From an optimization exercise on the open Yosys and OpenROAD flow, aimed at small area; shortcuts taken in it are not production practice.
At most, simulation tests tie the RTL to the original design; equivalence was not proved.
Not every run is shown, and edits may drop behaviour that the tests do not exercise.
Function not checked in run 12: the RTL went through the layout flow alone.

### flow/run.sh
#!/bin/bash
# synth_recipe.tcl (not shown) runs the flow's synth.tcl, then flattens the netlist and writes it again
# the make line also repeats each setting of config.mk as NAME=value (left out here)
make -C /OpenROAD-flow-scripts/flow DESIGN_CONFIG=/design/flow/config.mk WORK_HOME=/design/flow/orfs CLKGATE_MAP_FILE= SYNTH_SCRIPT=/design/flow/synth_recipe.tcl finish
### flow/config.mk
export PLATFORM = sky130hd
export DESIGN_NAME = TopLevel
export DESIGN_NICKNAME = TopLevel
export VERILOG_FILES = /design/flow/design.v
export SDC_FILE = /design/flow/constraint.sdc
export NUM_CORES = 4
export LEC_CHECK = 0
export CAP_MARGIN = 20
export CORE_MARGIN = 2
export CORE_UTILIZATION = 30
export PLACE_DENSITY = 0.45
export SLEW_MARGIN = 20
### flow/constraint.sdc
create_clock -name core_clock -period 20.0 [get_ports {Clk}]
set_input_delay 4.0000 -clock core_clock [delete_from_list [all_inputs] [get_ports {Clk}]]
set_output_delay 4.0000 -clock core_clock [all_outputs]
set_load 0.01 [all_outputs]
### flow/design.v
`timescale 1ns / 1ps
module ALU32Bit(ALUControl, A, B, ALUResult, ALUHiResult, Zero);
	input [4:0] ALUControl;  
	input [31:0] A, B;	     
	integer i;
	reg [31:0] A_temp;
	output reg [31:0] ALUResult;	 
	output reg [31:0] ALUHiResult;   
	output reg Zero;	     
     always @(*) begin
          if(ALUResult == 0)
          begin
               Zero = 1;
          end
          else
          begin
               Zero = 0;
          end
     end
    always @(*) 
    begin
          ALUHiResult = 32'b0;
          ALUResult = 32'b0;
          case(ALUControl)
               5'b00000:
               begin
                    ALUResult = A + B;
               end
               5'b00001:
               begin
                    ALUResult = A - B;
               end
               5'b00010:
               begin 
                    {ALUHiResult, ALUResult} = A * B;
               end
               5'b00011:
               begin
                    ALUResult = 32'b0;  
               end
               5'b00100:
               begin 
                    ALUResult = B << A;
               end
               5'b00101:
               begin
                    ALUResult = B >> A;
               end
               5'b00110: 
               begin  
                    ALUResult = (B[10:6] != 0) ? {A[30:0],A[31]} : A;  
               end
               5'b00111: begin
                    ALUResult = (B[10:6] != 0) ? {A[0], A[31:1]} : A;  
               end
               5'b01000:
               begin
                    ALUResult = A & B;
               end
               5'b01001:
               begin 
                    ALUResult = A | B;
               end
               5'b01010:
               begin
                    ALUResult =  A ^ B;
               end
               5'b01011:
               begin
                    ALUResult = ~(A | B);
               end
               5'b01100:
               begin 
                    ALUResult = ~(A & B);
               end
               5'b01101:
               begin
                    ALUResult = ~(A ^ B);
               end
               5'b01110:
               begin
                    if (!(A>B)) 
                    begin
                         ALUResult = 0;
                    end
                    else 
                    begin
                         ALUResult = 1;
                    end
               end    
               5'b01111:
               begin
                    if (A < B) begin
                         ALUResult = 1;
                    end 
                    else
                    begin
                         ALUResult = 0;
                    end
               end
               5'b10000:
               begin
                    if(A >= 0)
                    begin
                         ALUResult = 1;
                    end
                    else
                    begin
                         ALUResult = 0;
                    end
               end
               5'b10001:
               begin
                    if(A <= 0)
                    begin
                         ALUResult = 1;
                    end
                    else
                    begin
                         ALUResult = 0;
                    end
               end
               5'b10010:
               begin 
                    if(A == B)
                    begin
                         ALUResult = 1;
                    end
                    else
                    begin
                         ALUResult = 0;
                    end
               end
               5'b10011:
               begin
                    if(~(A == B))
                    begin
                         ALUResult = 1;
                    end
                    else
                    begin
                         ALUResult = 0;
                    end
               end
               5'b10100:
               begin 
                    if(A < 0)
                    begin
                         ALUResult = 1;
                    end
                    else
                    begin
                         ALUResult = 0;
                    end
               end
               5'b10101:
               begin
                    if(A > 0)
                    begin
                         ALUResult = 1;
                    end
                    else
                    begin
                         ALUResult = 0;
                    end
               end
               5'b10110: 
               begin
                    ALUResult = B >> A;
               end
               5'b10111: 
               begin
                    ALUResult = A >>> B[4:0];
               end
               5'b11000:
               begin
                    ALUResult = A >>> B[10:6];
               end
               5'b11001:
               begin 
                    if (A == 0) begin
                        ALUResult = B;
                    end
               end
               5'b11010:
               begin
                    if (A != 0) begin
                        ALUResult = B;
                    end
               end
               5'b11011:
               begin
                    ALUResult = 0;
               end
               5'b11100:
               begin 
               end
               5'b11101:
               begin
               end
               5'b11110:
               begin
               end    
               5'b11111:
               begin
               end
               default: 
               begin
                ALUResult = 32'b0;
               end
          endcase
     end
endmodule
`timescale 1ns / 1ps
module Branch_ALU(instruction, rs, rt, opcode, control,  branchFlag, SEL_OP);
input [31:0] instruction; 
input [31:0]rs;
input [31:0]rt; 
input [5:0]opcode;
input control;
output reg branchFlag;
output reg [1:0]SEL_OP;
always@(*) begin
    if (control == 0 ) begin
      branchFlag <=0;
      SEL_OP <= 2'b00; 
    end
    else begin
    case(opcode)
    6'b000001:
    if (rs >= 0) begin
    branchFlag <= 1; 
    SEL_OP  <= 2'b10;
    end
    else begin
    branchFlag <= 0;
    SEL_OP <= 2'b00;
    end
    6'b000100:
    if(rs == rt) begin
    branchFlag <= 1;
    SEL_OP <= 2'b10;
    end
    else begin
    branchFlag <= 0; 
    SEL_OP <= 2'b00;
    end
     6'b000101:
    if(!(rs == rt)) begin
    branchFlag <= 1;
    SEL_OP <= 2'b10;
    end
    else begin
    branchFlag <= 0; 
    SEL_OP <= 2'b00;
    end
    6'b000111:
    if(rs > 0 ) begin
    branchFlag <= 1; 
    SEL_OP <= 2'b10;
    end
    else begin
    branchFlag <= 0;
    SEL_OP <= 2'b00;
    end
    6'b000110:
    if( rs <= 0) begin
    branchFlag <= 1;
    SEL_OP <= 2'b10;
    end
    else begin
    branchFlag <= 0;
    SEL_OP <= 2'b00;
    end
    6'b000001:
    if ( rs < 0) begin
    branchFlag <= 1;
    SEL_OP <= 2'b10;
    end
    else begin
    branchFlag <= 0;
    SEL_OP <= 2'b00;
    end
    6'b000010:
    begin
    branchFlag <= 0;
    SEL_OP <= 2'b01;
    end 
    6'b000000:
    begin
    if (instruction == 32'h00000000)begin
    branchFlag <= 0;
    SEL_OP <= 2'b0;
    end
    else begin
    branchFlag  <= 0;
    SEL_OP <= 2'b11;  
    end
    end
    6'b000011:
    begin
    branchFlag <= 0;
    SEL_OP <= 2'b01;
    end
     default: 
    begin
    branchFlag <= 0;
    SEL_OP <= 2'b00;
    end
    endcase
end
end
endmodule
`timescale 1ns / 1ps
module Controller(instruction, ALUOp, RegDst, SEH_Mux, RegWrite, ALUSrc,
MemWrite, MemRead, MemToReg, BitsIn, Branch_ALU_op, JAL_Mux, MAS_Control, HiLo_Zero,
HiLoOut, WriteDataHi, WriteDataLo, HiLoWB, SeOpt, Sel_MAdd, HiLoSel, Alu_RS_mux,
D1_sadMux_sel, D1_sadMem_control,D1_sadRegWrite,D1_minRegWrite);
input [31:0]instruction;
wire [5:0]FunctCode;
wire [5:0]instruct;
output reg [4:0]ALUOp; 
output reg [1:0]RegDst;
output reg [1:0]SEH_Mux;
output reg RegWrite;
output reg ALUSrc;
output reg MemWrite;
output reg MemRead;
output reg MemToReg; 
output reg [1:0]BitsIn;
output reg Branch_ALU_op;
output reg JAL_Mux;
output reg MAS_Control;
output reg HiLo_Zero;
output reg HiLoOut;
output reg WriteDataHi;
output reg WriteDataLo;
output reg Sel_MAdd;
output reg SeOpt;
output reg HiLoSel;
output reg HiLoWB; 
output reg Alu_RS_mux;
output reg D1_sadMux_sel;
output reg D1_sadMem_control;
output reg [1:0]D1_sadRegWrite;
output reg D1_minRegWrite;
assign FunctCode = instruction[5:0];
assign instruct = instruction[31:26];
always @(instruction,instruct, FunctCode)
begin
    Alu_RS_mux <= 0;
    ALUOp <= 5'b00000; RegDst <= 2'b00; SEH_Mux <= 2'b00; RegWrite <= 0;
    ALUSrc <= 0; MemWrite <= 0; MemRead <= 0; MemToReg <= 0; BitsIn <= 2'b00;
    Branch_ALU_op <= 0; JAL_Mux <= 0; MAS_Control <= 0; HiLo_Zero <= 0;
    HiLoOut <= 0; WriteDataHi <= 0; WriteDataLo <= 0; HiLoWB <= 0; SeOpt <= 0;
    Sel_MAdd <= 0; HiLoSel <= 0; D1_sadMux_sel <= 0; D1_sadMem_control <= 0;
    D1_sadRegWrite <= 0; D1_minRegWrite <= 0;
  case (instruct)
        6'b000000:
        begin
          case (FunctCode)
            6'b100000:
            begin
              ALUOp <= 5'b00000;
              RegDst <= 2'b01;
              SEH_Mux <= 2'b01;
              RegWrite <= 1;
              ALUSrc <= 0;
              MemWrite <= 0;
              MemRead <= 0;
              MemToReg <= 0;
              BitsIn <= 2'b00;
              Branch_ALU_op <= 0;
              JAL_Mux <= 0;
              MAS_Control <= 0;
              HiLo_Zero <= 0;
              HiLoOut <= 0;
              WriteDataHi <= 0;
              WriteDataLo <= 0;
              HiLoWB <= 0;
              SeOpt <= 0;
              Sel_MAdd <= 0;
              HiLoSel <= 0;
              Alu_RS_mux <= 0;
              D1_sadMux_sel <= 0; 
              D1_sadMem_control<=0;
              D1_sadRegWrite <= 0;
              D1_minRegWrite <= 0;
            end
            6'b100001:
            begin
              ALUOp <= 5'b00000;
              RegDst<= 2'b01;
              SEH_Mux <= 2'b01;
              RegWrite <= 1;
              ALUSrc <= 0;
              MemWrite <= 0;
              MemRead <= 0;
              MemToReg <= 0;
              BitsIn <= 2'b00;
              Branch_ALU_op <= 0;
              JAL_Mux <= 0;
              MAS_Control <= 0;
              HiLo_Zero <= 0;
              HiLoOut <= 0;
              WriteDataHi <= 0;
              WriteDataLo <= 0;
              HiLoWB <= 0;
              SeOpt <= 1;
              Sel_MAdd <= 0;
              HiLoSel <= 0;
              D1_sadMux_sel <= 0; 
              D1_sadMem_control<=0;
              D1_sadRegWrite <= 0;
              D1_minRegWrite <= 0;
            end
            6'b100010:
            begin
              ALUOp <= 5'b00001;
              RegDst<= 2'b01;
              SEH_Mux <= 2'b01;
              RegWrite <= 1;
              ALUSrc <= 0;
              MemWrite <= 0;
              MemRead <= 0;
              MemToReg <= 0;
              BitsIn <= 2'b00;
              Branch_ALU_op <= 0;
              JAL_Mux <= 0;
              MAS_Control <= 0;
              HiLo_Zero <= 0;
              HiLoOut <= 0;
              WriteDataHi <= 0;
              WriteDataLo <= 0;
              HiLoWB <= 0;
              SeOpt <= 0;
              Sel_MAdd <= 0;
              HiLoSel <= 0;
              D1_sadMux_sel <= 0; 
              D1_sadMem_control<=0;
              D1_sadRegWrite <= 0;
              D1_minRegWrite <= 0;
            end
            6'b011000: 
            begin
              ALUOp <= 5'b00010;
              RegDst<= 2'b01;
              SEH_Mux <= 2'b01;
              RegWrite <= 0;
              ALUSrc <= 0;
              MemWrite <= 0;
              MemRead <= 0;
              MemToReg <= 0;
              BitsIn <= 2'b00;
              Branch_ALU_op <= 0;
              JAL_Mux <= 0;
              MAS_Control <= 0;
              HiLo_Zero <= 0;
              HiLoOut <= 0;
              WriteDataHi <= 1;
              WriteDataLo <= 1;
              HiLoWB <= 0;
              SeOpt <= 1;
              Sel_MAdd <= 0;
              HiLoSel <= 0;
              D1_sadMux_sel <= 0; 
              D1_sadMem_control<=0;
              D1_sadRegWrite <= 0;
              D1_minRegWrite <= 0;
            end
            6'b011001:
            begin
              ALUOp <= 5'b00010;
              RegDst<= 2'b01;
              SEH_Mux <= 2'b01;
              RegWrite <= 0;
              ALUSrc <= 0;
              MemWrite <= 0;
              MemRead <= 0;
              MemToReg <= 0;
              BitsIn <= 2'b00;
              Branch_ALU_op <= 0;
              JAL_Mux <= 0;
              MAS_Control <= 0;
              HiLo_Zero <= 0;
              HiLoOut <= 0;
              WriteDataHi <= 1;
              WriteDataLo <= 1;
              HiLoWB <= 0;
              SeOpt <= 0;
              Sel_MAdd <= 0;
              HiLoSel <= 0;
              D1_sadMux_sel <= 0; 
              D1_sadMem_control<=0;
              D1_sadRegWrite <= 0;
              D1_minRegWrite <= 0;
            end
            6'b001000:
            begin
              ALUOp <= 5'b00000;
              RegDst<= 2'b00;
              SEH_Mux <= 2'b01;
              RegWrite <= 0;
              ALUSrc <= 0;
              MemWrite <= 0;
              MemRead <= 0;
              MemToReg <= 0;
              BitsIn <= 2'b00;
              Branch_ALU_op <= 1;
              JAL_Mux <= 0;
              MAS_Control <= 0;
              HiLo_Zero <= 0;
              HiLoOut <= 0;
              WriteDataHi <= 0;
              WriteDataLo <= 0;
              HiLoWB <= 0;
              SeOpt <= 1;
              Sel_MAdd <= 0;
              HiLoSel <= 0;
              D1_sadMux_sel <= 0; 
              D1_sadMem_control<=0;
              D1_sadRegWrite <= 0;
              D1_minRegWrite <= 0;
            end
            6'b100100: 
            begin
              ALUOp <= 5'b01000;
              RegDst<= 2'b01;
              SEH_Mux <= 2'b01;
              RegWrite <= 1;
              ALUSrc <= 0;
              MemWrite <= 0;
              MemRead <= 0;
              MemToReg <= 0;
              BitsIn <= 2'b00;
              Branch_ALU_op <= 0;
              JAL_Mux <= 0;
              MAS_Control <= 0;
              HiLo_Zero <= 0;
              HiLoOut <= 0;
              WriteDataHi <= 0;
              WriteDataLo <= 0;
              HiLoWB <= 0;
              SeOpt <= 1;
              Sel_MAdd <= 0;
              HiLoSel <= 0;
              D1_sadMux_sel <= 0; 
              D1_sadMem_control<=0;
              D1_sadRegWrite <= 0;
              D1_minRegWrite <= 0;
            end
            6'b100101: 
            begin
              ALUOp <= 5'b01001;
              RegDst<= 2'b01;
              SEH_Mux <= 2'b01;
              RegWrite <= 1;
              ALUSrc <= 0;
              MemWrite <= 0;
              MemRead <= 0;
              MemToReg <= 0;
              BitsIn <= 2'b00;
              Branch_ALU_op <= 0;
              JAL_Mux <= 0;
              MAS_Control <= 0;
              HiLo_Zero <= 0;
              HiLoOut <= 0;
              WriteDataHi <= 0;
              WriteDataLo <= 0;
              HiLoWB <= 0;
              SeOpt <= 1;
              Sel_MAdd <= 0;
              HiLoSel <= 0;
              D1_sadMux_sel <= 0; 
              D1_sadMem_control<=0;
              D1_sadRegWrite <= 0;
              D1_minRegWrite <= 0;
            end
            6'b100111: 
            begin
              ALUOp <= 5'b01011;
              RegDst<= 2'b01;
              SEH_Mux <= 2'b01;
              RegWrite <= 1;
              ALUSrc <= 0;
              MemWrite <= 0;
              MemRead <= 0;
              MemToReg <= 0;
              BitsIn <= 2'b00;
              Branch_ALU_op <= 0;
              JAL_Mux <= 0;
              MAS_Control <= 0;
              HiLo_Zero <= 0;
              HiLoOut <= 0;
              WriteDataHi <= 0;
              WriteDataLo <= 0;
              HiLoWB <= 0;
              SeOpt <= 1;
              Sel_MAdd <= 0;
              HiLoSel <= 0;
              D1_sadMux_sel <= 0;
              D1_sadMem_control<=0; 
              D1_sadRegWrite <= 0;
              D1_minRegWrite <= 0;
            end
            6'b100110: 
            begin
              ALUOp <= 5'b01010;
              RegDst<= 2'b01;
              SEH_Mux <= 2'b01;
              RegWrite <= 1;
              ALUSrc <= 0;
              MemWrite <= 0;
              MemRead <= 0;
              MemToReg <= 0;
              BitsIn <= 2'b00;
              Branch_ALU_op <= 0;
              JAL_Mux <= 0;
              MAS_Control <= 0;
              HiLo_Zero <= 0;
              HiLoOut <= 0;
              WriteDataHi <= 0;
              WriteDataLo <= 0;
              HiLoWB <= 0;
              SeOpt <= 1;
              Sel_MAdd <= 0;
              HiLoSel <= 0;
              D1_sadMux_sel <= 0; 
              D1_sadMem_control<=0;
              D1_sadRegWrite <= 0;
              D1_minRegWrite <= 0;
            end
            6'b000000: 
            begin
              ALUOp <= 5'b00100;
              RegDst<= 2'b01;
              SEH_Mux <= 2'b10;
              RegWrite <= 1;
              ALUSrc <= 0;
              MemWrite <= 0;
              MemRead <= 0;
              MemToReg <= 0;
              BitsIn <= 2'b00;
              Branch_ALU_op <= 0;
              JAL_Mux <= 0;
              MAS_Control <= 0;
              HiLo_Zero <= 0;
              HiLoOut <= 0;
              WriteDataHi <= 0;
              WriteDataLo <= 0;
              HiLoWB <= 0;
              SeOpt <= 1;
              Sel_MAdd <= 0;
              HiLoSel <= 0;
              Alu_RS_mux <= 1;
              D1_sadMux_sel <= 0;
              D1_sadMem_control<=0; 
              D1_sadRegWrite <= 0;
              D1_minRegWrite <= 0;
            end
            6'b000010: 
            begin
              ALUOp <= 5'b00101;
              RegDst<= 2'b01;
              SEH_Mux <= 2'b10;
              RegWrite <= 1;
              ALUSrc <= 0;
              MemWrite <= 0;
              MemRead <= 0;
              MemToReg <= 0;
              BitsIn <= 2'b00;
              Branch_ALU_op <= 0;
              JAL_Mux <= 0;
              MAS_Control <= 0;
              HiLo_Zero <= 0;
              HiLoOut <= 0;
              WriteDataHi <= 0;
              WriteDataLo <= 0;
              HiLoWB <= 0;
              SeOpt <= 1;
              Sel_MAdd <= 0;
              HiLoSel <= 0;
              Alu_RS_mux <= 1;
              D1_sadMux_sel <= 0; 
              D1_sadMem_control<=0;
              D1_sadRegWrite <= 0;
              D1_minRegWrite <= 0;
            end
            6'b000110: 
            begin
              ALUOp <= 5'b10110;
              RegDst<= 2'b01;
              SEH_Mux <= 2'b01;
              RegWrite <= 1;
              ALUSrc <= 0;
              MemWrite <= 0;
              MemRead <= 0;
              MemToReg <= 0;
              BitsIn <= 2'b00;
              Branch_ALU_op <= 0;
              JAL_Mux <= 0;
              MAS_Control <= 0;
              HiLo_Zero <= 0;
              HiLoOut <= 0;
              WriteDataHi <= 0;
              WriteDataLo <= 0;
              HiLoWB <= 0;
              SeOpt <= 1;
              Sel_MAdd <= 0;
              HiLoSel <= 0;
              D1_sadMux_sel <= 0; 
              D1_sadMem_control<=0;
              D1_sadRegWrite <= 0;
              D1_minRegWrite <= 0;
            end
            6'b101010: 
            begin
              ALUOp <= 5'b01111;
              RegDst<= 2'b01;
              SEH_Mux <= 2'b01;
              RegWrite <= 1;
              ALUSrc <= 0;
              MemWrite <= 0;
              MemRead <= 0;
              MemToReg <= 0;
              BitsIn <= 2'b00;
              Branch_ALU_op <= 0;
              JAL_Mux <= 0;
              MAS_Control <= 0;
              HiLo_Zero <= 0;
              HiLoOut <= 0;
              WriteDataHi <= 0;
              WriteDataLo <= 0;
              HiLoWB <= 0;
              SeOpt <= 1;
              Sel_MAdd <= 0;
              HiLoSel <= 0;
              D1_sadMux_sel <= 0; 
              D1_sadMem_control<=0;
              D1_sadRegWrite <= 0;
              D1_minRegWrite <= 0;
            end
            6'b001011: 
            begin
              ALUOp <= 5'b11010;
              RegDst<= 2'b01;
              SEH_Mux <= 2'b01;
              RegWrite <= 1;
              ALUSrc <= 0;
              MemWrite <= 0;
              MemRead <= 0;
              MemToReg <= 0;
              BitsIn <= 2'b00;
              Branch_ALU_op <= 0;
              JAL_Mux <= 0;
              MAS_Control <= 0;
              HiLo_Zero <= 0;
              HiLoOut <= 0;
              WriteDataHi <= 0;
              WriteDataLo <= 0;
              HiLoWB <= 0;
              SeOpt <= 1;
              Sel_MAdd <= 0;
              HiLoSel <= 0;
              D1_sadMux_sel <= 0; 
              D1_sadMem_control<=0;
              D1_sadRegWrite <= 0;
              D1_minRegWrite <= 0;
            end
            6'b001010: 
            begin
              ALUOp <= 5'b11001;
              RegDst<= 2'b01;
              SEH_Mux <= 2'b01;
              RegWrite <= 1;
              ALUSrc <= 0;
              MemWrite <= 0;
              MemRead <= 0;
              MemToReg <= 0;
              BitsIn <= 2'b00;
              Branch_ALU_op <= 0;
              JAL_Mux <= 0;
              MAS_Control <= 0;
              HiLo_Zero <= 0;
              HiLoOut <= 0;
              WriteDataHi <= 0;
              WriteDataLo <= 0;
              HiLoWB <= 0;
              SeOpt <= 1;
              Sel_MAdd <= 0;
              HiLoSel <= 0;
              D1_sadMux_sel <= 0; 
              D1_sadMem_control<=0;
              D1_sadRegWrite <= 0;
              D1_minRegWrite <= 0;
            end
            6'b000110:
            begin
              ALUOp <= 5'b00111;
              RegDst<= 2'b01;
              SEH_Mux <= 2'b01;
              RegWrite <= 1;
              ALUSrc <= 0;
              MemWrite <= 0;
              MemRead <= 0;
              MemToReg <= 0;
              BitsIn <= 2'b00;
              Branch_ALU_op <= 0;
              JAL_Mux <= 0;
              MAS_Control <= 0;
              HiLo_Zero <= 0;
              HiLoOut <= 0;
              WriteDataHi <= 0;
              WriteDataLo <= 0;
              HiLoWB <= 0;
              SeOpt <= 1;
              Sel_MAdd <= 0;
              HiLoSel <= 0;
              D1_sadMux_sel <= 0; 
              D1_sadMem_control<=0;
              D1_sadRegWrite <= 0;
              D1_minRegWrite <= 0;
            end
            6'b000011: 
            begin
              ALUOp <= 5'b11000;
              RegDst<= 2'b01;
              SEH_Mux <= 2'b01;
              RegWrite <= 1;
              ALUSrc <= 1;
              MemWrite <= 0;
              MemRead <= 0;
              MemToReg <= 0;
              BitsIn <= 2'b00;
              Branch_ALU_op <= 0;
              JAL_Mux <= 0;
              MAS_Control <= 0;
              HiLo_Zero <= 0;
              HiLoOut <= 0;
              WriteDataHi <= 0;
              WriteDataLo <= 0;
              HiLoWB <= 0;
              SeOpt <= 1;
              Sel_MAdd <= 0;
              HiLoSel <= 0;
              D1_sadMux_sel <= 0; 
              D1_sadMem_control<=0;
              D1_sadRegWrite <= 0;
              D1_minRegWrite <= 0;
            end
            6'b000111: 
            begin
              ALUOp <= 5'b10111;
              RegDst<= 2'b01;
              SEH_Mux <= 2'b01;
              RegWrite <= 1;
              ALUSrc <= 0;
              MemWrite <= 0;
              MemRead <= 0;
              MemToReg <= 0;
              BitsIn <= 2'b00;
              Branch_ALU_op <= 0;
              JAL_Mux <= 0;
              MAS_Control <= 0;
              HiLo_Zero <= 0;
              HiLoOut <= 0;
              WriteDataHi <= 0;
              WriteDataLo <= 0;
              HiLoWB <= 0;
              SeOpt <= 1;
              Sel_MAdd <= 0;
              HiLoSel <= 0;
              D1_sadMux_sel <= 0; 
              D1_sadMem_control<=0;
              D1_sadRegWrite <= 0;
              D1_minRegWrite <= 0;
            end
            6'b101011: 
            begin
              ALUOp <= 5'b01111;
              RegDst<= 2'b00;
              SEH_Mux <= 2'b01;
              RegWrite <= 1;
              ALUSrc <= 0;
              MemWrite <= 0;
              MemRead <= 0;
              MemToReg <= 0;
              BitsIn <= 2'b00;
              Branch_ALU_op <= 0;
              JAL_Mux <= 0;
              MAS_Control <= 0;
              HiLo_Zero <= 0;
              HiLoOut <= 0;
              WriteDataHi <= 0;
              WriteDataLo <= 0;
              HiLoWB <= 0;
              SeOpt <= 1;
              Sel_MAdd <= 0;
              HiLoSel <= 0;
              D1_sadMux_sel <= 0; 
              D1_sadMem_control<=0;
              D1_sadRegWrite <= 0;
              D1_minRegWrite <= 0;
            end
            6'b010000: 
            begin
              ALUOp <= 5'b00000;
              RegDst<= 2'b01;
              SEH_Mux <= 2'b01;
              RegWrite <= 1;
              ALUSrc <= 0;
              MemWrite <= 0;
              MemRead <= 0;
              MemToReg <= 0;
              BitsIn <= 2'b00;
              Branch_ALU_op <= 0;
              JAL_Mux <= 0;
              MAS_Control <= 0;
              HiLo_Zero <= 0;
              HiLoOut <= 0;
              WriteDataHi <= 1;
              WriteDataLo <= 0;
              HiLoWB <= 1;
              SeOpt <= 1;
              Sel_MAdd <= 0;
              HiLoSel <= 1;
              D1_sadMux_sel <= 0; 
              D1_sadMem_control<=0;
              D1_sadRegWrite <= 0;
              D1_minRegWrite <= 0;
            end
            6'b010010:
            begin
              ALUOp <= 5'b00000;
              RegDst<= 2'b01;
              SEH_Mux <= 2'b01;
              RegWrite <= 1;
              ALUSrc <= 0;
              MemWrite <= 0;
              MemRead <= 0;
              MemToReg <= 0;
              BitsIn <= 2'b00;
              Branch_ALU_op <= 0;
              JAL_Mux <= 0;
              MAS_Control <= 0;
              HiLo_Zero <= 0;
              HiLoOut <= 0;
              WriteDataHi <= 0;
              WriteDataLo <= 1;
              HiLoWB <= 1;
              SeOpt <= 1;
              Sel_MAdd <= 0;
              HiLoSel <= 0;
              D1_sadMux_sel <= 0; 
              D1_sadMem_control<=0;
              D1_sadRegWrite <= 0;
              D1_minRegWrite <= 0;
            end
     default:
        begin
              ALUOp <= 5'b00000;
              RegDst <= 2'b00;
              SEH_Mux <= 2'b00;
              RegWrite <= 0;
              ALUSrc <= 0;
              MemWrite <= 0;
              MemRead <= 0;
              MemToReg <= 0;
              BitsIn <= 2'b00;
              Branch_ALU_op <= 0;
              JAL_Mux <= 0;
              MAS_Control <= 0;
              HiLo_Zero <= 0;
              HiLoOut <= 0;
              WriteDataHi <= 0;
              WriteDataLo <= 0;
              HiLoWB <= 0;
              SeOpt <= 0;
              Sel_MAdd <= 0;
              HiLoSel <= 0;
              D1_sadMux_sel <= 0; 
              D1_sadMem_control<=0;
              D1_sadRegWrite <= 0;
              D1_minRegWrite <= 0;
        end
          endcase
        end
        6'b001001:
        begin
              ALUOp <= 5'b00000;
              RegDst<= 2'b00;
              SEH_Mux <= 2'b01;
              RegWrite <= 1;
              ALUSrc <= 1;
              MemWrite <= 0;
              MemRead <= 0;
              MemToReg <= 0;
              BitsIn <= 2'b00;
              Branch_ALU_op <= 0;
              JAL_Mux <= 0;
              MAS_Control <= 0;
              HiLo_Zero <= 0;
              HiLoOut <= 0;
              WriteDataHi <= 0;
              WriteDataLo <= 0;
              HiLoWB <= 0;
              SeOpt <= 0;
              Sel_MAdd <= 0;
              HiLoSel <= 0;
              D1_sadMux_sel <= 0; 
              D1_sadMem_control<=0;
              D1_sadRegWrite <= 0;
              D1_minRegWrite <= 0;
        end
        6'b001000:
        begin
              ALUOp <= 5'b00000;
              RegDst<= 2'b00;
              SEH_Mux <= 2'b01;
              RegWrite <= 1;
              ALUSrc <= 1;
              MemWrite <= 0;
              MemRead <= 0;
              MemToReg <= 0;
              BitsIn <= 2'b00;
              Branch_ALU_op <= 0;
              JAL_Mux <= 0;
              MAS_Control <= 0;
              HiLo_Zero <= 0;
              HiLoOut <= 0;
              WriteDataHi <= 0;
              WriteDataLo <= 0;
              HiLoWB <= 0;
              SeOpt <= 1;
              Sel_MAdd <= 0;
              HiLoSel <= 0;
              D1_sadMux_sel <= 0; 
              D1_sadMem_control<=0;
              D1_sadRegWrite <= 0;
              D1_minRegWrite <= 0;
        end
        6'b011100:
        begin
          if (FunctCode == 6'b000000) begin
              ALUOp <= 5'b00010;
              RegDst<= 2'b01;
              SEH_Mux <= 2'b01;
              RegWrite <= 0;
              ALUSrc <= 0;
              MemWrite <= 0;
              MemRead <= 0;
              MemToReg <= 0;
              BitsIn <= 2'b00;
              Branch_ALU_op <= 0;
              JAL_Mux <= 0;
              MAS_Control <= 1;
              HiLo_Zero <= 1;
              HiLoOut <= 0;
              WriteDataHi <= 1;
              WriteDataLo <= 1;
              HiLoWB <= 0;
              SeOpt <= 1;
              Sel_MAdd <= 1;
              HiLoSel <= 0;
              D1_sadMux_sel <= 0; 
              D1_sadMem_control<=0;
              D1_sadRegWrite <= 0;
              D1_minRegWrite <= 0;
          end
          else if (FunctCode == 6'b000100) begin
              ALUOp <= 5'b00010;
              RegDst<= 2'b01;
              SEH_Mux <= 2'b01;
              RegWrite <= 0;
              ALUSrc <= 0;
              MemWrite <= 0;
              MemRead <= 0;
              MemToReg <= 0;
              BitsIn <= 2'b00;
              Branch_ALU_op <= 0;
              JAL_Mux <= 0;
              MAS_Control <= 0;
              HiLo_Zero <= 1;
              HiLoOut <= 1;
              WriteDataHi <= 1;
              WriteDataLo <= 1;
              HiLoWB <= 0;
              SeOpt <= 1;
              Sel_MAdd <= 1;
              HiLoSel <= 0;
              D1_sadMux_sel <= 0; 
              D1_sadMem_control<=0;
              D1_sadRegWrite <= 0;
              D1_minRegWrite <= 0;
          end
          else if (FunctCode == 6'b000010) begin
              ALUOp <= 5'b00010;
              RegDst<= 2'b01;
              SEH_Mux <= 2'b01;
              RegWrite <= 1;
              ALUSrc <= 0;
              MemWrite <= 0;
              MemRead <= 0;
              MemToReg <= 0;
              BitsIn <= 2'b00;
              Branch_ALU_op <= 0;
              JAL_Mux <= 0;
              MAS_Control <= 0;
              HiLo_Zero <= 0;
              HiLoOut <= 0;
              WriteDataHi <= 0;
              WriteDataLo <= 0;
              HiLoWB <= 0;
              SeOpt <= 1;
              Sel_MAdd <= 0;
              HiLoSel <= 0;
              D1_sadMux_sel <= 0; 
              D1_sadMem_control<=0;
              D1_sadRegWrite <= 0;
              D1_minRegWrite <= 0;
            end
        end
        6'b100011:
        begin
              ALUOp <= 5'b00000;
              RegDst<= 2'b00;
              SEH_Mux <= 2'b01;
              RegWrite <= 1;
              ALUSrc <= 1;
              MemWrite <= 0;
              MemRead <= 1;
              MemToReg <= 1;
              BitsIn <= 2'b00;
              Branch_ALU_op <= 0;
              JAL_Mux <= 0;
              MAS_Control <= 0;
              HiLo_Zero <= 0;
              HiLoOut <= 0;
              WriteDataHi <= 0;
              WriteDataLo <= 0;
              HiLoWB <= 0;
              SeOpt <= 1;
              Sel_MAdd <= 0;
              HiLoSel <= 0;
              D1_sadMux_sel <= 0; 
              D1_sadMem_control<=0;
              D1_sadRegWrite <= 0;
              D1_minRegWrite <= 0;
        end
        6'b101011:
        begin
              ALUOp <= 5'b00000;
              RegDst<= 2'b01;
              SEH_Mux <= 2'b01;
              RegWrite <= 0;
              ALUSrc <= 1;
              MemWrite <= 1;
              MemRead <= 0;
              MemToReg <= 0;
              BitsIn <= 2'b00;
              Branch_ALU_op <= 0;
              JAL_Mux <= 0;
              MAS_Control <= 0;
              HiLo_Zero <= 0;
              HiLoOut <= 0;
              WriteDataHi <= 0;
              WriteDataLo <= 0;
              HiLoWB <= 0;
              SeOpt <= 1;
              Sel_MAdd <= 0;
              HiLoSel <= 0;
              D1_sadMux_sel <= 0; 
              D1_sadMem_control<=0;
              D1_sadRegWrite <= 0;
              D1_minRegWrite <= 0;
        end
        6'b101000:
        begin
              ALUOp <= 5'b00000;
              RegDst<= 2'b00;
              SEH_Mux <= 2'b01;
              RegWrite <= 0;
              ALUSrc <= 1;
              MemWrite <= 1;
              MemRead <= 0;
              MemToReg <= 0;
              BitsIn <= 2'b10;
              Branch_ALU_op <= 0;
              JAL_Mux <= 0;
              MAS_Control <= 0;
              HiLo_Zero <= 0;
              HiLoOut <= 0;
              WriteDataHi <= 0;
              WriteDataLo <= 0;
              HiLoWB <= 0;
              SeOpt <= 1;
              Sel_MAdd <= 0;
              HiLoSel <= 0;
              D1_sadMux_sel <= 0; 
              D1_sadMem_control<=0;
              D1_sadRegWrite <= 0;
              D1_minRegWrite <= 0;
        end
        6'b100001:
        begin
              ALUOp <= 5'b00000;
              RegDst<= 2'b00;
              SEH_Mux <= 2'b01;
              RegWrite <= 1;
              ALUSrc <= 1;
              MemWrite <= 0;
              MemRead <= 1;
              MemToReg <= 1;
              BitsIn <= 2'b01;
              Branch_ALU_op <= 0;
              JAL_Mux <= 0;
              MAS_Control <= 0;
              HiLo_Zero <= 0;
              HiLoOut <= 0;
              WriteDataHi <= 0;
              WriteDataLo <= 0;
              HiLoWB <= 0;
              SeOpt <= 1;
              Sel_MAdd <= 0;
              HiLoSel <= 0;
              D1_sadMux_sel <= 0; 
              D1_sadMem_control<=0;
              D1_sadRegWrite <= 0;
              D1_minRegWrite <= 0;
        end
        6'b100000:
        begin
              ALUOp <= 5'b00000;
              RegDst<= 2'b00;
              SEH_Mux <= 2'b01;
              RegWrite <= 1;
              ALUSrc <= 1;
              MemWrite <= 0;
              MemRead <= 1;
              MemToReg <= 1;
              BitsIn <= 2'b10;
              Branch_ALU_op <= 0;
              JAL_Mux <= 0;
              MAS_Control <= 0;
              HiLo_Zero <= 0;
              HiLoOut <= 0;
              WriteDataHi <= 0;
              WriteDataLo <= 0;
              HiLoWB <= 0;
              SeOpt <= 1;
              Sel_MAdd <= 0;
              HiLoSel <= 0;
              D1_sadMux_sel <= 0; 
              D1_sadMem_control<=0;
              D1_sadRegWrite <= 0;
              D1_minRegWrite <= 0;
        end
        6'b101001:
        begin
              ALUOp <= 5'b00000;
              RegDst<= 2'b00;
              SEH_Mux <= 2'b01;
              RegWrite <= 0;
              ALUSrc <= 1;
              MemWrite <= 1;
              MemRead <= 0;
              MemToReg <= 0;
              BitsIn <= 2'b01;
              Branch_ALU_op <= 0;
              JAL_Mux <= 0;
              MAS_Control <= 0;
              HiLo_Zero <= 0;
              HiLoOut <= 0;
              WriteDataHi <= 0;
              WriteDataLo <= 0;
              HiLoWB <= 0;
              SeOpt <= 1;
              Sel_MAdd <= 0;
              HiLoSel <= 0;
              D1_sadMux_sel <= 0; 
              D1_sadMem_control<=0;
              D1_sadRegWrite <= 0;
              D1_minRegWrite <= 0;
        end
        6'b001111:
        begin
              ALUOp <= 5'b00000;
              RegDst<= 2'b00;
              SEH_Mux <= 2'b01;
              RegWrite <= 1;
              ALUSrc <= 1;
              MemWrite <= 0;
              MemRead <= 0;
              MemToReg <= 0;
              BitsIn <= 2'b00;
              Branch_ALU_op <= 0;
              JAL_Mux <= 0;
              MAS_Control <= 0;
              HiLo_Zero <= 0;
              HiLoOut <= 0;
              WriteDataHi <= 0;
              WriteDataLo <= 0;
              HiLoWB <= 0;
              SeOpt <= 0;
              Sel_MAdd <= 0;
              HiLoSel <= 0;
              D1_sadMux_sel <= 0; 
              D1_sadMem_control<=0;
              D1_sadRegWrite <= 0;
              D1_minRegWrite <= 0;
        end
        6'b000001:
        begin
          if (instruction [16] == 1 ) begin
              ALUOp <= 5'b10100;
              RegDst<= 2'b00;
              SEH_Mux <= 2'b01;
              RegWrite <= 0;
              ALUSrc <= 1;
              MemWrite <= 0;
              MemRead <= 0;
              MemToReg <= 0;
              BitsIn <= 2'b00;
              Branch_ALU_op <= 1;
              JAL_Mux <= 0;
              MAS_Control <= 0;
              HiLo_Zero <= 0;
              HiLoOut <= 0;
              WriteDataHi <= 0;
              WriteDataLo <= 0;
              HiLoWB <= 0;
              SeOpt <= 1;
              Sel_MAdd <= 0;
              HiLoSel <= 0;
              D1_sadMux_sel <= 0; 
              D1_sadMem_control<=0;
              D1_sadRegWrite <= 0;
              D1_minRegWrite <= 0;
          end
          else 
          begin
              ALUOp <= 5'b10000;
              RegDst<= 2'b00;
              SEH_Mux <= 2'b01;
              RegWrite <= 0;
              ALUSrc <= 1;
              MemWrite <= 0;
              MemRead <= 0;
              MemToReg <= 0;
              BitsIn <= 2'b00;
              Branch_ALU_op <= 1;
              JAL_Mux <= 0;
              MAS_Control <= 0;
              HiLo_Zero <= 0;
              HiLoOut <= 0;
              WriteDataHi <= 0;
              WriteDataLo <= 0;
              HiLoWB <= 0;
              SeOpt <= 1;
              Sel_MAdd <= 0;
              HiLoSel <= 0;
              D1_sadMux_sel <= 0;
              D1_sadMem_control<=0; 
              D1_sadRegWrite <= 0;
              D1_minRegWrite <= 0;
          end
        end
        6'b000100:
        begin
              ALUOp <= 5'b10011;
              RegDst<= 2'b01;
              SEH_Mux <= 2'b01;
              RegWrite <= 1'b0;
              ALUSrc <= 1;
              MemWrite <= 0;
              MemRead <= 0;
              MemToReg <= 0;
              BitsIn <= 2'b00;
              Branch_ALU_op <= 1;
              JAL_Mux <= 0;
              MAS_Control <= 0;
              HiLo_Zero <= 0;
              HiLoOut <= 0;
              WriteDataHi <= 0;
              WriteDataLo <= 0;
              HiLoWB <= 0;
              SeOpt <= 1;
              Sel_MAdd <= 0;
              HiLoSel <= 0;
              D1_sadMux_sel <= 0; 
              D1_sadMem_control<=0;
              D1_sadRegWrite <= 0;
              D1_minRegWrite <= 0;
        end
        6'b000101:
        begin
              ALUOp <= 5'b10010;
              RegDst<= 2'b01;
              SEH_Mux <= 2'b01;
              RegWrite <= 0;
              ALUSrc <= 1;
              MemWrite <= 0;
              MemRead <= 0;
              MemToReg <= 0;
              BitsIn <= 2'b00;
              Branch_ALU_op <= 1;
              JAL_Mux <= 0;
              MAS_Control <= 0;
              HiLo_Zero <= 0;
              HiLoOut <= 0;
              WriteDataHi <= 0;
              WriteDataLo <= 0;
              HiLoWB <= 0;
              SeOpt <= 1;
              Sel_MAdd <= 0;
              HiLoSel <= 0;
              D1_sadMux_sel <= 0; 
              D1_sadMem_control<=0;
              D1_sadRegWrite <= 0;
              D1_minRegWrite <= 0;
        end
        6'b000111:
        begin
              ALUOp <= 5'b10001;
              RegDst<= 2'b01;
              SEH_Mux <= 2'b01;
              RegWrite <= 0;
              ALUSrc <= 1;
              MemWrite <= 0;
              MemRead <= 0;
              MemToReg <= 0;
              BitsIn <= 2'b00;
              Branch_ALU_op <= 1;
              JAL_Mux <= 0;
              MAS_Control <= 0;
              HiLo_Zero <= 0;
              HiLoOut <= 0;
              WriteDataHi <= 0;
              WriteDataLo <= 0;
              HiLoWB <= 0;
              SeOpt <= 1;
              Sel_MAdd <= 0;
              HiLoSel <= 0;
              D1_sadMux_sel <= 0; 
              D1_sadMem_control<=0;
              D1_sadRegWrite <= 0;
              D1_minRegWrite <= 0;
        end
        6'b000110:
        begin
            ALUOp <= 5'b10101;
              RegDst<= 2'b01;
              SEH_Mux <= 2'b01;
              RegWrite <= 0;
              ALUSrc <= 1;
              MemWrite <= 0;
              MemRead <= 0;
              MemToReg <= 0;
              BitsIn <= 2'b00;
              Branch_ALU_op <= 1;
              JAL_Mux <= 0;
              MAS_Control <= 0;
              HiLo_Zero <= 0;
              HiLoOut <= 0;
              WriteDataHi <= 0;
              WriteDataLo <= 0;
              HiLoWB <= 0;
              SeOpt <= 1;
              Sel_MAdd <= 0;
              HiLoSel <= 0;
              D1_sadMux_sel <= 0;
              D1_sadMem_control<=0; 
              D1_sadRegWrite <= 0;
              D1_minRegWrite <= 0;
        end
        6'b000010:
        begin
              ALUOp <= 5'b00000;
              RegDst<= 2'b00;
              SEH_Mux <= 2'b01;
              RegWrite <= 0;
              ALUSrc <= 0;
              MemWrite <= 0;
              MemRead <= 0;
              MemToReg <= 0;
              BitsIn <= 2'b00;
              Branch_ALU_op <= 1;
              JAL_Mux <= 0;
              MAS_Control <= 0;
              HiLo_Zero <= 0;
              HiLoOut <= 0;
              WriteDataHi <= 0;
              WriteDataLo <= 0;
              HiLoWB <= 0;
              SeOpt <= 1;
              Sel_MAdd <= 0;
              HiLoSel <= 0;
              D1_sadMux_sel <= 0; 
              D1_sadMem_control<=0;
              D1_sadRegWrite <= 0;
              D1_minRegWrite <= 0;
        end
        6'b000011:
        begin
          ALUOp <= 5'b00000;
          RegDst<= 2'b10;
          SEH_Mux <= 2'b01;
          RegWrite <= 1;
          ALUSrc <= 0;
          MemWrite <= 0;
          MemRead <= 0;
          MemToReg <= 0;
          BitsIn <= 2'b00;
          Branch_ALU_op <= 1;
          JAL_Mux <= 1;
          MAS_Control <= 0;
          HiLo_Zero <= 0;
          HiLoOut <= 0;
          WriteDataHi <= 0;
          WriteDataLo <= 0;
          HiLoWB <= 0;
          SeOpt <= 1;
          Sel_MAdd <= 0;
          HiLoSel <= 0;
          D1_sadMux_sel <= 0;
          D1_sadMem_control<=0; 
          D1_sadRegWrite <= 0;
          D1_minRegWrite <= 0;
        end 
        6'b001100:
        begin
          ALUOp <= 5'b01000;
          RegDst<= 2'b00;
          SEH_Mux <= 2'b01;
          RegWrite <= 1;
          ALUSrc <= 1;
          MemWrite <= 0;
          MemRead <= 0;
          MemToReg <= 0;
          BitsIn <= 2'b00;
          Branch_ALU_op <= 0;
          JAL_Mux <= 0;
          MAS_Control <= 0;
          HiLo_Zero <= 0;
          HiLoOut <= 0;
          WriteDataHi <= 0;
          WriteDataLo <= 0;
          HiLoWB <= 0;
          SeOpt <= 1;
          Sel_MAdd <= 0;
          HiLoSel <= 0;
          D1_sadMux_sel <= 0; 
          D1_sadMem_control<=0;
          D1_sadRegWrite <= 0;
          D1_minRegWrite <= 0;
        end
        6'b001101:
        begin
          ALUOp <= 5'b01001;
          RegDst<= 2'b00;
          SEH_Mux <= 2'b01;
          RegWrite <= 1;
          ALUSrc <= 1;
          MemWrite <= 0;
          MemRead <= 0;
          MemToReg <= 0;
          BitsIn <= 2'b00;
          Branch_ALU_op <= 0;
          JAL_Mux <= 0;
          MAS_Control <= 0;
          HiLo_Zero <= 0;
          HiLoOut <= 0;
          WriteDataHi <= 0;
          WriteDataLo <= 0;
          HiLoWB <= 0;
          SeOpt <= 0;
          Sel_MAdd <= 0;
          HiLoSel <= 0;
          D1_sadMux_sel <= 0; 
          D1_sadMem_control<=0;
          D1_sadRegWrite <= 0;
          D1_minRegWrite <= 0;
        end
        6'b001110:
        begin
          ALUOp <= 5'b01010;
          RegDst<= 2'b00;
          SEH_Mux <= 2'b01;
          RegWrite <= 1;
          ALUSrc <= 1;
          MemWrite <= 0;
          MemRead <= 0;
          MemToReg <= 0;
          BitsIn <= 2'b00;
          Branch_ALU_op <= 0;
          JAL_Mux <= 0;
          MAS_Control <= 0;
          HiLo_Zero <= 0;
          HiLoOut <= 0;
          WriteDataHi <= 0;
          WriteDataLo <= 0;
          HiLoWB <= 0;
          SeOpt <= 1;
          Sel_MAdd <= 0;
          HiLoSel <= 0;
          D1_sadMux_sel <= 0;
          D1_sadMem_control<=0; 
          D1_sadRegWrite <= 0;
          D1_minRegWrite <= 0;
        end
        6'b011111:
        begin
          ALUOp <= 5'b00000;
          RegDst<= 2'b01;
          SEH_Mux <= 2'b00;
          RegWrite <= 1;
          ALUSrc <= 1;
          MemWrite <= 0;
          MemRead <= 0;
          MemToReg <= 0;
          BitsIn <= 2'b00;
          Branch_ALU_op <= 0;
          JAL_Mux <= 0;
          MAS_Control <= 0;
          HiLo_Zero <= 0;
          HiLoOut <= 0;
          WriteDataHi <= 0;
          WriteDataLo <= 0;
          HiLoWB <= 0;
          SeOpt <= 1;
          Sel_MAdd <= 0;
          HiLoSel <= 0;
          D1_sadMux_sel <= 0; 
          D1_sadMem_control<=0;
          D1_sadRegWrite <= 0;
          D1_minRegWrite <= 0;
        end
        6'b001010:
        begin
          ALUOp <= 5'b01111;
          RegDst<= 2'b00;
          SEH_Mux <= 2'b01;
          RegWrite <= 1;
          ALUSrc <= 1;
          MemWrite <= 0;
          MemRead <= 0;
          MemToReg <= 0;
          BitsIn <= 2'b00;
          Branch_ALU_op <= 0;
          JAL_Mux <= 0;
          MAS_Control <= 0;
          HiLo_Zero <= 0;
          HiLoOut <= 0;
          WriteDataHi <= 0;
          WriteDataLo <= 0;
          HiLoWB <= 0;
          SeOpt <= 1;
          Sel_MAdd <= 0;
          HiLoSel <= 0;
          D1_sadMux_sel <= 0;
          D1_sadMem_control<=0; 
          D1_sadRegWrite <= 0;
          D1_minRegWrite <= 0;
        end
        6'b011111:
        begin
          ALUOp <= 5'b00000;
          RegDst<= 2'b01;
          SEH_Mux <= 2'b01;
          RegWrite <= 1;
          ALUSrc <= 0;
          MemWrite <= 0;
          MemRead <= 0;
          MemToReg <= 0;
          BitsIn <= 2'b00;
          Branch_ALU_op <= 0;
          JAL_Mux <= 0;
          MAS_Control <= 0;
          HiLo_Zero <= 0;
          HiLoOut <= 0;
          WriteDataHi <= 0;
          WriteDataLo <= 0;
          HiLoWB <= 0;
          SeOpt <= 1;
          Sel_MAdd <= 0;
          HiLoSel <= 0;
          D1_sadMux_sel <= 0; 
          D1_sadMem_control<=0;
          D1_sadRegWrite <= 0;
          D1_minRegWrite <= 0;
        end
        6'b001011:
        begin
          ALUOp <= 5'b01111;
          RegDst<= 2'b00;
          SEH_Mux <= 2'b01;
          RegWrite <= 1;
          ALUSrc <= 1;
          MemWrite <= 0;
          MemRead <= 0;
          MemToReg <= 0;
          BitsIn <= 2'b00;
          Branch_ALU_op <= 0;
          JAL_Mux <= 0;
          MAS_Control <= 0;
          HiLo_Zero <= 0;
          HiLoOut <= 0;
          WriteDataHi <= 0;
          WriteDataLo <= 0;
          HiLoWB <= 0;
          SeOpt <= 1;
          Sel_MAdd <= 0;
          HiLoSel <= 0;
          D1_sadMux_sel <= 0; 
          D1_sadMem_control<=0;
          D1_sadRegWrite <= 0;
          D1_minRegWrite <= 0;
        end
        6'b010000:
        begin
          ALUOp <= 5'b00000;
          RegDst<= 2'b01;
          SEH_Mux <= 2'b01;
          RegWrite <= 0;
          ALUSrc <= 1;
          MemWrite <= 0;
          MemRead <= 0;
          MemToReg <= 0;
          BitsIn <= 2'b11;
          Branch_ALU_op <= 0;
          JAL_Mux <= 0;
          MAS_Control <= 0;
          HiLo_Zero <= 0;
          HiLoOut <= 0;
          WriteDataHi <= 0;
          WriteDataLo <= 0;
          HiLoWB <= 0;
          SeOpt <= 0;
          Sel_MAdd <= 0;
          HiLoSel <= 0;
          D1_sadMux_sel <= 0; 
          D1_sadMem_control<=1;
          D1_sadRegWrite <= 2'b01;
          D1_minRegWrite <= 0;
        end
        6'b010001:
        begin
          ALUOp <= 5'b00000;
          RegDst<= 2'b01;
          SEH_Mux <= 2'b01;
          RegWrite <= 0;
          ALUSrc <= 1;
          MemWrite <= 0;
          MemRead <= 0;
          MemToReg <= 0;
          BitsIn <= 2'b11;
          Branch_ALU_op <= 0;
          JAL_Mux <= 0;
          MAS_Control <= 0;
          HiLo_Zero <= 0;
          HiLoOut <= 0;
          WriteDataHi <= 0;
          WriteDataLo <= 0;
          HiLoWB <= 0;
          SeOpt <= 0;
          Sel_MAdd <= 0;
          HiLoSel <= 0;
          D1_sadMux_sel <= 1; 
          D1_sadMem_control<=1;
          D1_sadRegWrite <= 2'b11;
          D1_minRegWrite <= 1;
        end
        6'b010010:
        begin
          ALUOp <= 5'b00000;
          RegDst<= 2'b00;
          SEH_Mux <= 2'b01;
          RegWrite <= 1;
          ALUSrc <= 1;
          MemWrite <= 0;
          MemRead <= 0;
          MemToReg <= 0;
          BitsIn <= 2'b11;
          Branch_ALU_op <= 0;
          JAL_Mux <= 0;
          MAS_Control <= 0;
          HiLo_Zero <= 0;
          HiLoOut <= 0;
          WriteDataHi <= 0;
          WriteDataLo <= 0;
          HiLoWB <= 0;
          SeOpt <= 0;
          Sel_MAdd <= 0;
          HiLoSel <= 0;
          D1_sadMux_sel <= 0; 
          D1_sadMem_control<=0;
          D1_sadRegWrite <= 2'b00;
          D1_minRegWrite <= 0;
        end        
        default:
        begin
              ALUOp <= 5'b00000;
              RegDst <= 2'b00;
              SEH_Mux <= 2'b00;
              RegWrite <= 0;
              ALUSrc <= 0;
              MemWrite <= 0;
              MemRead <= 0;
              MemToReg <= 0;
              BitsIn <= 2'b00;
              Branch_ALU_op <= 0;
              JAL_Mux <= 0;
              MAS_Control <= 0;
              HiLo_Zero <= 0;
              HiLoOut <= 0;
              WriteDataHi <= 0;
              WriteDataLo <= 0;
              HiLoWB <= 0;
              SeOpt <= 0;
              Sel_MAdd <= 0;
              HiLoSel <= 0;
              D1_sadMux_sel <= 0; 
              D1_sadMem_control<=0;
              D1_sadRegWrite <= 0;
              D1_minRegWrite <= 0;
        end
    endcase
    if (instruction == 32'h00000000) begin
              ALUOp <= 5'b00000;
              RegDst <= 2'b00;
              SEH_Mux <= 2'b00;
              RegWrite <= 0;
              ALUSrc <= 0;
              MemWrite <= 0;
              MemRead <= 0;
              MemToReg <= 0;
              BitsIn <= 2'b00;
              Branch_ALU_op <= 0;
              JAL_Mux <= 0;
              MAS_Control <= 0;
              HiLo_Zero <= 0;
              HiLoOut <= 0;
              WriteDataHi <= 0;
              WriteDataLo <= 0;
              HiLoWB <= 0;
              SeOpt <= 0;
              Sel_MAdd <= 0;
              HiLoSel <= 0;
              D1_sadMux_sel <= 0; 
              D1_sadMem_control<=0;
              D1_sadRegWrite <= 0;
              D1_minRegWrite <= 0;
          end
  end
endmodule
`timescale 1ns / 1ps
module TopLevel(Clk, Rst, v0, v1, imem_addr, imem_data, dmem_addr, dmem_wdata, dmem_we, dmem_re, dmem_rdata, sad_re, sad_addr, sad_rdata);
input Clk, Rst;
output  [31:0] v0;
output  [31:0] v1;
output [9:0]   imem_addr;
input  [31:0]  imem_data;
output [14:0]  dmem_addr;
output [31:0]  dmem_wdata;
output         dmem_we;
output         dmem_re;
input  [31:0]  dmem_rdata;
output         sad_re;
output [239:0] sad_addr;
input  [511:0] sad_rdata;
integer k;
reg  [31:0] PC;
reg  [31:0] Instr_D;
reg         fl_D;           
wire [31:0] PC4_F = PC + 32'd4;
assign imem_addr = PC[11:2];
wire [31:0] PC4_D = fl_D ? 32'd0 : PC;
wire [4:0] rs_n = Instr_D[25:21];
wire [4:0] rt_n = Instr_D[20:16];
wire [4:0] rd_n = Instr_D[15:11];
wire [4:0] c_ALUOp; wire [1:0] c_RegDst, c_SEH_Mux, c_BitsIn, c_sadRW;
wire c_RegWrite, c_ALUSrc, c_MemWrite, c_MemRead, c_MemToReg, c_Branch, c_Jal, c_MAS,
     c_HiLoZero, c_HiLoOut, c_WDHi, c_WDLo, c_HiLoWB, c_SeOpt, c_SelMadd, c_HiLoSel,
     c_RSmux, c_sadSel, c_sadMem, c_minRW;
Controller ctl(Instr_D, c_ALUOp, c_RegDst, c_SEH_Mux, c_RegWrite, c_ALUSrc,
  c_MemWrite, c_MemRead, c_MemToReg, c_BitsIn, c_Branch, c_Jal, c_MAS, c_HiLoZero,
  c_HiLoOut, c_WDHi, c_WDLo, c_HiLoWB, c_SeOpt, c_SelMadd, c_HiLoSel, c_RSmux,
  c_sadSel, c_sadMem, c_sadRW, c_minRW);
reg        rw_E, rw_M, rw_1, rw_2, rw_3, rw_W;
reg [4:0]  ds_E, ds_M, ds_1, ds_2, ds_3, ds_W;
wire rtchk = (c_RegDst == 2'b01);
wire stall = (rw_E & ((ds_E == rs_n) | (rtchk & (ds_E == rt_n)))) |
             (rw_M & ((ds_M == rs_n) | (rtchk & (ds_M == rt_n)))) |
             (rw_1 & ((ds_1 == rs_n) | (rtchk & (ds_1 == rt_n)))) |
             (rw_2 & ((ds_2 == rs_n) | (rtchk & (ds_2 == rt_n)))) |
             (rw_3 & ((ds_3 == rs_n) | (rtchk & (ds_3 == rt_n)))) |
             (rw_W & ((ds_W == rs_n) | (rtchk & (ds_W == rt_n))));
wire go = ~stall;
reg  [31:0] rf [0:31];
wire [31:0] rs_D = rf[rs_n];
wire [31:0] rt_D = rf[rt_n];
assign v0 = rf[2];
assign v1 = rf[3];
reg  [31:0] Hi, Lo;
wire [1:0]  seh = go ? c_SEH_Mux : 2'b00;
wire        seo = go & c_SeOpt;
reg  [15:0] seh_v;
always @(*) begin
  case (seh)
    2'b00: seh_v = rt_D[15:0];
    2'b01: seh_v = Instr_D[15:0];
    2'b10: seh_v = {11'b0, Instr_D[10:6]};
    default: seh_v = 16'b0;
  endcase
end
wire        se_hi = seo & seh_v[15];
wire [31:0] SE_D  = {{16{se_hi}}, seh_v};
wire       brFlag;
wire [1:0] SelOP;
Branch_ALU bra(.instruction(Instr_D), .rs(rs_D), .rt(rt_D), .opcode(Instr_D[31:26]),
               .control(go & c_Branch), .branchFlag(brFlag), .SEL_OP(SelOP));
wire taken = (SelOP != 2'b00);
reg [31:0] target;
always @(*) begin
  case (SelOP)
    2'b01: target = {PC4_D[31:28], Instr_D[25:0], 2'b00};
    2'b10: target = PC4_D + {SE_D[29:0], 2'b00};
    default: target = rs_D;
  endcase
end
reg [4:0] dest_D;
always @(*) begin
  case (c_RegDst)
    2'b00: dest_D = rt_n;
    2'b01: dest_D = rd_n;
    2'b10: dest_D = 5'd31;
    default: dest_D = 5'd0;
  endcase
end
always @(posedge Clk) begin
  if (Rst) PC <= 32'd0;
  else if (go) PC <= taken ? target : PC4_F;
end
always @(posedge Clk) begin
  if (Rst | (go & taken)) begin
    Instr_D <= 32'd0;
    fl_D <= ~Rst;
  end else if (go) begin
    Instr_D <= imem_data;
    fl_D <= 1'b0;
  end
end
reg [31:0] rs_E, rt_E, Hi_E, Lo_E, PC4_E;
reg [15:0] se_E;
reg        sehi_E;
reg [4:0]  aop_E;
reg        asrc_E, hlz_E, mw_E, mr_E, mas_E, m2r_E, jal_E, smadd_E, hlwb_E,
           wdh_E, wdl_E, rsm_E, ssel_E, smem_E, minrw_E;
reg [1:0]  bits_E, srw_E;
always @(posedge Clk) begin
  if (Rst) begin
    rs_E <= 0; rt_E <= 0; Hi_E <= 0; Lo_E <= 0; PC4_E <= 0; se_E <= 0; sehi_E <= 0;
    aop_E <= 0; asrc_E <= 0; hlz_E <= 0; mw_E <= 0; mr_E <= 0; mas_E <= 0; m2r_E <= 0;
    jal_E <= 0; smadd_E <= 0; hlwb_E <= 0; wdh_E <= 0; wdl_E <= 0; rsm_E <= 0;
    ssel_E <= 0; smem_E <= 0; minrw_E <= 0; bits_E <= 0; srw_E <= 0;
    rw_E <= 0; ds_E <= 0;
  end else begin
    rs_E <= rs_D; rt_E <= rt_D; Hi_E <= Hi; Lo_E <= Lo; PC4_E <= PC4_D;
    se_E <= SE_D[15:0]; sehi_E <= se_hi;
    ds_E <= dest_D;
    aop_E   <= go ? c_ALUOp : 5'b11011;
    asrc_E  <= go & c_ALUSrc;
    hlz_E   <= go & c_HiLoZero;
    mw_E    <= go & c_MemWrite;
    mr_E    <= go & c_MemRead;
    mas_E   <= go & c_MAS;
    m2r_E   <= go & c_MemToReg;
    jal_E   <= go & c_Jal;
    smadd_E <= go & c_SelMadd;
    hlwb_E  <= go & c_HiLoWB;
    wdh_E   <= go & c_WDHi;
    wdl_E   <= go & c_WDLo;
    rsm_E   <= go & c_RSmux;
    ssel_E  <= go & c_sadSel;
    smem_E  <= go & c_sadMem;
    minrw_E <= go & c_minRW;
    bits_E  <= go ? c_BitsIn : 2'b00;
    srw_E   <= go ? c_sadRW : 2'b00;
    rw_E    <= go & c_RegWrite;
  end
end
wire [31:0] SE_E = {{16{sehi_E}}, se_E};
wire [31:0] aluB = asrc_E ? SE_E : rt_E;
wire [31:0] aluA = rsm_E ? SE_E : rs_E;
wire [31:0] aluLo, aluHi;
wire        aluZero;
ALU32Bit alu(aop_E, aluA, aluB, aluLo, aluHi, aluZero);
wire [31:0] readHiLo = (go & c_HiLoSel) ? Hi_E : Lo_E;
wire [63:0] hlm  = hlz_E ? {Hi_E, Lo_E} : 64'd0;
wire [63:0] madd = mas_E ? ({aluHi, aluLo} + hlm) : ({aluHi, aluLo} - hlm);
wire        altp_E = hlwb_E | smadd_E | jal_E;
wire [31:0] lo_X = hlwb_E ? readHiLo : smadd_E ? madd[31:0] : jal_E ? PC4_E : aluLo;
wire [31:0] hs_X = mw_E ? rt_E : madd[63:32];
reg [31:0] lo_M, hs_M;
reg        mw_M, mr_M, m2r_M, wdh_M, wdl_M, ssel_M, smem_M, minrw_M;
reg [1:0]  bits_M, srw_M;
always @(posedge Clk) begin
  if (Rst) begin
    lo_M <= 0; hs_M <= 0; mw_M <= 0; mr_M <= 0; m2r_M <= 0; wdh_M <= 0; wdl_M <= 0;
    ssel_M <= 0; smem_M <= 0; minrw_M <= 0; bits_M <= 0; srw_M <= 0; rw_M <= 0; ds_M <= 0;
  end else begin
    lo_M <= lo_X; hs_M <= hs_X;
    mw_M <= mw_E; mr_M <= mr_E; m2r_M <= m2r_E & ~altp_E;
    wdh_M <= wdh_E; wdl_M <= wdl_E; ssel_M <= ssel_E; smem_M <= smem_E; minrw_M <= minrw_E;
    bits_M <= altp_E ? 2'b00 : bits_E;
    srw_M <= srw_E; rw_M <= rw_E; ds_M <= ds_E;
  end
end
assign dmem_addr  = lo_M[16:2];
assign dmem_wdata = hs_M;
assign dmem_we    = mw_M;
assign dmem_re    = mr_M;
assign sad_re     = smem_M;
genvar gi;
generate
  for (gi = 0; gi < 16; gi = gi + 1) begin : sadaddr
    localparam [14:0] OFFA = gi;
    localparam [14:0] OFFB = (gi / 4) * 64 + (gi % 4);
    assign sad_addr[15*gi +: 15] = lo_M[16:2] + (ssel_M ? OFFB : OFFA);
  end
endgenerate
wire [31:0] memv = m2r_M ? (mr_M ? dmem_rdata : 32'd0) : lo_M;
wire        ext16 = bits_M[0] ^ bits_M[1];
wire [31:0] wd_X1 = ext16 ? {16'd0, memv[15:0]} : memv;
wire        usad_X1 = (bits_M == 2'b11);
reg [31:0] Wr [0:15];
reg [31:0] Fr [0:15];
always @(posedge Clk) begin
  if (Rst) begin
    for (k = 0; k < 16; k = k + 1) begin
      Wr[k] <= 32'd0;
      Fr[k] <= 32'd0;
    end
  end else if (srw_M == 2'b01) begin
    for (k = 0; k < 16; k = k + 1) Wr[k] <= sad_rdata[32*k +: 32];
  end else if (srw_M == 2'b11) begin
    for (k = 0; k < 16; k = k + 1) Fr[k] <= sad_rdata[32*k +: 32];
  end
end
reg [31:0] sadS;
reg [32:0] tt;
always @(*) begin
  sadS = 32'd0;
  for (k = 0; k < 16; k = k + 1) begin
    tt = {1'b0, Wr[k]} + {1'b0, ~Fr[k]};
    sadS = sadS + (tt[31:0] ^ {32{~tt[32]}}) + {31'd0, tt[32]};
  end
end
reg [31:0] wd_1, wd_2, wd_3, wd_W;
reg [31:0] hi_1, hi_2, hi_3, hi_W;
reg        wdh_1, wdh_2, wdh_3, wdh_W;
reg        wdl_1, wdl_2, wdl_3, wdl_W;
reg        us_1, us_2, us_3, us_W;
reg        mn_1, mn_2, mn_3, mn_W;
reg [31:0] sp_1, sp_2, sp_W;      
reg [31:0] MINr, minv_W;
always @(posedge Clk) begin
  if (Rst) begin
    wd_1 <= 0; wd_2 <= 0; wd_3 <= 0; wd_W <= 0;
    hi_1 <= 0; hi_2 <= 0; hi_3 <= 0; hi_W <= 0;
    wdh_1 <= 0; wdh_2 <= 0; wdh_3 <= 0; wdh_W <= 0;
    wdl_1 <= 0; wdl_2 <= 0; wdl_3 <= 0; wdl_W <= 0;
    us_1 <= 0; us_2 <= 0; us_3 <= 0; us_W <= 0;
    mn_1 <= 0; mn_2 <= 0; mn_3 <= 0; mn_W <= 0;
    rw_1 <= 0; rw_2 <= 0; rw_3 <= 0; rw_W <= 0;
    ds_1 <= 0; ds_2 <= 0; ds_3 <= 0; ds_W <= 0;
    sp_1 <= 0; sp_2 <= 0; sp_W <= 0;
    minv_W <= 0;
  end else begin
    wd_1 <= wd_X1; wd_2 <= wd_1; wd_3 <= wd_2; wd_W <= wd_3;
    hi_1 <= hs_M;  hi_2 <= hi_1; hi_3 <= hi_2; hi_W <= hi_3;
    wdh_1 <= wdh_M; wdh_2 <= wdh_1; wdh_3 <= wdh_2; wdh_W <= wdh_3;
    wdl_1 <= wdl_M; wdl_2 <= wdl_1; wdl_3 <= wdl_2; wdl_W <= wdl_3;
    us_1 <= usad_X1; us_2 <= us_1; us_3 <= us_2; us_W <= us_3;
    mn_1 <= minrw_M; mn_2 <= mn_1; mn_3 <= mn_2; mn_W <= mn_3;
    rw_1 <= rw_M; rw_2 <= rw_1; rw_3 <= rw_2; rw_W <= rw_3;
    ds_1 <= ds_M; ds_2 <= ds_1; ds_3 <= ds_2; ds_W <= ds_3;
    sp_1 <= sadS; sp_2 <= sp_1; sp_W <= sp_2;
    minv_W <= MINr;
  end
end
wire [31:0] cmp  = (sp_W <= minv_W) ? sp_W : minv_W;
wire [31:0] WD   = us_W ? cmp : wd_W;
always @(posedge Clk) begin
  if (Rst) MINr <= 32'h00FFFFFF;
  else if (mn_W) MINr <= cmp;
end
always @(posedge Clk) begin
  if (Rst) begin
    Hi <= 0; Lo <= 0;
  end else begin
    if (wdh_W) Hi <= hi_W;
    if (wdl_W) Lo <= WD;
  end
end
always @(posedge Clk) begin
  if (Rst) begin
    for (k = 0; k < 32; k = k + 1) rf[k] <= 32'd0;
  end else if (rw_W) begin
    rf[ds_W] <= WD;
  end
end
endmodule
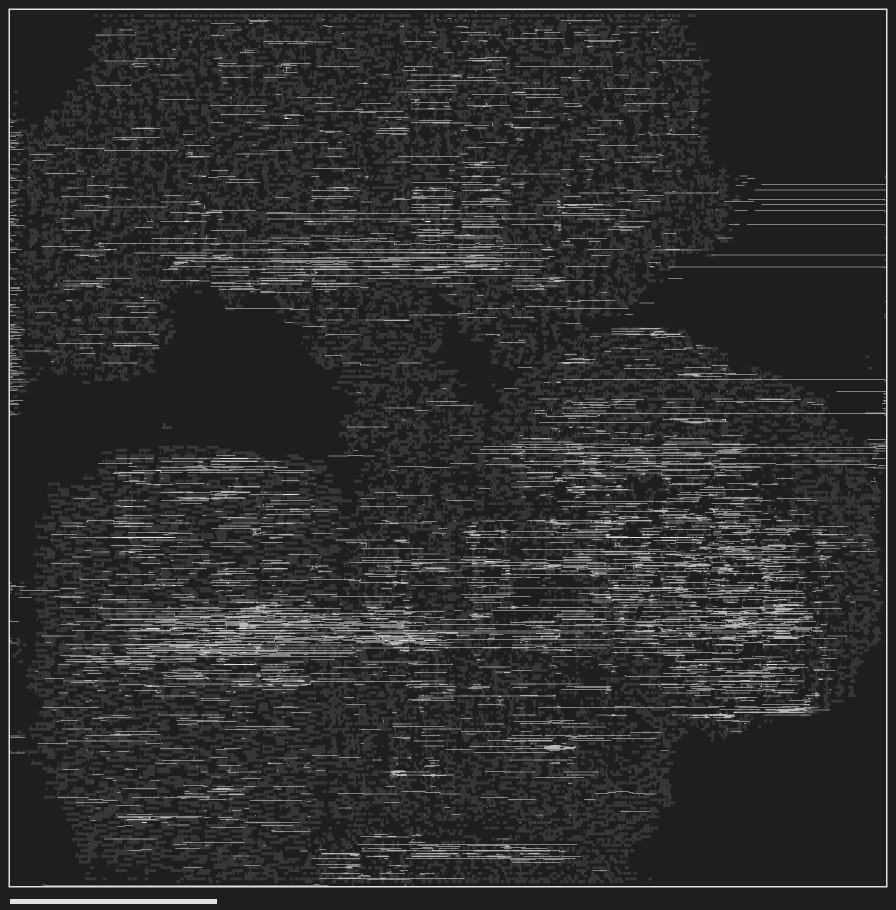
Figure 1: run 1, the metal 3 layer.
Scale bar: 200 um.
main direction	horizontal
share of all routed wire	7.2%
longest straight run	392 um
total wire length: 948000 um
via count: 174k
GR Util met3: 4.27%

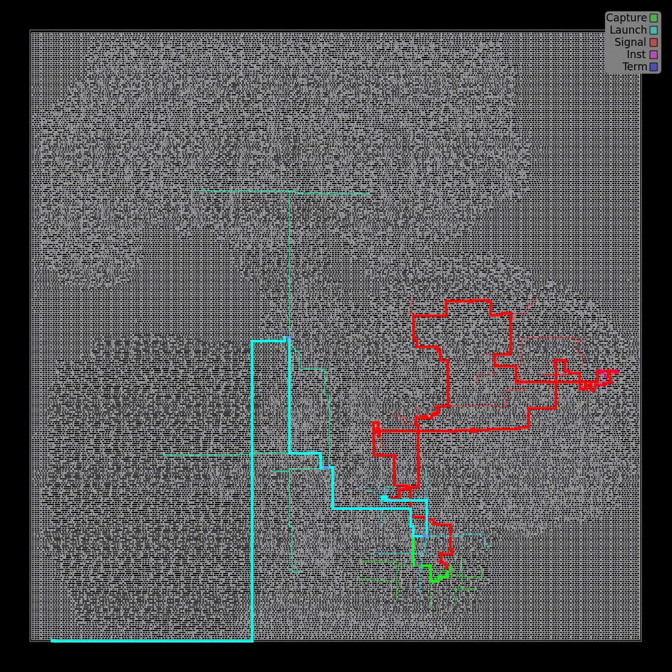
Figure 2: run 1, path with the least slack.
post-layout minimum cycle time: 14.63 ns
final worst-path setup slack: 5.37 ns
Final Non-Filler Cells: 33.2k

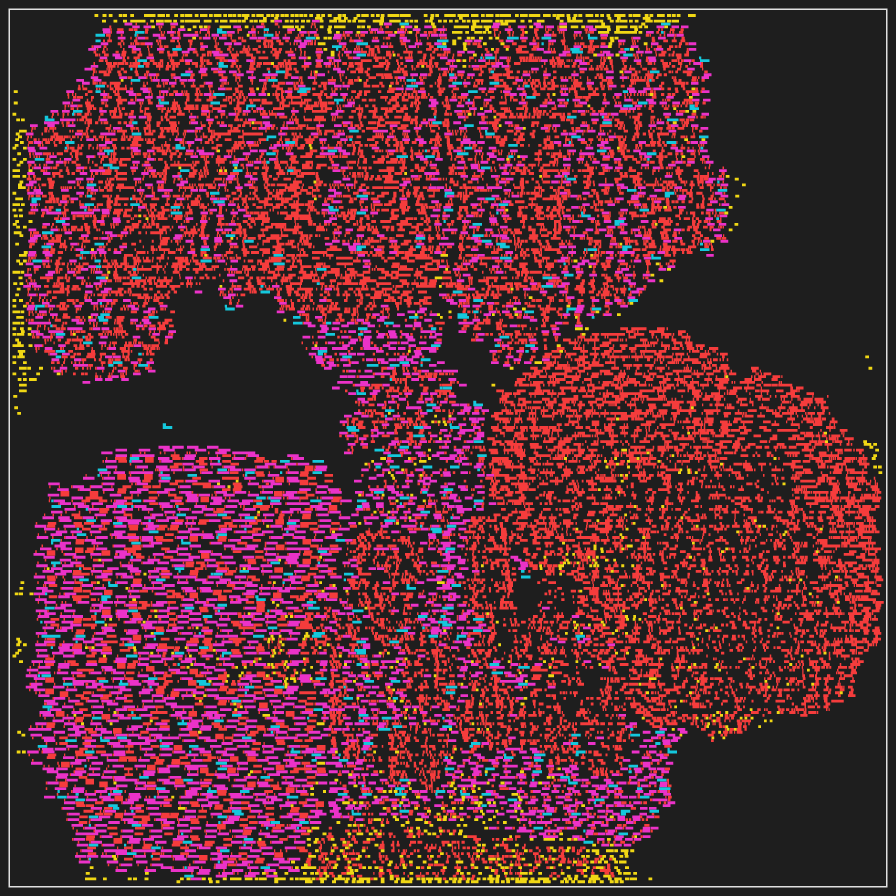
Figure 3: run 1, cell classes on the final placement.
colour	class	cells
cyan	clock drivers and dummy loads	623
red	remaining logic cells	18846
magenta	sequential cells	2928
yellow	remaining buffers and delay cells	1419
Final Util: 34.6%
num rows: 308
register share of the cell area: 28.3%
fin area: 243000 um^2

==> reports/results.ini, run 1 <==
[status]
status = complete, no violations

[die]
die_w_um = 844
dieHeight_um = 844

[logic_synthesis]
syn_area_um2 = 212000
synthArstFlopShare_pct = 0
syn-mean-instance-area_um2 = 9.10
synth-seq-cells = 2928
synth.net_count = 26300
synth_edf_count = 1025
yosysWarningCount = 6

[global_route]
grt_pass1_vias = 170000
grt_max_degree = 172

[worst_setup_path]
critPathKind = reg -> reg
cp_max_fo = 21
rr_worst_depth = 48
worstSetupStartpointType = register
cpPeakStageDelay_ns = 0.85
regToRegEndpoint = hs_M[30]
worst-path-buf-inv = 7

[finish]
top_regs = rf x1024, Fr x512, Wr x512
largest_reg_flops = 1024
fin_nets = 26500
final_common_cell = nand2_1

[clock_tree]
cts_buffer_depth = 4
post_cts_buffers = 0
clk_pin_slew_ns = 0.07
cts.sinks = 2928

[min_path]
hold_end = hi_2[22]
hold_depth = 1

[timing]
maxSlewViolCount = 0
tightest_slew_ns = 1.21
setup_violations = 0
hold_violations = 0

[route]
first_pass_iters = 6

[run 1: per-layer routing]
layer  GRT usage (%)  routed length (um)
met1            35.0              405000
met2            40.4              427000
met3            4.27               68400
met4            11.1               47900
met5               0                 219
[run 1: cell type report]
class                   instances  area [um^2]
well taps                    9300        11600
repair buffers               1419        13100
inverters                    2185         8200
clock inverters               173         2020
clock buffers                 450         9510
diodes                         52          130
flip-flops and latches       2928        68900
fillers                     72600       461000
multi-input cells           16700       130000
[run 1: worst register-to-register path: cells and delay by family (launching register included)]
kind                       cells  cell delay (ns)
xor gates and xnor gates       2             0.42
AOI/OAI and AO/OA             18             4.97
adders and majority gates      9             4.20
DFF                            1             0.31
buffers and inverters          7             1.99
and+or+nand+nor               12             2.62
[run 1: cell families after synthesis]
logic type / after synthesis / share of synthesized area [%]
AND/OR/NAND/NOR: 7671 / 15.5
flip-flops: 2928 / 32.5
XOR/XNOR: 1421 / 5.92
adder cells (fa/ha/maj): 2428 / 19.1
AO/OA/AOI/OAI: 4173 / 11.9
buffers and inverters: 3696 / 6.68
multiplexers: 968 / 8.42
[run 1: cell usage after synthesis (all sizes together) (75+ instances only)]
cell	n	share of area, %
a211oi	141	0.50
a21o	359	1.3
a21oi	2024	4.8
a221oi	75	0.31
a31oi	113	0.34
and2	96	0.28
and3	94	0.28
buf	389	0.82
clkbuf	1122	2.0
dfxtp	1903	18
edfxtp	1025	15
fa	1354	13
ha	1074	6.3
inv	2166	3.8
mux2i	281	1.3
mux4	647	6.9
nand2	3340	5.9
nand2b	186	0.55
nand3	169	0.40
nand4	97	0.29
nor2	2590	4.6
nor2b	608	1.8
nor3	214	0.51
o21a	103	0.36
o21ai	641	1.5
o21bai	97	0.34
o22ai	88	0.26
xnor2	1015	4.2
xor2	399	1.6
[run 1: how the worst max path moves through the flow]
stage | startpoint | end | cells past startpoint
finish | rsm_E | hs_M[30] | 48
detailed placement | rsm_E | hs_M[30] | 48
CTS | rsm_E | hs_M[30] | 48
global route | rsm_E | hs_M[30] | 47
floorplan | rsm_E | hs_M[31] | 45
global placement | rsm_E | hs_M[30] | 48
[run 1: metrics by stage]
stage / setup WS [ns] / hold slack [ns] / utilization (%) / std cells
floorplan: 7.39 / 0.412 / - / 23300
global placement: 5.80 / 0.415 / 32.9 / 32500
detailed placement: 5.73 / 0.420 / 32.9 / 32500
CTS: 5.63 / 0.394 / 34.5 / 33100
global route: 4.88 / 0.428 / 34.6 / 33200
finish: 5.37 / 0.408 / 34.6 / 33200
Figure 4. M4 wires (run 1).
Supply wires on this layer in grey.
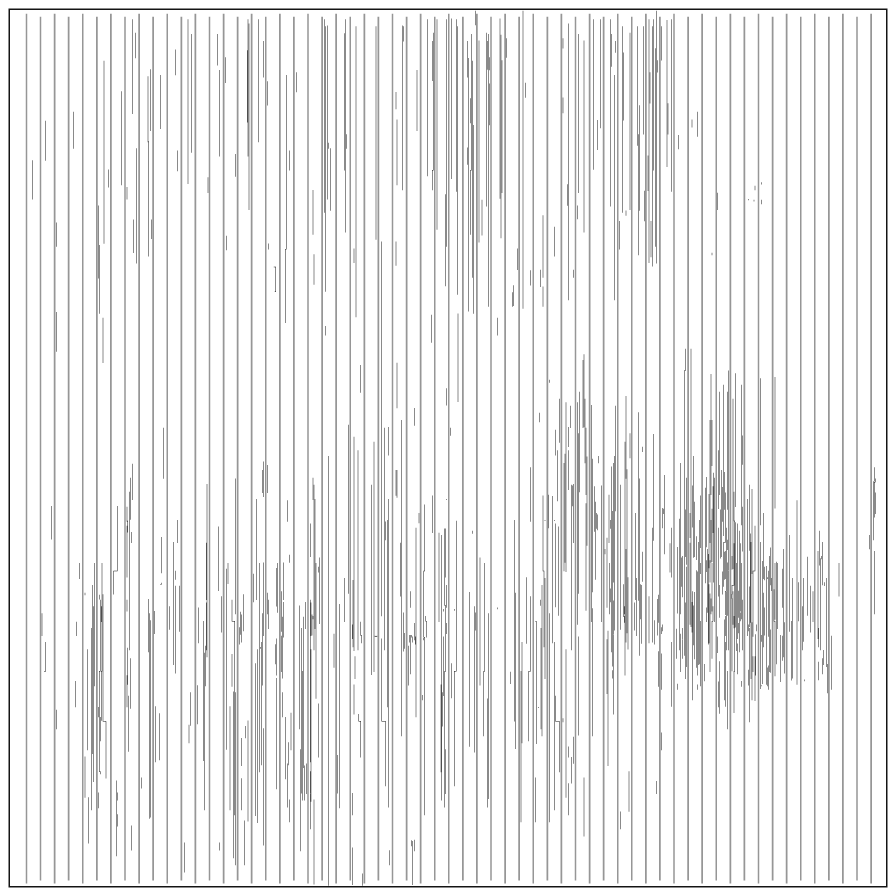

==> run 2, diff against run 1 <==
--- a/flow/design.v
+++ b/flow/design.v
@@ -1,214 +1,51 @@
 `timescale 1ns / 1ps
-module ALU32Bit(ALUControl, A, B, ALUResult, ALUHiResult, Zero);
-	input [4:0] ALUControl;  
-	input [31:0] A, B;	     
-	integer i;
-	reg [31:0] A_temp;
-	output reg [31:0] ALUResult;	 
-	output reg [31:0] ALUHiResult;   
-	output reg Zero;	     
-     always @(*) begin
-          if(ALUResult == 0)
-          begin
-               Zero = 1;
-          end
-          else
-          begin
-               Zero = 0;
-          end
-     end
-    always @(*) 
-    begin
-          ALUHiResult = 32'b0;
-          ALUResult = 32'b0;
-          case(ALUControl)
-               5'b00000:
-               begin
-                    ALUResult = A + B;
-               end
-               5'b00001:
-               begin
-                    ALUResult = A - B;
-               end
-               5'b00010:
-               begin 
-                    {ALUHiResult, ALUResult} = A * B;
-               end
-               5'b00011:
-               begin
-                    ALUResult = 32'b0;  
-               end
-               5'b00100:
-               begin 
-                    ALUResult = B << A;
-               end
-               5'b00101:
-               begin
-                    ALUResult = B >> A;
-               end
-               5'b00110: 
-               begin  
-                    ALUResult = (B[10:6] != 0) ? {A[30:0],A[31]} : A;  
-               end
-               5'b00111: begin
-                    ALUResult = (B[10:6] != 0) ? {A[0], A[31:1]} : A;  
-               end
-               5'b01000:
-               begin
-                    ALUResult = A & B;
-               end
-               5'b01001:
-               begin 
-                    ALUResult = A | B;
-               end
-               5'b01010:
-               begin
-                    ALUResult =  A ^ B;
-               end
-               5'b01011:
-               begin
-                    ALUResult = ~(A | B);
-               end
-               5'b01100:
-               begin 
-                    ALUResult = ~(A & B);
-               end
-               5'b01101:
-               begin
-                    ALUResult = ~(A ^ B);
-               end
-               5'b01110:
-               begin
-                    if (!(A>B)) 
-                    begin
-                         ALUResult = 0;
-                    end
-                    else 
-                    begin
-                         ALUResult = 1;
-                    end
-               end    
-               5'b01111:
-               begin
-                    if (A < B) begin
-                         ALUResult = 1;
-                    end 
-                    else
-                    begin
-                         ALUResult = 0;
-                    end
-               end
-               5'b10000:
-               begin
-                    if(A >= 0)
-                    begin
-                         ALUResult = 1;
-                    end
-                    else
-                    begin
-                         ALUResult = 0;
-                    end
-               end
-               5'b10001:
-               begin
-                    if(A <= 0)
-                    begin
-                         ALUResult = 1;
-                    end
-                    else
-                    begin
-                         ALUResult = 0;
-                    end
-               end
-               5'b10010:
-               begin 
-                    if(A == B)
-                    begin
-                         ALUResult = 1;
-                    end
-                    else
-                    begin
-                         ALUResult = 0;
-                    end
-               end
-               5'b10011:
-               begin
-                    if(~(A == B))
-                    begin
-                         ALUResult = 1;
-                    end
-                    else
-                    begin
-                         ALUResult = 0;
-                    end
-               end
-               5'b10100:
-               begin 
-                    if(A < 0)
-                    begin
-                         ALUResult = 1;
-                    end
-                    else
-                    begin
-                         ALUResult = 0;
-                    end
-               end
-               5'b10101:
-               begin
-                    if(A > 0)
-                    begin
-                         ALUResult = 1;
-                    end
-                    else
-                    begin
-                         ALUResult = 0;
-                    end
-               end
-               5'b10110: 
-               begin
-                    ALUResult = B >> A;
-               end
-               5'b10111: 
-               begin
-                    ALUResult = A >>> B[4:0];
-               end
-               5'b11000:
-               begin
-                    ALUResult = A >>> B[10:6];
-               end
-               5'b11001:
-               begin 
-                    if (A == 0) begin
-                        ALUResult = B;
-                    end
-               end
-               5'b11010:
-               begin
-                    if (A != 0) begin
-                        ALUResult = B;
-                    end
-               end
-               5'b11011:
-               begin
-                    ALUResult = 0;
-               end
-               5'b11100:
-               begin 
-               end
-               5'b11101:
-               begin
-               end
-               5'b11110:
-               begin
-               end    
-               5'b11111:
-               begin
-               end
-               default: 
-               begin
-                ALUResult = 32'b0;
-               end
-          endcase
-     end
+module rca #(parameter N = 32) (a, b, ci, s, co);
+  input  [N-1:0] a, b;
+  input          ci;
+  output [N-1:0] s;
+  output         co;
+  wire [N:0] cy;
+  assign cy[0] = ci;
+  genvar j;
+  generate
+    for (j = 0; j < N; j = j + 1) begin : bit_
+      wire p = a[j] ^ b[j];
+      assign s[j] = p ^ cy[j];
+      assign cy[j+1] = (a[j] & b[j]) | (cy[j] & p);
+    end
+  endgenerate
+  assign co = cy[N];
+endmodule
+`timescale 1ns / 1ps
+module boothmul(a, b, add, ci, p);
+  input  [31:0] a, b;
+  input  [63:0] add;
+  input         ci;
+  output reg [63:0] p;
+  wire [34:0] bb = {2'b00, b, 1'b0};
+  wire [32:0] ax0 = {1'b0, a};
+  wire [32:0] ax1 = {a, 1'b0};
+  wire [63:0] row [0:16];
+  wire [16:0] neg;
+  genvar j;
+  generate
+    for (j = 0; j < 17; j = j + 1) begin : pp_
+      wire y2 = bb[2*j+2], y1 = bb[2*j+1], y0 = bb[2*j];
+      wire one = y1 ^ y0;
+      wire two = (y2 & ~y1 & ~y0) | (~y2 & y1 & y0);
+      wire [32:0] mag = ({33{one}} & ax0) | ({33{two}} & ax1);
+      wire [33:0] pp  = {~y2, mag ^ {33{y2}}};
+      assign neg[j] = y2;
+      assign row[j] = {30'd0, pp} << (2*j);
+    end
+  endgenerate
+  reg [63:0] cst;
+  integer i;
+  always @(*) begin
+    cst = 64'd0;
+    for (i = 0; i < 17; i = i + 1) cst = cst - (64'd1 << (33 + 2*i));
+    p = cst + add + {63'd0, ci};
+    for (i = 0; i < 17; i = i + 1) p = p + row[i] + ({63'd0, neg[i]} << (2*i));
+  end
 endmodule
 `timescale 1ns / 1ps
@@ -1855,4 +1692,13 @@
 endmodule
 `timescale 1ns / 1ps
+module absd(w, f, v, c);
+  input  [31:0] w, f;
+  output [31:0] v;
+  output        c;
+  wire [31:0] t;
+  rca #(32) sub(.a(w), .b(~f), .ci(1'b0), .s(t), .co(c));
+  assign v = t ^ {32{~c}};
+endmodule
+`timescale 1ns / 1ps
 module TopLevel(Clk, Rst, v0, v1, imem_addr, imem_data, dmem_addr, dmem_wdata, dmem_we, dmem_re, dmem_rdata, sad_re, sad_addr, sad_rdata);
 input Clk, Rst;
@@ -1873,5 +1719,8 @@
 reg  [31:0] Instr_D;
 reg         fl_D;           
-wire [31:0] PC4_F = PC + 32'd4;
+wire [29:0] pcinc;
+wire        pcinc_co;
+rca #(30) pcadd(.a(PC[31:2]), .b(30'd0), .ci(1'b1), .s(pcinc), .co(pcinc_co));
+wire [31:0] PC4_F = {pcinc, PC[1:0]};
 assign imem_addr = PC[11:2];
 wire [31:0] PC4_D = fl_D ? 32'd0 : PC;
@@ -1921,9 +1770,12 @@
                .control(go & c_Branch), .branchFlag(brFlag), .SEL_OP(SelOP));
 wire taken = (SelOP != 2'b00);
+wire [31:0] brt;
+wire        brt_co;
+rca #(32) bradd(.a(PC4_D), .b({SE_D[29:0], 2'b00}), .ci(1'b0), .s(brt), .co(brt_co));
 reg [31:0] target;
 always @(*) begin
   case (SelOP)
     2'b01: target = {PC4_D[31:28], Instr_D[25:0], 2'b00};
-    2'b10: target = PC4_D + {SE_D[29:0], 2'b00};
+    2'b10: target = brt;
     default: target = rs_D;
   endcase
@@ -1993,10 +1845,54 @@
 wire [31:0] aluB = asrc_E ? SE_E : rt_E;
 wire [31:0] aluA = rsm_E ? SE_E : rs_E;
-wire [31:0] aluLo, aluHi;
-wire        aluZero;
-ALU32Bit alu(aop_E, aluA, aluB, aluLo, aluHi, aluZero);
+wire        isMul = (aop_E == 5'b00010);
+wire [63:0] hlm   = hlz_E ? {Hi_E, Lo_E} : 64'd0;
+wire [63:0] fused;
+boothmul mul(.a(aluA), .b(aluB), .add(mas_E ? hlm : ~hlm), .ci(~mas_E), .p(fused));
+wire        addop = (aop_E == 5'b00000);
+wire [31:0] sumv;
+wire        cout;                        
+rca #(32) addsub(.a(aluA), .b(addop ? aluB : ~aluB), .ci(~addop), .s(sumv), .co(cout));
+wire        eqAB  = (aluA == aluB);
+wire        azero = (aluA == 32'd0);
+wire        rotnz = |aluB[10:6];
+wire        shB   = (aop_E == 5'b00100) | (aop_E == 5'b00101) | (aop_E == 5'b10110);
+wire        shL   = (aop_E == 5'b00100);
+wire [31:0] shx   = shB ? aluB : aluA;
+wire [4:0]  sha   = shB ? aluA[4:0] : ((aop_E == 5'b11000) ? aluB[10:6] : aluB[4:0]);
+wire        shbig = shB & (|aluA[31:5]);
+reg  [31:0] shin, shout;
+wire [31:0] shr = shin >> sha;
+always @(*) begin
+  for (k = 0; k < 32; k = k + 1) shin[k] = shL ? shx[31-k] : shx[k];
+  for (k = 0; k < 32; k = k + 1) shout[k] = shbig ? 1'b0 : (shL ? shr[31-k] : shr[k]);
+end
+reg [31:0] aluLo;
+always @(*) begin
+  case (aop_E)
+    5'b00000, 5'b00001: aluLo = sumv;
+    5'b00010: aluLo = fused[31:0];
+    5'b00100, 5'b00101, 5'b10110, 5'b10111, 5'b11000: aluLo = shout;
+    5'b00110: aluLo = rotnz ? {aluA[30:0], aluA[31]} : aluA;
+    5'b00111: aluLo = rotnz ? {aluA[0], aluA[31:1]} : aluA;
+    5'b01000: aluLo = aluA & aluB;
+    5'b01001: aluLo = aluA | aluB;
+    5'b01010: aluLo = aluA ^ aluB;
+    5'b01011: aluLo = ~(aluA | aluB);
+    5'b01100: aluLo = ~(aluA & aluB);
+    5'b01101: aluLo = ~(aluA ^ aluB);
+    5'b01110: aluLo = {31'd0, cout & ~eqAB};
+    5'b01111: aluLo = {31'd0, ~cout};
+    5'b10000: aluLo = 32'd1;
+    5'b10001: aluLo = {31'd0, azero};
+    5'b10010: aluLo = {31'd0, eqAB};
+    5'b10011: aluLo = {31'd0, ~eqAB};
+    5'b10101: aluLo = {31'd0, ~azero};
+    5'b11001: aluLo = azero ? aluB : 32'd0;
+    5'b11010: aluLo = azero ? 32'd0 : aluB;
+    default:  aluLo = 32'd0;
+  endcase
+end
 wire [31:0] readHiLo = (go & c_HiLoSel) ? Hi_E : Lo_E;
-wire [63:0] hlm  = hlz_E ? {Hi_E, Lo_E} : 64'd0;
-wire [63:0] madd = mas_E ? ({aluHi, aluLo} + hlm) : ({aluHi, aluLo} - hlm);
+wire [63:0] madd = isMul ? fused : {32'd0, aluLo};
 wire        altp_E = hlwb_E | smadd_E | jal_E;
 wire [31:0] lo_X = hlwb_E ? readHiLo : smadd_E ? madd[31:0] : jal_E ? PC4_E : aluLo;
@@ -2027,5 +1923,6 @@
     localparam [14:0] OFFA = gi;
     localparam [14:0] OFFB = (gi / 4) * 64 + (gi % 4);
-    assign sad_addr[15*gi +: 15] = lo_M[16:2] + (ssel_M ? OFFB : OFFA);
+    wire co;
+    rca #(15) sa(.a(lo_M[16:2]), .b(ssel_M ? OFFB : OFFA), .ci(1'b0), .s(sad_addr[15*gi +: 15]), .co(co));
   end
 endgenerate
@@ -2048,12 +1945,15 @@
   end
 end
+wire [31:0] adv [0:15];
+wire [15:0] adc;
+generate
+  for (gi = 0; gi < 16; gi = gi + 1) begin : absd_
+    absd u(.w(Wr[gi]), .f(Fr[gi]), .v(adv[gi]), .c(adc[gi]));
+  end
+endgenerate
 reg [31:0] sadS;
-reg [32:0] tt;
 always @(*) begin
   sadS = 32'd0;
-  for (k = 0; k < 16; k = k + 1) begin
-    tt = {1'b0, Wr[k]} + {1'b0, ~Fr[k]};
-    sadS = sadS + (tt[31:0] ^ {32{~tt[32]}}) + {31'd0, tt[32]};
-  end
+  for (k = 0; k < 16; k = k + 1) sadS = sadS + adv[k] + {31'd0, adc[k]};
 end
 reg [31:0] wd_1, wd_2, wd_3, wd_W;
--- a/flow/config.mk
+++ b/flow/config.mk
@@ -8,5 +8,7 @@
 export CAP_MARGIN = 20
 export CORE_MARGIN = 2
-export CORE_UTILIZATION = 30
-export PLACE_DENSITY = 0.45
+export CORE_UTILIZATION = 55
+export CTS_BUF_LIST = sky130_fd_sc_hd__clkbuf_8
+export CTS_CLUSTER_SIZE = 25
+export PLACE_DENSITY = 0.7
 export SLEW_MARGIN = 20
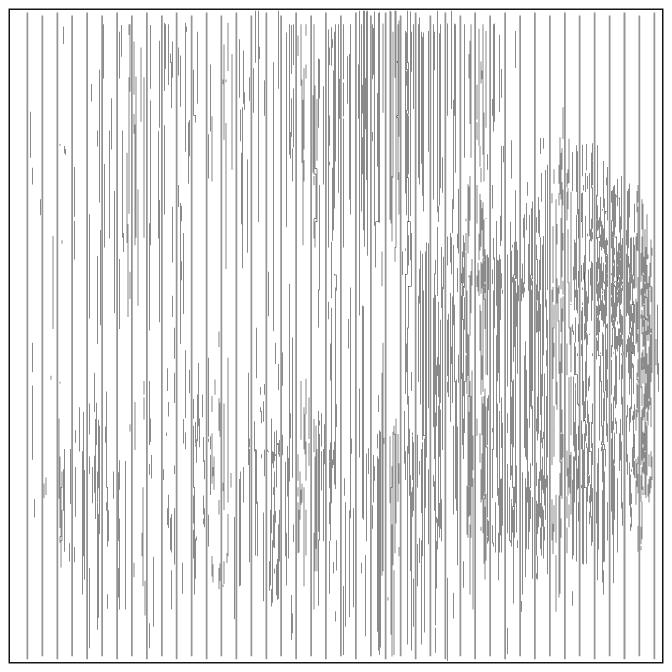
Figure 5: run 2, M4 wires.
Supply wires on this layer in grey.
nets with wire on the layer	756
share of all routed wire	7.8%
wire length on this layer	59.8 mm
main direction	vertical
total wire length: 766000 um
via count: 156k

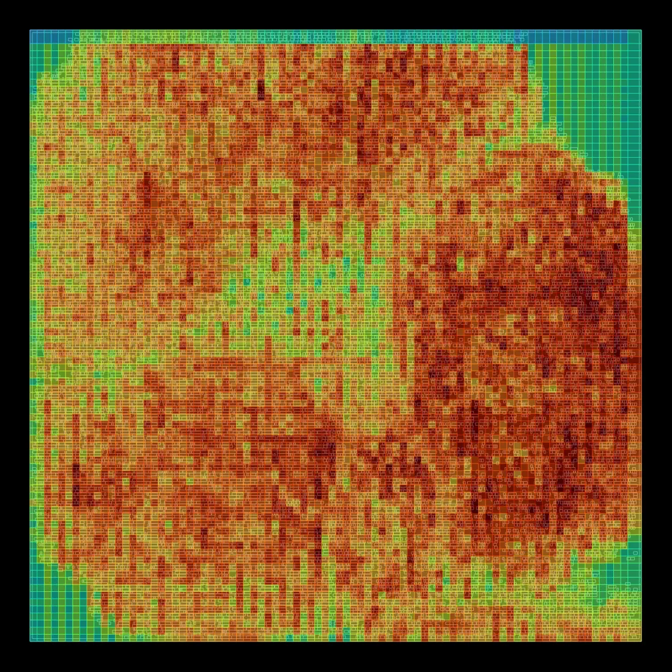
Figure 6: run 2, routing congestion.
Final Util: 61.7%
GRT met2 Usage: 62.5%

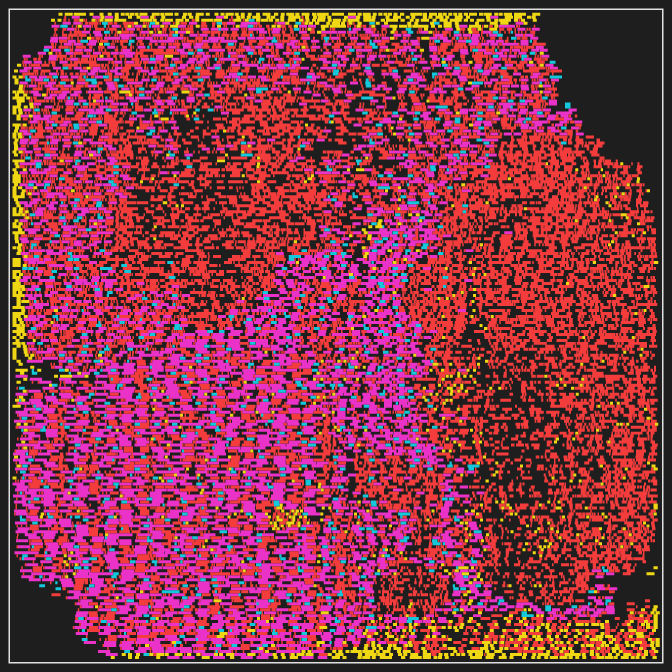
Figure 7: run 2, cell classes on the final placement.
colour	class	cells
cyan	clock drivers and dummy loads	856
magenta	sequential cells	2928
red	remaining logic cells	14807
yellow	remaining buffers and delay cells	1417
fin area: 213000 um^2
register share of the cell area: 32.3%
CORE AREA: 346000 um^2

==> run 2 against run 1 <==
Core utilization increased by 27 points. Still clean. Non-clock buffer count decreased by 2. Cell count is 26% lower. Wire length fell by 19%. Sequential share of layout area up 4.0 points. Critical endpoint is now sp_1[23]. Via count shrank 10%. Maximum frequency down 25%. Highest routed layer unchanged.
==> reports/results.ini, run 2 <==
[status]
status = complete, no violations

[logic_synthesis]
yosys.area_share.xor_xnor_pct = 5.13
synth_edf_count = 1025
post-synth-top-count-cell = nand2_1
synth_top_area_cell = dfxtp_1
synthArstFlopShare_pct = 0
syn_area_um2 = 191000
syn-mean-instance-area_um2 = 9.82
synth-compound-area-share_pct = 11.7
synth.net_count = 22100

[finish]
fin_nets = 22300
final_common_cell = nand2_1
largest_reg_flops = 1024
top_regs = rf x1024, Fr x512, Wr x512

[clock_tree]
cts_buffer_depth = 4
clk_pin_slew_ns = 0.06

[route]
first_pass_iters = 10

[global_route]
grt_max_degree = 214
grtUsageMet1_pct = 55.7
grt_pass1_vias = 150000

[timing]
maxSlewViolCount = 0
period_minus_slack_ns = 19.46

[worst_setup_path]
startpoint = Fr[12][0]
cp_max_fo = 11

[die]
num_rows = 216
dieHeight_um = 593

[place]
dp_slack_ns = 0.402

-- run 2: changes by cell type in the layout (fill, tap and decap cells not counted), sizes merged, moves of 250 or more --
cell and delta:
a21o -250, a21oi -315, ha -500, inv -361, nand2 -848, nor2 -961
o22ai +413, xnor2 -328
-- run 2: metal layers --
layer	part of all wire, %	vias up
li1	-	65800
met1	36	76400
met2	43	11400
met3	13	2704
met4	7.8	52
met5	0.11	-
-- run 2: worst max-delay path: cells and delay by family, from the launching register on --
family                   cells  cell delay [ns]
AO/OA/AOI/OAI                7             1.74
XOR/XNOR                     2             0.40
adder cells (fa/ha/maj)     39            15.93
buffers and inverters        7             0.56
flip-flops                   1             0.33
AND/OR/NAND/NOR              2             0.29
-- run 2: repair_timing --
action                     CTS  global route
setup endpoints to repair    0            12
buffers inserted             0             8
gates resized for setup      0            19
-- run 2: final timing paths --
check | end | cells after the start
worst min-delay path | sp_2[30] | 1
worst max register to register | sp_1[23] | 57
worst max-delay path | sp_1[23] | 57
worst min register to register | sp_2[30] | 1
-- run 2: logic make-up after synthesis --
group           count (synthesis)
flops                        2928
xor+xnor                     1116
mux                           962
fa+ha+maj                    2102
buf+inv                      3315
compound gates               3728
simple gates                 5259
-- run 2: cell type report --
| class | instances | area [um^2] |
|---|---|---|
| multi-input cells | 13200 | 110000 |
| repair buffers | 1417 | 13200 |
| clock buffers | 551 | 7580 |
| clock inverters | 305 | 1820 |
| flip-flops and latches | 2928 | 68900 |
| fillers | 28700 | 132000 |
| well taps | 4578 | 5730 |
| diodes | 30 | 75.1 |
| inverters | 1640 | 6160 |
-- run 2: metrics by stage --
| step | cell area (um^2) | instances | hold WS, ns |
|---|---|---|---|
| 3_3_place_gp | 204000 | 23700 | 0.415 |
| 4_1_cts | 213000 | 24600 | 0.328 |
| 2_1_floorplan | 191000 | 19400 | 0.406 |
| 6_report | 213000 | 24600 | 0.304 |
| 5_1_grt | 213000 | 24600 | 0.360 |
| 3_5_place_dp | 204000 | 23700 | 0.412 |
Figure 8. The metal 3 layer (run 2).
Scale bar: 200 um.
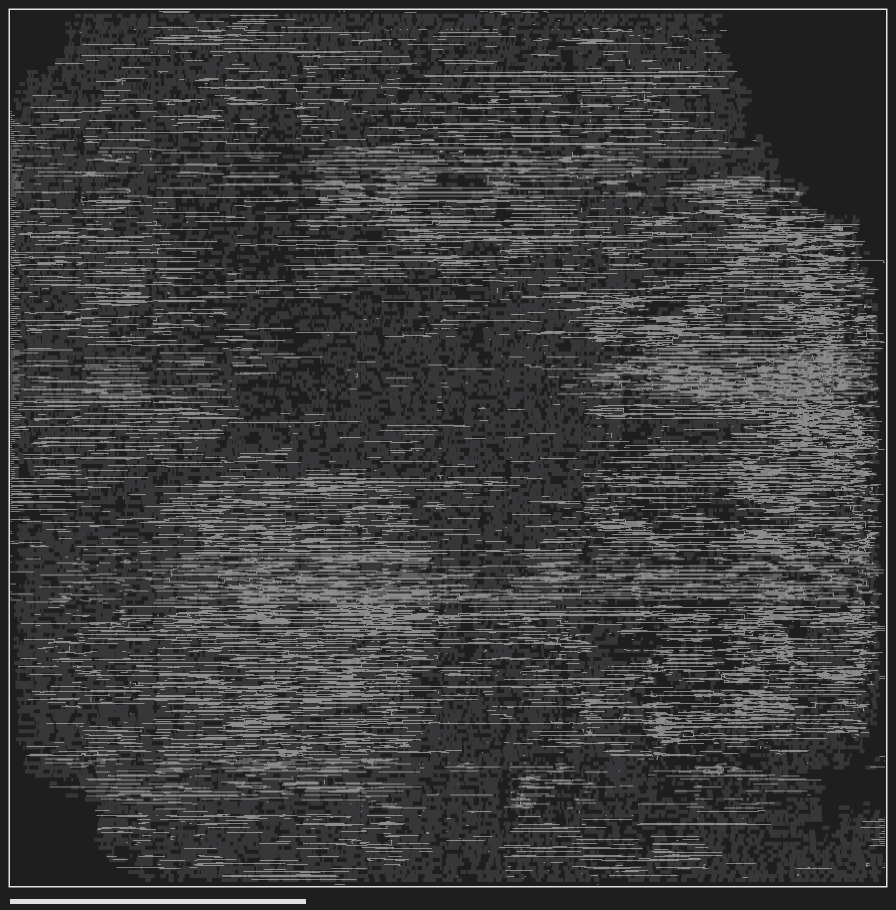

==> run 3, diff against run 2 <==
--- a/flow/config.mk
+++ b/flow/config.mk
@@ -8,7 +8,5 @@
 export CAP_MARGIN = 20
 export CORE_MARGIN = 2
-export CORE_UTILIZATION = 55
-export CTS_BUF_LIST = sky130_fd_sc_hd__clkbuf_8
-export CTS_CLUSTER_SIZE = 25
-export PLACE_DENSITY = 0.7
+export CORE_UTILIZATION = 30
+export PLACE_DENSITY = 0.45
 export SLEW_MARGIN = 20
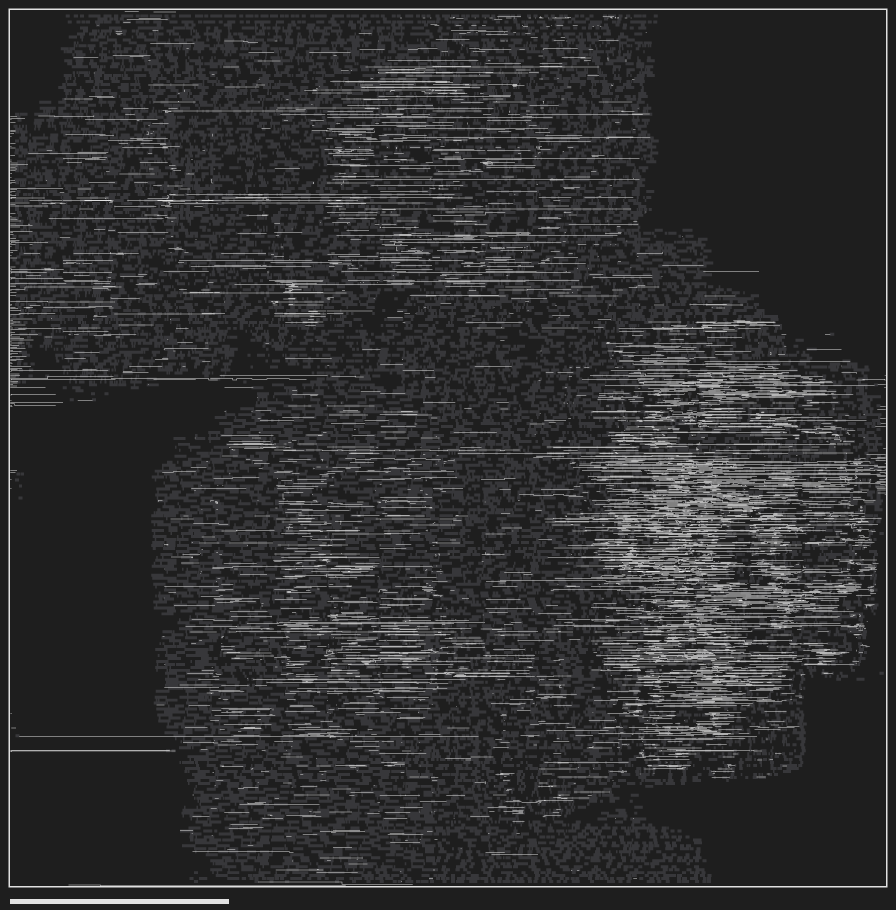
Figure 9: run 3, the metal 3 layer.
Scale bar: 200 um.
nets with wire on the layer	1892
main direction	horizontal
longest straight run	420 um
via count: 153k
total wire length: 899000 um
GR Util met3: 5.70%

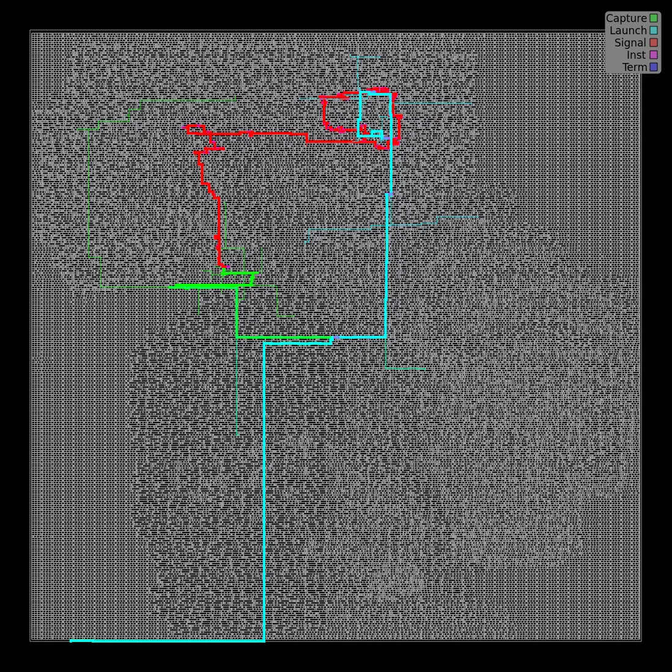
Figure 10: run 3, path with the least slack.
Final Util: 34.9%
final worst-path setup slack: 0.636 ns

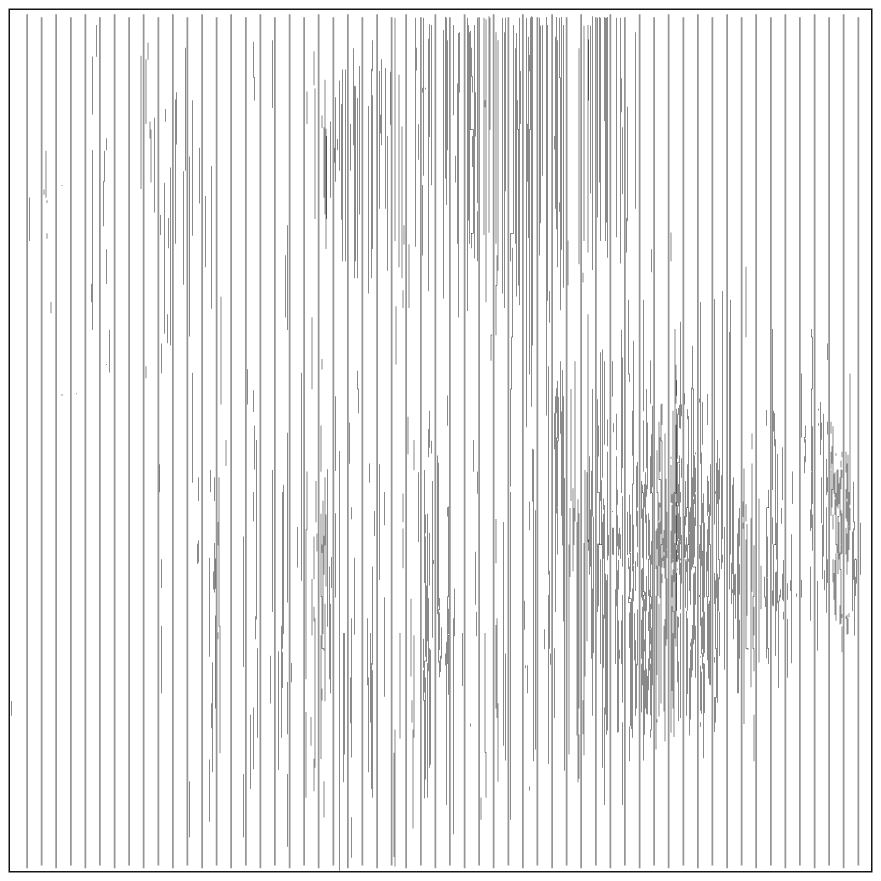
Figure 11: run 3, M4 wires.
Supply wires on this layer in grey.
nets with wire on the layer	529
share of all routed wire	6.6%

==> run 3 against run 2 <==
Sequential share of layout area is 1.1 points lower. Critical endpoint is now sp_1[28]. Critical path depth did not move. Register-to-register slack gained 0.09 ns. Wire length increased by 17%. Die area is 83% higher. Maximum frequency rose by 0.49%. Global-route usage shrank 16 points. Area after synthesis stayed put.
==> reports/results.ini, run 3 <==
[worst_setup_path]
cpPeakStageDelay_ns = 0.64
worstSetupStartpointType = register
critPathKind = reg -> reg
cp_max_fo = 8

[logic_synthesis]
synth.net_count = 22100
synth_top_area_cell = dfxtp_1
synth-seq-cells = 2928
syn-mean-instance-area_um2 = 9.82
yosysWarningCount = 8
syn_area_um2 = 191000
synth_edf_count = 1025
synthArstFlopShare_pct = 0
synth_common_cells = nand2_1 (2492), dfxtp_1 (1903), a21oi_1 (1706)
yosysTopAreaCellShare_pct = 20.0

[timing]
maxSlewViolCount = 0
setup_violations = 0
tightest_slew_ns = 1.29
hold_violations = 0
period_minus_slack_ns = 19.36

[finish]
final_cell_area_um2 = 221000
final_common_cell = nand2_1
largest_reg_flops = 1024
fill_cells = 64500
seq_area_um2 = 68900
fin_nets = 22300
top_regs = rf x1024, Fr x512, Wr x512
multi_input_area_um2 = 110000

[die]
die_w_um = 801
num_rows = 292
start_util_pct = 30.1
coreArea_um2 = 633000
dieHeight_um = 801

[clock_tree]
clk_pin_slew_ns = 0.06
cts_buffer_depth = 4
cts.sinks = 2928

[global_route]
grt_pass1_vias = 149000
grt_max_degree = 169
antenna_found_initial = 54

[place]
dp_slack_ns = 0.257
post_dp_cell_area_um2 = 209000

[status]
status = complete, no violations

[run 3: cell types whose count changed in the layout (fill, tap and decap cells not counted), sizes merged]
cell and delta:
buf +106, bufinv +10, clkbuf -61, clkinv -5, clkinvlp -3, diode +7, inv -157
[run 3: cell families (layout without fill, tap and decap cells)]
family / count (synthesis) / after routing / share of synthesized area [%]
simple gates: 5259 / 5259 / 11.7
compound gates: 3728 / 3728 / 11.7
buf+inv: 3315 / 3803 / 6.78
flops: 2928 / 2928 / 36.1
fa+ha+maj: 2102 / 2102 / 19.8
xor+xnor: 1116 / 1116 / 5.13
mux: 962 / 962 / 8.76
other cells: 0 / 37 / 0
[run 3: what timing repair did]
item                       CTS  global route
setup endpoints to repair    0            11
gates resized for setup      0            14
buffers inserted             0            52
[run 3: path summary, 6_finish.rpt]
path                                 end  slack (ns)  cells after the start  startpoint
worst max register to register  sp_1[28]        0.64                     57    Fr[7][0]
worst max-delay path            sp_1[28]        0.64                     57    Fr[7][0]
worst min-delay path             wd_W[4]        0.38                      1     wd_3[4]
worst min register to register   wd_W[4]        0.38                      1     wd_3[4]
[run 3: routing by layer]
layer  GRT usage (%)  vias to the layer above  share of wire [%]
met2            41.4                     7429                 44
met5               0                        -              0.021
met4            14.6                       28                6.6
met3            5.70                     1767                8.3
li1                -                    65800                  -
met1            35.7                    77900                 41
[run 3: per-stage QoR]
stage	util [%]	instances
final	34.9	28300
after floorplan	-	19400
after detailed placement	33.0	27600
after global routing	34.9	28300
after global placement	33.0	27600
after CTS	34.9	28200
[run 3: area by class of cell]
type | count | share of cell area, %
diodes | 37 | 0.0419
multi-input cells | 13200 | 49.7
clock inverters | 150 | 0.784
repair buffers | 1525 | 6.31
well taps | 8379 | 4.74
inverters | 1640 | 2.78
flip-flops and latches | 2928 | 31.2
clock buffers | 488 | 4.50
[run 3: critical path: cells and delay by family, from the launching register on]
family	cells	cell delay, ns
simple gates	5	0.78
buf+inv	5	0.37
flops	1	0.33
compound gates	5	1.00
xor+xnor	2	0.37
fa+ha+maj	40	16.40
Figure 12. Cell classes on the final placement (run 3).
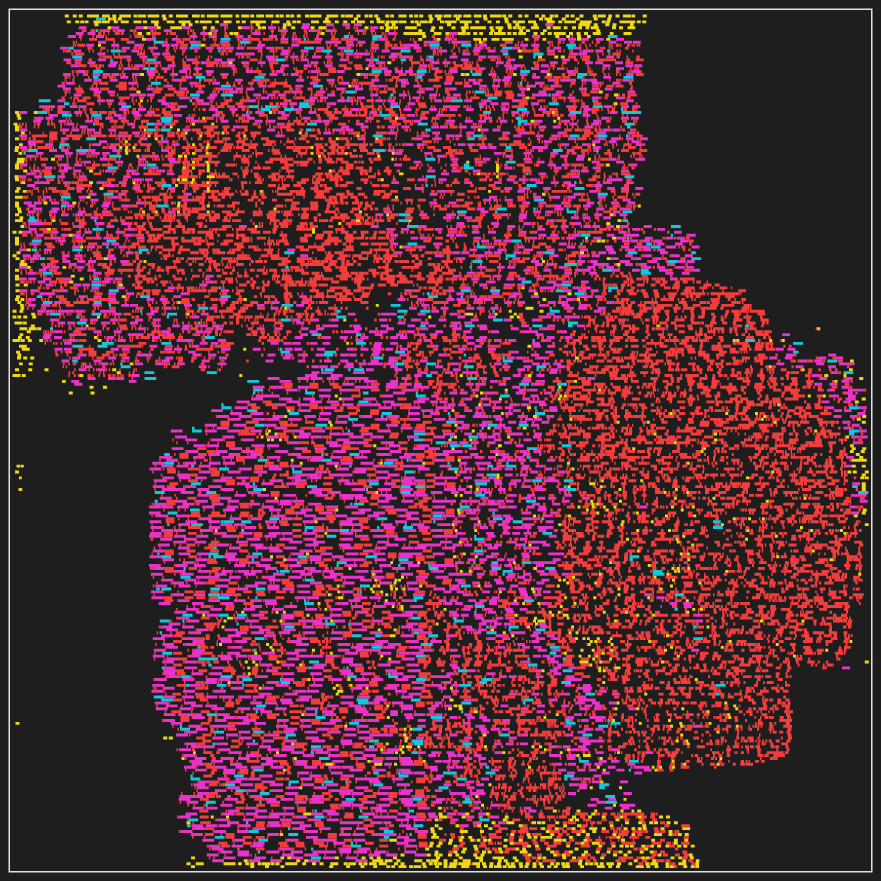

==> run 4, diff against run 3 <==
--- a/flow/design.v
+++ b/flow/design.v
@@ -1803,5 +1803,5 @@
   end
 end
-reg [31:0] rs_E, rt_E, Hi_E, Lo_E, PC4_E;
+reg [31:0] rs_E, rt_E, Hi_E, Lo_E;
 reg [15:0] se_E;
 reg        sehi_E;
@@ -1811,14 +1811,16 @@
 reg [1:0]  bits_E, srw_E;
 always @(posedge Clk) begin
+  rs_E <= c_Jal ? PC4_D : rs_D;    
+  rt_E <= rt_D; Hi_E <= Hi; Lo_E <= Lo;
+  se_E <= SE_D[15:0]; sehi_E <= se_hi;
+  ds_E <= dest_D;
+end
+always @(posedge Clk) begin
   if (Rst) begin
-    rs_E <= 0; rt_E <= 0; Hi_E <= 0; Lo_E <= 0; PC4_E <= 0; se_E <= 0; sehi_E <= 0;
     aop_E <= 0; asrc_E <= 0; hlz_E <= 0; mw_E <= 0; mr_E <= 0; mas_E <= 0; m2r_E <= 0;
     jal_E <= 0; smadd_E <= 0; hlwb_E <= 0; wdh_E <= 0; wdl_E <= 0; rsm_E <= 0;
     ssel_E <= 0; smem_E <= 0; minrw_E <= 0; bits_E <= 0; srw_E <= 0;
-    rw_E <= 0; ds_E <= 0;
+    rw_E <= 0;
   end else begin
-    rs_E <= rs_D; rt_E <= rt_D; Hi_E <= Hi; Lo_E <= Lo; PC4_E <= PC4_D;
-    se_E <= SE_D[15:0]; sehi_E <= se_hi;
-    ds_E <= dest_D;
     aop_E   <= go ? c_ALUOp : 5'b11011;
     asrc_E  <= go & c_ALUSrc;
@@ -1896,5 +1898,5 @@
 wire [63:0] madd = isMul ? fused : {32'd0, aluLo};
 wire        altp_E = hlwb_E | smadd_E | jal_E;
-wire [31:0] lo_X = hlwb_E ? readHiLo : smadd_E ? madd[31:0] : jal_E ? PC4_E : aluLo;
+wire [31:0] lo_X = hlwb_E ? readHiLo : smadd_E ? madd[31:0] : jal_E ? rs_E : aluLo;
 wire [31:0] hs_X = mw_E ? rt_E : madd[63:32];
 reg [31:0] lo_M, hs_M;
@@ -1902,13 +1904,15 @@
 reg [1:0]  bits_M, srw_M;
 always @(posedge Clk) begin
+  lo_M <= lo_X; hs_M <= hs_X; ds_M <= ds_E;
+end
+always @(posedge Clk) begin
   if (Rst) begin
-    lo_M <= 0; hs_M <= 0; mw_M <= 0; mr_M <= 0; m2r_M <= 0; wdh_M <= 0; wdl_M <= 0;
-    ssel_M <= 0; smem_M <= 0; minrw_M <= 0; bits_M <= 0; srw_M <= 0; rw_M <= 0; ds_M <= 0;
+    mw_M <= 0; mr_M <= 0; m2r_M <= 0; wdh_M <= 0; wdl_M <= 0;
+    ssel_M <= 0; smem_M <= 0; minrw_M <= 0; bits_M <= 0; srw_M <= 0; rw_M <= 0;
   end else begin
-    lo_M <= lo_X; hs_M <= hs_X;
     mw_M <= mw_E; mr_M <= mr_E; m2r_M <= m2r_E & ~altp_E;
     wdh_M <= wdh_E; wdl_M <= wdl_E; ssel_M <= ssel_E; smem_M <= smem_E; minrw_M <= minrw_E;
     bits_M <= altp_E ? 2'b00 : bits_E;
-    srw_M <= srw_E; rw_M <= rw_E; ds_M <= ds_E;
+    srw_M <= srw_E; rw_M <= rw_E;
   end
 end
@@ -1966,7 +1970,12 @@
 reg [31:0] MINr, minv_W;
 always @(posedge Clk) begin
+  wd_1 <= wd_X1; wd_2 <= wd_1; wd_3 <= wd_2; wd_W <= wd_3;
+  hi_1 <= hs_M;  hi_2 <= hi_1; hi_3 <= hi_2; hi_W <= hi_3;
+  ds_1 <= ds_M; ds_2 <= ds_1; ds_3 <= ds_2; ds_W <= ds_3;
+  sp_1 <= sadS; sp_2 <= sp_1; sp_W <= sp_2;
+  minv_W <= MINr;
+end
+always @(posedge Clk) begin
   if (Rst) begin
-    wd_1 <= 0; wd_2 <= 0; wd_3 <= 0; wd_W <= 0;
-    hi_1 <= 0; hi_2 <= 0; hi_3 <= 0; hi_W <= 0;
     wdh_1 <= 0; wdh_2 <= 0; wdh_3 <= 0; wdh_W <= 0;
     wdl_1 <= 0; wdl_2 <= 0; wdl_3 <= 0; wdl_W <= 0;
@@ -1974,10 +1983,5 @@
     mn_1 <= 0; mn_2 <= 0; mn_3 <= 0; mn_W <= 0;
     rw_1 <= 0; rw_2 <= 0; rw_3 <= 0; rw_W <= 0;
-    ds_1 <= 0; ds_2 <= 0; ds_3 <= 0; ds_W <= 0;
-    sp_1 <= 0; sp_2 <= 0; sp_W <= 0;
-    minv_W <= 0;
   end else begin
-    wd_1 <= wd_X1; wd_2 <= wd_1; wd_3 <= wd_2; wd_W <= wd_3;
-    hi_1 <= hs_M;  hi_2 <= hi_1; hi_3 <= hi_2; hi_W <= hi_3;
     wdh_1 <= wdh_M; wdh_2 <= wdh_1; wdh_3 <= wdh_2; wdh_W <= wdh_3;
     wdl_1 <= wdl_M; wdl_2 <= wdl_1; wdl_3 <= wdl_2; wdl_W <= wdl_3;
@@ -1985,7 +1989,4 @@
     mn_1 <= minrw_M; mn_2 <= mn_1; mn_3 <= mn_2; mn_W <= mn_3;
     rw_1 <= rw_M; rw_2 <= rw_1; rw_3 <= rw_2; rw_W <= rw_3;
-    ds_1 <= ds_M; ds_2 <= ds_1; ds_3 <= ds_2; ds_W <= ds_3;
-    sp_1 <= sadS; sp_2 <= sp_1; sp_W <= sp_2;
-    minv_W <= MINr;
   end
 end
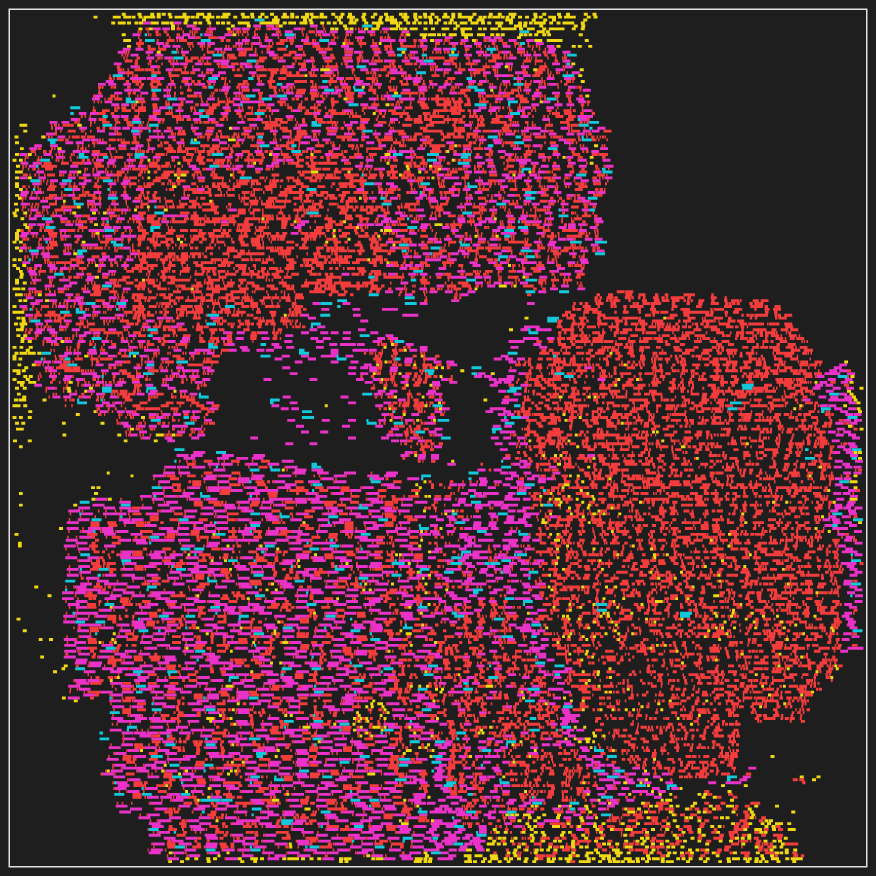
Figure 13: run 4, cell classes on the final placement.
colour	class	cells
red	remaining logic cells	14812
yellow	remaining buffers and delay cells	1532
magenta	sequential cells	2896
cyan	clock drivers and dummy loads	630
Final Util: 34.9%
num rows: 291
CORE AREA: 627000 um^2
fin area: 219000 um^2
register share of the cell area: 31.2%

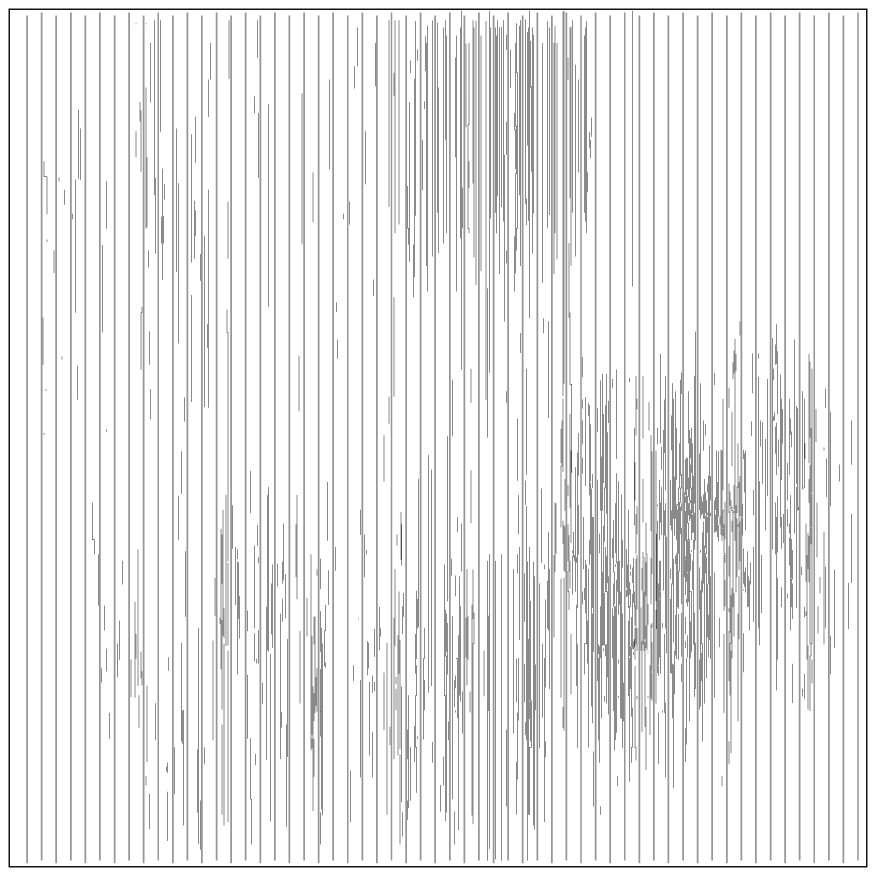
Figure 14: run 4, M4 wires.
Supply wires on this layer in grey.
main direction	vertical
longest straight run	358 um
wire length on this layer	57.3 mm
share of all routed wire	6.3%
via count: 155k
total wire length: 913000 um

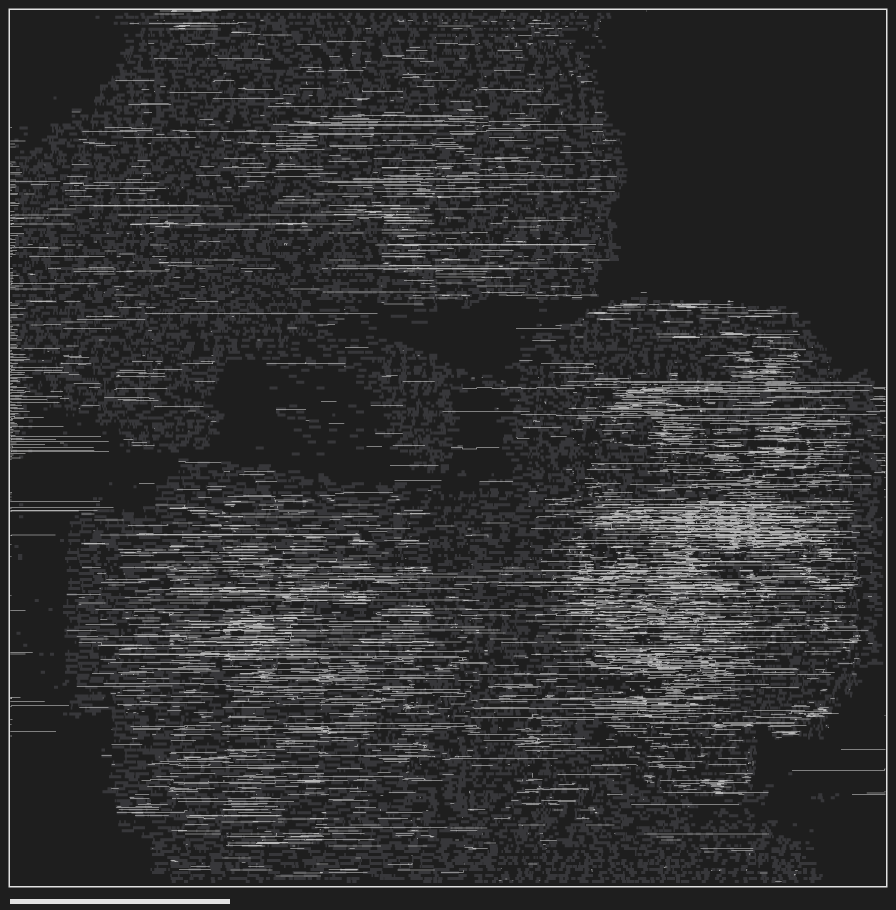
Figure 15: run 4, the metal 3 layer.
Scale bar: 200 um.
nets with wire on the layer	2076
main direction	horizontal
longest straight run	252 um
share of all routed wire	8.9%
wire length on this layer	81.4 mm
GR Util met3: 6.26%

==> run 4 against run 3 <==
Core utilization is essentially flat. Cell count fell by 0.19%. Setup slack improved by 0.0054 ns.
==> reports/results.ini, run 4 <==
[place]
dp_slack_ns = 0.511
gp_congestion = 1.00

[worst_setup_path]
critPathKind = reg -> reg
arrival_ns = 20.22
cpPeakStageDelay_ns = 0.63
worst-path-buf-inv = 6
critPathTopFamily = adder cells
worstSetupStartpointType = register
cp_max_fo = 19

[finish]
fill_cells = 64000
syn_to_final_growth_pct = 16.0
final_cell_mix = nand2_1 (2635), dfxtp_1 (1853), a21oi_1 (1725)
final_common_cell = nand2_1
top_regs = rf x1024, Fr x512, Wr x512
fin_nets = 22300
largest_reg_flops = 1024
drive_gt1_share_pct = 9.24

[clock_tree]
cts_buffer_depth = 4
clkLatencyLatePin_ns = 1.05
clk_pin_slew_ns = 0.06
cts.sinks = 2896

[global_route]
antenna_found_initial = 82
grt_max_degree = 176
grt_pass1_vias = 150000
grt_pass1_wl_um = 1250000

[timing]
period_minus_slack_ns = 19.36
setup_violations = 0
tightest_slew_ns = 1.43
maxSlewViolCount = 0
setup_ws_ns = 0.641
hold_violations = 0

[logic_synthesis]
syn_area_um2 = 189000
ys_top_cells_by_area = dfxtp_1 (20%), edfxtp_1 (16%), fa_1 (16%)
yosysWarningCount = 8
synth_edf_count = 1025
syn-mean-instance-area_um2 = 9.74
yosysTopAreaCellShare_pct = 19.9
synth_top_area_cell = dfxtp_1
yosysSeqAreaShare_pct = 36.2
synth-seq-cells = 2896
synth_common_cells = nand2_1 (2638), dfxtp_1 (1871), a21oi_1 (1744)

[status]
status = complete, no violations

[route]
first_pass_iters = 13
antenna_left = 0

[die]
dieHeight_um = 797
die_w_um = 797

run 4: cell families after synthesis:
| group | after synthesis | share of synthesized area [%] |
|---|---|---|
| and+or+nand+nor | 4963 | 10.9 |
| AOI/OAI and AO/OA | 4089 | 13.2 |
| buffers and inverters | 3325 | 6.98 |
| DFF | 2896 | 36.2 |
| adders and majority gates | 2102 | 20.0 |
| xor gates and xnor gates | 1119 | 5.20 |
| muxes | 870 | 7.51 |
run 4: what timing repair did:
item,in CTS,in global routing
resized for setup,0,6
setup buffers,0,14
endpoints found under the setup margin,0,5
run 4: final timing paths:
check / startpoint / slack, ns / to / depth (start not counted)
min: hi_1[19] / 0.28 / hi_2[19] / 0
min reg2reg: hi_1[19] / 0.28 / hi_2[19] / 0
max reg2reg: Fr[4][0] / 0.64 / sp_1[30] / 56
max: Fr[4][0] / 0.64 / sp_1[30] / 56
run 4: area by class of cell:
class | count | area (um^2) | area share, %
Multi-Input combinational cell | 13100 | 108000 | 49.5
Sequential cell | 2896 | 68300 | 31.2
Timing Repair Buffer | 1532 | 14100 | 6.43
Tap cell | 8350 | 10400 | 4.77
Clock buffer | 500 | 9920 | 4.53
Inverter | 1669 | 6260 | 2.86
Clock inverter | 130 | 1500 | 0.687
Antenna cell | 39 | 97.6 | 0.0446
run 4: through the flow:
stage,util (%),hold WS [ns],cells,area (um^2)
2_1_floorplan,-,0.310,19400,189000
3_3_place_gp,33.0,0.311,27600,207000
3_5_place_dp,33.0,0.312,27600,207000
4_1_cts,34.9,0.284,28200,219000
5_1_grt,34.9,0.286,28200,219000
6_report,34.9,0.276,28300,219000
run 4: per-layer routing:
metal,up-vias,global-route usage (%),wire length (um)
met2,7975,42.3,399000
met1,79100,37.1,375000
met3,1882,6.26,81400
met4,63,14.1,57300
met5,-,0.355,735
li1,66100,-,-
Figure 16. Path with the least slack (run 4).
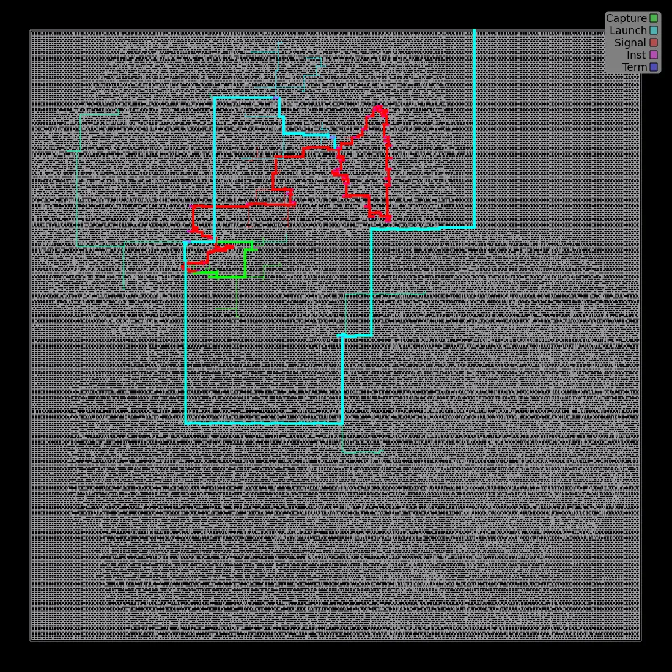

==> run 5: too many edits to list; what changed since run 4 <==
flow/design.v: 2014 -> 3045 lines; modules unchanged: 5
  sadcsa: new, 1024 lines
  TopLevel: edited, 312 -> 318 lines
==> module TopLevel as of run 5 <==
module TopLevel(Clk, Rst, v0, v1, imem_addr, imem_data, dmem_addr, dmem_wdata, dmem_we, dmem_re, dmem_rdata, sad_re, sad_addr, sad_rdata);
input Clk, Rst;
output  [31:0] v0;
output  [31:0] v1;
output [9:0]   imem_addr;
input  [31:0]  imem_data;
output [14:0]  dmem_addr;
output [31:0]  dmem_wdata;
output         dmem_we;
output         dmem_re;
input  [31:0]  dmem_rdata;
output         sad_re;
output [239:0] sad_addr;
input  [511:0] sad_rdata;
integer k;
reg  [31:0] PC;
reg  [31:0] Instr_D;
reg         fl_D;           
wire [29:0] pcinc;
wire        pcinc_co;
rca #(30) pcadd(.a(PC[31:2]), .b(30'd0), .ci(1'b1), .s(pcinc), .co(pcinc_co));
wire [31:0] PC4_F = {pcinc, PC[1:0]};
assign imem_addr = PC[11:2];
wire [31:0] PC4_D = fl_D ? 32'd0 : PC;
wire [4:0] rs_n = Instr_D[25:21];
wire [4:0] rt_n = Instr_D[20:16];
wire [4:0] rd_n = Instr_D[15:11];
wire [4:0] c_ALUOp; wire [1:0] c_RegDst, c_SEH_Mux, c_BitsIn, c_sadRW;
wire c_RegWrite, c_ALUSrc, c_MemWrite, c_MemRead, c_MemToReg, c_Branch, c_Jal, c_MAS,
     c_HiLoZero, c_HiLoOut, c_WDHi, c_WDLo, c_HiLoWB, c_SeOpt, c_SelMadd, c_HiLoSel,
     c_RSmux, c_sadSel, c_sadMem, c_minRW;
Controller ctl(Instr_D, c_ALUOp, c_RegDst, c_SEH_Mux, c_RegWrite, c_ALUSrc,
  c_MemWrite, c_MemRead, c_MemToReg, c_BitsIn, c_Branch, c_Jal, c_MAS, c_HiLoZero,
  c_HiLoOut, c_WDHi, c_WDLo, c_HiLoWB, c_SeOpt, c_SelMadd, c_HiLoSel, c_RSmux,
  c_sadSel, c_sadMem, c_sadRW, c_minRW);
reg        rw_E, rw_M, rw_1, rw_2, rw_3, rw_W;
reg [4:0]  ds_E, ds_M, ds_1, ds_2, ds_3, ds_W;
wire rtchk = (c_RegDst == 2'b01);
wire stall = (rw_E & ((ds_E == rs_n) | (rtchk & (ds_E == rt_n)))) |
             (rw_M & ((ds_M == rs_n) | (rtchk & (ds_M == rt_n)))) |
             (rw_1 & ((ds_1 == rs_n) | (rtchk & (ds_1 == rt_n)))) |
             (rw_2 & ((ds_2 == rs_n) | (rtchk & (ds_2 == rt_n)))) |
             (rw_3 & ((ds_3 == rs_n) | (rtchk & (ds_3 == rt_n)))) |
             (rw_W & ((ds_W == rs_n) | (rtchk & (ds_W == rt_n))));
wire go = ~stall;
reg  [31:0] rf [0:31];
wire [31:0] rs_D = rf[rs_n];
wire [31:0] rt_D = rf[rt_n];
assign v0 = rf[2];
assign v1 = rf[3];
reg  [31:0] Hi, Lo;
wire [1:0]  seh = go ? c_SEH_Mux : 2'b00;
wire        seo = go & c_SeOpt;
reg  [15:0] seh_v;
always @(*) begin
  case (seh)
    2'b00: seh_v = rt_D[15:0];
    2'b01: seh_v = Instr_D[15:0];
    2'b10: seh_v = {11'b0, Instr_D[10:6]};
    default: seh_v = 16'b0;
  endcase
end
wire        se_hi = seo & seh_v[15];
wire [31:0] SE_D  = {{16{se_hi}}, seh_v};
wire       brFlag;
wire [1:0] SelOP;
Branch_ALU bra(.instruction(Instr_D), .rs(rs_D), .rt(rt_D), .opcode(Instr_D[31:26]),
               .control(go & c_Branch), .branchFlag(brFlag), .SEL_OP(SelOP));
wire taken = (SelOP != 2'b00);
wire [31:0] brt;
wire        brt_co;
rca #(32) bradd(.a(PC4_D), .b({SE_D[29:0], 2'b00}), .ci(1'b0), .s(brt), .co(brt_co));
reg [31:0] target;
always @(*) begin
  case (SelOP)
    2'b01: target = {PC4_D[31:28], Instr_D[25:0], 2'b00};
    2'b10: target = brt;
    default: target = rs_D;
  endcase
end
reg [4:0] dest_D;
always @(*) begin
  case (c_RegDst)
    2'b00: dest_D = rt_n;
    2'b01: dest_D = rd_n;
    2'b10: dest_D = 5'd31;
    default: dest_D = 5'd0;
  endcase
end
always @(posedge Clk) begin
  if (Rst) PC <= 32'd0;
  else if (go) PC <= taken ? target : PC4_F;
end
always @(posedge Clk) begin
  if (Rst | (go & taken)) begin
    Instr_D <= 32'd0;
    fl_D <= ~Rst;
  end else if (go) begin
    Instr_D <= imem_data;
    fl_D <= 1'b0;
  end
end
reg [31:0] rs_E, rt_E, Hi_E, Lo_E;
reg [15:0] se_E;
reg        sehi_E;
reg [4:0]  aop_E;
reg        asrc_E, hlz_E, mw_E, mr_E, mas_E, m2r_E, jal_E, smadd_E, hlwb_E,
           wdh_E, wdl_E, rsm_E, ssel_E, smem_E, minrw_E;
reg [1:0]  bits_E, srw_E;
always @(posedge Clk) begin
  rs_E <= c_Jal ? PC4_D : rs_D;    
  rt_E <= rt_D; Hi_E <= Hi; Lo_E <= Lo;
  se_E <= SE_D[15:0]; sehi_E <= se_hi;
  ds_E <= dest_D;
end
always @(posedge Clk) begin
  if (Rst) begin
    aop_E <= 0; asrc_E <= 0; hlz_E <= 0; mw_E <= 0; mr_E <= 0; mas_E <= 0; m2r_E <= 0;
    jal_E <= 0; smadd_E <= 0; hlwb_E <= 0; wdh_E <= 0; wdl_E <= 0; rsm_E <= 0;
    ssel_E <= 0; smem_E <= 0; minrw_E <= 0; bits_E <= 0; srw_E <= 0;
    rw_E <= 0;
  end else begin
    aop_E   <= go ? c_ALUOp : 5'b11011;
    asrc_E  <= go & c_ALUSrc;
    hlz_E   <= go & c_HiLoZero;
    mw_E    <= go & c_MemWrite;
    mr_E    <= go & c_MemRead;
    mas_E   <= go & c_MAS;
    m2r_E   <= go & c_MemToReg;
    jal_E   <= go & c_Jal;
    smadd_E <= go & c_SelMadd;
    hlwb_E  <= go & c_HiLoWB;
    wdh_E   <= go & c_WDHi;
    wdl_E   <= go & c_WDLo;
    rsm_E   <= go & c_RSmux;
    ssel_E  <= go & c_sadSel;
    smem_E  <= go & c_sadMem;
    minrw_E <= go & c_minRW;
    bits_E  <= go ? c_BitsIn : 2'b00;
    srw_E   <= go ? c_sadRW : 2'b00;
    rw_E    <= go & c_RegWrite;
  end
end
wire [31:0] SE_E = {{16{sehi_E}}, se_E};
wire [31:0] aluB = asrc_E ? SE_E : rt_E;
wire [31:0] aluA = rsm_E ? SE_E : rs_E;
wire        isMul = (aop_E == 5'b00010);
wire [63:0] hlm   = hlz_E ? {Hi_E, Lo_E} : 64'd0;
wire [63:0] fused;
boothmul mul(.a(aluA), .b(aluB), .add(mas_E ? hlm : ~hlm), .ci(~mas_E), .p(fused));
wire        addop = (aop_E == 5'b00000);
wire [31:0] sumv;
wire        cout;                        
rca #(32) addsub(.a(aluA), .b(addop ? aluB : ~aluB), .ci(~addop), .s(sumv), .co(cout));
wire        eqAB  = (aluA == aluB);
wire        azero = (aluA == 32'd0);
wire        rotnz = |aluB[10:6];
wire        shB   = (aop_E == 5'b00100) | (aop_E == 5'b00101) | (aop_E == 5'b10110);
wire        shL   = (aop_E == 5'b00100);
wire [31:0] shx   = shB ? aluB : aluA;
wire [4:0]  sha   = shB ? aluA[4:0] : ((aop_E == 5'b11000) ? aluB[10:6] : aluB[4:0]);
wire        shbig = shB & (|aluA[31:5]);
reg  [31:0] shin, shout;
wire [31:0] shr = shin >> sha;
always @(*) begin
  for (k = 0; k < 32; k = k + 1) shin[k] = shL ? shx[31-k] : shx[k];
  for (k = 0; k < 32; k = k + 1) shout[k] = shbig ? 1'b0 : (shL ? shr[31-k] : shr[k]);
end
reg [31:0] aluLo;
always @(*) begin
  case (aop_E)
    5'b00000, 5'b00001: aluLo = sumv;
    5'b00010: aluLo = fused[31:0];
    5'b00100, 5'b00101, 5'b10110, 5'b10111, 5'b11000: aluLo = shout;
    5'b00110: aluLo = rotnz ? {aluA[30:0], aluA[31]} : aluA;
    5'b00111: aluLo = rotnz ? {aluA[0], aluA[31:1]} : aluA;
    5'b01000: aluLo = aluA & aluB;
    5'b01001: aluLo = aluA | aluB;
    5'b01010: aluLo = aluA ^ aluB;
    5'b01011: aluLo = ~(aluA | aluB);
    5'b01100: aluLo = ~(aluA & aluB);
    5'b01101: aluLo = ~(aluA ^ aluB);
    5'b01110: aluLo = {31'd0, cout & ~eqAB};
    5'b01111: aluLo = {31'd0, ~cout};
    5'b10000: aluLo = 32'd1;
    5'b10001: aluLo = {31'd0, azero};
    5'b10010: aluLo = {31'd0, eqAB};
    5'b10011: aluLo = {31'd0, ~eqAB};
    5'b10101: aluLo = {31'd0, ~azero};
    5'b11001: aluLo = azero ? aluB : 32'd0;
    5'b11010: aluLo = azero ? 32'd0 : aluB;
    default:  aluLo = 32'd0;
  endcase
end
wire [31:0] readHiLo = (go & c_HiLoSel) ? Hi_E : Lo_E;
wire [63:0] madd = isMul ? fused : {32'd0, aluLo};
wire        altp_E = hlwb_E | smadd_E | jal_E;
wire [31:0] lo_X = hlwb_E ? readHiLo : smadd_E ? madd[31:0] : jal_E ? rs_E : aluLo;
wire [31:0] hs_X = mw_E ? rt_E : madd[63:32];
reg [31:0] lo_M, hs_M;
reg        mw_M, mr_M, m2r_M, wdh_M, wdl_M, ssel_M, smem_M, minrw_M;
reg [1:0]  bits_M, srw_M;
always @(posedge Clk) begin
  lo_M <= lo_X; hs_M <= hs_X; ds_M <= ds_E;
end
always @(posedge Clk) begin
  if (Rst) begin
    mw_M <= 0; mr_M <= 0; m2r_M <= 0; wdh_M <= 0; wdl_M <= 0;
    ssel_M <= 0; smem_M <= 0; minrw_M <= 0; bits_M <= 0; srw_M <= 0; rw_M <= 0;
  end else begin
    mw_M <= mw_E; mr_M <= mr_E; m2r_M <= m2r_E & ~altp_E;
    wdh_M <= wdh_E; wdl_M <= wdl_E; ssel_M <= ssel_E; smem_M <= smem_E; minrw_M <= minrw_E;
    bits_M <= altp_E ? 2'b00 : bits_E;
    srw_M <= srw_E; rw_M <= rw_E;
  end
end
assign dmem_addr  = lo_M[16:2];
assign dmem_wdata = hs_M;
assign dmem_we    = mw_M;
assign dmem_re    = mr_M;
assign sad_re     = smem_M;
genvar gi;
generate
  for (gi = 0; gi < 16; gi = gi + 1) begin : sadaddr
    localparam [14:0] OFFA = gi;
    localparam [14:0] OFFB = (gi / 4) * 64 + (gi % 4);
    wire co;
    rca #(15) sa(.a(lo_M[16:2]), .b(ssel_M ? OFFB : OFFA), .ci(1'b0), .s(sad_addr[15*gi +: 15]), .co(co));
  end
endgenerate
wire [31:0] memv = m2r_M ? (mr_M ? dmem_rdata : 32'd0) : lo_M;
wire        ext16 = bits_M[0] ^ bits_M[1];
wire [31:0] wd_X1 = ext16 ? {16'd0, memv[15:0]} : memv;
wire        usad_X1 = (bits_M == 2'b11);
reg [31:0] Wr [0:15];
reg [31:0] Fr [0:15];
always @(posedge Clk) begin
  if (Rst) begin
    for (k = 0; k < 16; k = k + 1) begin
      Wr[k] <= 32'd0;
      Fr[k] <= 32'd0;
    end
  end else if (srw_M == 2'b01) begin
    for (k = 0; k < 16; k = k + 1) Wr[k] <= sad_rdata[32*k +: 32];
  end else if (srw_M == 2'b11) begin
    for (k = 0; k < 16; k = k + 1) Fr[k] <= sad_rdata[32*k +: 32];
  end
end
wire [31:0] adv [0:15];
wire [15:0] adc;
generate
  for (gi = 0; gi < 16; gi = gi + 1) begin : absd_
    absd u(.w(Wr[gi]), .f(Fr[gi]), .v(adv[gi]), .c(adc[gi]));
  end
endgenerate
wire [511:0] advf;
generate
  for (gi = 0; gi < 16; gi = gi + 1) begin : advf_
    assign advf[32*gi +: 32] = adv[gi];
  end
endgenerate
wire [31:0] sr0, sr1;
sadcsa csa(.v(advf), .c(adc), .r0(sr0), .r1(sr1));
reg [31:0] wd_1, wd_2, wd_3, wd_W;
reg [31:0] hi_1, hi_2, hi_3, hi_W;
reg        wdh_1, wdh_2, wdh_3, wdh_W;
reg        wdl_1, wdl_2, wdl_3, wdl_W;
reg        us_1, us_2, us_3, us_W;
reg        mn_1, mn_2, mn_3, mn_W;
reg [31:0] sp_1a, sp_1b, sp_2, sp_W;      
wire [31:0] sp_1;
wire        sp_co;
rca #(32) spadd(.a(sp_1a), .b(sp_1b), .ci(1'b0), .s(sp_1), .co(sp_co));
reg [31:0] MINr, minv_W;
always @(posedge Clk) begin
  wd_1 <= wd_X1; wd_2 <= wd_1; wd_3 <= wd_2; wd_W <= wd_3;
  hi_1 <= hs_M;  hi_2 <= hi_1; hi_3 <= hi_2; hi_W <= hi_3;
  ds_1 <= ds_M; ds_2 <= ds_1; ds_3 <= ds_2; ds_W <= ds_3;
  sp_1a <= sr0; sp_1b <= sr1; sp_2 <= sp_1; sp_W <= sp_2;
  minv_W <= MINr;
end
always @(posedge Clk) begin
  if (Rst) begin
    wdh_1 <= 0; wdh_2 <= 0; wdh_3 <= 0; wdh_W <= 0;
    wdl_1 <= 0; wdl_2 <= 0; wdl_3 <= 0; wdl_W <= 0;
    us_1 <= 0; us_2 <= 0; us_3 <= 0; us_W <= 0;
    mn_1 <= 0; mn_2 <= 0; mn_3 <= 0; mn_W <= 0;
    rw_1 <= 0; rw_2 <= 0; rw_3 <= 0; rw_W <= 0;
  end else begin
    wdh_1 <= wdh_M; wdh_2 <= wdh_1; wdh_3 <= wdh_2; wdh_W <= wdh_3;
    wdl_1 <= wdl_M; wdl_2 <= wdl_1; wdl_3 <= wdl_2; wdl_W <= wdl_3;
    us_1 <= usad_X1; us_2 <= us_1; us_3 <= us_2; us_W <= us_3;
    mn_1 <= minrw_M; mn_2 <= mn_1; mn_3 <= mn_2; mn_W <= mn_3;
    rw_1 <= rw_M; rw_2 <= rw_1; rw_3 <= rw_2; rw_W <= rw_3;
  end
end
wire [31:0] cmp  = (sp_W <= minv_W) ? sp_W : minv_W;
wire [31:0] WD   = us_W ? cmp : wd_W;
always @(posedge Clk) begin
  if (Rst) MINr <= 32'h00FFFFFF;
  else if (mn_W) MINr <= cmp;
end
always @(posedge Clk) begin
  if (Rst) begin
    Hi <= 0; Lo <= 0;
  end else begin
    if (wdh_W) Hi <= hi_W;
    if (wdl_W) Lo <= WD;
  end
end
always @(posedge Clk) begin
  if (Rst) begin
    for (k = 0; k < 32; k = k + 1) rf[k] <= 32'd0;
  end else if (rw_W) begin
    rf[ds_W] <= WD;
  end
end
endmodule
==> flow/flow/run.sh (new file) <==
#!/bin/bash
# The standard layout (standard.sh: standard synthesis, floorplan,
# placement, CTS, routing, finish) with three layout choices changed:
#  - the port buffers are the smallest buffer cell (buf_1) instead of the
#    resizer's default pick; every port still gets its own buffer;
#  - CTS uses clkbuf_8 and inserts no dummy balancing loads;
#  - after routing-stage timing repair, non-critical gates are downsized.
set -euo pipefail
export BUFFER_PORTS_ARGS="-buffer_cell sky130_fd_sc_hd__buf_1"
export CTS_ARGS="-sink_clustering_enable -repair_clock_nets -buf_list sky130_fd_sc_hd__clkbuf_8 -dont_use_dummy_load"
export RECOVER_POWER=100
bash standard.sh finish > standard_flow.log 2>&1
==> flow/standard.sh (new file) <==
#!/bin/bash
# synth_recipe.tcl (not shown) runs the flow's synth.tcl, then flattens the netlist and writes it again
# the make line also repeats each setting of config.mk as NAME=value (left out here)
make -C /OpenROAD-flow-scripts/flow DESIGN_CONFIG=/design/flow/config.mk WORK_HOME=/design/flow/orfs CLKGATE_MAP_FILE= SYNTH_SCRIPT=/design/flow/synth_recipe.tcl "${@:-finish}"
--- a/flow/config.mk
+++ b/flow/config.mk
@@ -6,7 +6,8 @@
 export NUM_CORES = 4
 export LEC_CHECK = 0
+export ABC_AREA = 1
 export CAP_MARGIN = 20
 export CORE_MARGIN = 2
-export CORE_UTILIZATION = 30
-export PLACE_DENSITY = 0.45
+export CORE_UTILIZATION = 40
+export PLACE_DENSITY = 0.55
 export SLEW_MARGIN = 20
removed: flow/run.sh
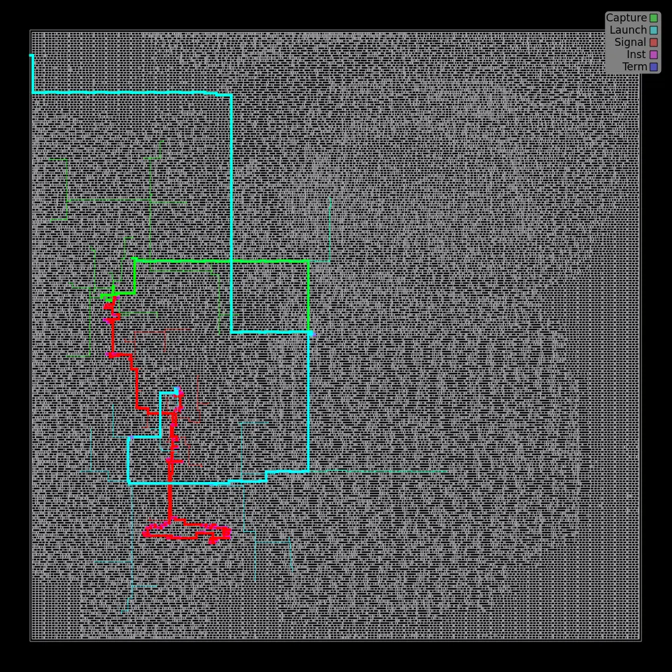
Figure 17: run 5, path with the least slack.
Final Util: 43.4%
Final TNS setup: 0 ns
Final Non-Filler Cells: 26.8k
post-layout minimum cycle time: 18.75 ns
final worst-path setup slack: 1.25 ns

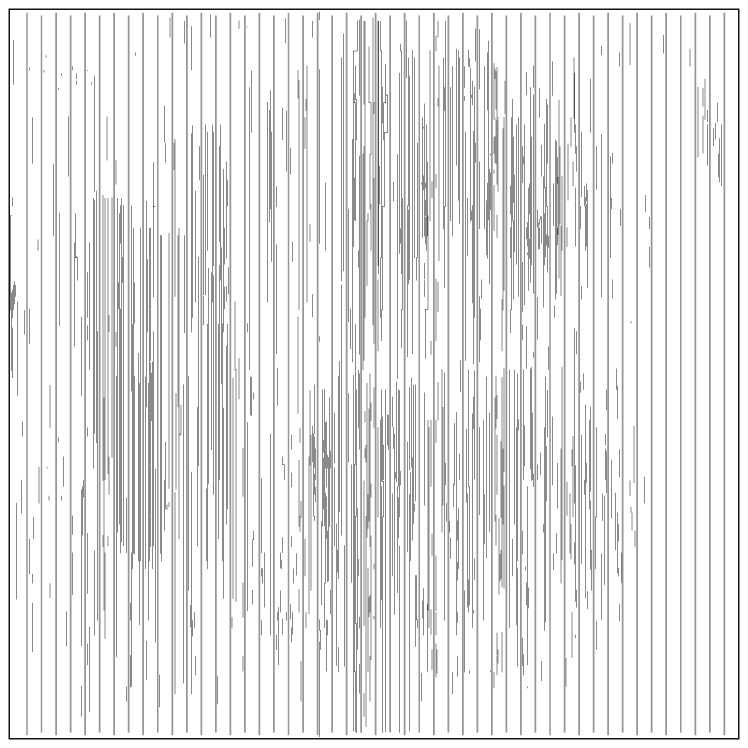
Figure 18: run 5, M4 wires.
Supply wires on this layer in grey.
share of all routed wire	6.9%
longest straight run	333 um
wire length on this layer	55.4 mm
main direction	vertical
nets with wire on the layer	543
via count: 155k
total wire length: 803000 um

==> run 5 against run 4 <==
Cell count shrank 5.1%. Critical path depth shrank 9. Area after synthesis decreased by 3.1%. Now fails the layout checks on max-capacitance violations, max-slew violations. Wire length decreased by 12%. Cell area decreased by 9.7%.
==> reports/results.ini, run 5 <==
[worst_setup_path]
critPathKind = reg -> reg
cpPeakStageDelay_ns = 1.60
worstSetupStartpointType = register
arrival_ns = 19.86

[status]
violations = max-capacitance violations, max-slew violations
status = failed layout checks

[die]
die_w_um = 680

[finish]
final_cell_mix = nor2_1 (3522), o21ai_0 (2587), dfxtp_1 (1891)
top_regs = rf x1024, Fr x512, Wr x512
largest_reg_flops = 1024
syn_to_final_growth_pct = 8.05
seq_area_um2 = 68900

[clock_tree]
clk_pin_slew_ns = 0.06
cts.sinks = 2928
post_cts_resized = 0

[global_route]
grt_max_degree = 256
grt_pass1_vias = 148000

[timing]
hold_slack_ns = 0.295
maxSlewViolCount = 4442
setup_violations = 0

[logic_synthesis]
synth_common_cells = nor2_1 (3526), o21ai_0 (2573), dfxtp_1 (1903)
yosysTopAreaCellShare_pct = 20.8
synth_edf_count = 1025

[flow_run]
drv_cap = 106

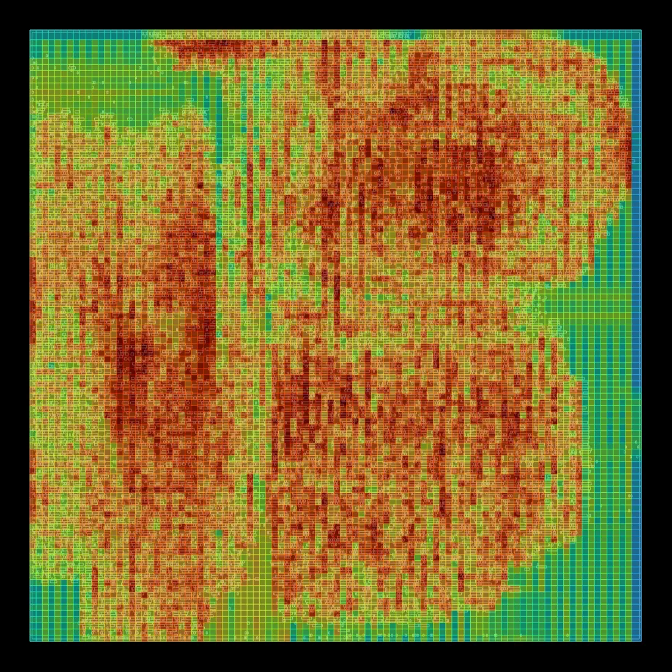
Figure 19: run 5, routing congestion.
GRT Util Overall: 33.7%
met1 Use GR: 44.1%
gr busiest metal: met2
Routed WL per cell: 30.0 um
GRT met2 Usage: 51.9%

-- run 5: cell families after synthesis --
| logic type | share of synthesized area (%) |
|---|---|
| adder cells (fa/ha/maj) | 20.8 |
| buffers and inverters | 7.61 |
| AND/OR/NAND/NOR | 12.2 |
| AO/OA/AOI/OAI | 15.7 |
| flip-flops | 37.7 |
| multiplexers | 0.0438 |
| XOR/XNOR | 6.01 |
-- run 5: metrics by stage --
step / setup WS, ns / util, % / std cells
2_1_floorplan: 3.25 / - / 20500
3_3_place_gp: 2.50 / 41.9 / 26200
3_5_place_dp: 2.48 / 41.9 / 26200
4_1_cts: 2.40 / 43.5 / 26800
5_1_grt: 0.857 / 43.3 / 26800
6_report: 1.25 / 43.4 / 26800
-- run 5: how the worst max path moves through the flow --
stage	start	endpoint	slack (ns)	cells after the start
CTS	Fr[5][0]	sp_1a[1]	2.40	47
floorplan	Fr[2][0]	sp_1a[1]	3.25	49
global placement	Fr[5][0]	sp_1a[1]	2.50	47
detailed placement	Fr[5][0]	sp_1a[1]	2.48	47
-- run 5: area by class of cell --
type	count	area share, %
multi-input combinational	14000	50.7
sequential	2928	34.9
tap	6000	3.80
inverter	1931	3.70
clock buffer	525	3.66
timing repair buffer	1345	3.19
antenna	38	0.0481
-- run 5: metal layers --
metal  wire, um  part of all wire, %  global-route usage, %
met5        233                0.029                      0
met4      55400                  6.9                   19.3
met3      78500                  9.8                   6.94
met2     354000                   44                   51.9
met1     315000                   39                   44.1
Figure 20. The metal 3 layer (run 5).
Scale bar: 200 um.
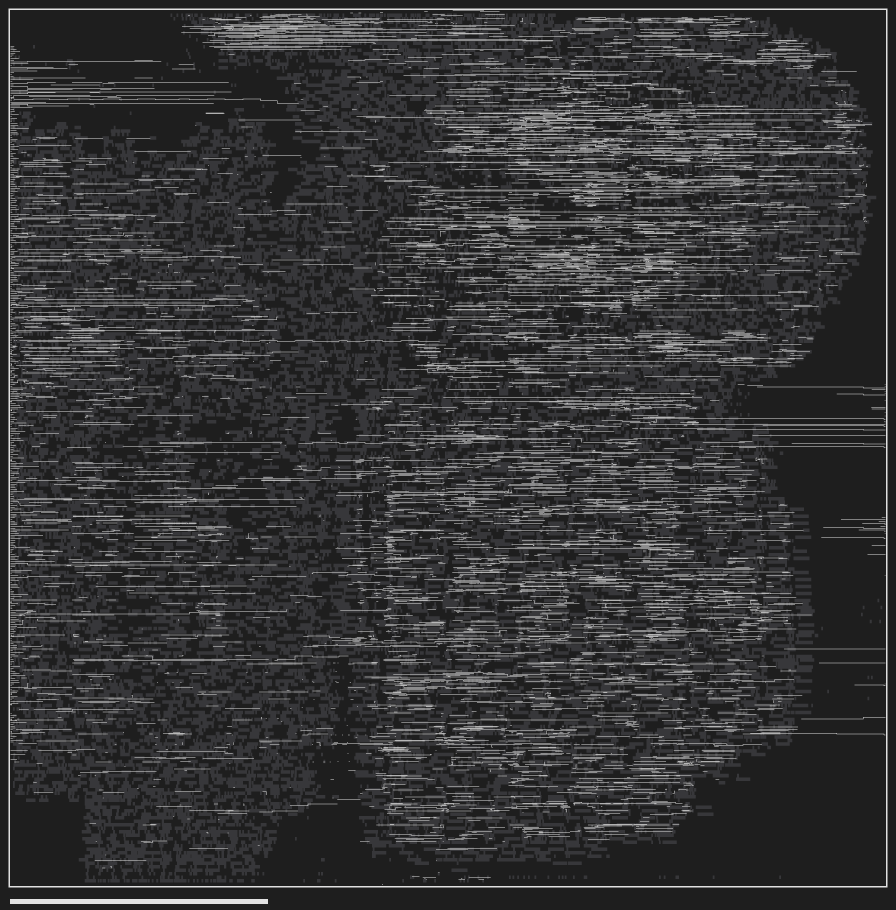

==> run 6, diff against run 5 <==
==> flow/run.sh (new file) <==
#!/bin/bash
# synth_recipe.tcl (not shown) runs the flow's synth.tcl, then flattens the netlist and writes it again
# the make line also repeats each setting of config.mk as NAME=value (left out here)
make -C /OpenROAD-flow-scripts/flow DESIGN_CONFIG=/design/flow/config.mk WORK_HOME=/design/flow/orfs CLKGATE_MAP_FILE= SYNTH_SCRIPT=/design/flow/synth_recipe.tcl finish
--- a/flow/config.mk
+++ b/flow/config.mk
@@ -6,8 +6,7 @@
 export NUM_CORES = 4
 export LEC_CHECK = 0
-export ABC_AREA = 1
 export CAP_MARGIN = 20
 export CORE_MARGIN = 2
-export CORE_UTILIZATION = 40
-export PLACE_DENSITY = 0.55
+export CORE_UTILIZATION = 30
+export PLACE_DENSITY = 0.45
 export SLEW_MARGIN = 20
removed: flow/flow/run.sh
removed: flow/standard.sh
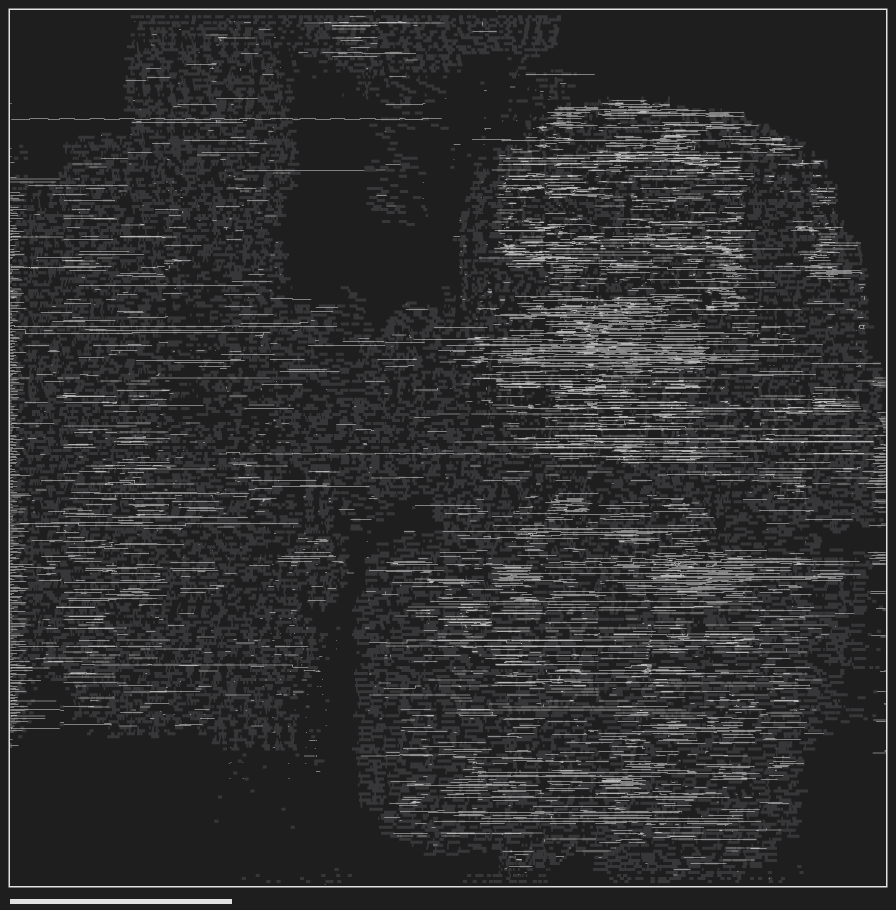
Figure 21: run 6, the metal 3 layer.
Scale bar: 200 um.
wire length on this layer	70.2 mm
longest straight run	314 um
main direction	horizontal
GR Util met3: 5.06%
via count: 149k
total wire length: 891000 um

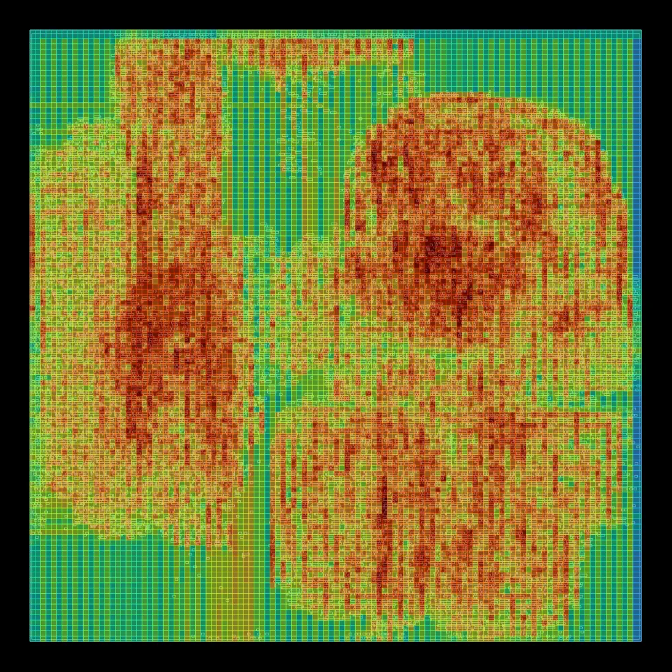
Figure 22: run 6, routing congestion.
Routed WL per cell: 32.2 um
GRT met2 Usage: 43.6%

==> run 6 against run 5 <==
Critical path type unchanged. Worst hold slack got worse by 0.021 ns. Core utilization decreased by 8.4 points. Synthesized cell count decreased by 7.6%. First-iteration DRC count decreased by 10%. Cell area increased by 9.0%. Global-route usage decreased by 6.2 points. Non-clock buffer count increased by 127. Setup slack improved by 1.2 ns. Now clean on timing, DRC and antenna.
==> reports/results.ini, run 6 <==
[status]
status = complete, no violations

[logic_synthesis]
ys_top_cells_by_area = dfxtp_1 (21%), fa_1 (17%), edfxtp_1 (17%)
syn_area_um2 = 186000
synth-compound-area-share_pct = 12.4
syn-mean-instance-area_um2 = 9.79
yosysSeqAreaShare_pct = 37.1
synth_top_area_cell = dfxtp_1
synthArstFlopShare_pct = 0
yosys.area_share.xor_xnor_pct = 5.14
synth-seq-cells = 2928
yosysTopAreaCellShare_pct = 20.5
yosysWarningCount = 8
synth-simple-area-share_pct = 10.7
synth.net_count = 21600
synth_top_family_by_area = adder cells
synthMuxAreaShare_pct = 7.49
synth_adder_area_share_pct = 20.5

[global_route]
antenna_found_initial = 108
grt_pass1_wl_um = 1210000
grt_pass1_vias = 144000
grtUsageTotal_pct = 27.5

[die]
coreArea_um2 = 616000
die_w_um = 791
start_util_pct = 30.2
num_rows = 288
dieHeight_um = 791

[route]
antenna_left = 0
first_pass_iters = 9

[timing]
setup_violations = 0
tns_ns = 0
tightest_slew_ns = 1.37
hold_violations = 0
maxSlewViolCount = 0

[worst_setup_path]
arrival_ns = 18.42
critPathKind = reg -> reg
cp_max_fo = 32
worstSetupStartpointType = register
worst-path-buf-inv = 4
critPathTopFamily = adder cells

[finish]
seq_area_um2 = 68900
final_cell_mix = nand2_1 (2583), dfxtp_1 (1888), a21oi_1 (1668)
layoutNonFillerInstCount = 27600
largest_reg_flops = 1024
fill_cells = 62800
drive_gt1_share_pct = 8.05
top_regs = rf x1024, Fr x512, Wr x512
fin_nets = 21900
multi_input_area_um2 = 105000

[clock_tree]
cts_buffer_depth = 4
cts.sinks = 2928
post_cts_buffers = 0
post_cts_resized = 0
clk_pin_slew_ns = 0.06
clkLatencyLatePin_ns = 1.07

[place]
gp_congestion = 0.989
dp_cells = 26900

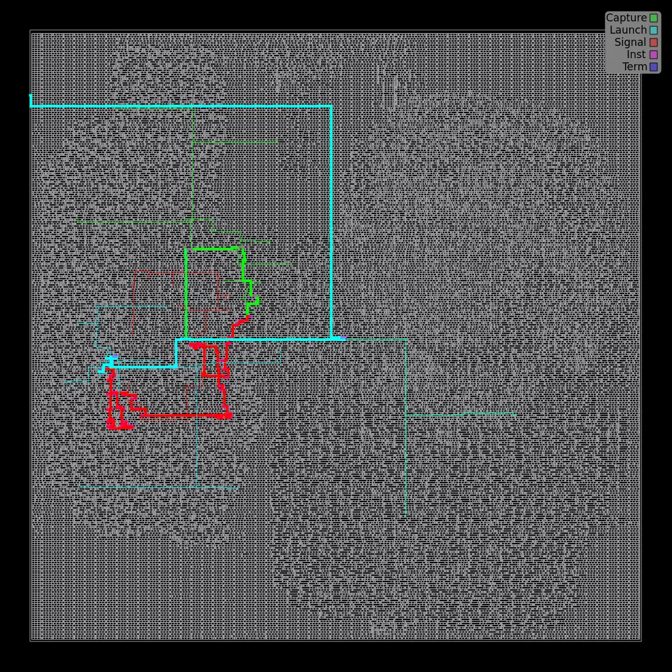
Figure 23: run 6, path with the least slack.
Final Util: 35.0%
post-layout minimum cycle time: 17.58 ns

[run 6: cell types whose count changed after synthesis, sizes merged, moves of 99 or more]
cell    delta
o21ai   -2123
nand2   +1117
a21oi    +768
mux4     +214
o221ai   -257
a221oi   +159
nand2b   +128
xnor2    +354
nor2    -2065
mux2i    +836
inv      -421
nand3    -372
xor2     -519
a21o      +99
[run 6: final cells by class]
cell class / instances / area share, %
diodes: 65 / 0.0755
clock buffers: 469 / 4.53
clock inverters: 161 / 0.897
inverters: 1493 / 2.60
multi-input cells: 12900 / 48.9
flip-flops and latches: 2928 / 32.0
well taps: 8120 / 4.72
repair buffers: 1472 / 6.27
[run 6: stage by stage]
step           hold WS (ns)  instance area [um^2]  util, %  setup WS (ns)
2_1_floorplan         0.310                186000        -           3.24
3_3_place_gp          0.310                203000     33.0           2.18
3_5_place_dp          0.312                203000     33.0           2.40
4_1_cts               0.258                215000     34.9           2.49
5_1_grt               0.286                215000     35.0           1.85
6_report              0.274                215000     35.0           2.42
[run 6: routing by layer]
| layer | share of wire [%] | global-route usage [%] | wire (um) | up-vias |
|---|---|---|---|---|
| met2 | 45 | 43.6 | 405000 | 7052 |
| met3 | 7.9 | 5.06 | 70200 | 1453 |
| met5 | 0.028 | 0 | 246 | - |
| li1 | - | - | - | 64400 |
| met1 | 41 | 36.3 | 364000 | 76200 |
| met4 | 5.9 | 13.2 | 52200 | 36 |
[run 6: cells by family (layout without fill, tap and decap cells)]
| family | count (synthesis) | count (layout) |
|---|---|---|
| buffers and inverters | 3097 | 3595 |
| other | 0 | 65 |
| adder cells (fa/ha/maj) | 2107 | 2107 |
| XOR/XNOR | 1090 | 1090 |
| multiplexers | 1112 | 1112 |
| AND/OR/NAND/NOR | 4809 | 4809 |
| flip-flops | 2928 | 2928 |
| AO/OA/AOI/OAI | 3821 | 3821 |
[run 6: worst paths after layout]
| kind | slack, ns | cells past startpoint | end | from |
|---|---|---|---|---|
| setup / recovery | 2.42 | 44 | sp_1a[2] | Fr[1][0] |
| hold / removal | 0.27 | 0 | hi_W[1] | hi_3[1] |
| setup reg to reg | 2.42 | 44 | sp_1a[2] | Fr[1][0] |
| hold reg to reg | 0.27 | 0 | hi_W[1] | hi_3[1] |
Figure 24. M4 wires (run 6).
Supply wires on this layer in grey.
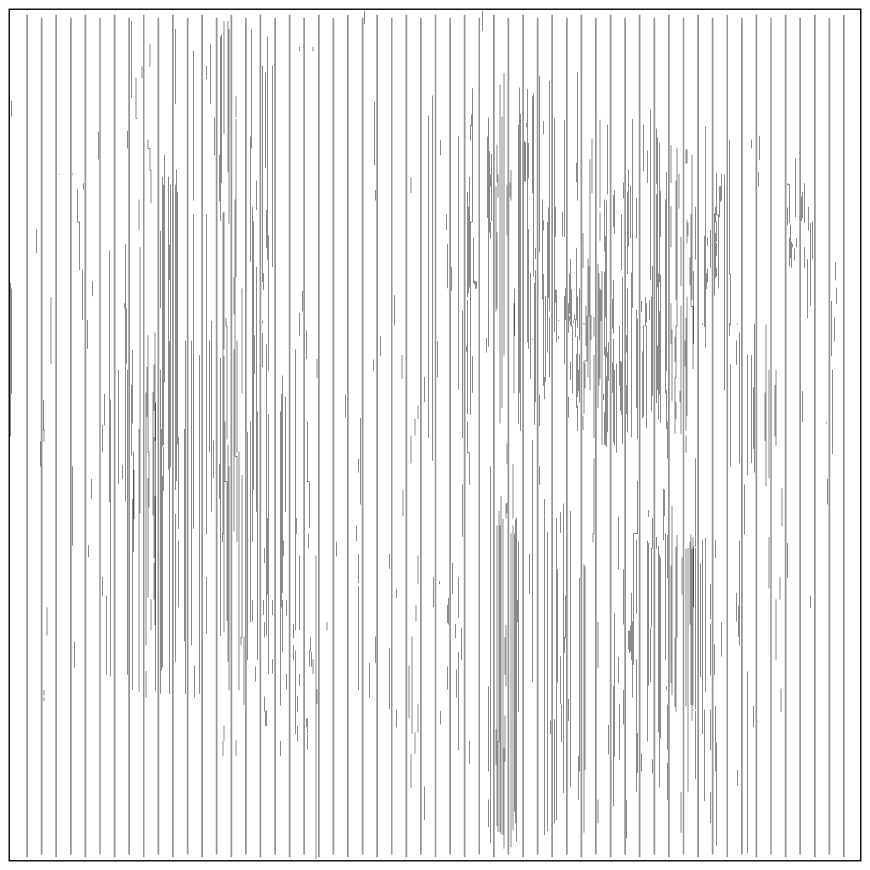

==> run 7, diff against run 6 <==
==> flow/flow/run.sh (new file) <==
#!/bin/bash
# The standard layout (standard.sh: standard synthesis, floorplan,
# placement, CTS, routing, finish) with two layout choices changed:
#  - the port buffers are the smallest buffer cell (buf_1) instead of the
#    resizer's default pick; every port still gets its own buffer;
#  - CTS builds the tree from clkbuf_16 with larger sink clusters and inserts
#    no dummy balancing loads.
# The make output goes to standard_flow.log; ORFS keeps each step's log
# under orfs/logs.
set -euo pipefail
export BUFFER_PORTS_ARGS="-buffer_cell sky130_fd_sc_hd__buf_1"
export CTS_ARGS="-sink_clustering_enable -repair_clock_nets -buf_list sky130_fd_sc_hd__clkbuf_16 -sink_clustering_size 30 -sink_clustering_max_diameter 80 -dont_use_dummy_load"
bash standard.sh finish > standard_flow.log 2>&1
==> flow/standard.sh (new file) <==
#!/bin/bash
# synth_recipe.tcl (not shown) runs the flow's synth.tcl, then flattens the netlist and writes it again
# the make line also repeats each setting of config.mk as NAME=value (left out here)
make -C /OpenROAD-flow-scripts/flow DESIGN_CONFIG=/design/flow/config.mk WORK_HOME=/design/flow/orfs CLKGATE_MAP_FILE= SYNTH_SCRIPT=/design/flow/synth_recipe.tcl "${@:-finish}"
--- a/flow/config.mk
+++ b/flow/config.mk
@@ -6,7 +6,8 @@
 export NUM_CORES = 4
 export LEC_CHECK = 0
+export ABC_AREA = 1
 export CAP_MARGIN = 20
 export CORE_MARGIN = 2
-export CORE_UTILIZATION = 30
-export PLACE_DENSITY = 0.45
+export CORE_UTILIZATION = 40
+export PLACE_DENSITY = 0.55
 export SLEW_MARGIN = 20
removed: flow/run.sh
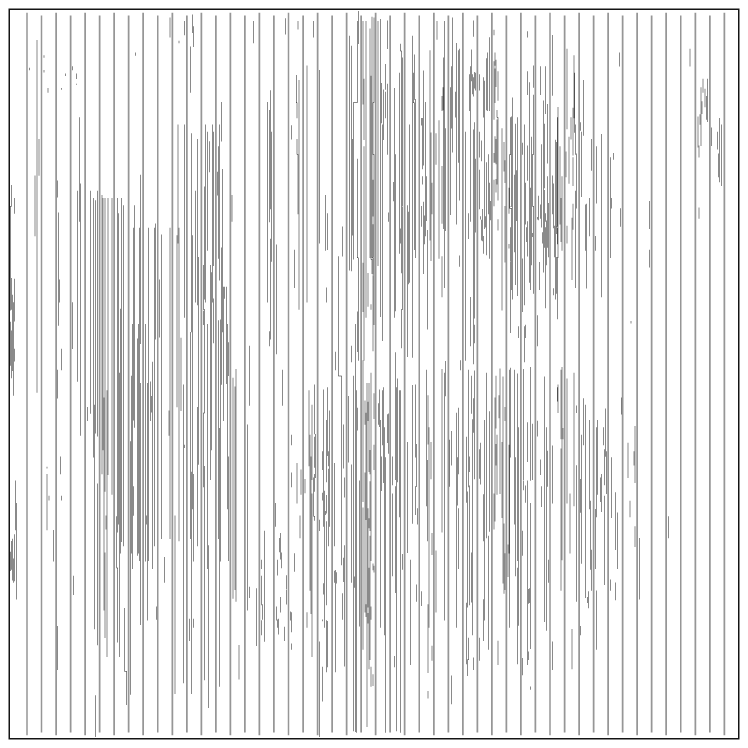
Figure 25: run 7, M4 wires.
Supply wires on this layer in grey.
share of all routed wire	6.8%
main direction	vertical
nets with wire on the layer	511
wire length on this layer	54.4 mm
longest straight run	381 um
via count: 153k
total wire length: 797000 um

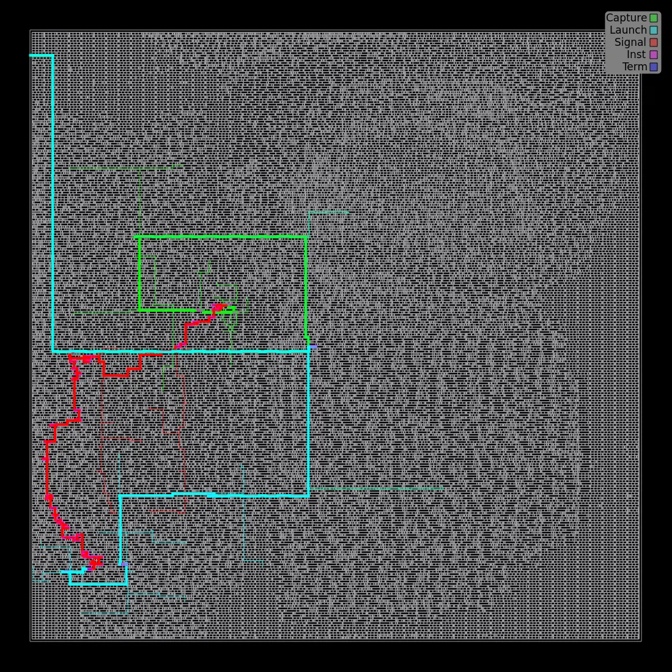
Figure 26: run 7, path with the least slack.
post-layout minimum cycle time: 17.50 ns
Final Non-Filler Cells: 26.4k
Final Util: 42.8%

==> run 7 against run 6 <==
Still clean on timing, DRC and antenna. Flip-flop and latch count unchanged. Core utilization increased by 7.8 points. Count of clock-buffer cells in the layout decreased by 306. Area after synthesis decreased by 1.6%. Critical path type unchanged. Highest routed layer unchanged.
==> reports/results.ini, run 7 <==
[timing]
tightest_slew_ns = 1.39
finClkSkew_ns = 0.111
hold_violations = 0
setup_violations = 0
setup_ws_ns = 2.50
tns_ns = 0
fin_crit_sh_pct = 87.5

[finish]
drive_gt1_share_pct = 3.96
fin_nets = 23100
final_common_cell = nor2_1
fill_cells = 45500
final_cell_mix = nor2_1 (3519), o21ai_0 (2567), dfxtp_1 (1888)
top_regs = rf x1024, Fr x512, Wr x512

[logic_synthesis]
synth_top_area_cell = dfxtp_1
synth.net_count = 23200
synthArstFlopShare_pct = 0
post-synth-top-count-cell = nor2_1
syn_area_um2 = 183000
synth_common_cells = nor2_1 (3526), o21ai_0 (2573), dfxtp_1 (1903)
yosysTopAreaCellShare_pct = 20.8
syn-mean-instance-area_um2 = 8.91
synth_edf_count = 1025
yosysSeqAreaShare_pct = 37.7
ys_top_cells_by_area = dfxtp_1 (21%), fa_1 (17%), edfxtp_1 (17%)
synth-seq-cells = 2928

[global_route]
grt_pass1_wl_um = 1110000
grtUsageTotal_pct = 33.4
grt_max_degree = 256
antenna_found_initial = 83
grt_pass1_vias = 145000

[worst_setup_path]
arrival_ns = 18.35
startpoint = Fr[5][0]
r2r_slack_ns = 2.50
worstSetupStartpointType = register
critPathKind = reg -> reg
rr_worst_depth = 47
cpPeakStageDelay_ns = 0.60
regToRegEndpoint = sp_1a[1]
endpoint = sp_1a[1]
cpMostUsedCell = fa_1
r2r-start = Fr[5][0]

[flow_run]
drv_cap = 0

[clock_tree]
cts_buffer_depth = 4
clk_pin_slew_ns = 0.10
post_cts_buffers = 0
post_cts_resized = 0
clkLatencyLatePin_ns = 0.98
cts.sinks = 2928

[die]
die_w_um = 680
dieHeight_um = 680
start_util_pct = 40.1
coreArea_um2 = 456000

[place]
dp_slack_ns = 2.48
gp_congestion = 1.05

[route]
antenna_left = 0
first_pass_iters = 9
wl_per_cell_um = 30.1

[status]
status = complete, no violations

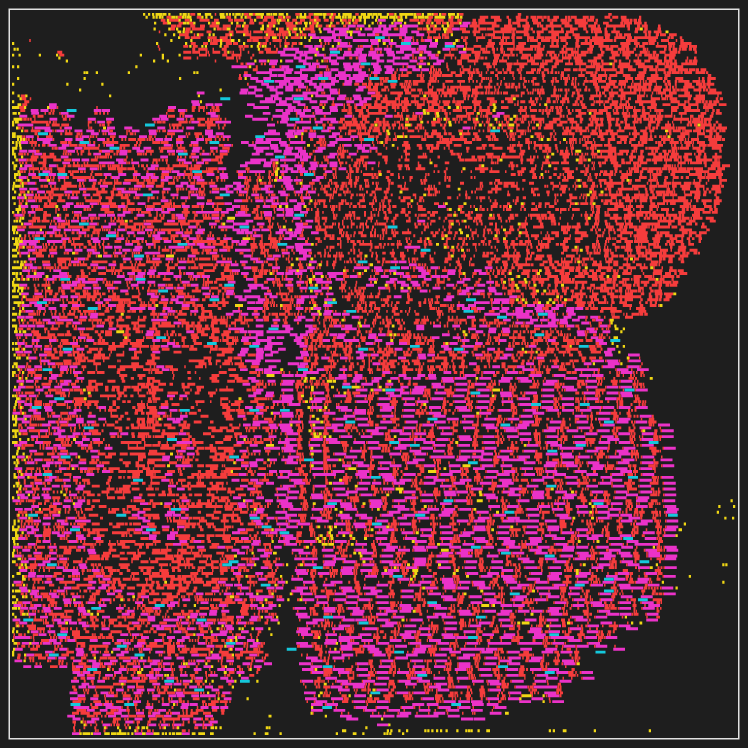
Figure 27: run 7, cell classes on the final placement.
colour	class	cells
magenta	sequential cells	2928
red	remaining logic cells	15968
yellow	remaining buffers and delay cells	1345
cyan	clock-net drivers	163
num rows: 248
register share of the cell area: 35.3%

-- run 7: cell count changes after synthesis, sizes merged, moves of 257 or more --
cell | previous run | this run
inv | 1482 | 1903
nand3 | 110 | 482
a21oi | 1681 | 913
xor2 | 246 | 765
nand2 | 2592 | 1475
xnor2 | 844 | 490
o221ai | 158 | 415
mux2i | 844 | 8
nor2 | 1475 | 3540
o21ai | 565 | 2688
-- run 7: per-stage QoR --
step / std cells / area (um^2) / utilization (%) / hold slack [ns]
6_report: 26400 / 195000 / 42.8 / 0.279
5_1_grt: 26400 / 195000 / 42.8 / 0.282
4_1_cts: 26400 / 195000 / 42.8 / 0.287
3_5_place_dp: 26200 / 191000 / 41.9 / 0.312
3_3_place_gp: 26200 / 191000 / 41.9 / 0.310
2_1_floorplan: 20500 / 183000 / - / 0.310
-- run 7: area by class of cell --
cell class	instances	area (um^2)	area share, %
multi-input combinational	14000	100000	51.4
sequential	2928	68900	35.3
tap	6000	7510	3.85
inverter	1931	7320	3.75
timing repair buffer	1345	6790	3.48
clock buffer	163	4080	2.09
antenna	35	87.6	0.0449
-- run 7: worst min path at each step --
stage	startpoint	to	slack [ns]	depth (start not counted)
after CTS	wd_1[14]	wd_2[14]	0.29	0
final	wd_1[14]	wd_2[14]	0.28	0
after global placement	hi_2[18]	hi_3[18]	0.31	0
after floorplan	hi_1[0]	hi_2[0]	0.31	0
after global routing	wd_1[14]	wd_2[14]	0.28	0
after detailed placement	hi_1[12]	hi_2[12]	0.31	0
-- run 7: cell families after synthesis --
group	after synthesis	synth area share [%]
multiplexers	8	0.0438
XOR/XNOR	1255	6.01
flip-flops	2928	37.7
buffers and inverters	3555	7.61
adder cells (fa/ha/maj)	2107	20.8
AO/OA/AOI/OAI	5028	15.7
AND/OR/NAND/NOR	5639	12.2
-- run 7: routing by layer --
layer	wire length [um]	vias to the layer above	global-route usage (%)
met1	316000	76100	44.2
met4	54400	34	18.6
met5	315	-	0.167
met2	352000	8252	51.7
li1	-	67300	-
met3	74500	1460	6.22
-- run 7: critical path, delay by kind of cell (launching register included) --
kind | cells | cell delay [ns]
adder cells (fa/ha/maj) | 40 | 15.97
XOR/XNOR | 1 | 0.20
flip-flops | 1 | 0.32
buffers and inverters | 6 | 0.88
Figure 28. Routing congestion (run 7).
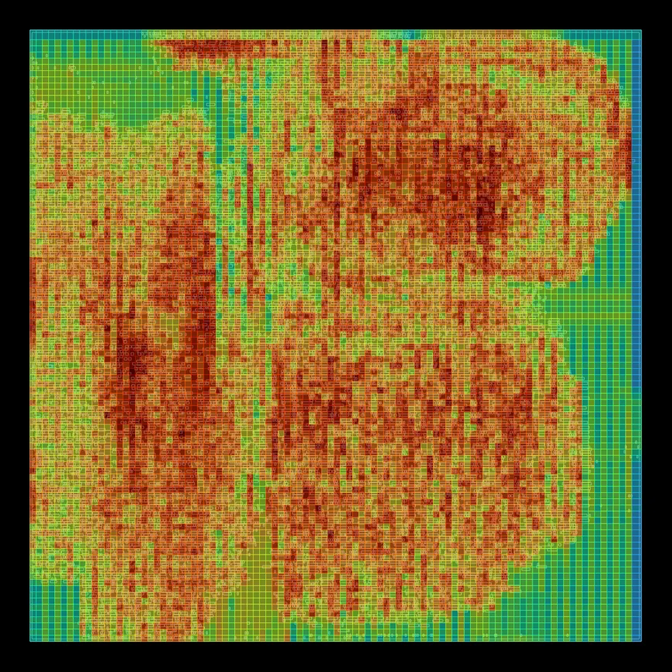

==> run 8, diff against run 7 <==
--- a/flow/config.mk
+++ b/flow/config.mk
@@ -7,7 +7,7 @@
 export LEC_CHECK = 0
 export ABC_AREA = 1
-export CAP_MARGIN = 20
+export CAP_MARGIN = 35
 export CORE_MARGIN = 2
 export CORE_UTILIZATION = 40
 export PLACE_DENSITY = 0.55
-export SLEW_MARGIN = 20
+export SLEW_MARGIN = 30
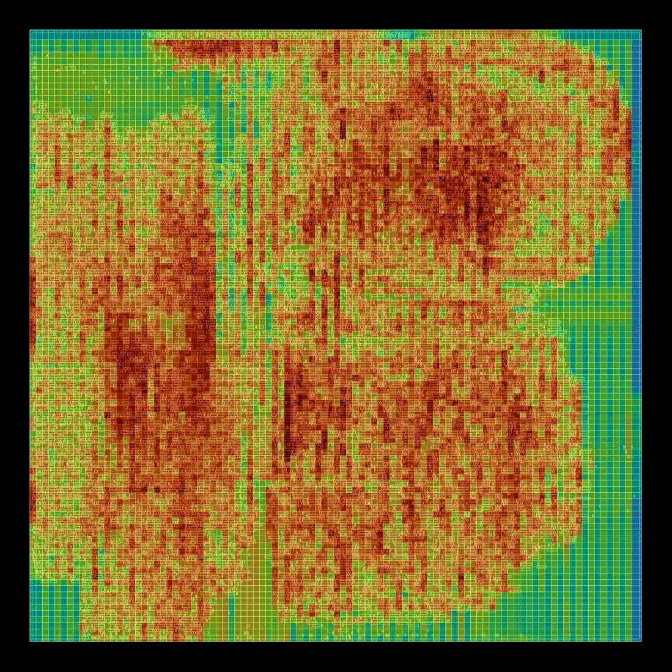
Figure 29: run 8, routing congestion.
GRT met2 Usage: 52.0%
GRT Util Overall: 33.4%
Final Util: 42.9%
GR Util met3: 6.01%
Routed WL per cell: 30.1 um

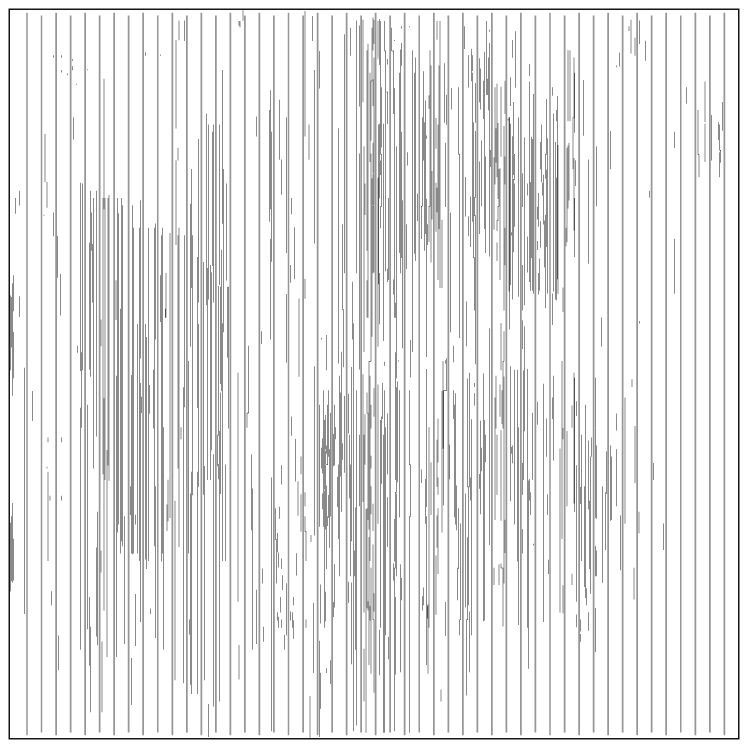
Figure 30: run 8, M4 wires.
Supply wires on this layer in grey.
main direction	vertical
share of all routed wire	6.7%
wire length on this layer	53.4 mm
nets with wire on the layer	492
longest straight run	381 um
via count: 153k
total wire length: 796000 um

==> run 8 against run 7 <==
Synthesized cell count did not move. Flip-flop and latch count did not move. Non-clock buffer count grew 26. Global-route usage about the same. Register-to-register slack worse by 0.06 ns. Still clean. Clock skew increased by 0.029 ns. Worst hold slack improved by 0.015 ns.
==> reports/results.ini, run 8 <==
[die]
start_util_pct = 40.1
coreArea_um2 = 456000

[status]
status = complete, no violations

[worst_setup_path]
worstSetupStartpointType = register
cp_max_fo = 33
worst-path-buf-inv = 6
crit_cells = 47
rr_worst_depth = 47
arrival_ns = 18.38
cpMostUsedCell = fa_1
critPathKind = reg -> reg
critPathTopFamily = adder cells

[flow_run]
drv_cap = 0

[route]
route.met2.wl_um = 353000
wl_met3_um = 70800
antenna_left = 0
topRoutingLayerUsed = met5
wl_met1_um = 319000

[timing]
period_minus_slack_ns = 17.56
tightest_slew_ns = 1.19
setup_ws_ns = 2.44
hold_violations = 0
setup_violations = 0

[finish]
final_common_cell = nor2_1
syn_to_final_growth_pct = 6.87
top_regs = rf x1024, Fr x512, Wr x512
largest_reg_flops = 1024
drive_gt1_share_pct = 4.10
fill_cells = 45300

[logic_synthesis]
synth_edf_count = 1025
yosysWarningCount = 8
yosysSeqAreaShare_pct = 37.7
syn-mean-instance-area_um2 = 8.91

[global_route]
grt_pass1_vias = 145000
grt_max_degree = 256
grt_pass1_wl_um = 1110000

[clock_tree]
post_cts_buffers = 0
cts.sinks = 2928
post_cts_resized = 0

[place]
dp_slack_ns = 2.50

[min_path]
hold_depth = 0

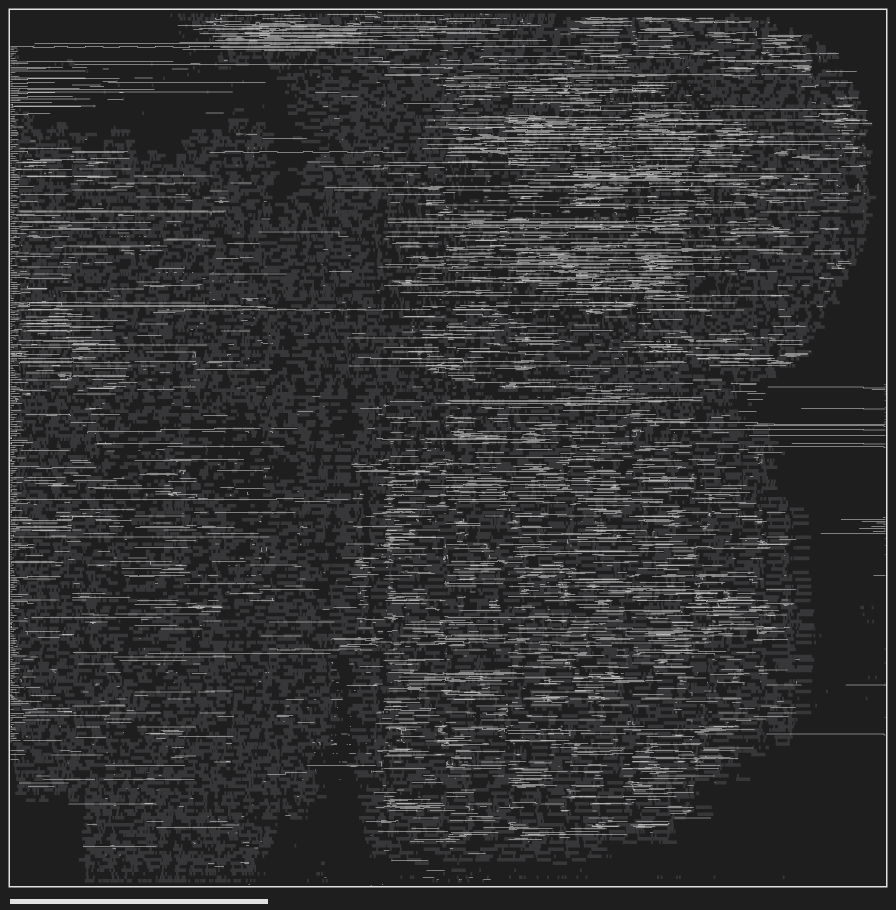
Figure 31: run 8, the metal 3 layer.
Scale bar: 200 um.
share of all routed wire	8.9%
wire length on this layer	70.8 mm
main direction	horizontal
longest straight run	347 um
nets with wire on the layer	2244

[run 8: changes by cell type in the layout (fill, tap and decap cells not counted), moves of 3 or more]
cell / delta
buf_12: +3
buf_16: +7
buf_2: +9
buf_4: +3
diode_2: +9
o21ai_0: -7
o21ai_1: +7
[run 8: cells by family (layout without fill, tap and decap cells)]
family	count (synthesis)	in the layout	share of synthesized area, %
multiplexers	8	8	0.0438
buffers and inverters	3555	3464	7.61
AND/OR/NAND/NOR	5639	5639	12.2
other	0	44	0
XOR/XNOR	1255	1255	6.01
AO/OA/AOI/OAI	5028	5028	15.7
flip-flops	2928	2928	37.7
adder cells (fa/ha/maj)	2107	2107	20.8
[run 8: layout make-up]
cell class / instances / area [um^2] / share of cell area [%]
Inverter: 1931 / 7320 / 3.74
Antenna cell: 44 / 110 / 0.0564
Multi-Input combinational cell: 14000 / 100000 / 51.3
Tap cell: 6000 / 7510 / 3.84
Clock buffer: 162 / 4050 / 2.08
Timing Repair Buffer: 1371 / 7150 / 3.66
Sequential cell: 2928 / 68900 / 35.3
[run 8: worst paths after layout]
check / slack [ns] / endpoint / from
worst max-delay path: 2.44 / sp_1a[1] / Fr[5][0]
worst min-delay path: 0.29 / hi_2[2] / hi_1[2]
worst max register to register: 2.44 / sp_1a[1] / Fr[5][0]
worst min register to register: 0.29 / hi_2[2] / hi_1[2]
[run 8: metrics by stage]
stage | hold slack (ns) | cell area, um^2 | instances
after floorplan | 0.310 | 183000 | 20500
after global placement | 0.310 | 191000 | 26200
after detailed placement | 0.312 | 191000 | 26300
after CTS | 0.305 | 195000 | 26400
after global routing | 0.316 | 195000 | 26400
final | 0.295 | 195000 | 26500
[run 8: metal layers]
layer | vias up | track usage (%)
met5 | - | 0
met4 | 36 | 18.0
met3 | 1384 | 6.01
met2 | 8035 | 52.0
met1 | 76500 | 44.3
li1 | 67400 | -
Figure 32. Cell classes on the final placement (run 8).
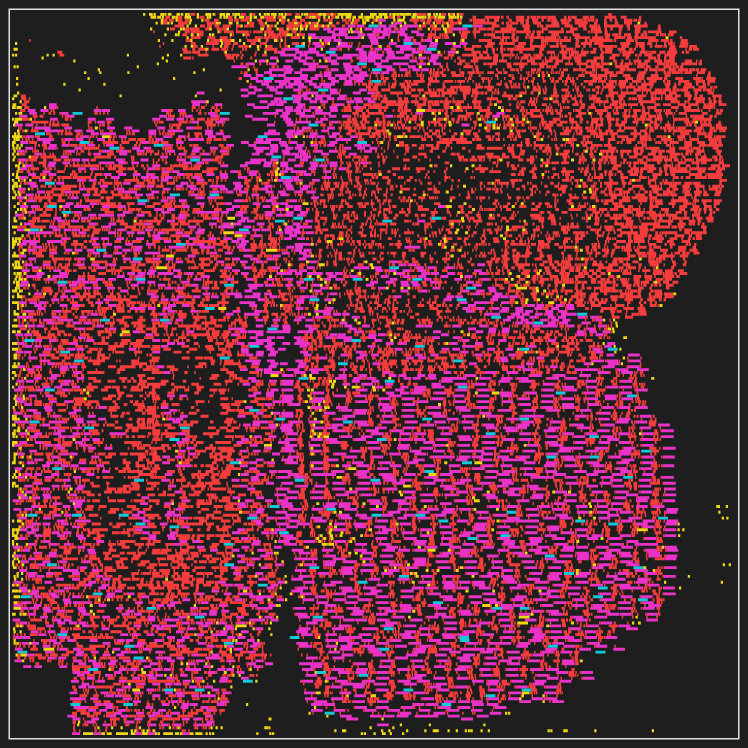

==> run 9, diff against run 8 <==
--- a/flow/flow/run.sh
+++ b/flow/flow/run.sh
@@ -10,4 +10,4 @@
 set -euo pipefail
 export BUFFER_PORTS_ARGS="-buffer_cell sky130_fd_sc_hd__buf_1"
-export CTS_ARGS="-sink_clustering_enable -repair_clock_nets -buf_list sky130_fd_sc_hd__clkbuf_16 -sink_clustering_size 30 -sink_clustering_max_diameter 80 -dont_use_dummy_load"
+export CTS_ARGS="-sink_clustering_enable -repair_clock_nets -buf_list sky130_fd_sc_hd__clkbuf_16 -sink_clustering_size 20 -sink_clustering_max_diameter 60 -dont_use_dummy_load"
 bash standard.sh finish > standard_flow.log 2>&1
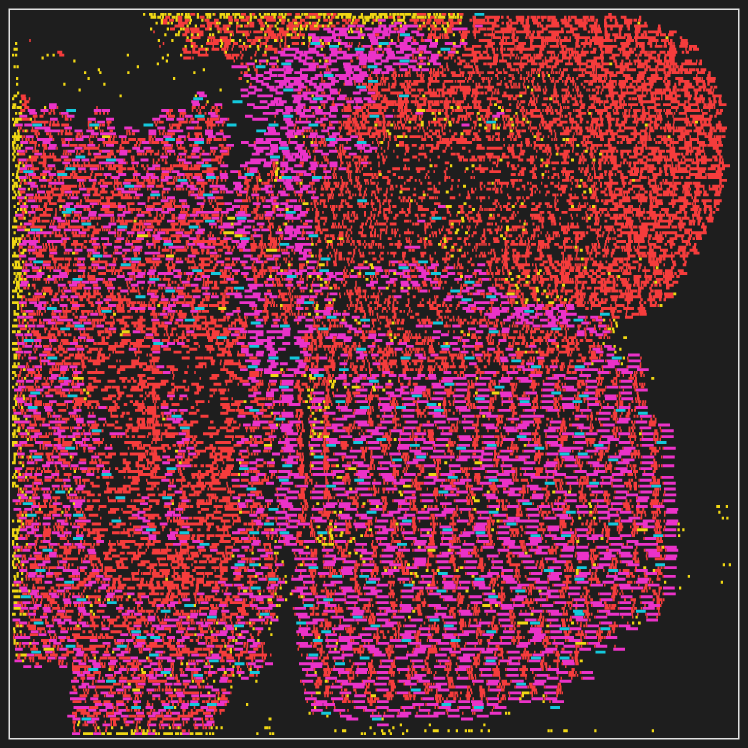
Figure 33: run 9, cell classes on the final placement.
colour	class	cells
magenta	sequential cells	2928
yellow	remaining buffers and delay cells	1371
cyan	clock-net drivers	294
red	remaining logic cells	15968
CORE AREA: 456000 um^2
Final Util: 43.6%
fin area: 199000 um^2

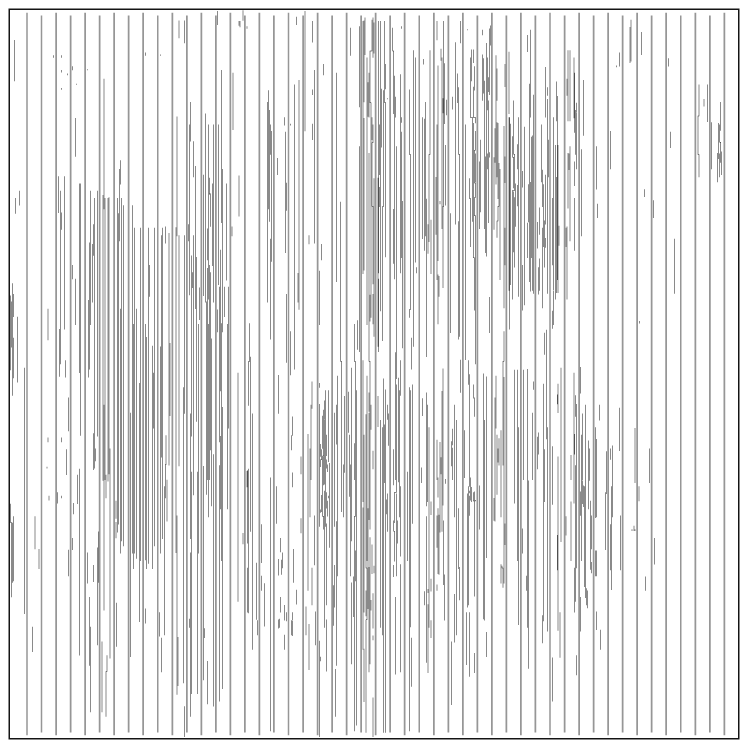
Figure 34: run 9, M4 wires.
Supply wires on this layer in grey.
share of all routed wire	6.9%
longest straight run	331 um
via count: 154k
total wire length: 799000 um

==> run 9 against run 8 <==
Die area unchanged. Critical path depth unchanged. Core utilization is 0.73 points higher. Sequential share of layout area down 0.59 points. Area after synthesis stayed put. Setup slack got worse by 0.017 ns. First-iteration DRC count increased by 3.7%. Cell count up 0.50%. Critical endpoint unchanged.
==> reports/results.ini, run 9 <==
[global_route]
grt_pass1_vias = 146000
grtUsageTotal_pct = 33.6
antenna_found_initial = 88
grt_pass1_wl_um = 1120000
grt_max_degree = 256

[finish]
final_common_cell = nor2_1
seq_area_um2 = 68900
multi_input_area_um2 = 100000
drive_gt1_share_pct = 4.71
final_cell_mix = nor2_1 (3519), o21ai_0 (2561), dfxtp_1 (1887)
fill_cells = 45000
largest_reg_flops = 1024
syn_to_final_growth_pct = 8.68
layoutNonFillerInstCount = 26600
fin_nets = 23200

[logic_synthesis]
yosysSeqAreaShare_pct = 37.7
yosysTopAreaCellShare_pct = 20.8
post-synth-top-count-cell = nor2_1
syn_area_um2 = 183000
synth_common_cells = nor2_1 (3526), o21ai_0 (2573), dfxtp_1 (1903)
synth_edf_count = 1025
synth-seq-cells = 2928
synth.net_count = 23200
yosysWarningCount = 8
ys_top_cells_by_area = dfxtp_1 (21%), fa_1 (17%), edfxtp_1 (17%)
synthArstFlopShare_pct = 0
syn-mean-instance-area_um2 = 8.91

[timing]
finClkSkew_ns = 0.137
period_minus_slack_ns = 17.58
fin_crit_sh_pct = 87.9
maxSlewViolCount = 0
tightest_slew_ns = 1.19

[route]
wl_per_cell_um = 30.0
first_pass_iters = 8
antenna_left = 0

[place]
post_dp_cell_area_um2 = 191000
dp_cells = 26300
gp_congestion = 1.05

[worst_setup_path]
cpMostUsedCell = fa_1
cp_max_fo = 33
r2r-start = Fr[5][0]
startpoint = Fr[5][0]
arrival_ns = 18.39

[clock_tree]
clk_pin_slew_ns = 0.08
clkLatencyLatePin_ns = 0.97
cts.sinks = 2928
post_cts_buffers = 0

[die]
num_rows = 248
dieHeight_um = 680

[status]
status = complete, no violations

[flow_run]
drv_cap = 0

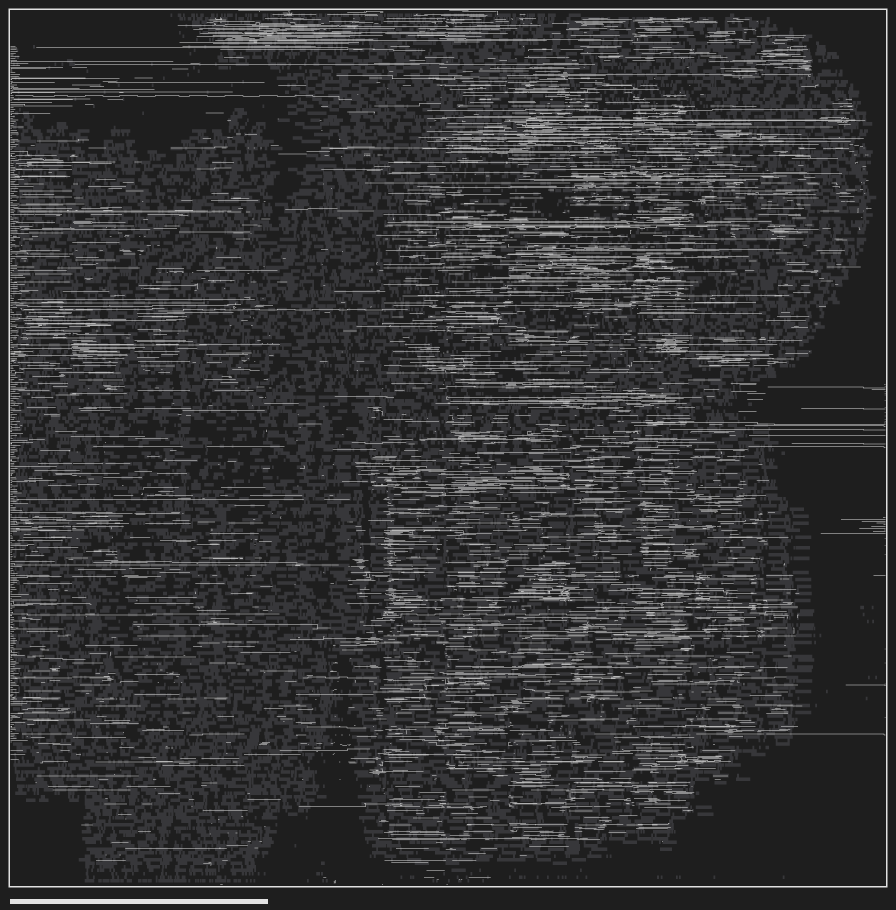
Figure 35: run 9, the metal 3 layer.
Scale bar: 200 um.
nets with wire on the layer	2328
main direction	horizontal
wire length on this layer	74.6 mm
longest straight run	268 um
GR Util met3: 6.44%

## run 9: cell type report
class	instances	share of cell area [%]
tap	6000	3.78
antenna	44	0.0554
clock buffer	294	3.70
inverter	1931	3.68
multi-input combinational	14000	50.5
timing repair buffer	1371	3.60
sequential	2928	34.7
## run 9: per-stage QoR
step	utilization, %
finish	43.6
global route	43.6
CTS	43.5
detailed placement	41.9
global placement	41.9
floorplan	-
## run 9: worst paths after layout
path / slack (ns) / endpoint / cells after the start
hold / removal: 0.28 / wd_3[3] / 0
setup / recovery: 2.42 / sp_1a[1] / 47
hold reg to reg: 0.28 / wd_3[3] / 0
setup reg to reg: 2.42 / sp_1a[1] / 47
## run 9: kinds of logic after synthesis
group           synth area share [%]
xor+xnor                        6.01
compound gates                  15.7
buf+inv                         7.61
simple gates                    12.2
fa+ha+maj                       20.8
mux                           0.0438
flops                           37.7
## run 9: worst max-delay path: cells and delay by family, from the launching register on
kind                     cells  cell delay [ns]
flip-flops                   1             0.31
adder cells (fa/ha/maj)     40            16.00
buffers and inverters        6             0.87
XOR/XNOR                     1             0.19
## run 9: routing by layer
layer	global-route usage, %	vias to the layer above	wire, um	part of all wire, %
met4	18.7	38	55300	6.9
met2	51.9	8417	352000	44
met5	0	-	226	0.028
li1	-	67700	-	-
met1	44.2	76500	316000	40
met3	6.44	1492	74600	9.3
Figure 36. Routing congestion (run 9).
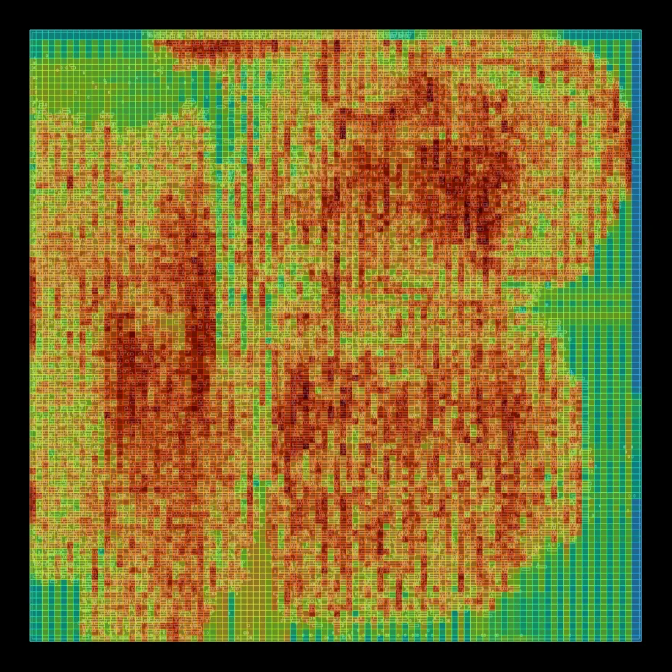

--- run 10: outline of the changes from run 9 ---
flow/design.v: 3045 -> 4960 lines; modules unchanged: 6
  boothmul: edited, 31 -> 1946 lines
--- a/flow/flow/run.sh
+++ b/flow/flow/run.sh
@@ -10,4 +10,4 @@
 set -euo pipefail
 export BUFFER_PORTS_ARGS="-buffer_cell sky130_fd_sc_hd__buf_1"
-export CTS_ARGS="-sink_clustering_enable -repair_clock_nets -buf_list sky130_fd_sc_hd__clkbuf_16 -sink_clustering_size 20 -sink_clustering_max_diameter 60 -dont_use_dummy_load"
+export CTS_ARGS="-sink_clustering_enable -repair_clock_nets -buf_list sky130_fd_sc_hd__clkbuf_16 -sink_clustering_size 30 -sink_clustering_max_diameter 80 -dont_use_dummy_load"
 bash standard.sh finish > standard_flow.log 2>&1
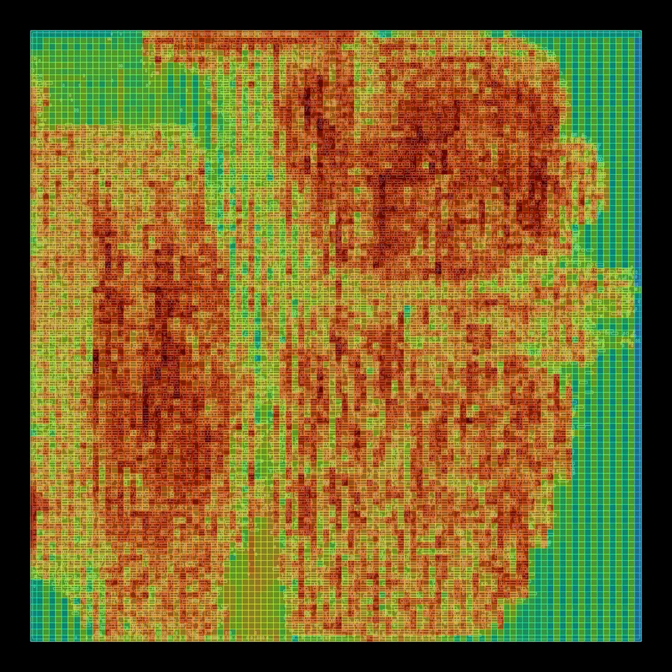
Figure 37: run 10, routing congestion.
met1 Use GR: 45.0%
Final Util: 43.0%

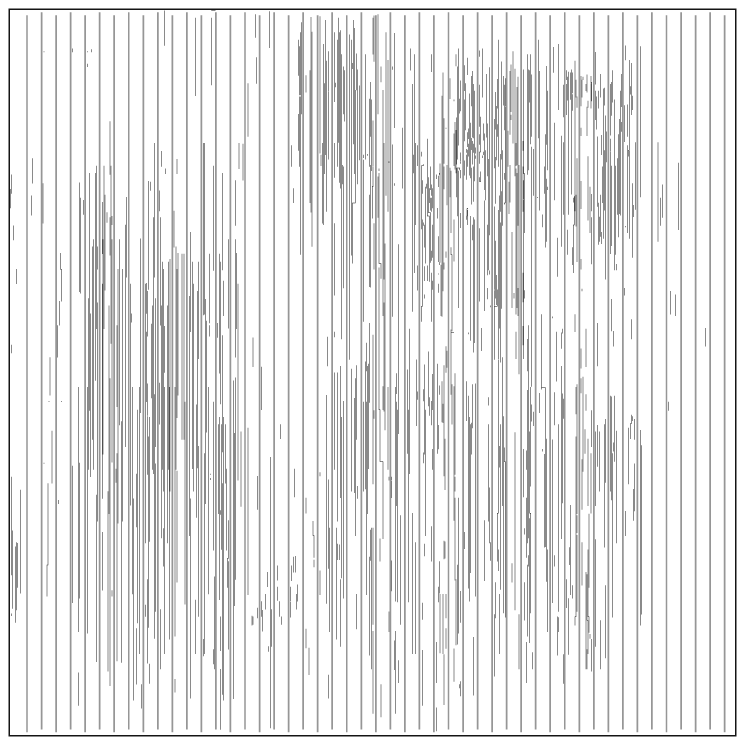
Figure 38: run 10, M4 wires.
Supply wires on this layer in grey.
longest straight run	303 um
share of all routed wire	6.8%
total wire length: 821000 um
via count: 154k

==> run 10 against run 9 <==
Still clean on timing, DRC and antenna. Die area down 0.91%. Setup slack got worse by 1.8 ns. Area after synthesis down 0.91%. Wire length is 2.8% higher. Critical path depth decreased by 1. Non-clock buffer count fell by 7.
==> reports/results.ini, run 10 <==
[place]
gp_congestion = 1.05

[route]
wl_per_cell_um = 31.3

[worst_setup_path]
critPathKind = reg -> reg
cpMostUsedCell = fa_1
worst-path-buf-inv = 5

[status]
status = complete, no violations

[logic_synthesis]
syn_area_um2 = 181000
synth_top_area_cell = dfxtp_1
synth.net_count = 22900
yosysTopAreaCellShare_pct = 21.0
synth_common_cells = nor2_1 (3582), o21ai_0 (2570), dfxtp_1 (1903)
post-synth-top-count-cell = nor2_1

[flow_run]
drv_cap = 0

[finish]
top_regs = rf x1024, Fr x512, Wr x512
fill_cells = 44700
syn_to_final_growth_pct = 7.29

[timing]
tns_ns = 0
finClkSkew_ns = 0.121
setup_violations = 0
tightest_slew_ns = 1.22
hold_slack_ns = 0.284

[global_route]
grt_pass1_wl_um = 1140000
grt_max_degree = 248
antenna_found_initial = 100

[clock_tree]
post_cts_resized = 0
cts_buffer_depth = 4

[die]
num_rows = 247
die_w_um = 677

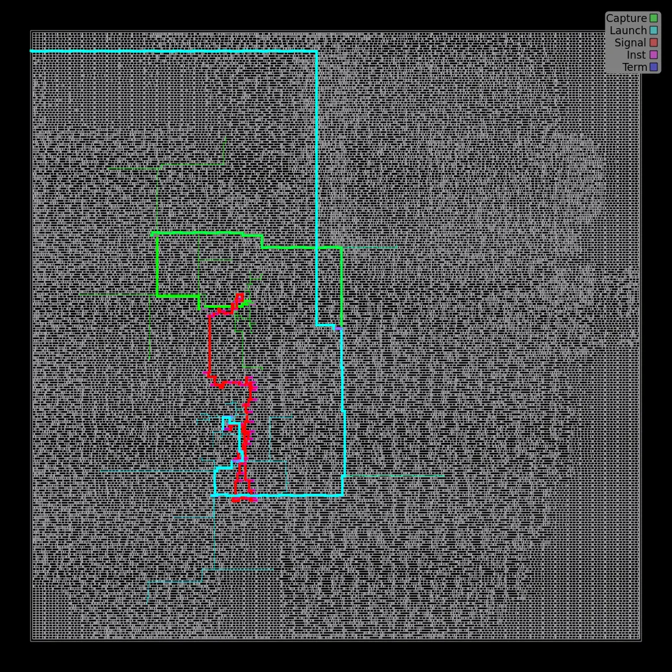
Figure 39: run 10, path with the least slack.
final worst-path setup slack: 0.616 ns
Final Non-Filler Cells: 26.2k
post-layout minimum cycle time: 19.38 ns

-- run 10: cell types whose count changed after synthesis, sizes merged, moves of 28 or more --
| cell | previous run | this run |
|---|---|---|
| inv | 1903 | 1690 |
| nand3 | 482 | 588 |
| nand2 | 1475 | 1394 |
| buf | 450 | 370 |
| clkbuf | 1174 | 1247 |
| o211ai | 81 | 36 |
| nor2 | 3540 | 3591 |
| a21oi | 913 | 954 |
| ha | 549 | 450 |
| o21bai | 5 | 33 |
-- run 10: worst paths after layout --
path / start / to / slack, ns / cells past startpoint
setup reg to reg: Fr[0][0] / sp_1a[1] / 0.62 / 46
hold reg to reg: wd_1[26] / wd_2[26] / 0.28 / 0
setup / recovery: Fr[0][0] / sp_1a[1] / 0.62 / 46
hold / removal: wd_1[26] / wd_2[26] / 0.28 / 0
-- run 10: final cells by class --
class	count	area share, %
flip-flops and latches	2928	35.5
diodes	43	0.0554
repair buffers	1364	3.72
multi-input cells	14000	51.4
clock buffers	167	2.15
inverters	1710	3.34
well taps	5976	3.85
-- run 10: per-layer routing --
metal  GRT usage, %  wire length (um)  vias up
met2           52.6            357000     9500
met3           9.20             91300     1769
li1               -                 -    66800
met5              0               823        -
met4           18.7             55500       54
met1           45.0            316000    76100
-- run 10: metrics by stage --
stage	instance area, um^2	cells
4_1_cts	194000	26200
3_3_place_gp	189000	26000
6_report	194000	26200
5_1_grt	194000	26200
3_5_place_dp	190000	26000
2_1_floorplan	181000	20300
-- run 10: kinds of logic (layout without fill, tap and decap cells) --
| group | count (synthesis) | count (layout) | synth area share (%) |
|---|---|---|---|
| AOI/OAI and AO/OA | 5024 | 5024 | 15.7 |
| other | 0 | 43 | 0 |
| adders and majority gates | 2018 | 2018 | 20.4 |
| and+or+nand+nor | 5733 | 5733 | 12.5 |
| xor gates and xnor gates | 1254 | 1254 | 6.06 |
| DFF | 2928 | 2928 | 38.0 |
| muxes | 15 | 15 | 0.0836 |
| buffers and inverters | 3327 | 3241 | 7.19 |
Figure 40. Cell classes on the final placement (run 10).
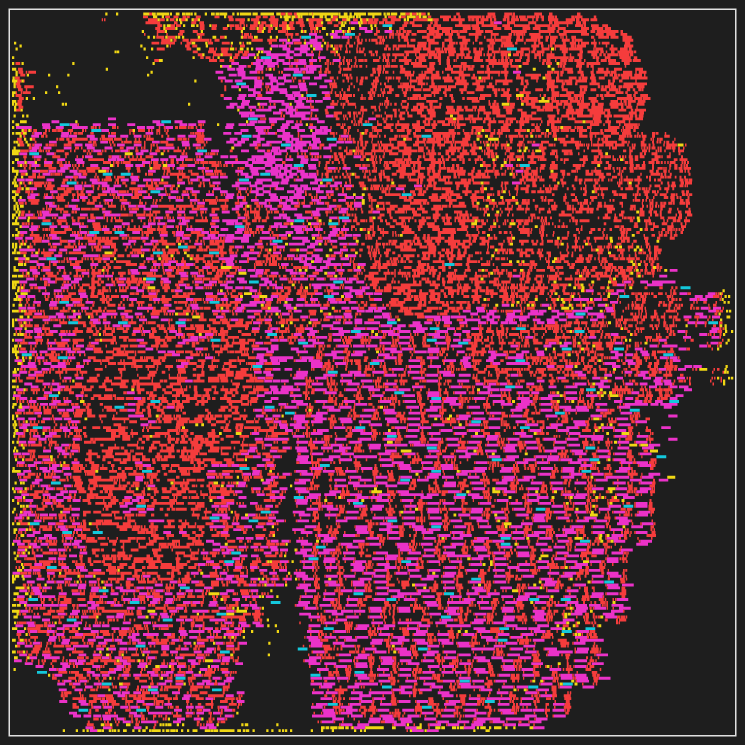

==> run 11, diff against run 10 <==
--- a/flow/config.mk
+++ b/flow/config.mk
@@ -9,5 +9,5 @@
 export CAP_MARGIN = 35
 export CORE_MARGIN = 2
-export CORE_UTILIZATION = 40
-export PLACE_DENSITY = 0.55
+export CORE_UTILIZATION = 50
+export PLACE_DENSITY = 0.62
 export SLEW_MARGIN = 30
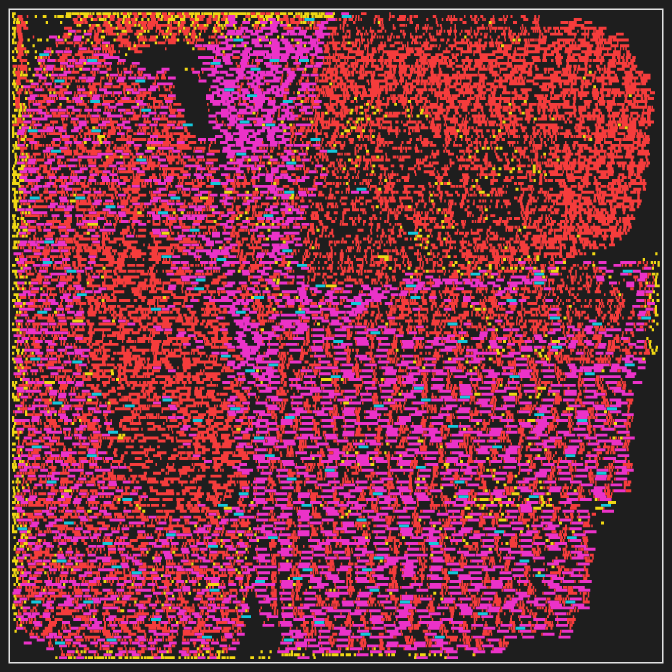
Figure 41: run 11, cell classes on the final placement.
colour	class	cells
cyan	clock-net drivers	156
yellow	remaining buffers and delay cells	1381
magenta	sequential cells	2928
red	remaining logic cells	15754
fin area: 193000 um^2
CORE AREA: 361000 um^2
register share of the cell area: 35.8%
num rows: 221

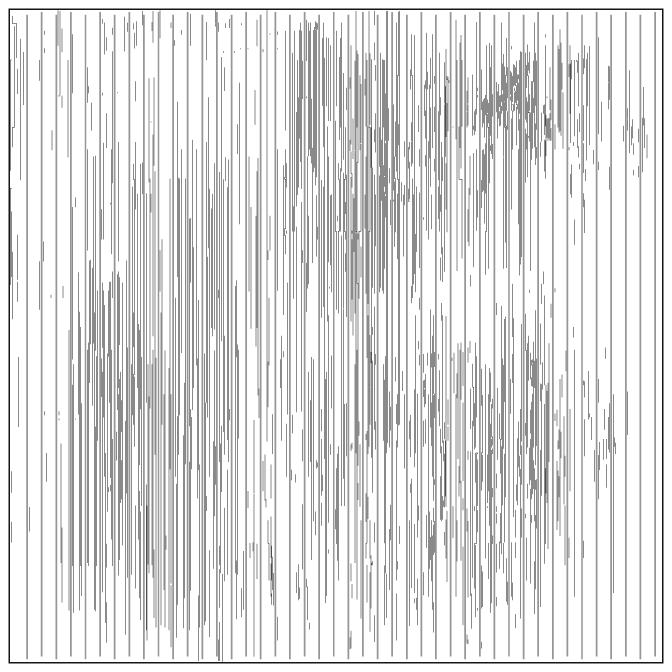
Figure 42: run 11, M4 wires.
Supply wires on this layer in grey.
longest straight run	411 um
main direction	vertical
total wire length: 786000 um
via count: 156k

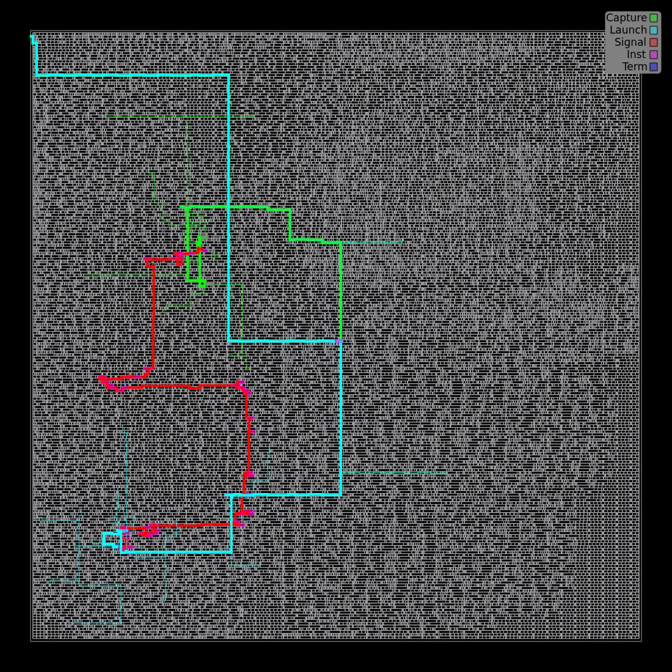
Figure 43: run 11, path with the least slack.
final worst-path setup slack: 0.663 ns
Final Non-Filler Cells: 25.1k
Final Util: 53.3%

==> run 11 against run 10 <==
Cell area fell by 0.88%. Count of clock-buffer cells in the layout is 11 lower. Die area is 20% lower. Area after synthesis unchanged. Cell count decreased by 4.5%. Critical path depth stayed put. Still clean. Setup slack better by 0.047 ns. Highest routed layer unchanged. Clock skew grew 0.056 ns.
==> reports/results.ini, run 11 <==
[status]
status = complete, no violations

[timing]
period_minus_slack_ns = 19.34
tightest_slew_ns = 1.21
finClkSkew_ns = 0.178
maxSlewViolCount = 0
setup_violations = 0
hold_slack_ns = 0.232

[logic_synthesis]
synth.net_count = 22900
synth_common_cells = nor2_1 (3582), o21ai_0 (2570), dfxtp_1 (1903)
synthArstFlopShare_pct = 0
yosysWarningCount = 7
synth_edf_count = 1025
synth-seq-cells = 2928
yosysTopAreaCellShare_pct = 21.0
syn-mean-instance-area_um2 = 8.92
post-synth-top-count-cell = nor2_1
ys_top_cells_by_area = dfxtp_1 (21%), fa_1 (17%), edfxtp_1 (17%)
synth_top_area_cell = dfxtp_1
syn_area_um2 = 181000

[finish]
final_common_cell = nor2_1
fin_nets = 22800
syn_to_final_growth_pct = 6.35
drive_gt1_share_pct = 4.13
largest_reg_flops = 1024

[worst_setup_path]
cpPeakStageDelay_ns = 0.65
arrival_ns = 20.17
cp_max_fo = 3
worst-path-buf-inv = 5
critPathTopFamily = adder cells
worstSetupStartpointType = register
critPathKind = reg -> reg

[clock_tree]
clkLatencyLatePin_ns = 0.99
cts_buffer_depth = 4
clk_pin_slew_ns = 0.10
cts.sinks = 2928

[route]
wl_met1_um = 288000
wl_per_cell_um = 31.4
first_pass_iters = 9
antenna_left = 0
topRoutingLayerUsed = met5
route.met2.wl_um = 330000

[flow_run]
drv_cap = 0

[global_route]
grt_pass1_wl_um = 1100000
grt_max_degree = 255
antenna_found_initial = 71
grt_pass1_vias = 146000

[place]
gp_congestion = 1.09
post_dp_cell_area_um2 = 188000
dp_slack_ns = 0.229
dp_cells = 24800

[die]
dieHeight_um = 606
die_w_um = 606

## run 11: cell families after synthesis
family                     Yosys count  share of synthesized area, %
AOI/OAI and AO/OA                 5024                          15.7
buffers and inverters             3327                          7.19
DFF                               2928                          38.0
xor gates and xnor gates          1254                          6.06
adders and majority gates         2018                          20.4
and+or+nand+nor                   5733                          12.5
muxes                               15                        0.0836
## run 11: area by class of cell
cell class	instances	area (um^2)
repair buffers	1381	7260
fillers	33600	169000
multi-input cells	14000	100000
well taps	4794	6000
inverters	1710	6470
diodes	38	95.1
clock buffers	156	3900
flip-flops and latches	2928	68900
## run 11: final timing paths
kind / startpoint / end / slack, ns / depth (start not counted)
worst max register to register: Fr[0][0] / sp_1a[1] / 0.66 / 46
worst min register to register: ds_M[0] / ds_1[0] / 0.23 / 0
worst max-delay path: Fr[0][0] / sp_1a[1] / 0.66 / 46
worst min-delay path: ds_M[0] / ds_1[0] / 0.23 / 0
## run 11: per-layer routing
layer,vias to the layer above,track usage [%]
met1,75900,53.8
met5,-,0.562
met3,2106,12.0
li1,66900,-
met4,46,28.4
met2,10800,61.2
## run 11: repair_timing
item,in CTS,in global routing
hold endpoints to repair,0,0
gates resized for setup,0,5
endpoints found under the setup margin,0,7
setup buffers,0,0
Figure 44. Routing congestion (run 11).
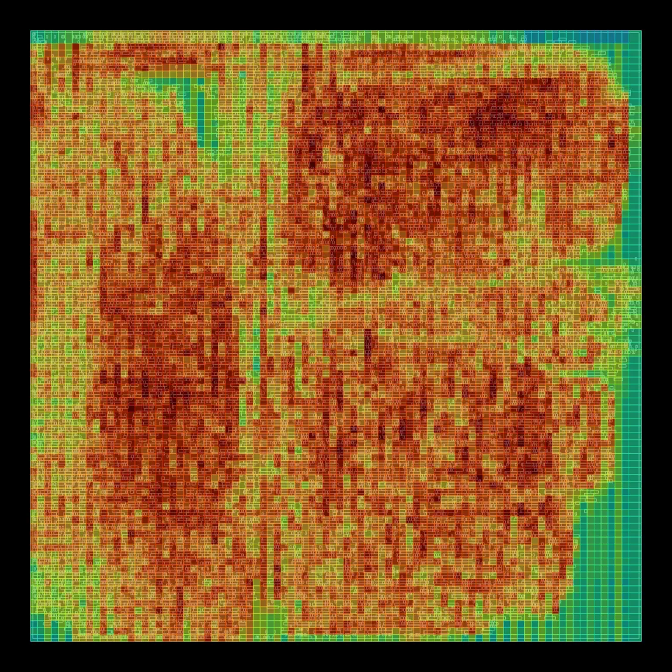

--- run 12: outline of the changes from run 11 ---
flow/design.v: 4960 -> 4912 lines; modules unchanged: 2
  ALU32Bit: new, 212 lines
  Add4_32Bit: new, 10 lines
  Adder_32Bit: new, 13 lines
  Adder_Subtractor_64Bit: new, 22 lines
  Comparitor: new, 17 lines
  EX_MEM_piplineRegister: new, 158 lines
  HazardMux: new, 116 lines
  ID_EX_piplineRegister: new, 182 lines
  IF_ID_piplineRegister: new, 27 lines
  MEM_X1_pipelineRegister: new, 212 lines
  MINregister: new, 18 lines
  Mux_1Bit_2To1: new, 18 lines
  Mux_32Bit_2To1: new, 19 lines
  Mux_32Bit_4To1: new, 28 lines
  Mux_5Bit_4To1: new, 28 lines
  Mux_64Bit_2To1: new, 19 lines
  Mux_PC: new, 19 lines
  ProgramCounter: new, 15 lines
  RegisterFile: new, 33 lines
  SadRegister: new, 184 lines
  ShiftLeft2_26Bit: new, 8 lines
  ShiftLeft2_32Bit: new, 8 lines
  SignExtension_16Bit_to_32_bit: new, 16 lines
  Subber: new, 13 lines
  X1_X2_pipelineRegister: new, 206 lines
  X2_X3_pipelineRegister: new, 134 lines
  X3_WB_pipelineRegister: new, 122 lines
  hazardDetection: new, 99 lines
  hiLoRegister: new, 18 lines
  sadMemoryMux: new, 21 lines
  and 1 more new or edited modules
  removed: rca, boothmul, sadcsa, absd
==> module HazardMux as of run 12 <==
module HazardMux(ALUOp, RegDst, SEH_Mux, RegWrite, ALUSrc,
MemWrite, MemRead, MemToReg, BitsIn, Branch_ALU_op, JAL_Mux, MAS_Control, HiLo_Zero,
HiLoOut, WriteDataHi, WriteDataLo, HiLoWB, SeOpt, Sel_MAdd, HiLoSel, Alu_RS_mux,D2_sadMux_sel,
D2_sadMem_control,D2_sadRegWrite,D2_minRegWrite,
in_ALUOp, in_RegDst, in_SEH_Mux, in_RegWrite, in_ALUSrc,
in_MemWrite, in_MemRead, in_MemToReg, in_BitsIn, in_Branch_ALU_op, in_JAL_Mux, in_MAS_Control, in_HiLo_Zero,
in_HiLoOut, in_WriteDataHi, in_WriteDataLo, in_HiLoWB, in_SeOpt, in_Sel_MAdd, in_HiLoSel, in_Alu_RS_mux, HazardControl,D1_sadMux_sel,
D1_sadMem_control,D1_sadRegWrite, D1_minRegWrite);
input [4:0]in_ALUOp; 
input [1:0]in_RegDst;
input [1:0]in_SEH_Mux;
input in_RegWrite;
input in_ALUSrc;
input in_MemWrite;
input in_MemRead;
input in_MemToReg; 
input [1:0]in_BitsIn;
input in_Branch_ALU_op;
input in_JAL_Mux;
input in_MAS_Control;
input in_HiLo_Zero;
input in_HiLoOut;
input in_WriteDataHi;
input in_WriteDataLo;
input in_Sel_MAdd;
input in_SeOpt;
input in_HiLoSel;
input in_HiLoWB; 
input in_Alu_RS_mux;
input HazardControl;
input D1_sadMux_sel;
input D1_sadMem_control;
input [1:0] D1_sadRegWrite;
input D1_minRegWrite;
output reg [4:0]ALUOp; 
output reg [1:0]RegDst;
output reg [1:0]SEH_Mux;
output reg RegWrite;
output reg ALUSrc;
output reg MemWrite;
output reg MemRead;
output reg MemToReg; 
output reg [1:0]BitsIn;
output reg Branch_ALU_op;
output reg JAL_Mux;
output reg MAS_Control;
output reg HiLo_Zero;
output reg HiLoOut;
output reg WriteDataHi;
output reg WriteDataLo;
output reg Sel_MAdd;
output reg SeOpt;
output reg HiLoSel;
output reg HiLoWB; 
output reg Alu_RS_mux;
output reg D2_sadMux_sel;
output reg D2_sadMem_control;
output reg [1:0] D2_sadRegWrite;
output reg D2_minRegWrite; 
always @(*)begin
    if (HazardControl == 0) begin
        ALUOp <= in_ALUOp; 
        RegDst <= in_RegDst;
        SEH_Mux <= in_SEH_Mux;
        RegWrite <= in_RegWrite;
        ALUSrc <= in_ALUSrc;
        MemWrite <= in_MemWrite;
        MemRead <= in_MemRead;
        MemToReg <= in_MemToReg; 
        BitsIn <= in_BitsIn;
        Branch_ALU_op <= in_Branch_ALU_op;
        JAL_Mux <= in_JAL_Mux;
        MAS_Control <= in_MAS_Control;
        HiLo_Zero <= in_HiLo_Zero;
        HiLoOut <= in_HiLoOut;
        WriteDataHi <= in_WriteDataHi;
        WriteDataLo <= in_WriteDataLo;
        Sel_MAdd <= in_Sel_MAdd;
        SeOpt <= in_SeOpt;
        HiLoSel <= in_HiLoSel;
        HiLoWB <= in_HiLoWB; 
        Alu_RS_mux <= in_Alu_RS_mux;
        D2_sadMux_sel <= D1_sadMux_sel;
        D2_sadRegWrite <= D1_sadRegWrite;
        D2_minRegWrite <= D1_minRegWrite;
        D2_sadMem_control <= D1_sadMem_control;
    end
    else begin
        ALUOp <= 5'b11011; 
        RegDst <= in_RegDst; 
        SEH_Mux <= 0;
        RegWrite <= 0;
        ALUSrc <= 0;
        MemWrite <= 0;
        MemRead <= 0;
        MemToReg <= 0; 
        BitsIn <= 0;
        Branch_ALU_op <= 0;
        JAL_Mux <= 0;
        MAS_Control <= 0;
        HiLo_Zero <= 0;
        HiLoOut <= 0;
        WriteDataHi <= 0;
        WriteDataLo <= 0;
        Sel_MAdd <= 0;
        SeOpt <= 0;
        HiLoSel <= 0;
        HiLoWB <= 0; 
        Alu_RS_mux <= 0;
        D2_sadMux_sel <=0;
        D2_sadRegWrite <= 0;
        D2_minRegWrite <= 0;
        D2_sadMem_control <= 0;
    end
end
endmodule
==> module Mux_1Bit_2To1 as of run 12 <==
module Mux_1Bit_2To1(out, inA, inB, select);
    input inA;
    input inB;
    input select;
    output reg out;
    always @(*)begin 
        case (select)
            1'b0:
            begin
                out <= inA;
            end
            1'b1:
            begin
                out <= inB;
            end
        endcase
    end
endmodule
==> module EX_MEM_piplineRegister as of run 12 <==
module EX_MEM_piplineRegister(
    EX_Instruction,
    EX_PC_Add4,
    EX_Address,
    EX_toMemToReg,
    EX_Rt,
    EX_ALUResult,
    EX_HiLoMadd,
    EX_ReadHiLo,
    EX_WriteRegCarry,
    EX_sadRegWrite,
    EX_MemWrite,
	EX_MemRead,
	EX_MAS,
	EX_MemToReg,
	EX_BitsIn,
	EX_Jal_Mux,
	EX_SEL_Madd,
	EX_HiLo_WB,
	EX_RegWrite,
	EX_WriteDataHi,
	EX_WriteDataLo,
	EX_sadMux_sel,
	EX_sadMem_control,
	EX_minRegWrite, 
    MEM_Instruction,
    MEM_PC_Add4,
    MEM_Address,
    MEM_toMemToReg,
    MEM_Rt,
    MEM_ALUResult,
    MEM_HiLoMadd,
    MEM_ReadHiLo,
    MEM_WriteRegCarry,
    MEM_sadRegWrite,
    MEM_MemWrite,
	MEM_MemRead,
	MEM_MAS,
	MEM_MemToReg,
	MEM_BitsIn,
	MEM_Jal_Mux,
	MEM_SEL_Madd,
	MEM_HiLo_WB,
    MEM_RegWrite,
    MEM_WriteDataHi,
    MEM_WriteDataLo,
    MEM_sadMux_sel,
	MEM_sadMem_control,
	MEM_minRegWrite,
    Clk,  
    Reset
    );
    input Clk;
    input Reset;
    input [31:0]EX_Instruction;
    input [31:0]EX_PC_Add4;
    input [31:0]EX_Address;
    input [31:0]EX_toMemToReg;
    input [31:0]EX_Rt;  
    input [63:0]EX_ALUResult;
    input [63:0]EX_HiLoMadd;
    input [31:0]EX_ReadHiLo;
    input [4:0]EX_WriteRegCarry;
    input [1:0] EX_sadRegWrite;
    input EX_MemWrite;
	input EX_MemRead;
	input EX_MAS;
	input EX_MemToReg;
	input [1:0]EX_BitsIn;
	input EX_Jal_Mux;
	input EX_SEL_Madd;
	input EX_HiLo_WB;
	input EX_RegWrite;
	input EX_WriteDataHi;
	input EX_WriteDataLo;
	input EX_sadMux_sel;
	input EX_sadMem_control;
	input EX_minRegWrite; 
    output reg [31:0]MEM_Instruction;
    output reg [31:0]MEM_PC_Add4;
    output reg [31:0]MEM_Address;
    output reg [31:0]MEM_toMemToReg;
    output reg [31:0]MEM_Rt; 
    output reg [63:0]MEM_ALUResult;
    output reg [63:0]MEM_HiLoMadd;
    output reg [31:0]MEM_ReadHiLo;
    output reg [4:0]MEM_WriteRegCarry;
    output reg [1:0] MEM_sadRegWrite;
    output reg MEM_MemWrite;
	output reg MEM_MemRead;
	output reg MEM_MAS;
	output reg MEM_MemToReg;
	output reg [1:0]MEM_BitsIn;
	output reg MEM_Jal_Mux;
	output reg MEM_SEL_Madd;
	output reg MEM_HiLo_WB;
	output reg MEM_RegWrite;
	output reg MEM_WriteDataHi;
	output reg MEM_WriteDataLo;
	output reg MEM_sadMux_sel;
	output reg MEM_sadMem_control;
	output reg MEM_minRegWrite;
    always @(posedge Clk)
    begin
    if (Reset == 1) begin
    MEM_Instruction <= 0;
    MEM_PC_Add4 <= 0;
        MEM_Address <= 0;
        MEM_toMemToReg <= 0;
        MEM_Rt <= 0;
        MEM_ALUResult <= 0;
        MEM_HiLoMadd <= 0;
        MEM_ReadHiLo <= 0;
        MEM_MemWrite <= 0;
	    MEM_MemRead <= 0;
	    MEM_MAS <= 0;
        MEM_MemToReg <= 0;
        MEM_BitsIn <= 0;
        MEM_Jal_Mux <= 0;
	    MEM_SEL_Madd <= 0;
	    MEM_HiLo_WB <= 0;    
	    MEM_RegWrite <= 0;
	    MEM_WriteRegCarry <= 0;
        MEM_WriteDataHi <= 0;        
        MEM_WriteDataLo <= 0;
        MEM_sadMux_sel <= 0;
    	MEM_sadMem_control <= 0;
    	MEM_sadRegWrite <= 0;
    	MEM_minRegWrite <= 0; 
    end
    else begin
        MEM_Instruction <= EX_Instruction;
        MEM_PC_Add4 <= EX_PC_Add4;
        MEM_Address <= EX_Address;
        MEM_toMemToReg <= EX_toMemToReg;
        MEM_Rt <= EX_Rt;
        MEM_ALUResult <= EX_ALUResult;
        MEM_HiLoMadd <= EX_HiLoMadd;
        MEM_ReadHiLo <= EX_ReadHiLo;
        MEM_MemWrite <= EX_MemWrite;
	    MEM_MemRead <= EX_MemRead;
	    MEM_MAS <= EX_MAS;
        MEM_MemToReg <= EX_MemToReg;
        MEM_BitsIn <= EX_BitsIn;
        MEM_Jal_Mux <= EX_Jal_Mux;
	    MEM_SEL_Madd <= EX_SEL_Madd;
	    MEM_HiLo_WB <= EX_HiLo_WB;    
	    MEM_RegWrite <= EX_RegWrite;
	    MEM_WriteRegCarry <= EX_WriteRegCarry;
        MEM_WriteDataHi <= EX_WriteDataHi;        
        MEM_WriteDataLo <= EX_WriteDataLo;
        MEM_sadMux_sel <= EX_sadMux_sel;
	    MEM_sadMem_control <= EX_sadMem_control;
	    MEM_sadRegWrite <= EX_sadRegWrite;
	    MEM_minRegWrite <= EX_minRegWrite;
    end
    end
endmodule
==> module Adder_Subtractor_64Bit as of run 12 <==
module Adder_Subtractor_64Bit(
    inA,
    inB,
    out,
    control
    );
    input [63:0]inA;
    input [63:0]inB;
    input control;
    output reg [63:0]out;
    always @(*)
    begin
        if(control == 1)
        begin
            out <= inA + inB;    
        end
        else 
        begin
            out <= inA - inB;
        end
    end
endmodule
==> module Mux_32Bit_4To1 as of run 12 <==
module Mux_32Bit_4To1(out, inA, inB, inC, inD, select);
    output reg [31:0] out;
    input [31:0] inA;
    input [31:0] inB;
    input [31:0] inC;
    input [31:0] inD;
    input [1:0]select;
    always @(*)begin 
        case (select)
            4'b00:
            begin
                out <= inA;
            end
            4'b01:
            begin
                out <= inB;
            end
            4'b10:
            begin
                out <= inC;
            end
            4'b11:
            begin
                out <= inD;
            end
        endcase
    end
endmodule
==> module SignExtension_16Bit_to_32_bit as of run 12 <==
module SignExtension_16Bit_to_32_bit(in, out, control);
    input [15:0] in;
    input control;
    output reg [31:0] out;
    always @(*)
    begin
        if(control == 0)
        begin
            out <= {16'b0, in[15:0]};
        end
        else
        begin
            out <= { { 16 {in[15]} }, in[15:0] };
        end
    end
endmodule
==> module MINregister as of run 12 <==
module MINregister(
        dataIn, dataOut, WriteEnable, Clk, Reset 
    );
input [31:0]dataIn;
output reg[31:0] dataOut;
input WriteEnable;
input Clk;
input Reset;
always @(posedge Clk)
begin
    if (Reset) begin
        dataOut <= 32'h00FFFFFF;
    end
    else if (WriteEnable == 1) begin
        dataOut <= dataIn;
    end
end
endmodule
==> module Mux_PC as of run 12 <==
module Mux_PC(
    out,
    inA,
    inB,
    sel
    );
    output reg [31:0] out;
    input [31:0] inA;
    input [31:0] inB;
    input sel;
    always @(*)begin 
        if (sel == 1) begin 
            out <= inB;
        end
        else begin
            out <= inA;
        end
    end
endmodule
==> module ShiftLeft2_26Bit as of run 12 <==
module ShiftLeft2_26Bit(in, out);
    input [25:0] in;
    output reg [27:0] out;
    always @(*)
    begin
        out <= in << 2;
    end
endmodule
==> module Subber as of run 12 <==
module Subber(inA, inB, out);
    input [31:0] inA;
    input [31:0] inB; 
    output reg [31:0] out; 
    always @ (*) begin
        if(inA >= inB) begin
            out <= inA - inB;
        end
        else begin
            out <= inB - inA;
        end
    end
endmodule
==> flow/run.sh (new file) <==
#!/bin/bash
# synth_recipe.tcl (not shown) runs the flow's synth.tcl, then flattens the netlist and writes it again
# the make line also repeats each setting of config.mk as NAME=value (left out here)
make -C /OpenROAD-flow-scripts/flow DESIGN_CONFIG=/design/flow/config.mk WORK_HOME=/design/flow/orfs CLKGATE_MAP_FILE= SYNTH_SCRIPT=/design/flow/synth_recipe.tcl finish
==> flow/config.mk (replaced) <==
export PLATFORM = sky130hd
export DESIGN_NAME = TopLevel
export DESIGN_NICKNAME = TopLevel
export VERILOG_FILES = /design/flow/design.v
export SDC_FILE = /design/flow/constraint.sdc
export NUM_CORES = 4
export LEC_CHECK = 0
export CAP_MARGIN = 20
export CORE_MARGIN = 2
export CORE_UTILIZATION = 30
export PLACE_DENSITY = 0.45
export SLEW_MARGIN = 20
removed: flow/flow/run.sh
removed: flow/standard.sh
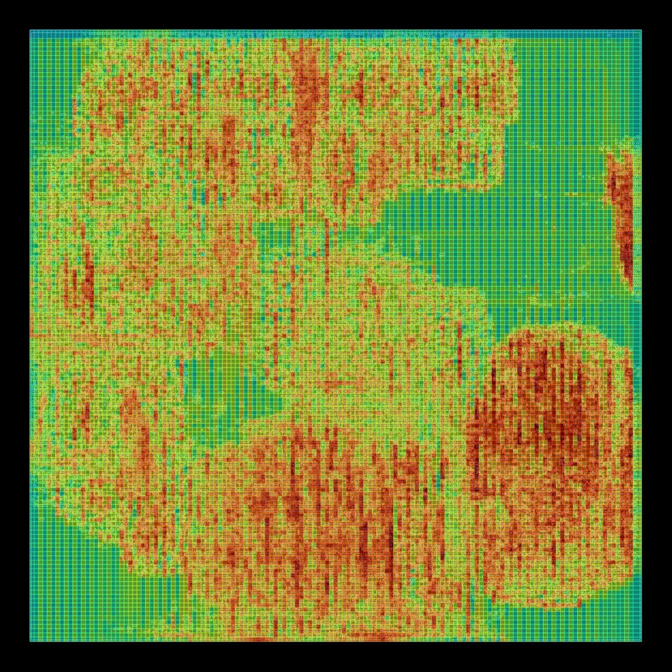
Figure 45: run 12, routing congestion.
GRT met2 Usage: 40.0%
GRT Util Overall: 24.4%
met1 Use GR: 32.2%

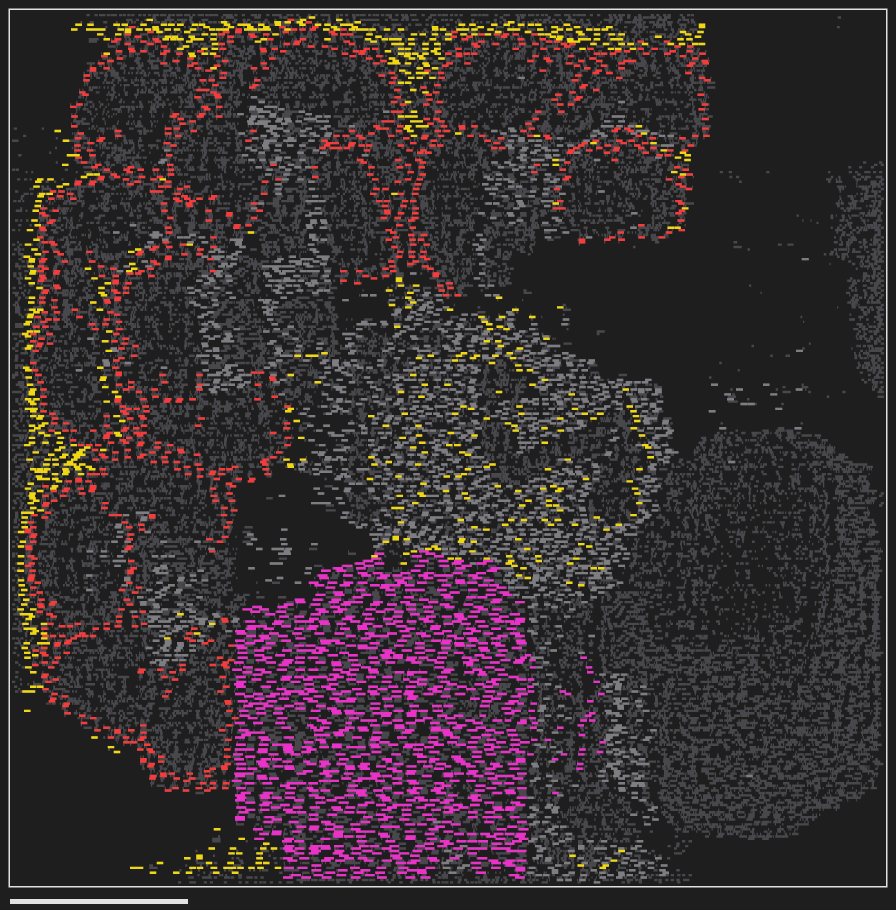
Figure 46: run 12, sequential cells coloured by instance or generate block.
Scale bar: 200 um. Other sequential cells in the stronger grey, the rest of the logic in the fainter grey.
colour	scope	flops	where
yellow	MEM_X1	720	all over the die
red	SadRegister	1024	all over the die
magenta	Register	1088	bottom middle
Die Area: 973000 um^2
Final Util: 34.9%

==> run 12 against run 11 <==
Still clean. Setup slack better by 4.2 ns. Flip-flop and latch count up 1866. Area after synthesis up 60%. Count of clock-buffer cells in the layout up 628. Die area rose to 2.7 times the previous value. Clock skew down 0.088 ns. Core utilization down 18 points. Critical path type unchanged. Critical endpoint is now X1_X2.X2_Subber12_out[30].
==> reports/results.ini, run 12 <==
[status]
status = complete, no violations

[logic_synthesis]
yosysWarningCount = 52
synthArstFlopShare_pct = 0
synth.net_count = 35500
post-synth-top-count-cell = nand2_1
syn_area_um2 = 289000
synth_edf_count = 1024
yosysTopAreaCellShare_pct = 26.1
synth_common_cells = nand2_1 (4076), dfxtp_1 (3770), nor2_1 (3131)
synth_top_area_cell = dfxtp_1
synth-seq-cells = 4794

[worst_setup_path]
r2r_slack_ns = 4.91
worstSetupStartpointType = register
arrival_ns = 16.02

[die]
die_w_um = 986
coreArea_um2 = 961000
num_rows = 360
start_util_pct = 30.1
dieHeight_um = 986

[timing]
tightest_slew_ns = 1.29
finClkSkew_ns = 0.0899
hold_violations = 0

[place]
dp_slack_ns = 3.90

[route]
antenna_left = 0
first_pass_iters = 6
wl_per_cell_um = 26.3

[finish]
syn_to_final_growth_pct = 15.9
multi_input_area_um2 = 167000
final_cell_area_um2 = 336000
top_regs = Register.registers x1024, SadRegister.registers x1024
final_common_cell = nand2_1
final_cell_mix = nand2_1 (4068), dfxtp_1 (3736), inv_1 (3522)
drive_gt1_share_pct = 7.62
fin_nets = 36500

[clock_tree]
cts_buffer_depth = 5
clkLatencyLatePin_ns = 1.09

[global_route]
grt_pass1_wl_um = 1740000
grt_pass1_vias = 237000
grt_max_degree = 214

[min_path]
hp-start = X2_X3.X3_DataMemOut[22]

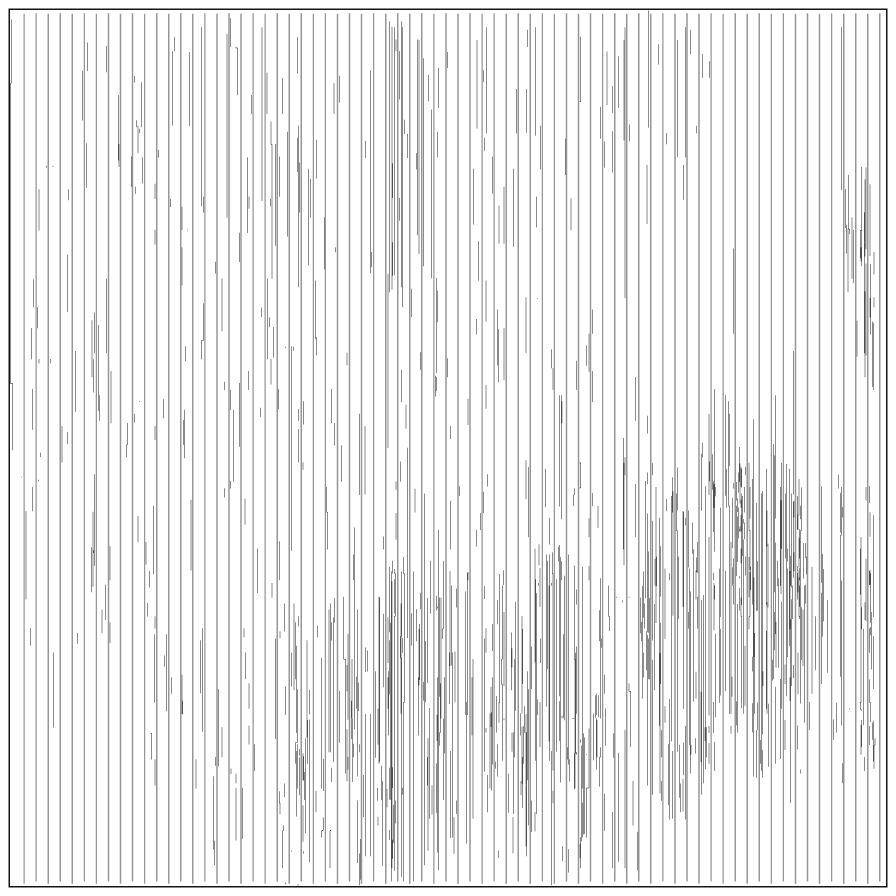
Figure 47: run 12, M4 wires.
Supply wires on this layer in grey.
main direction	vertical
share of all routed wire	4.6%
longest straight run	418 um
via count: 239k
total wire length: 1220000 um

run 12: worst max path at each step:
stage | startpoint | endpoint | cells past startpoint
after CTS | SadRegister.registers[28][14] | X1_X2.X2_Subber12_out[30] | 14
final | SadRegister.registers[28][14] | X1_X2.X2_Subber12_out[30] | 14
after global placement | Rst | SadRegister.registers[2][19] | 4
after detailed placement | Rst | SadRegister.registers[2][18] | 4
after global routing | SadRegister.registers[28][14] | X1_X2.X2_Subber12_out[30] | 14
after floorplan | Rst | SadRegister.registers[6][26] | 5
run 12: per-layer routing:
layer	track usage, %	part of all wire [%]	up-vias	wire length [um]
met5	0	0.023	-	283
met4	10.0	4.6	46	55700
met3	3.49	5.4	1865	66600
met2	40.0	47	7720	569000
met1	32.2	43	119000	532000
li1	-	-	110000	-
run 12: worst max-delay path: stages, from the launching register on:
cell and delay [ns]:
dfxtp_1 0.35, inv_1 0.05, ha_1 0.51, nand4_1 0.26, nor3_1 0.39, o21ai_0 0.17, a21oi_1 0.27, o211ai_1 0.17
a31oi_4 0.71, buf_4 0.48, mux2i_1 0.39, o31a_1 0.23, o21ai_0 0.20, a221oi_1 0.37, mux2_2 0.38
run 12: per-stage QoR:
step	utilization (%)	cells
after floorplan	-	32000
after global placement	32.4	44200
after detailed placement	32.4	44200
after CTS	34.9	46300
after global routing	34.9	46500
final	34.9	46600
run 12: cell families after synthesis:
group | Yosys count | synth area share [%]
and+or+nand+nor | 10700 | 16.7
AOI/OAI and AO/OA | 6677 | 14.2
DFF | 4794 | 36.7
buffers and inverters | 4592 | 6.07
adders and majority gates | 2912 | 15.8
muxes | 1221 | 7.09
xor gates and xnor gates | 1131 | 3.42
run 12: layout make-up:
type | count | share of cell area, %
multi-input combinational | 22600 | 49.7
inverter | 2477 | 2.77
clock buffer | 784 | 4.99
timing repair buffer | 1457 | 4.04
sequential | 4794 | 31.7
clock inverter | 1333 | 1.92
antenna | 216 | 0.161
tap | 12900 | 4.79

[afterwards: timing with drivers on the ports]
The flow's constraints put no driver on any port. The routed layouts listed below were extracted and timed again, unchanged, in two steps.
Step 1 sets driving cells, clkbuf_16 on the clock port and buf_2 on the other inputs (assumed; they add their load-dependent delay and slew).
Step 2 also shifts input and output timing later by t, the mid clock arrival at the registers, as if the neighbouring blocks saw the same clock.
a / b / c = no drivers / after step 1 / after step 2; a / b = the first two.
run	t (ns)	slack for setup (ns)	hold slack, ns	latest minus earliest clock arrival (ns)	slew at the worst register clock pin (ns)
run 1	1.134	5.367 / 5.367 / 5.367	0.408 / 0.408 / 0.408	0.115 / 0.115	0.07 / 0.07
run 2	1.196	0.542 / 0.542 / 0.542	0.304 / 0.304 / 0.304	0.168 / 0.167	0.08 / 0.08
run 3	1.123	0.636 / 0.636 / 0.636	0.378 / 0.378 / 0.378	0.122 / 0.123	0.09 / 0.09
run 4	1.078	0.641 / 0.641 / 0.641	0.276 / 0.276 / 0.276	0.146 / 0.146	0.10 / 0.10
run 5	1.291	1.254 / 1.254 / 1.107	0.295 / 0.295 / 0.295	0.173 / 0.172	0.07 / 0.07
run 6	1.124	2.419 / 2.419 / 2.419	0.274 / 0.274 / 0.274	0.143 / 0.144	0.07 / 0.07
run 7	1.056	2.499 / 2.499 / 2.499	0.279 / 0.279 / 0.279	0.137 / 0.137	0.12 / 0.12
run 8	1.035	2.438 / 2.438 / 2.438	0.295 / 0.295 / 0.295	0.143 / 0.143	0.12 / 0.12
run 9	1.026	2.421 / 2.421 / 2.421	0.280 / 0.280 / 0.280	0.148 / 0.148	0.08 / 0.08
run 10	1.075	0.616 / 0.616 / 0.616	0.284 / 0.284 / 0.284	0.124 / 0.124	0.12 / 0.12
run 11	1.027	0.663 / 0.663 / 0.663	0.232 / 0.232 / 0.232	0.177 / 0.178	0.12 / 0.12
For run 5, which loses most, drivers alone change the setup slack by 0.000 ns; drivers and shift together by -0.147 ns.
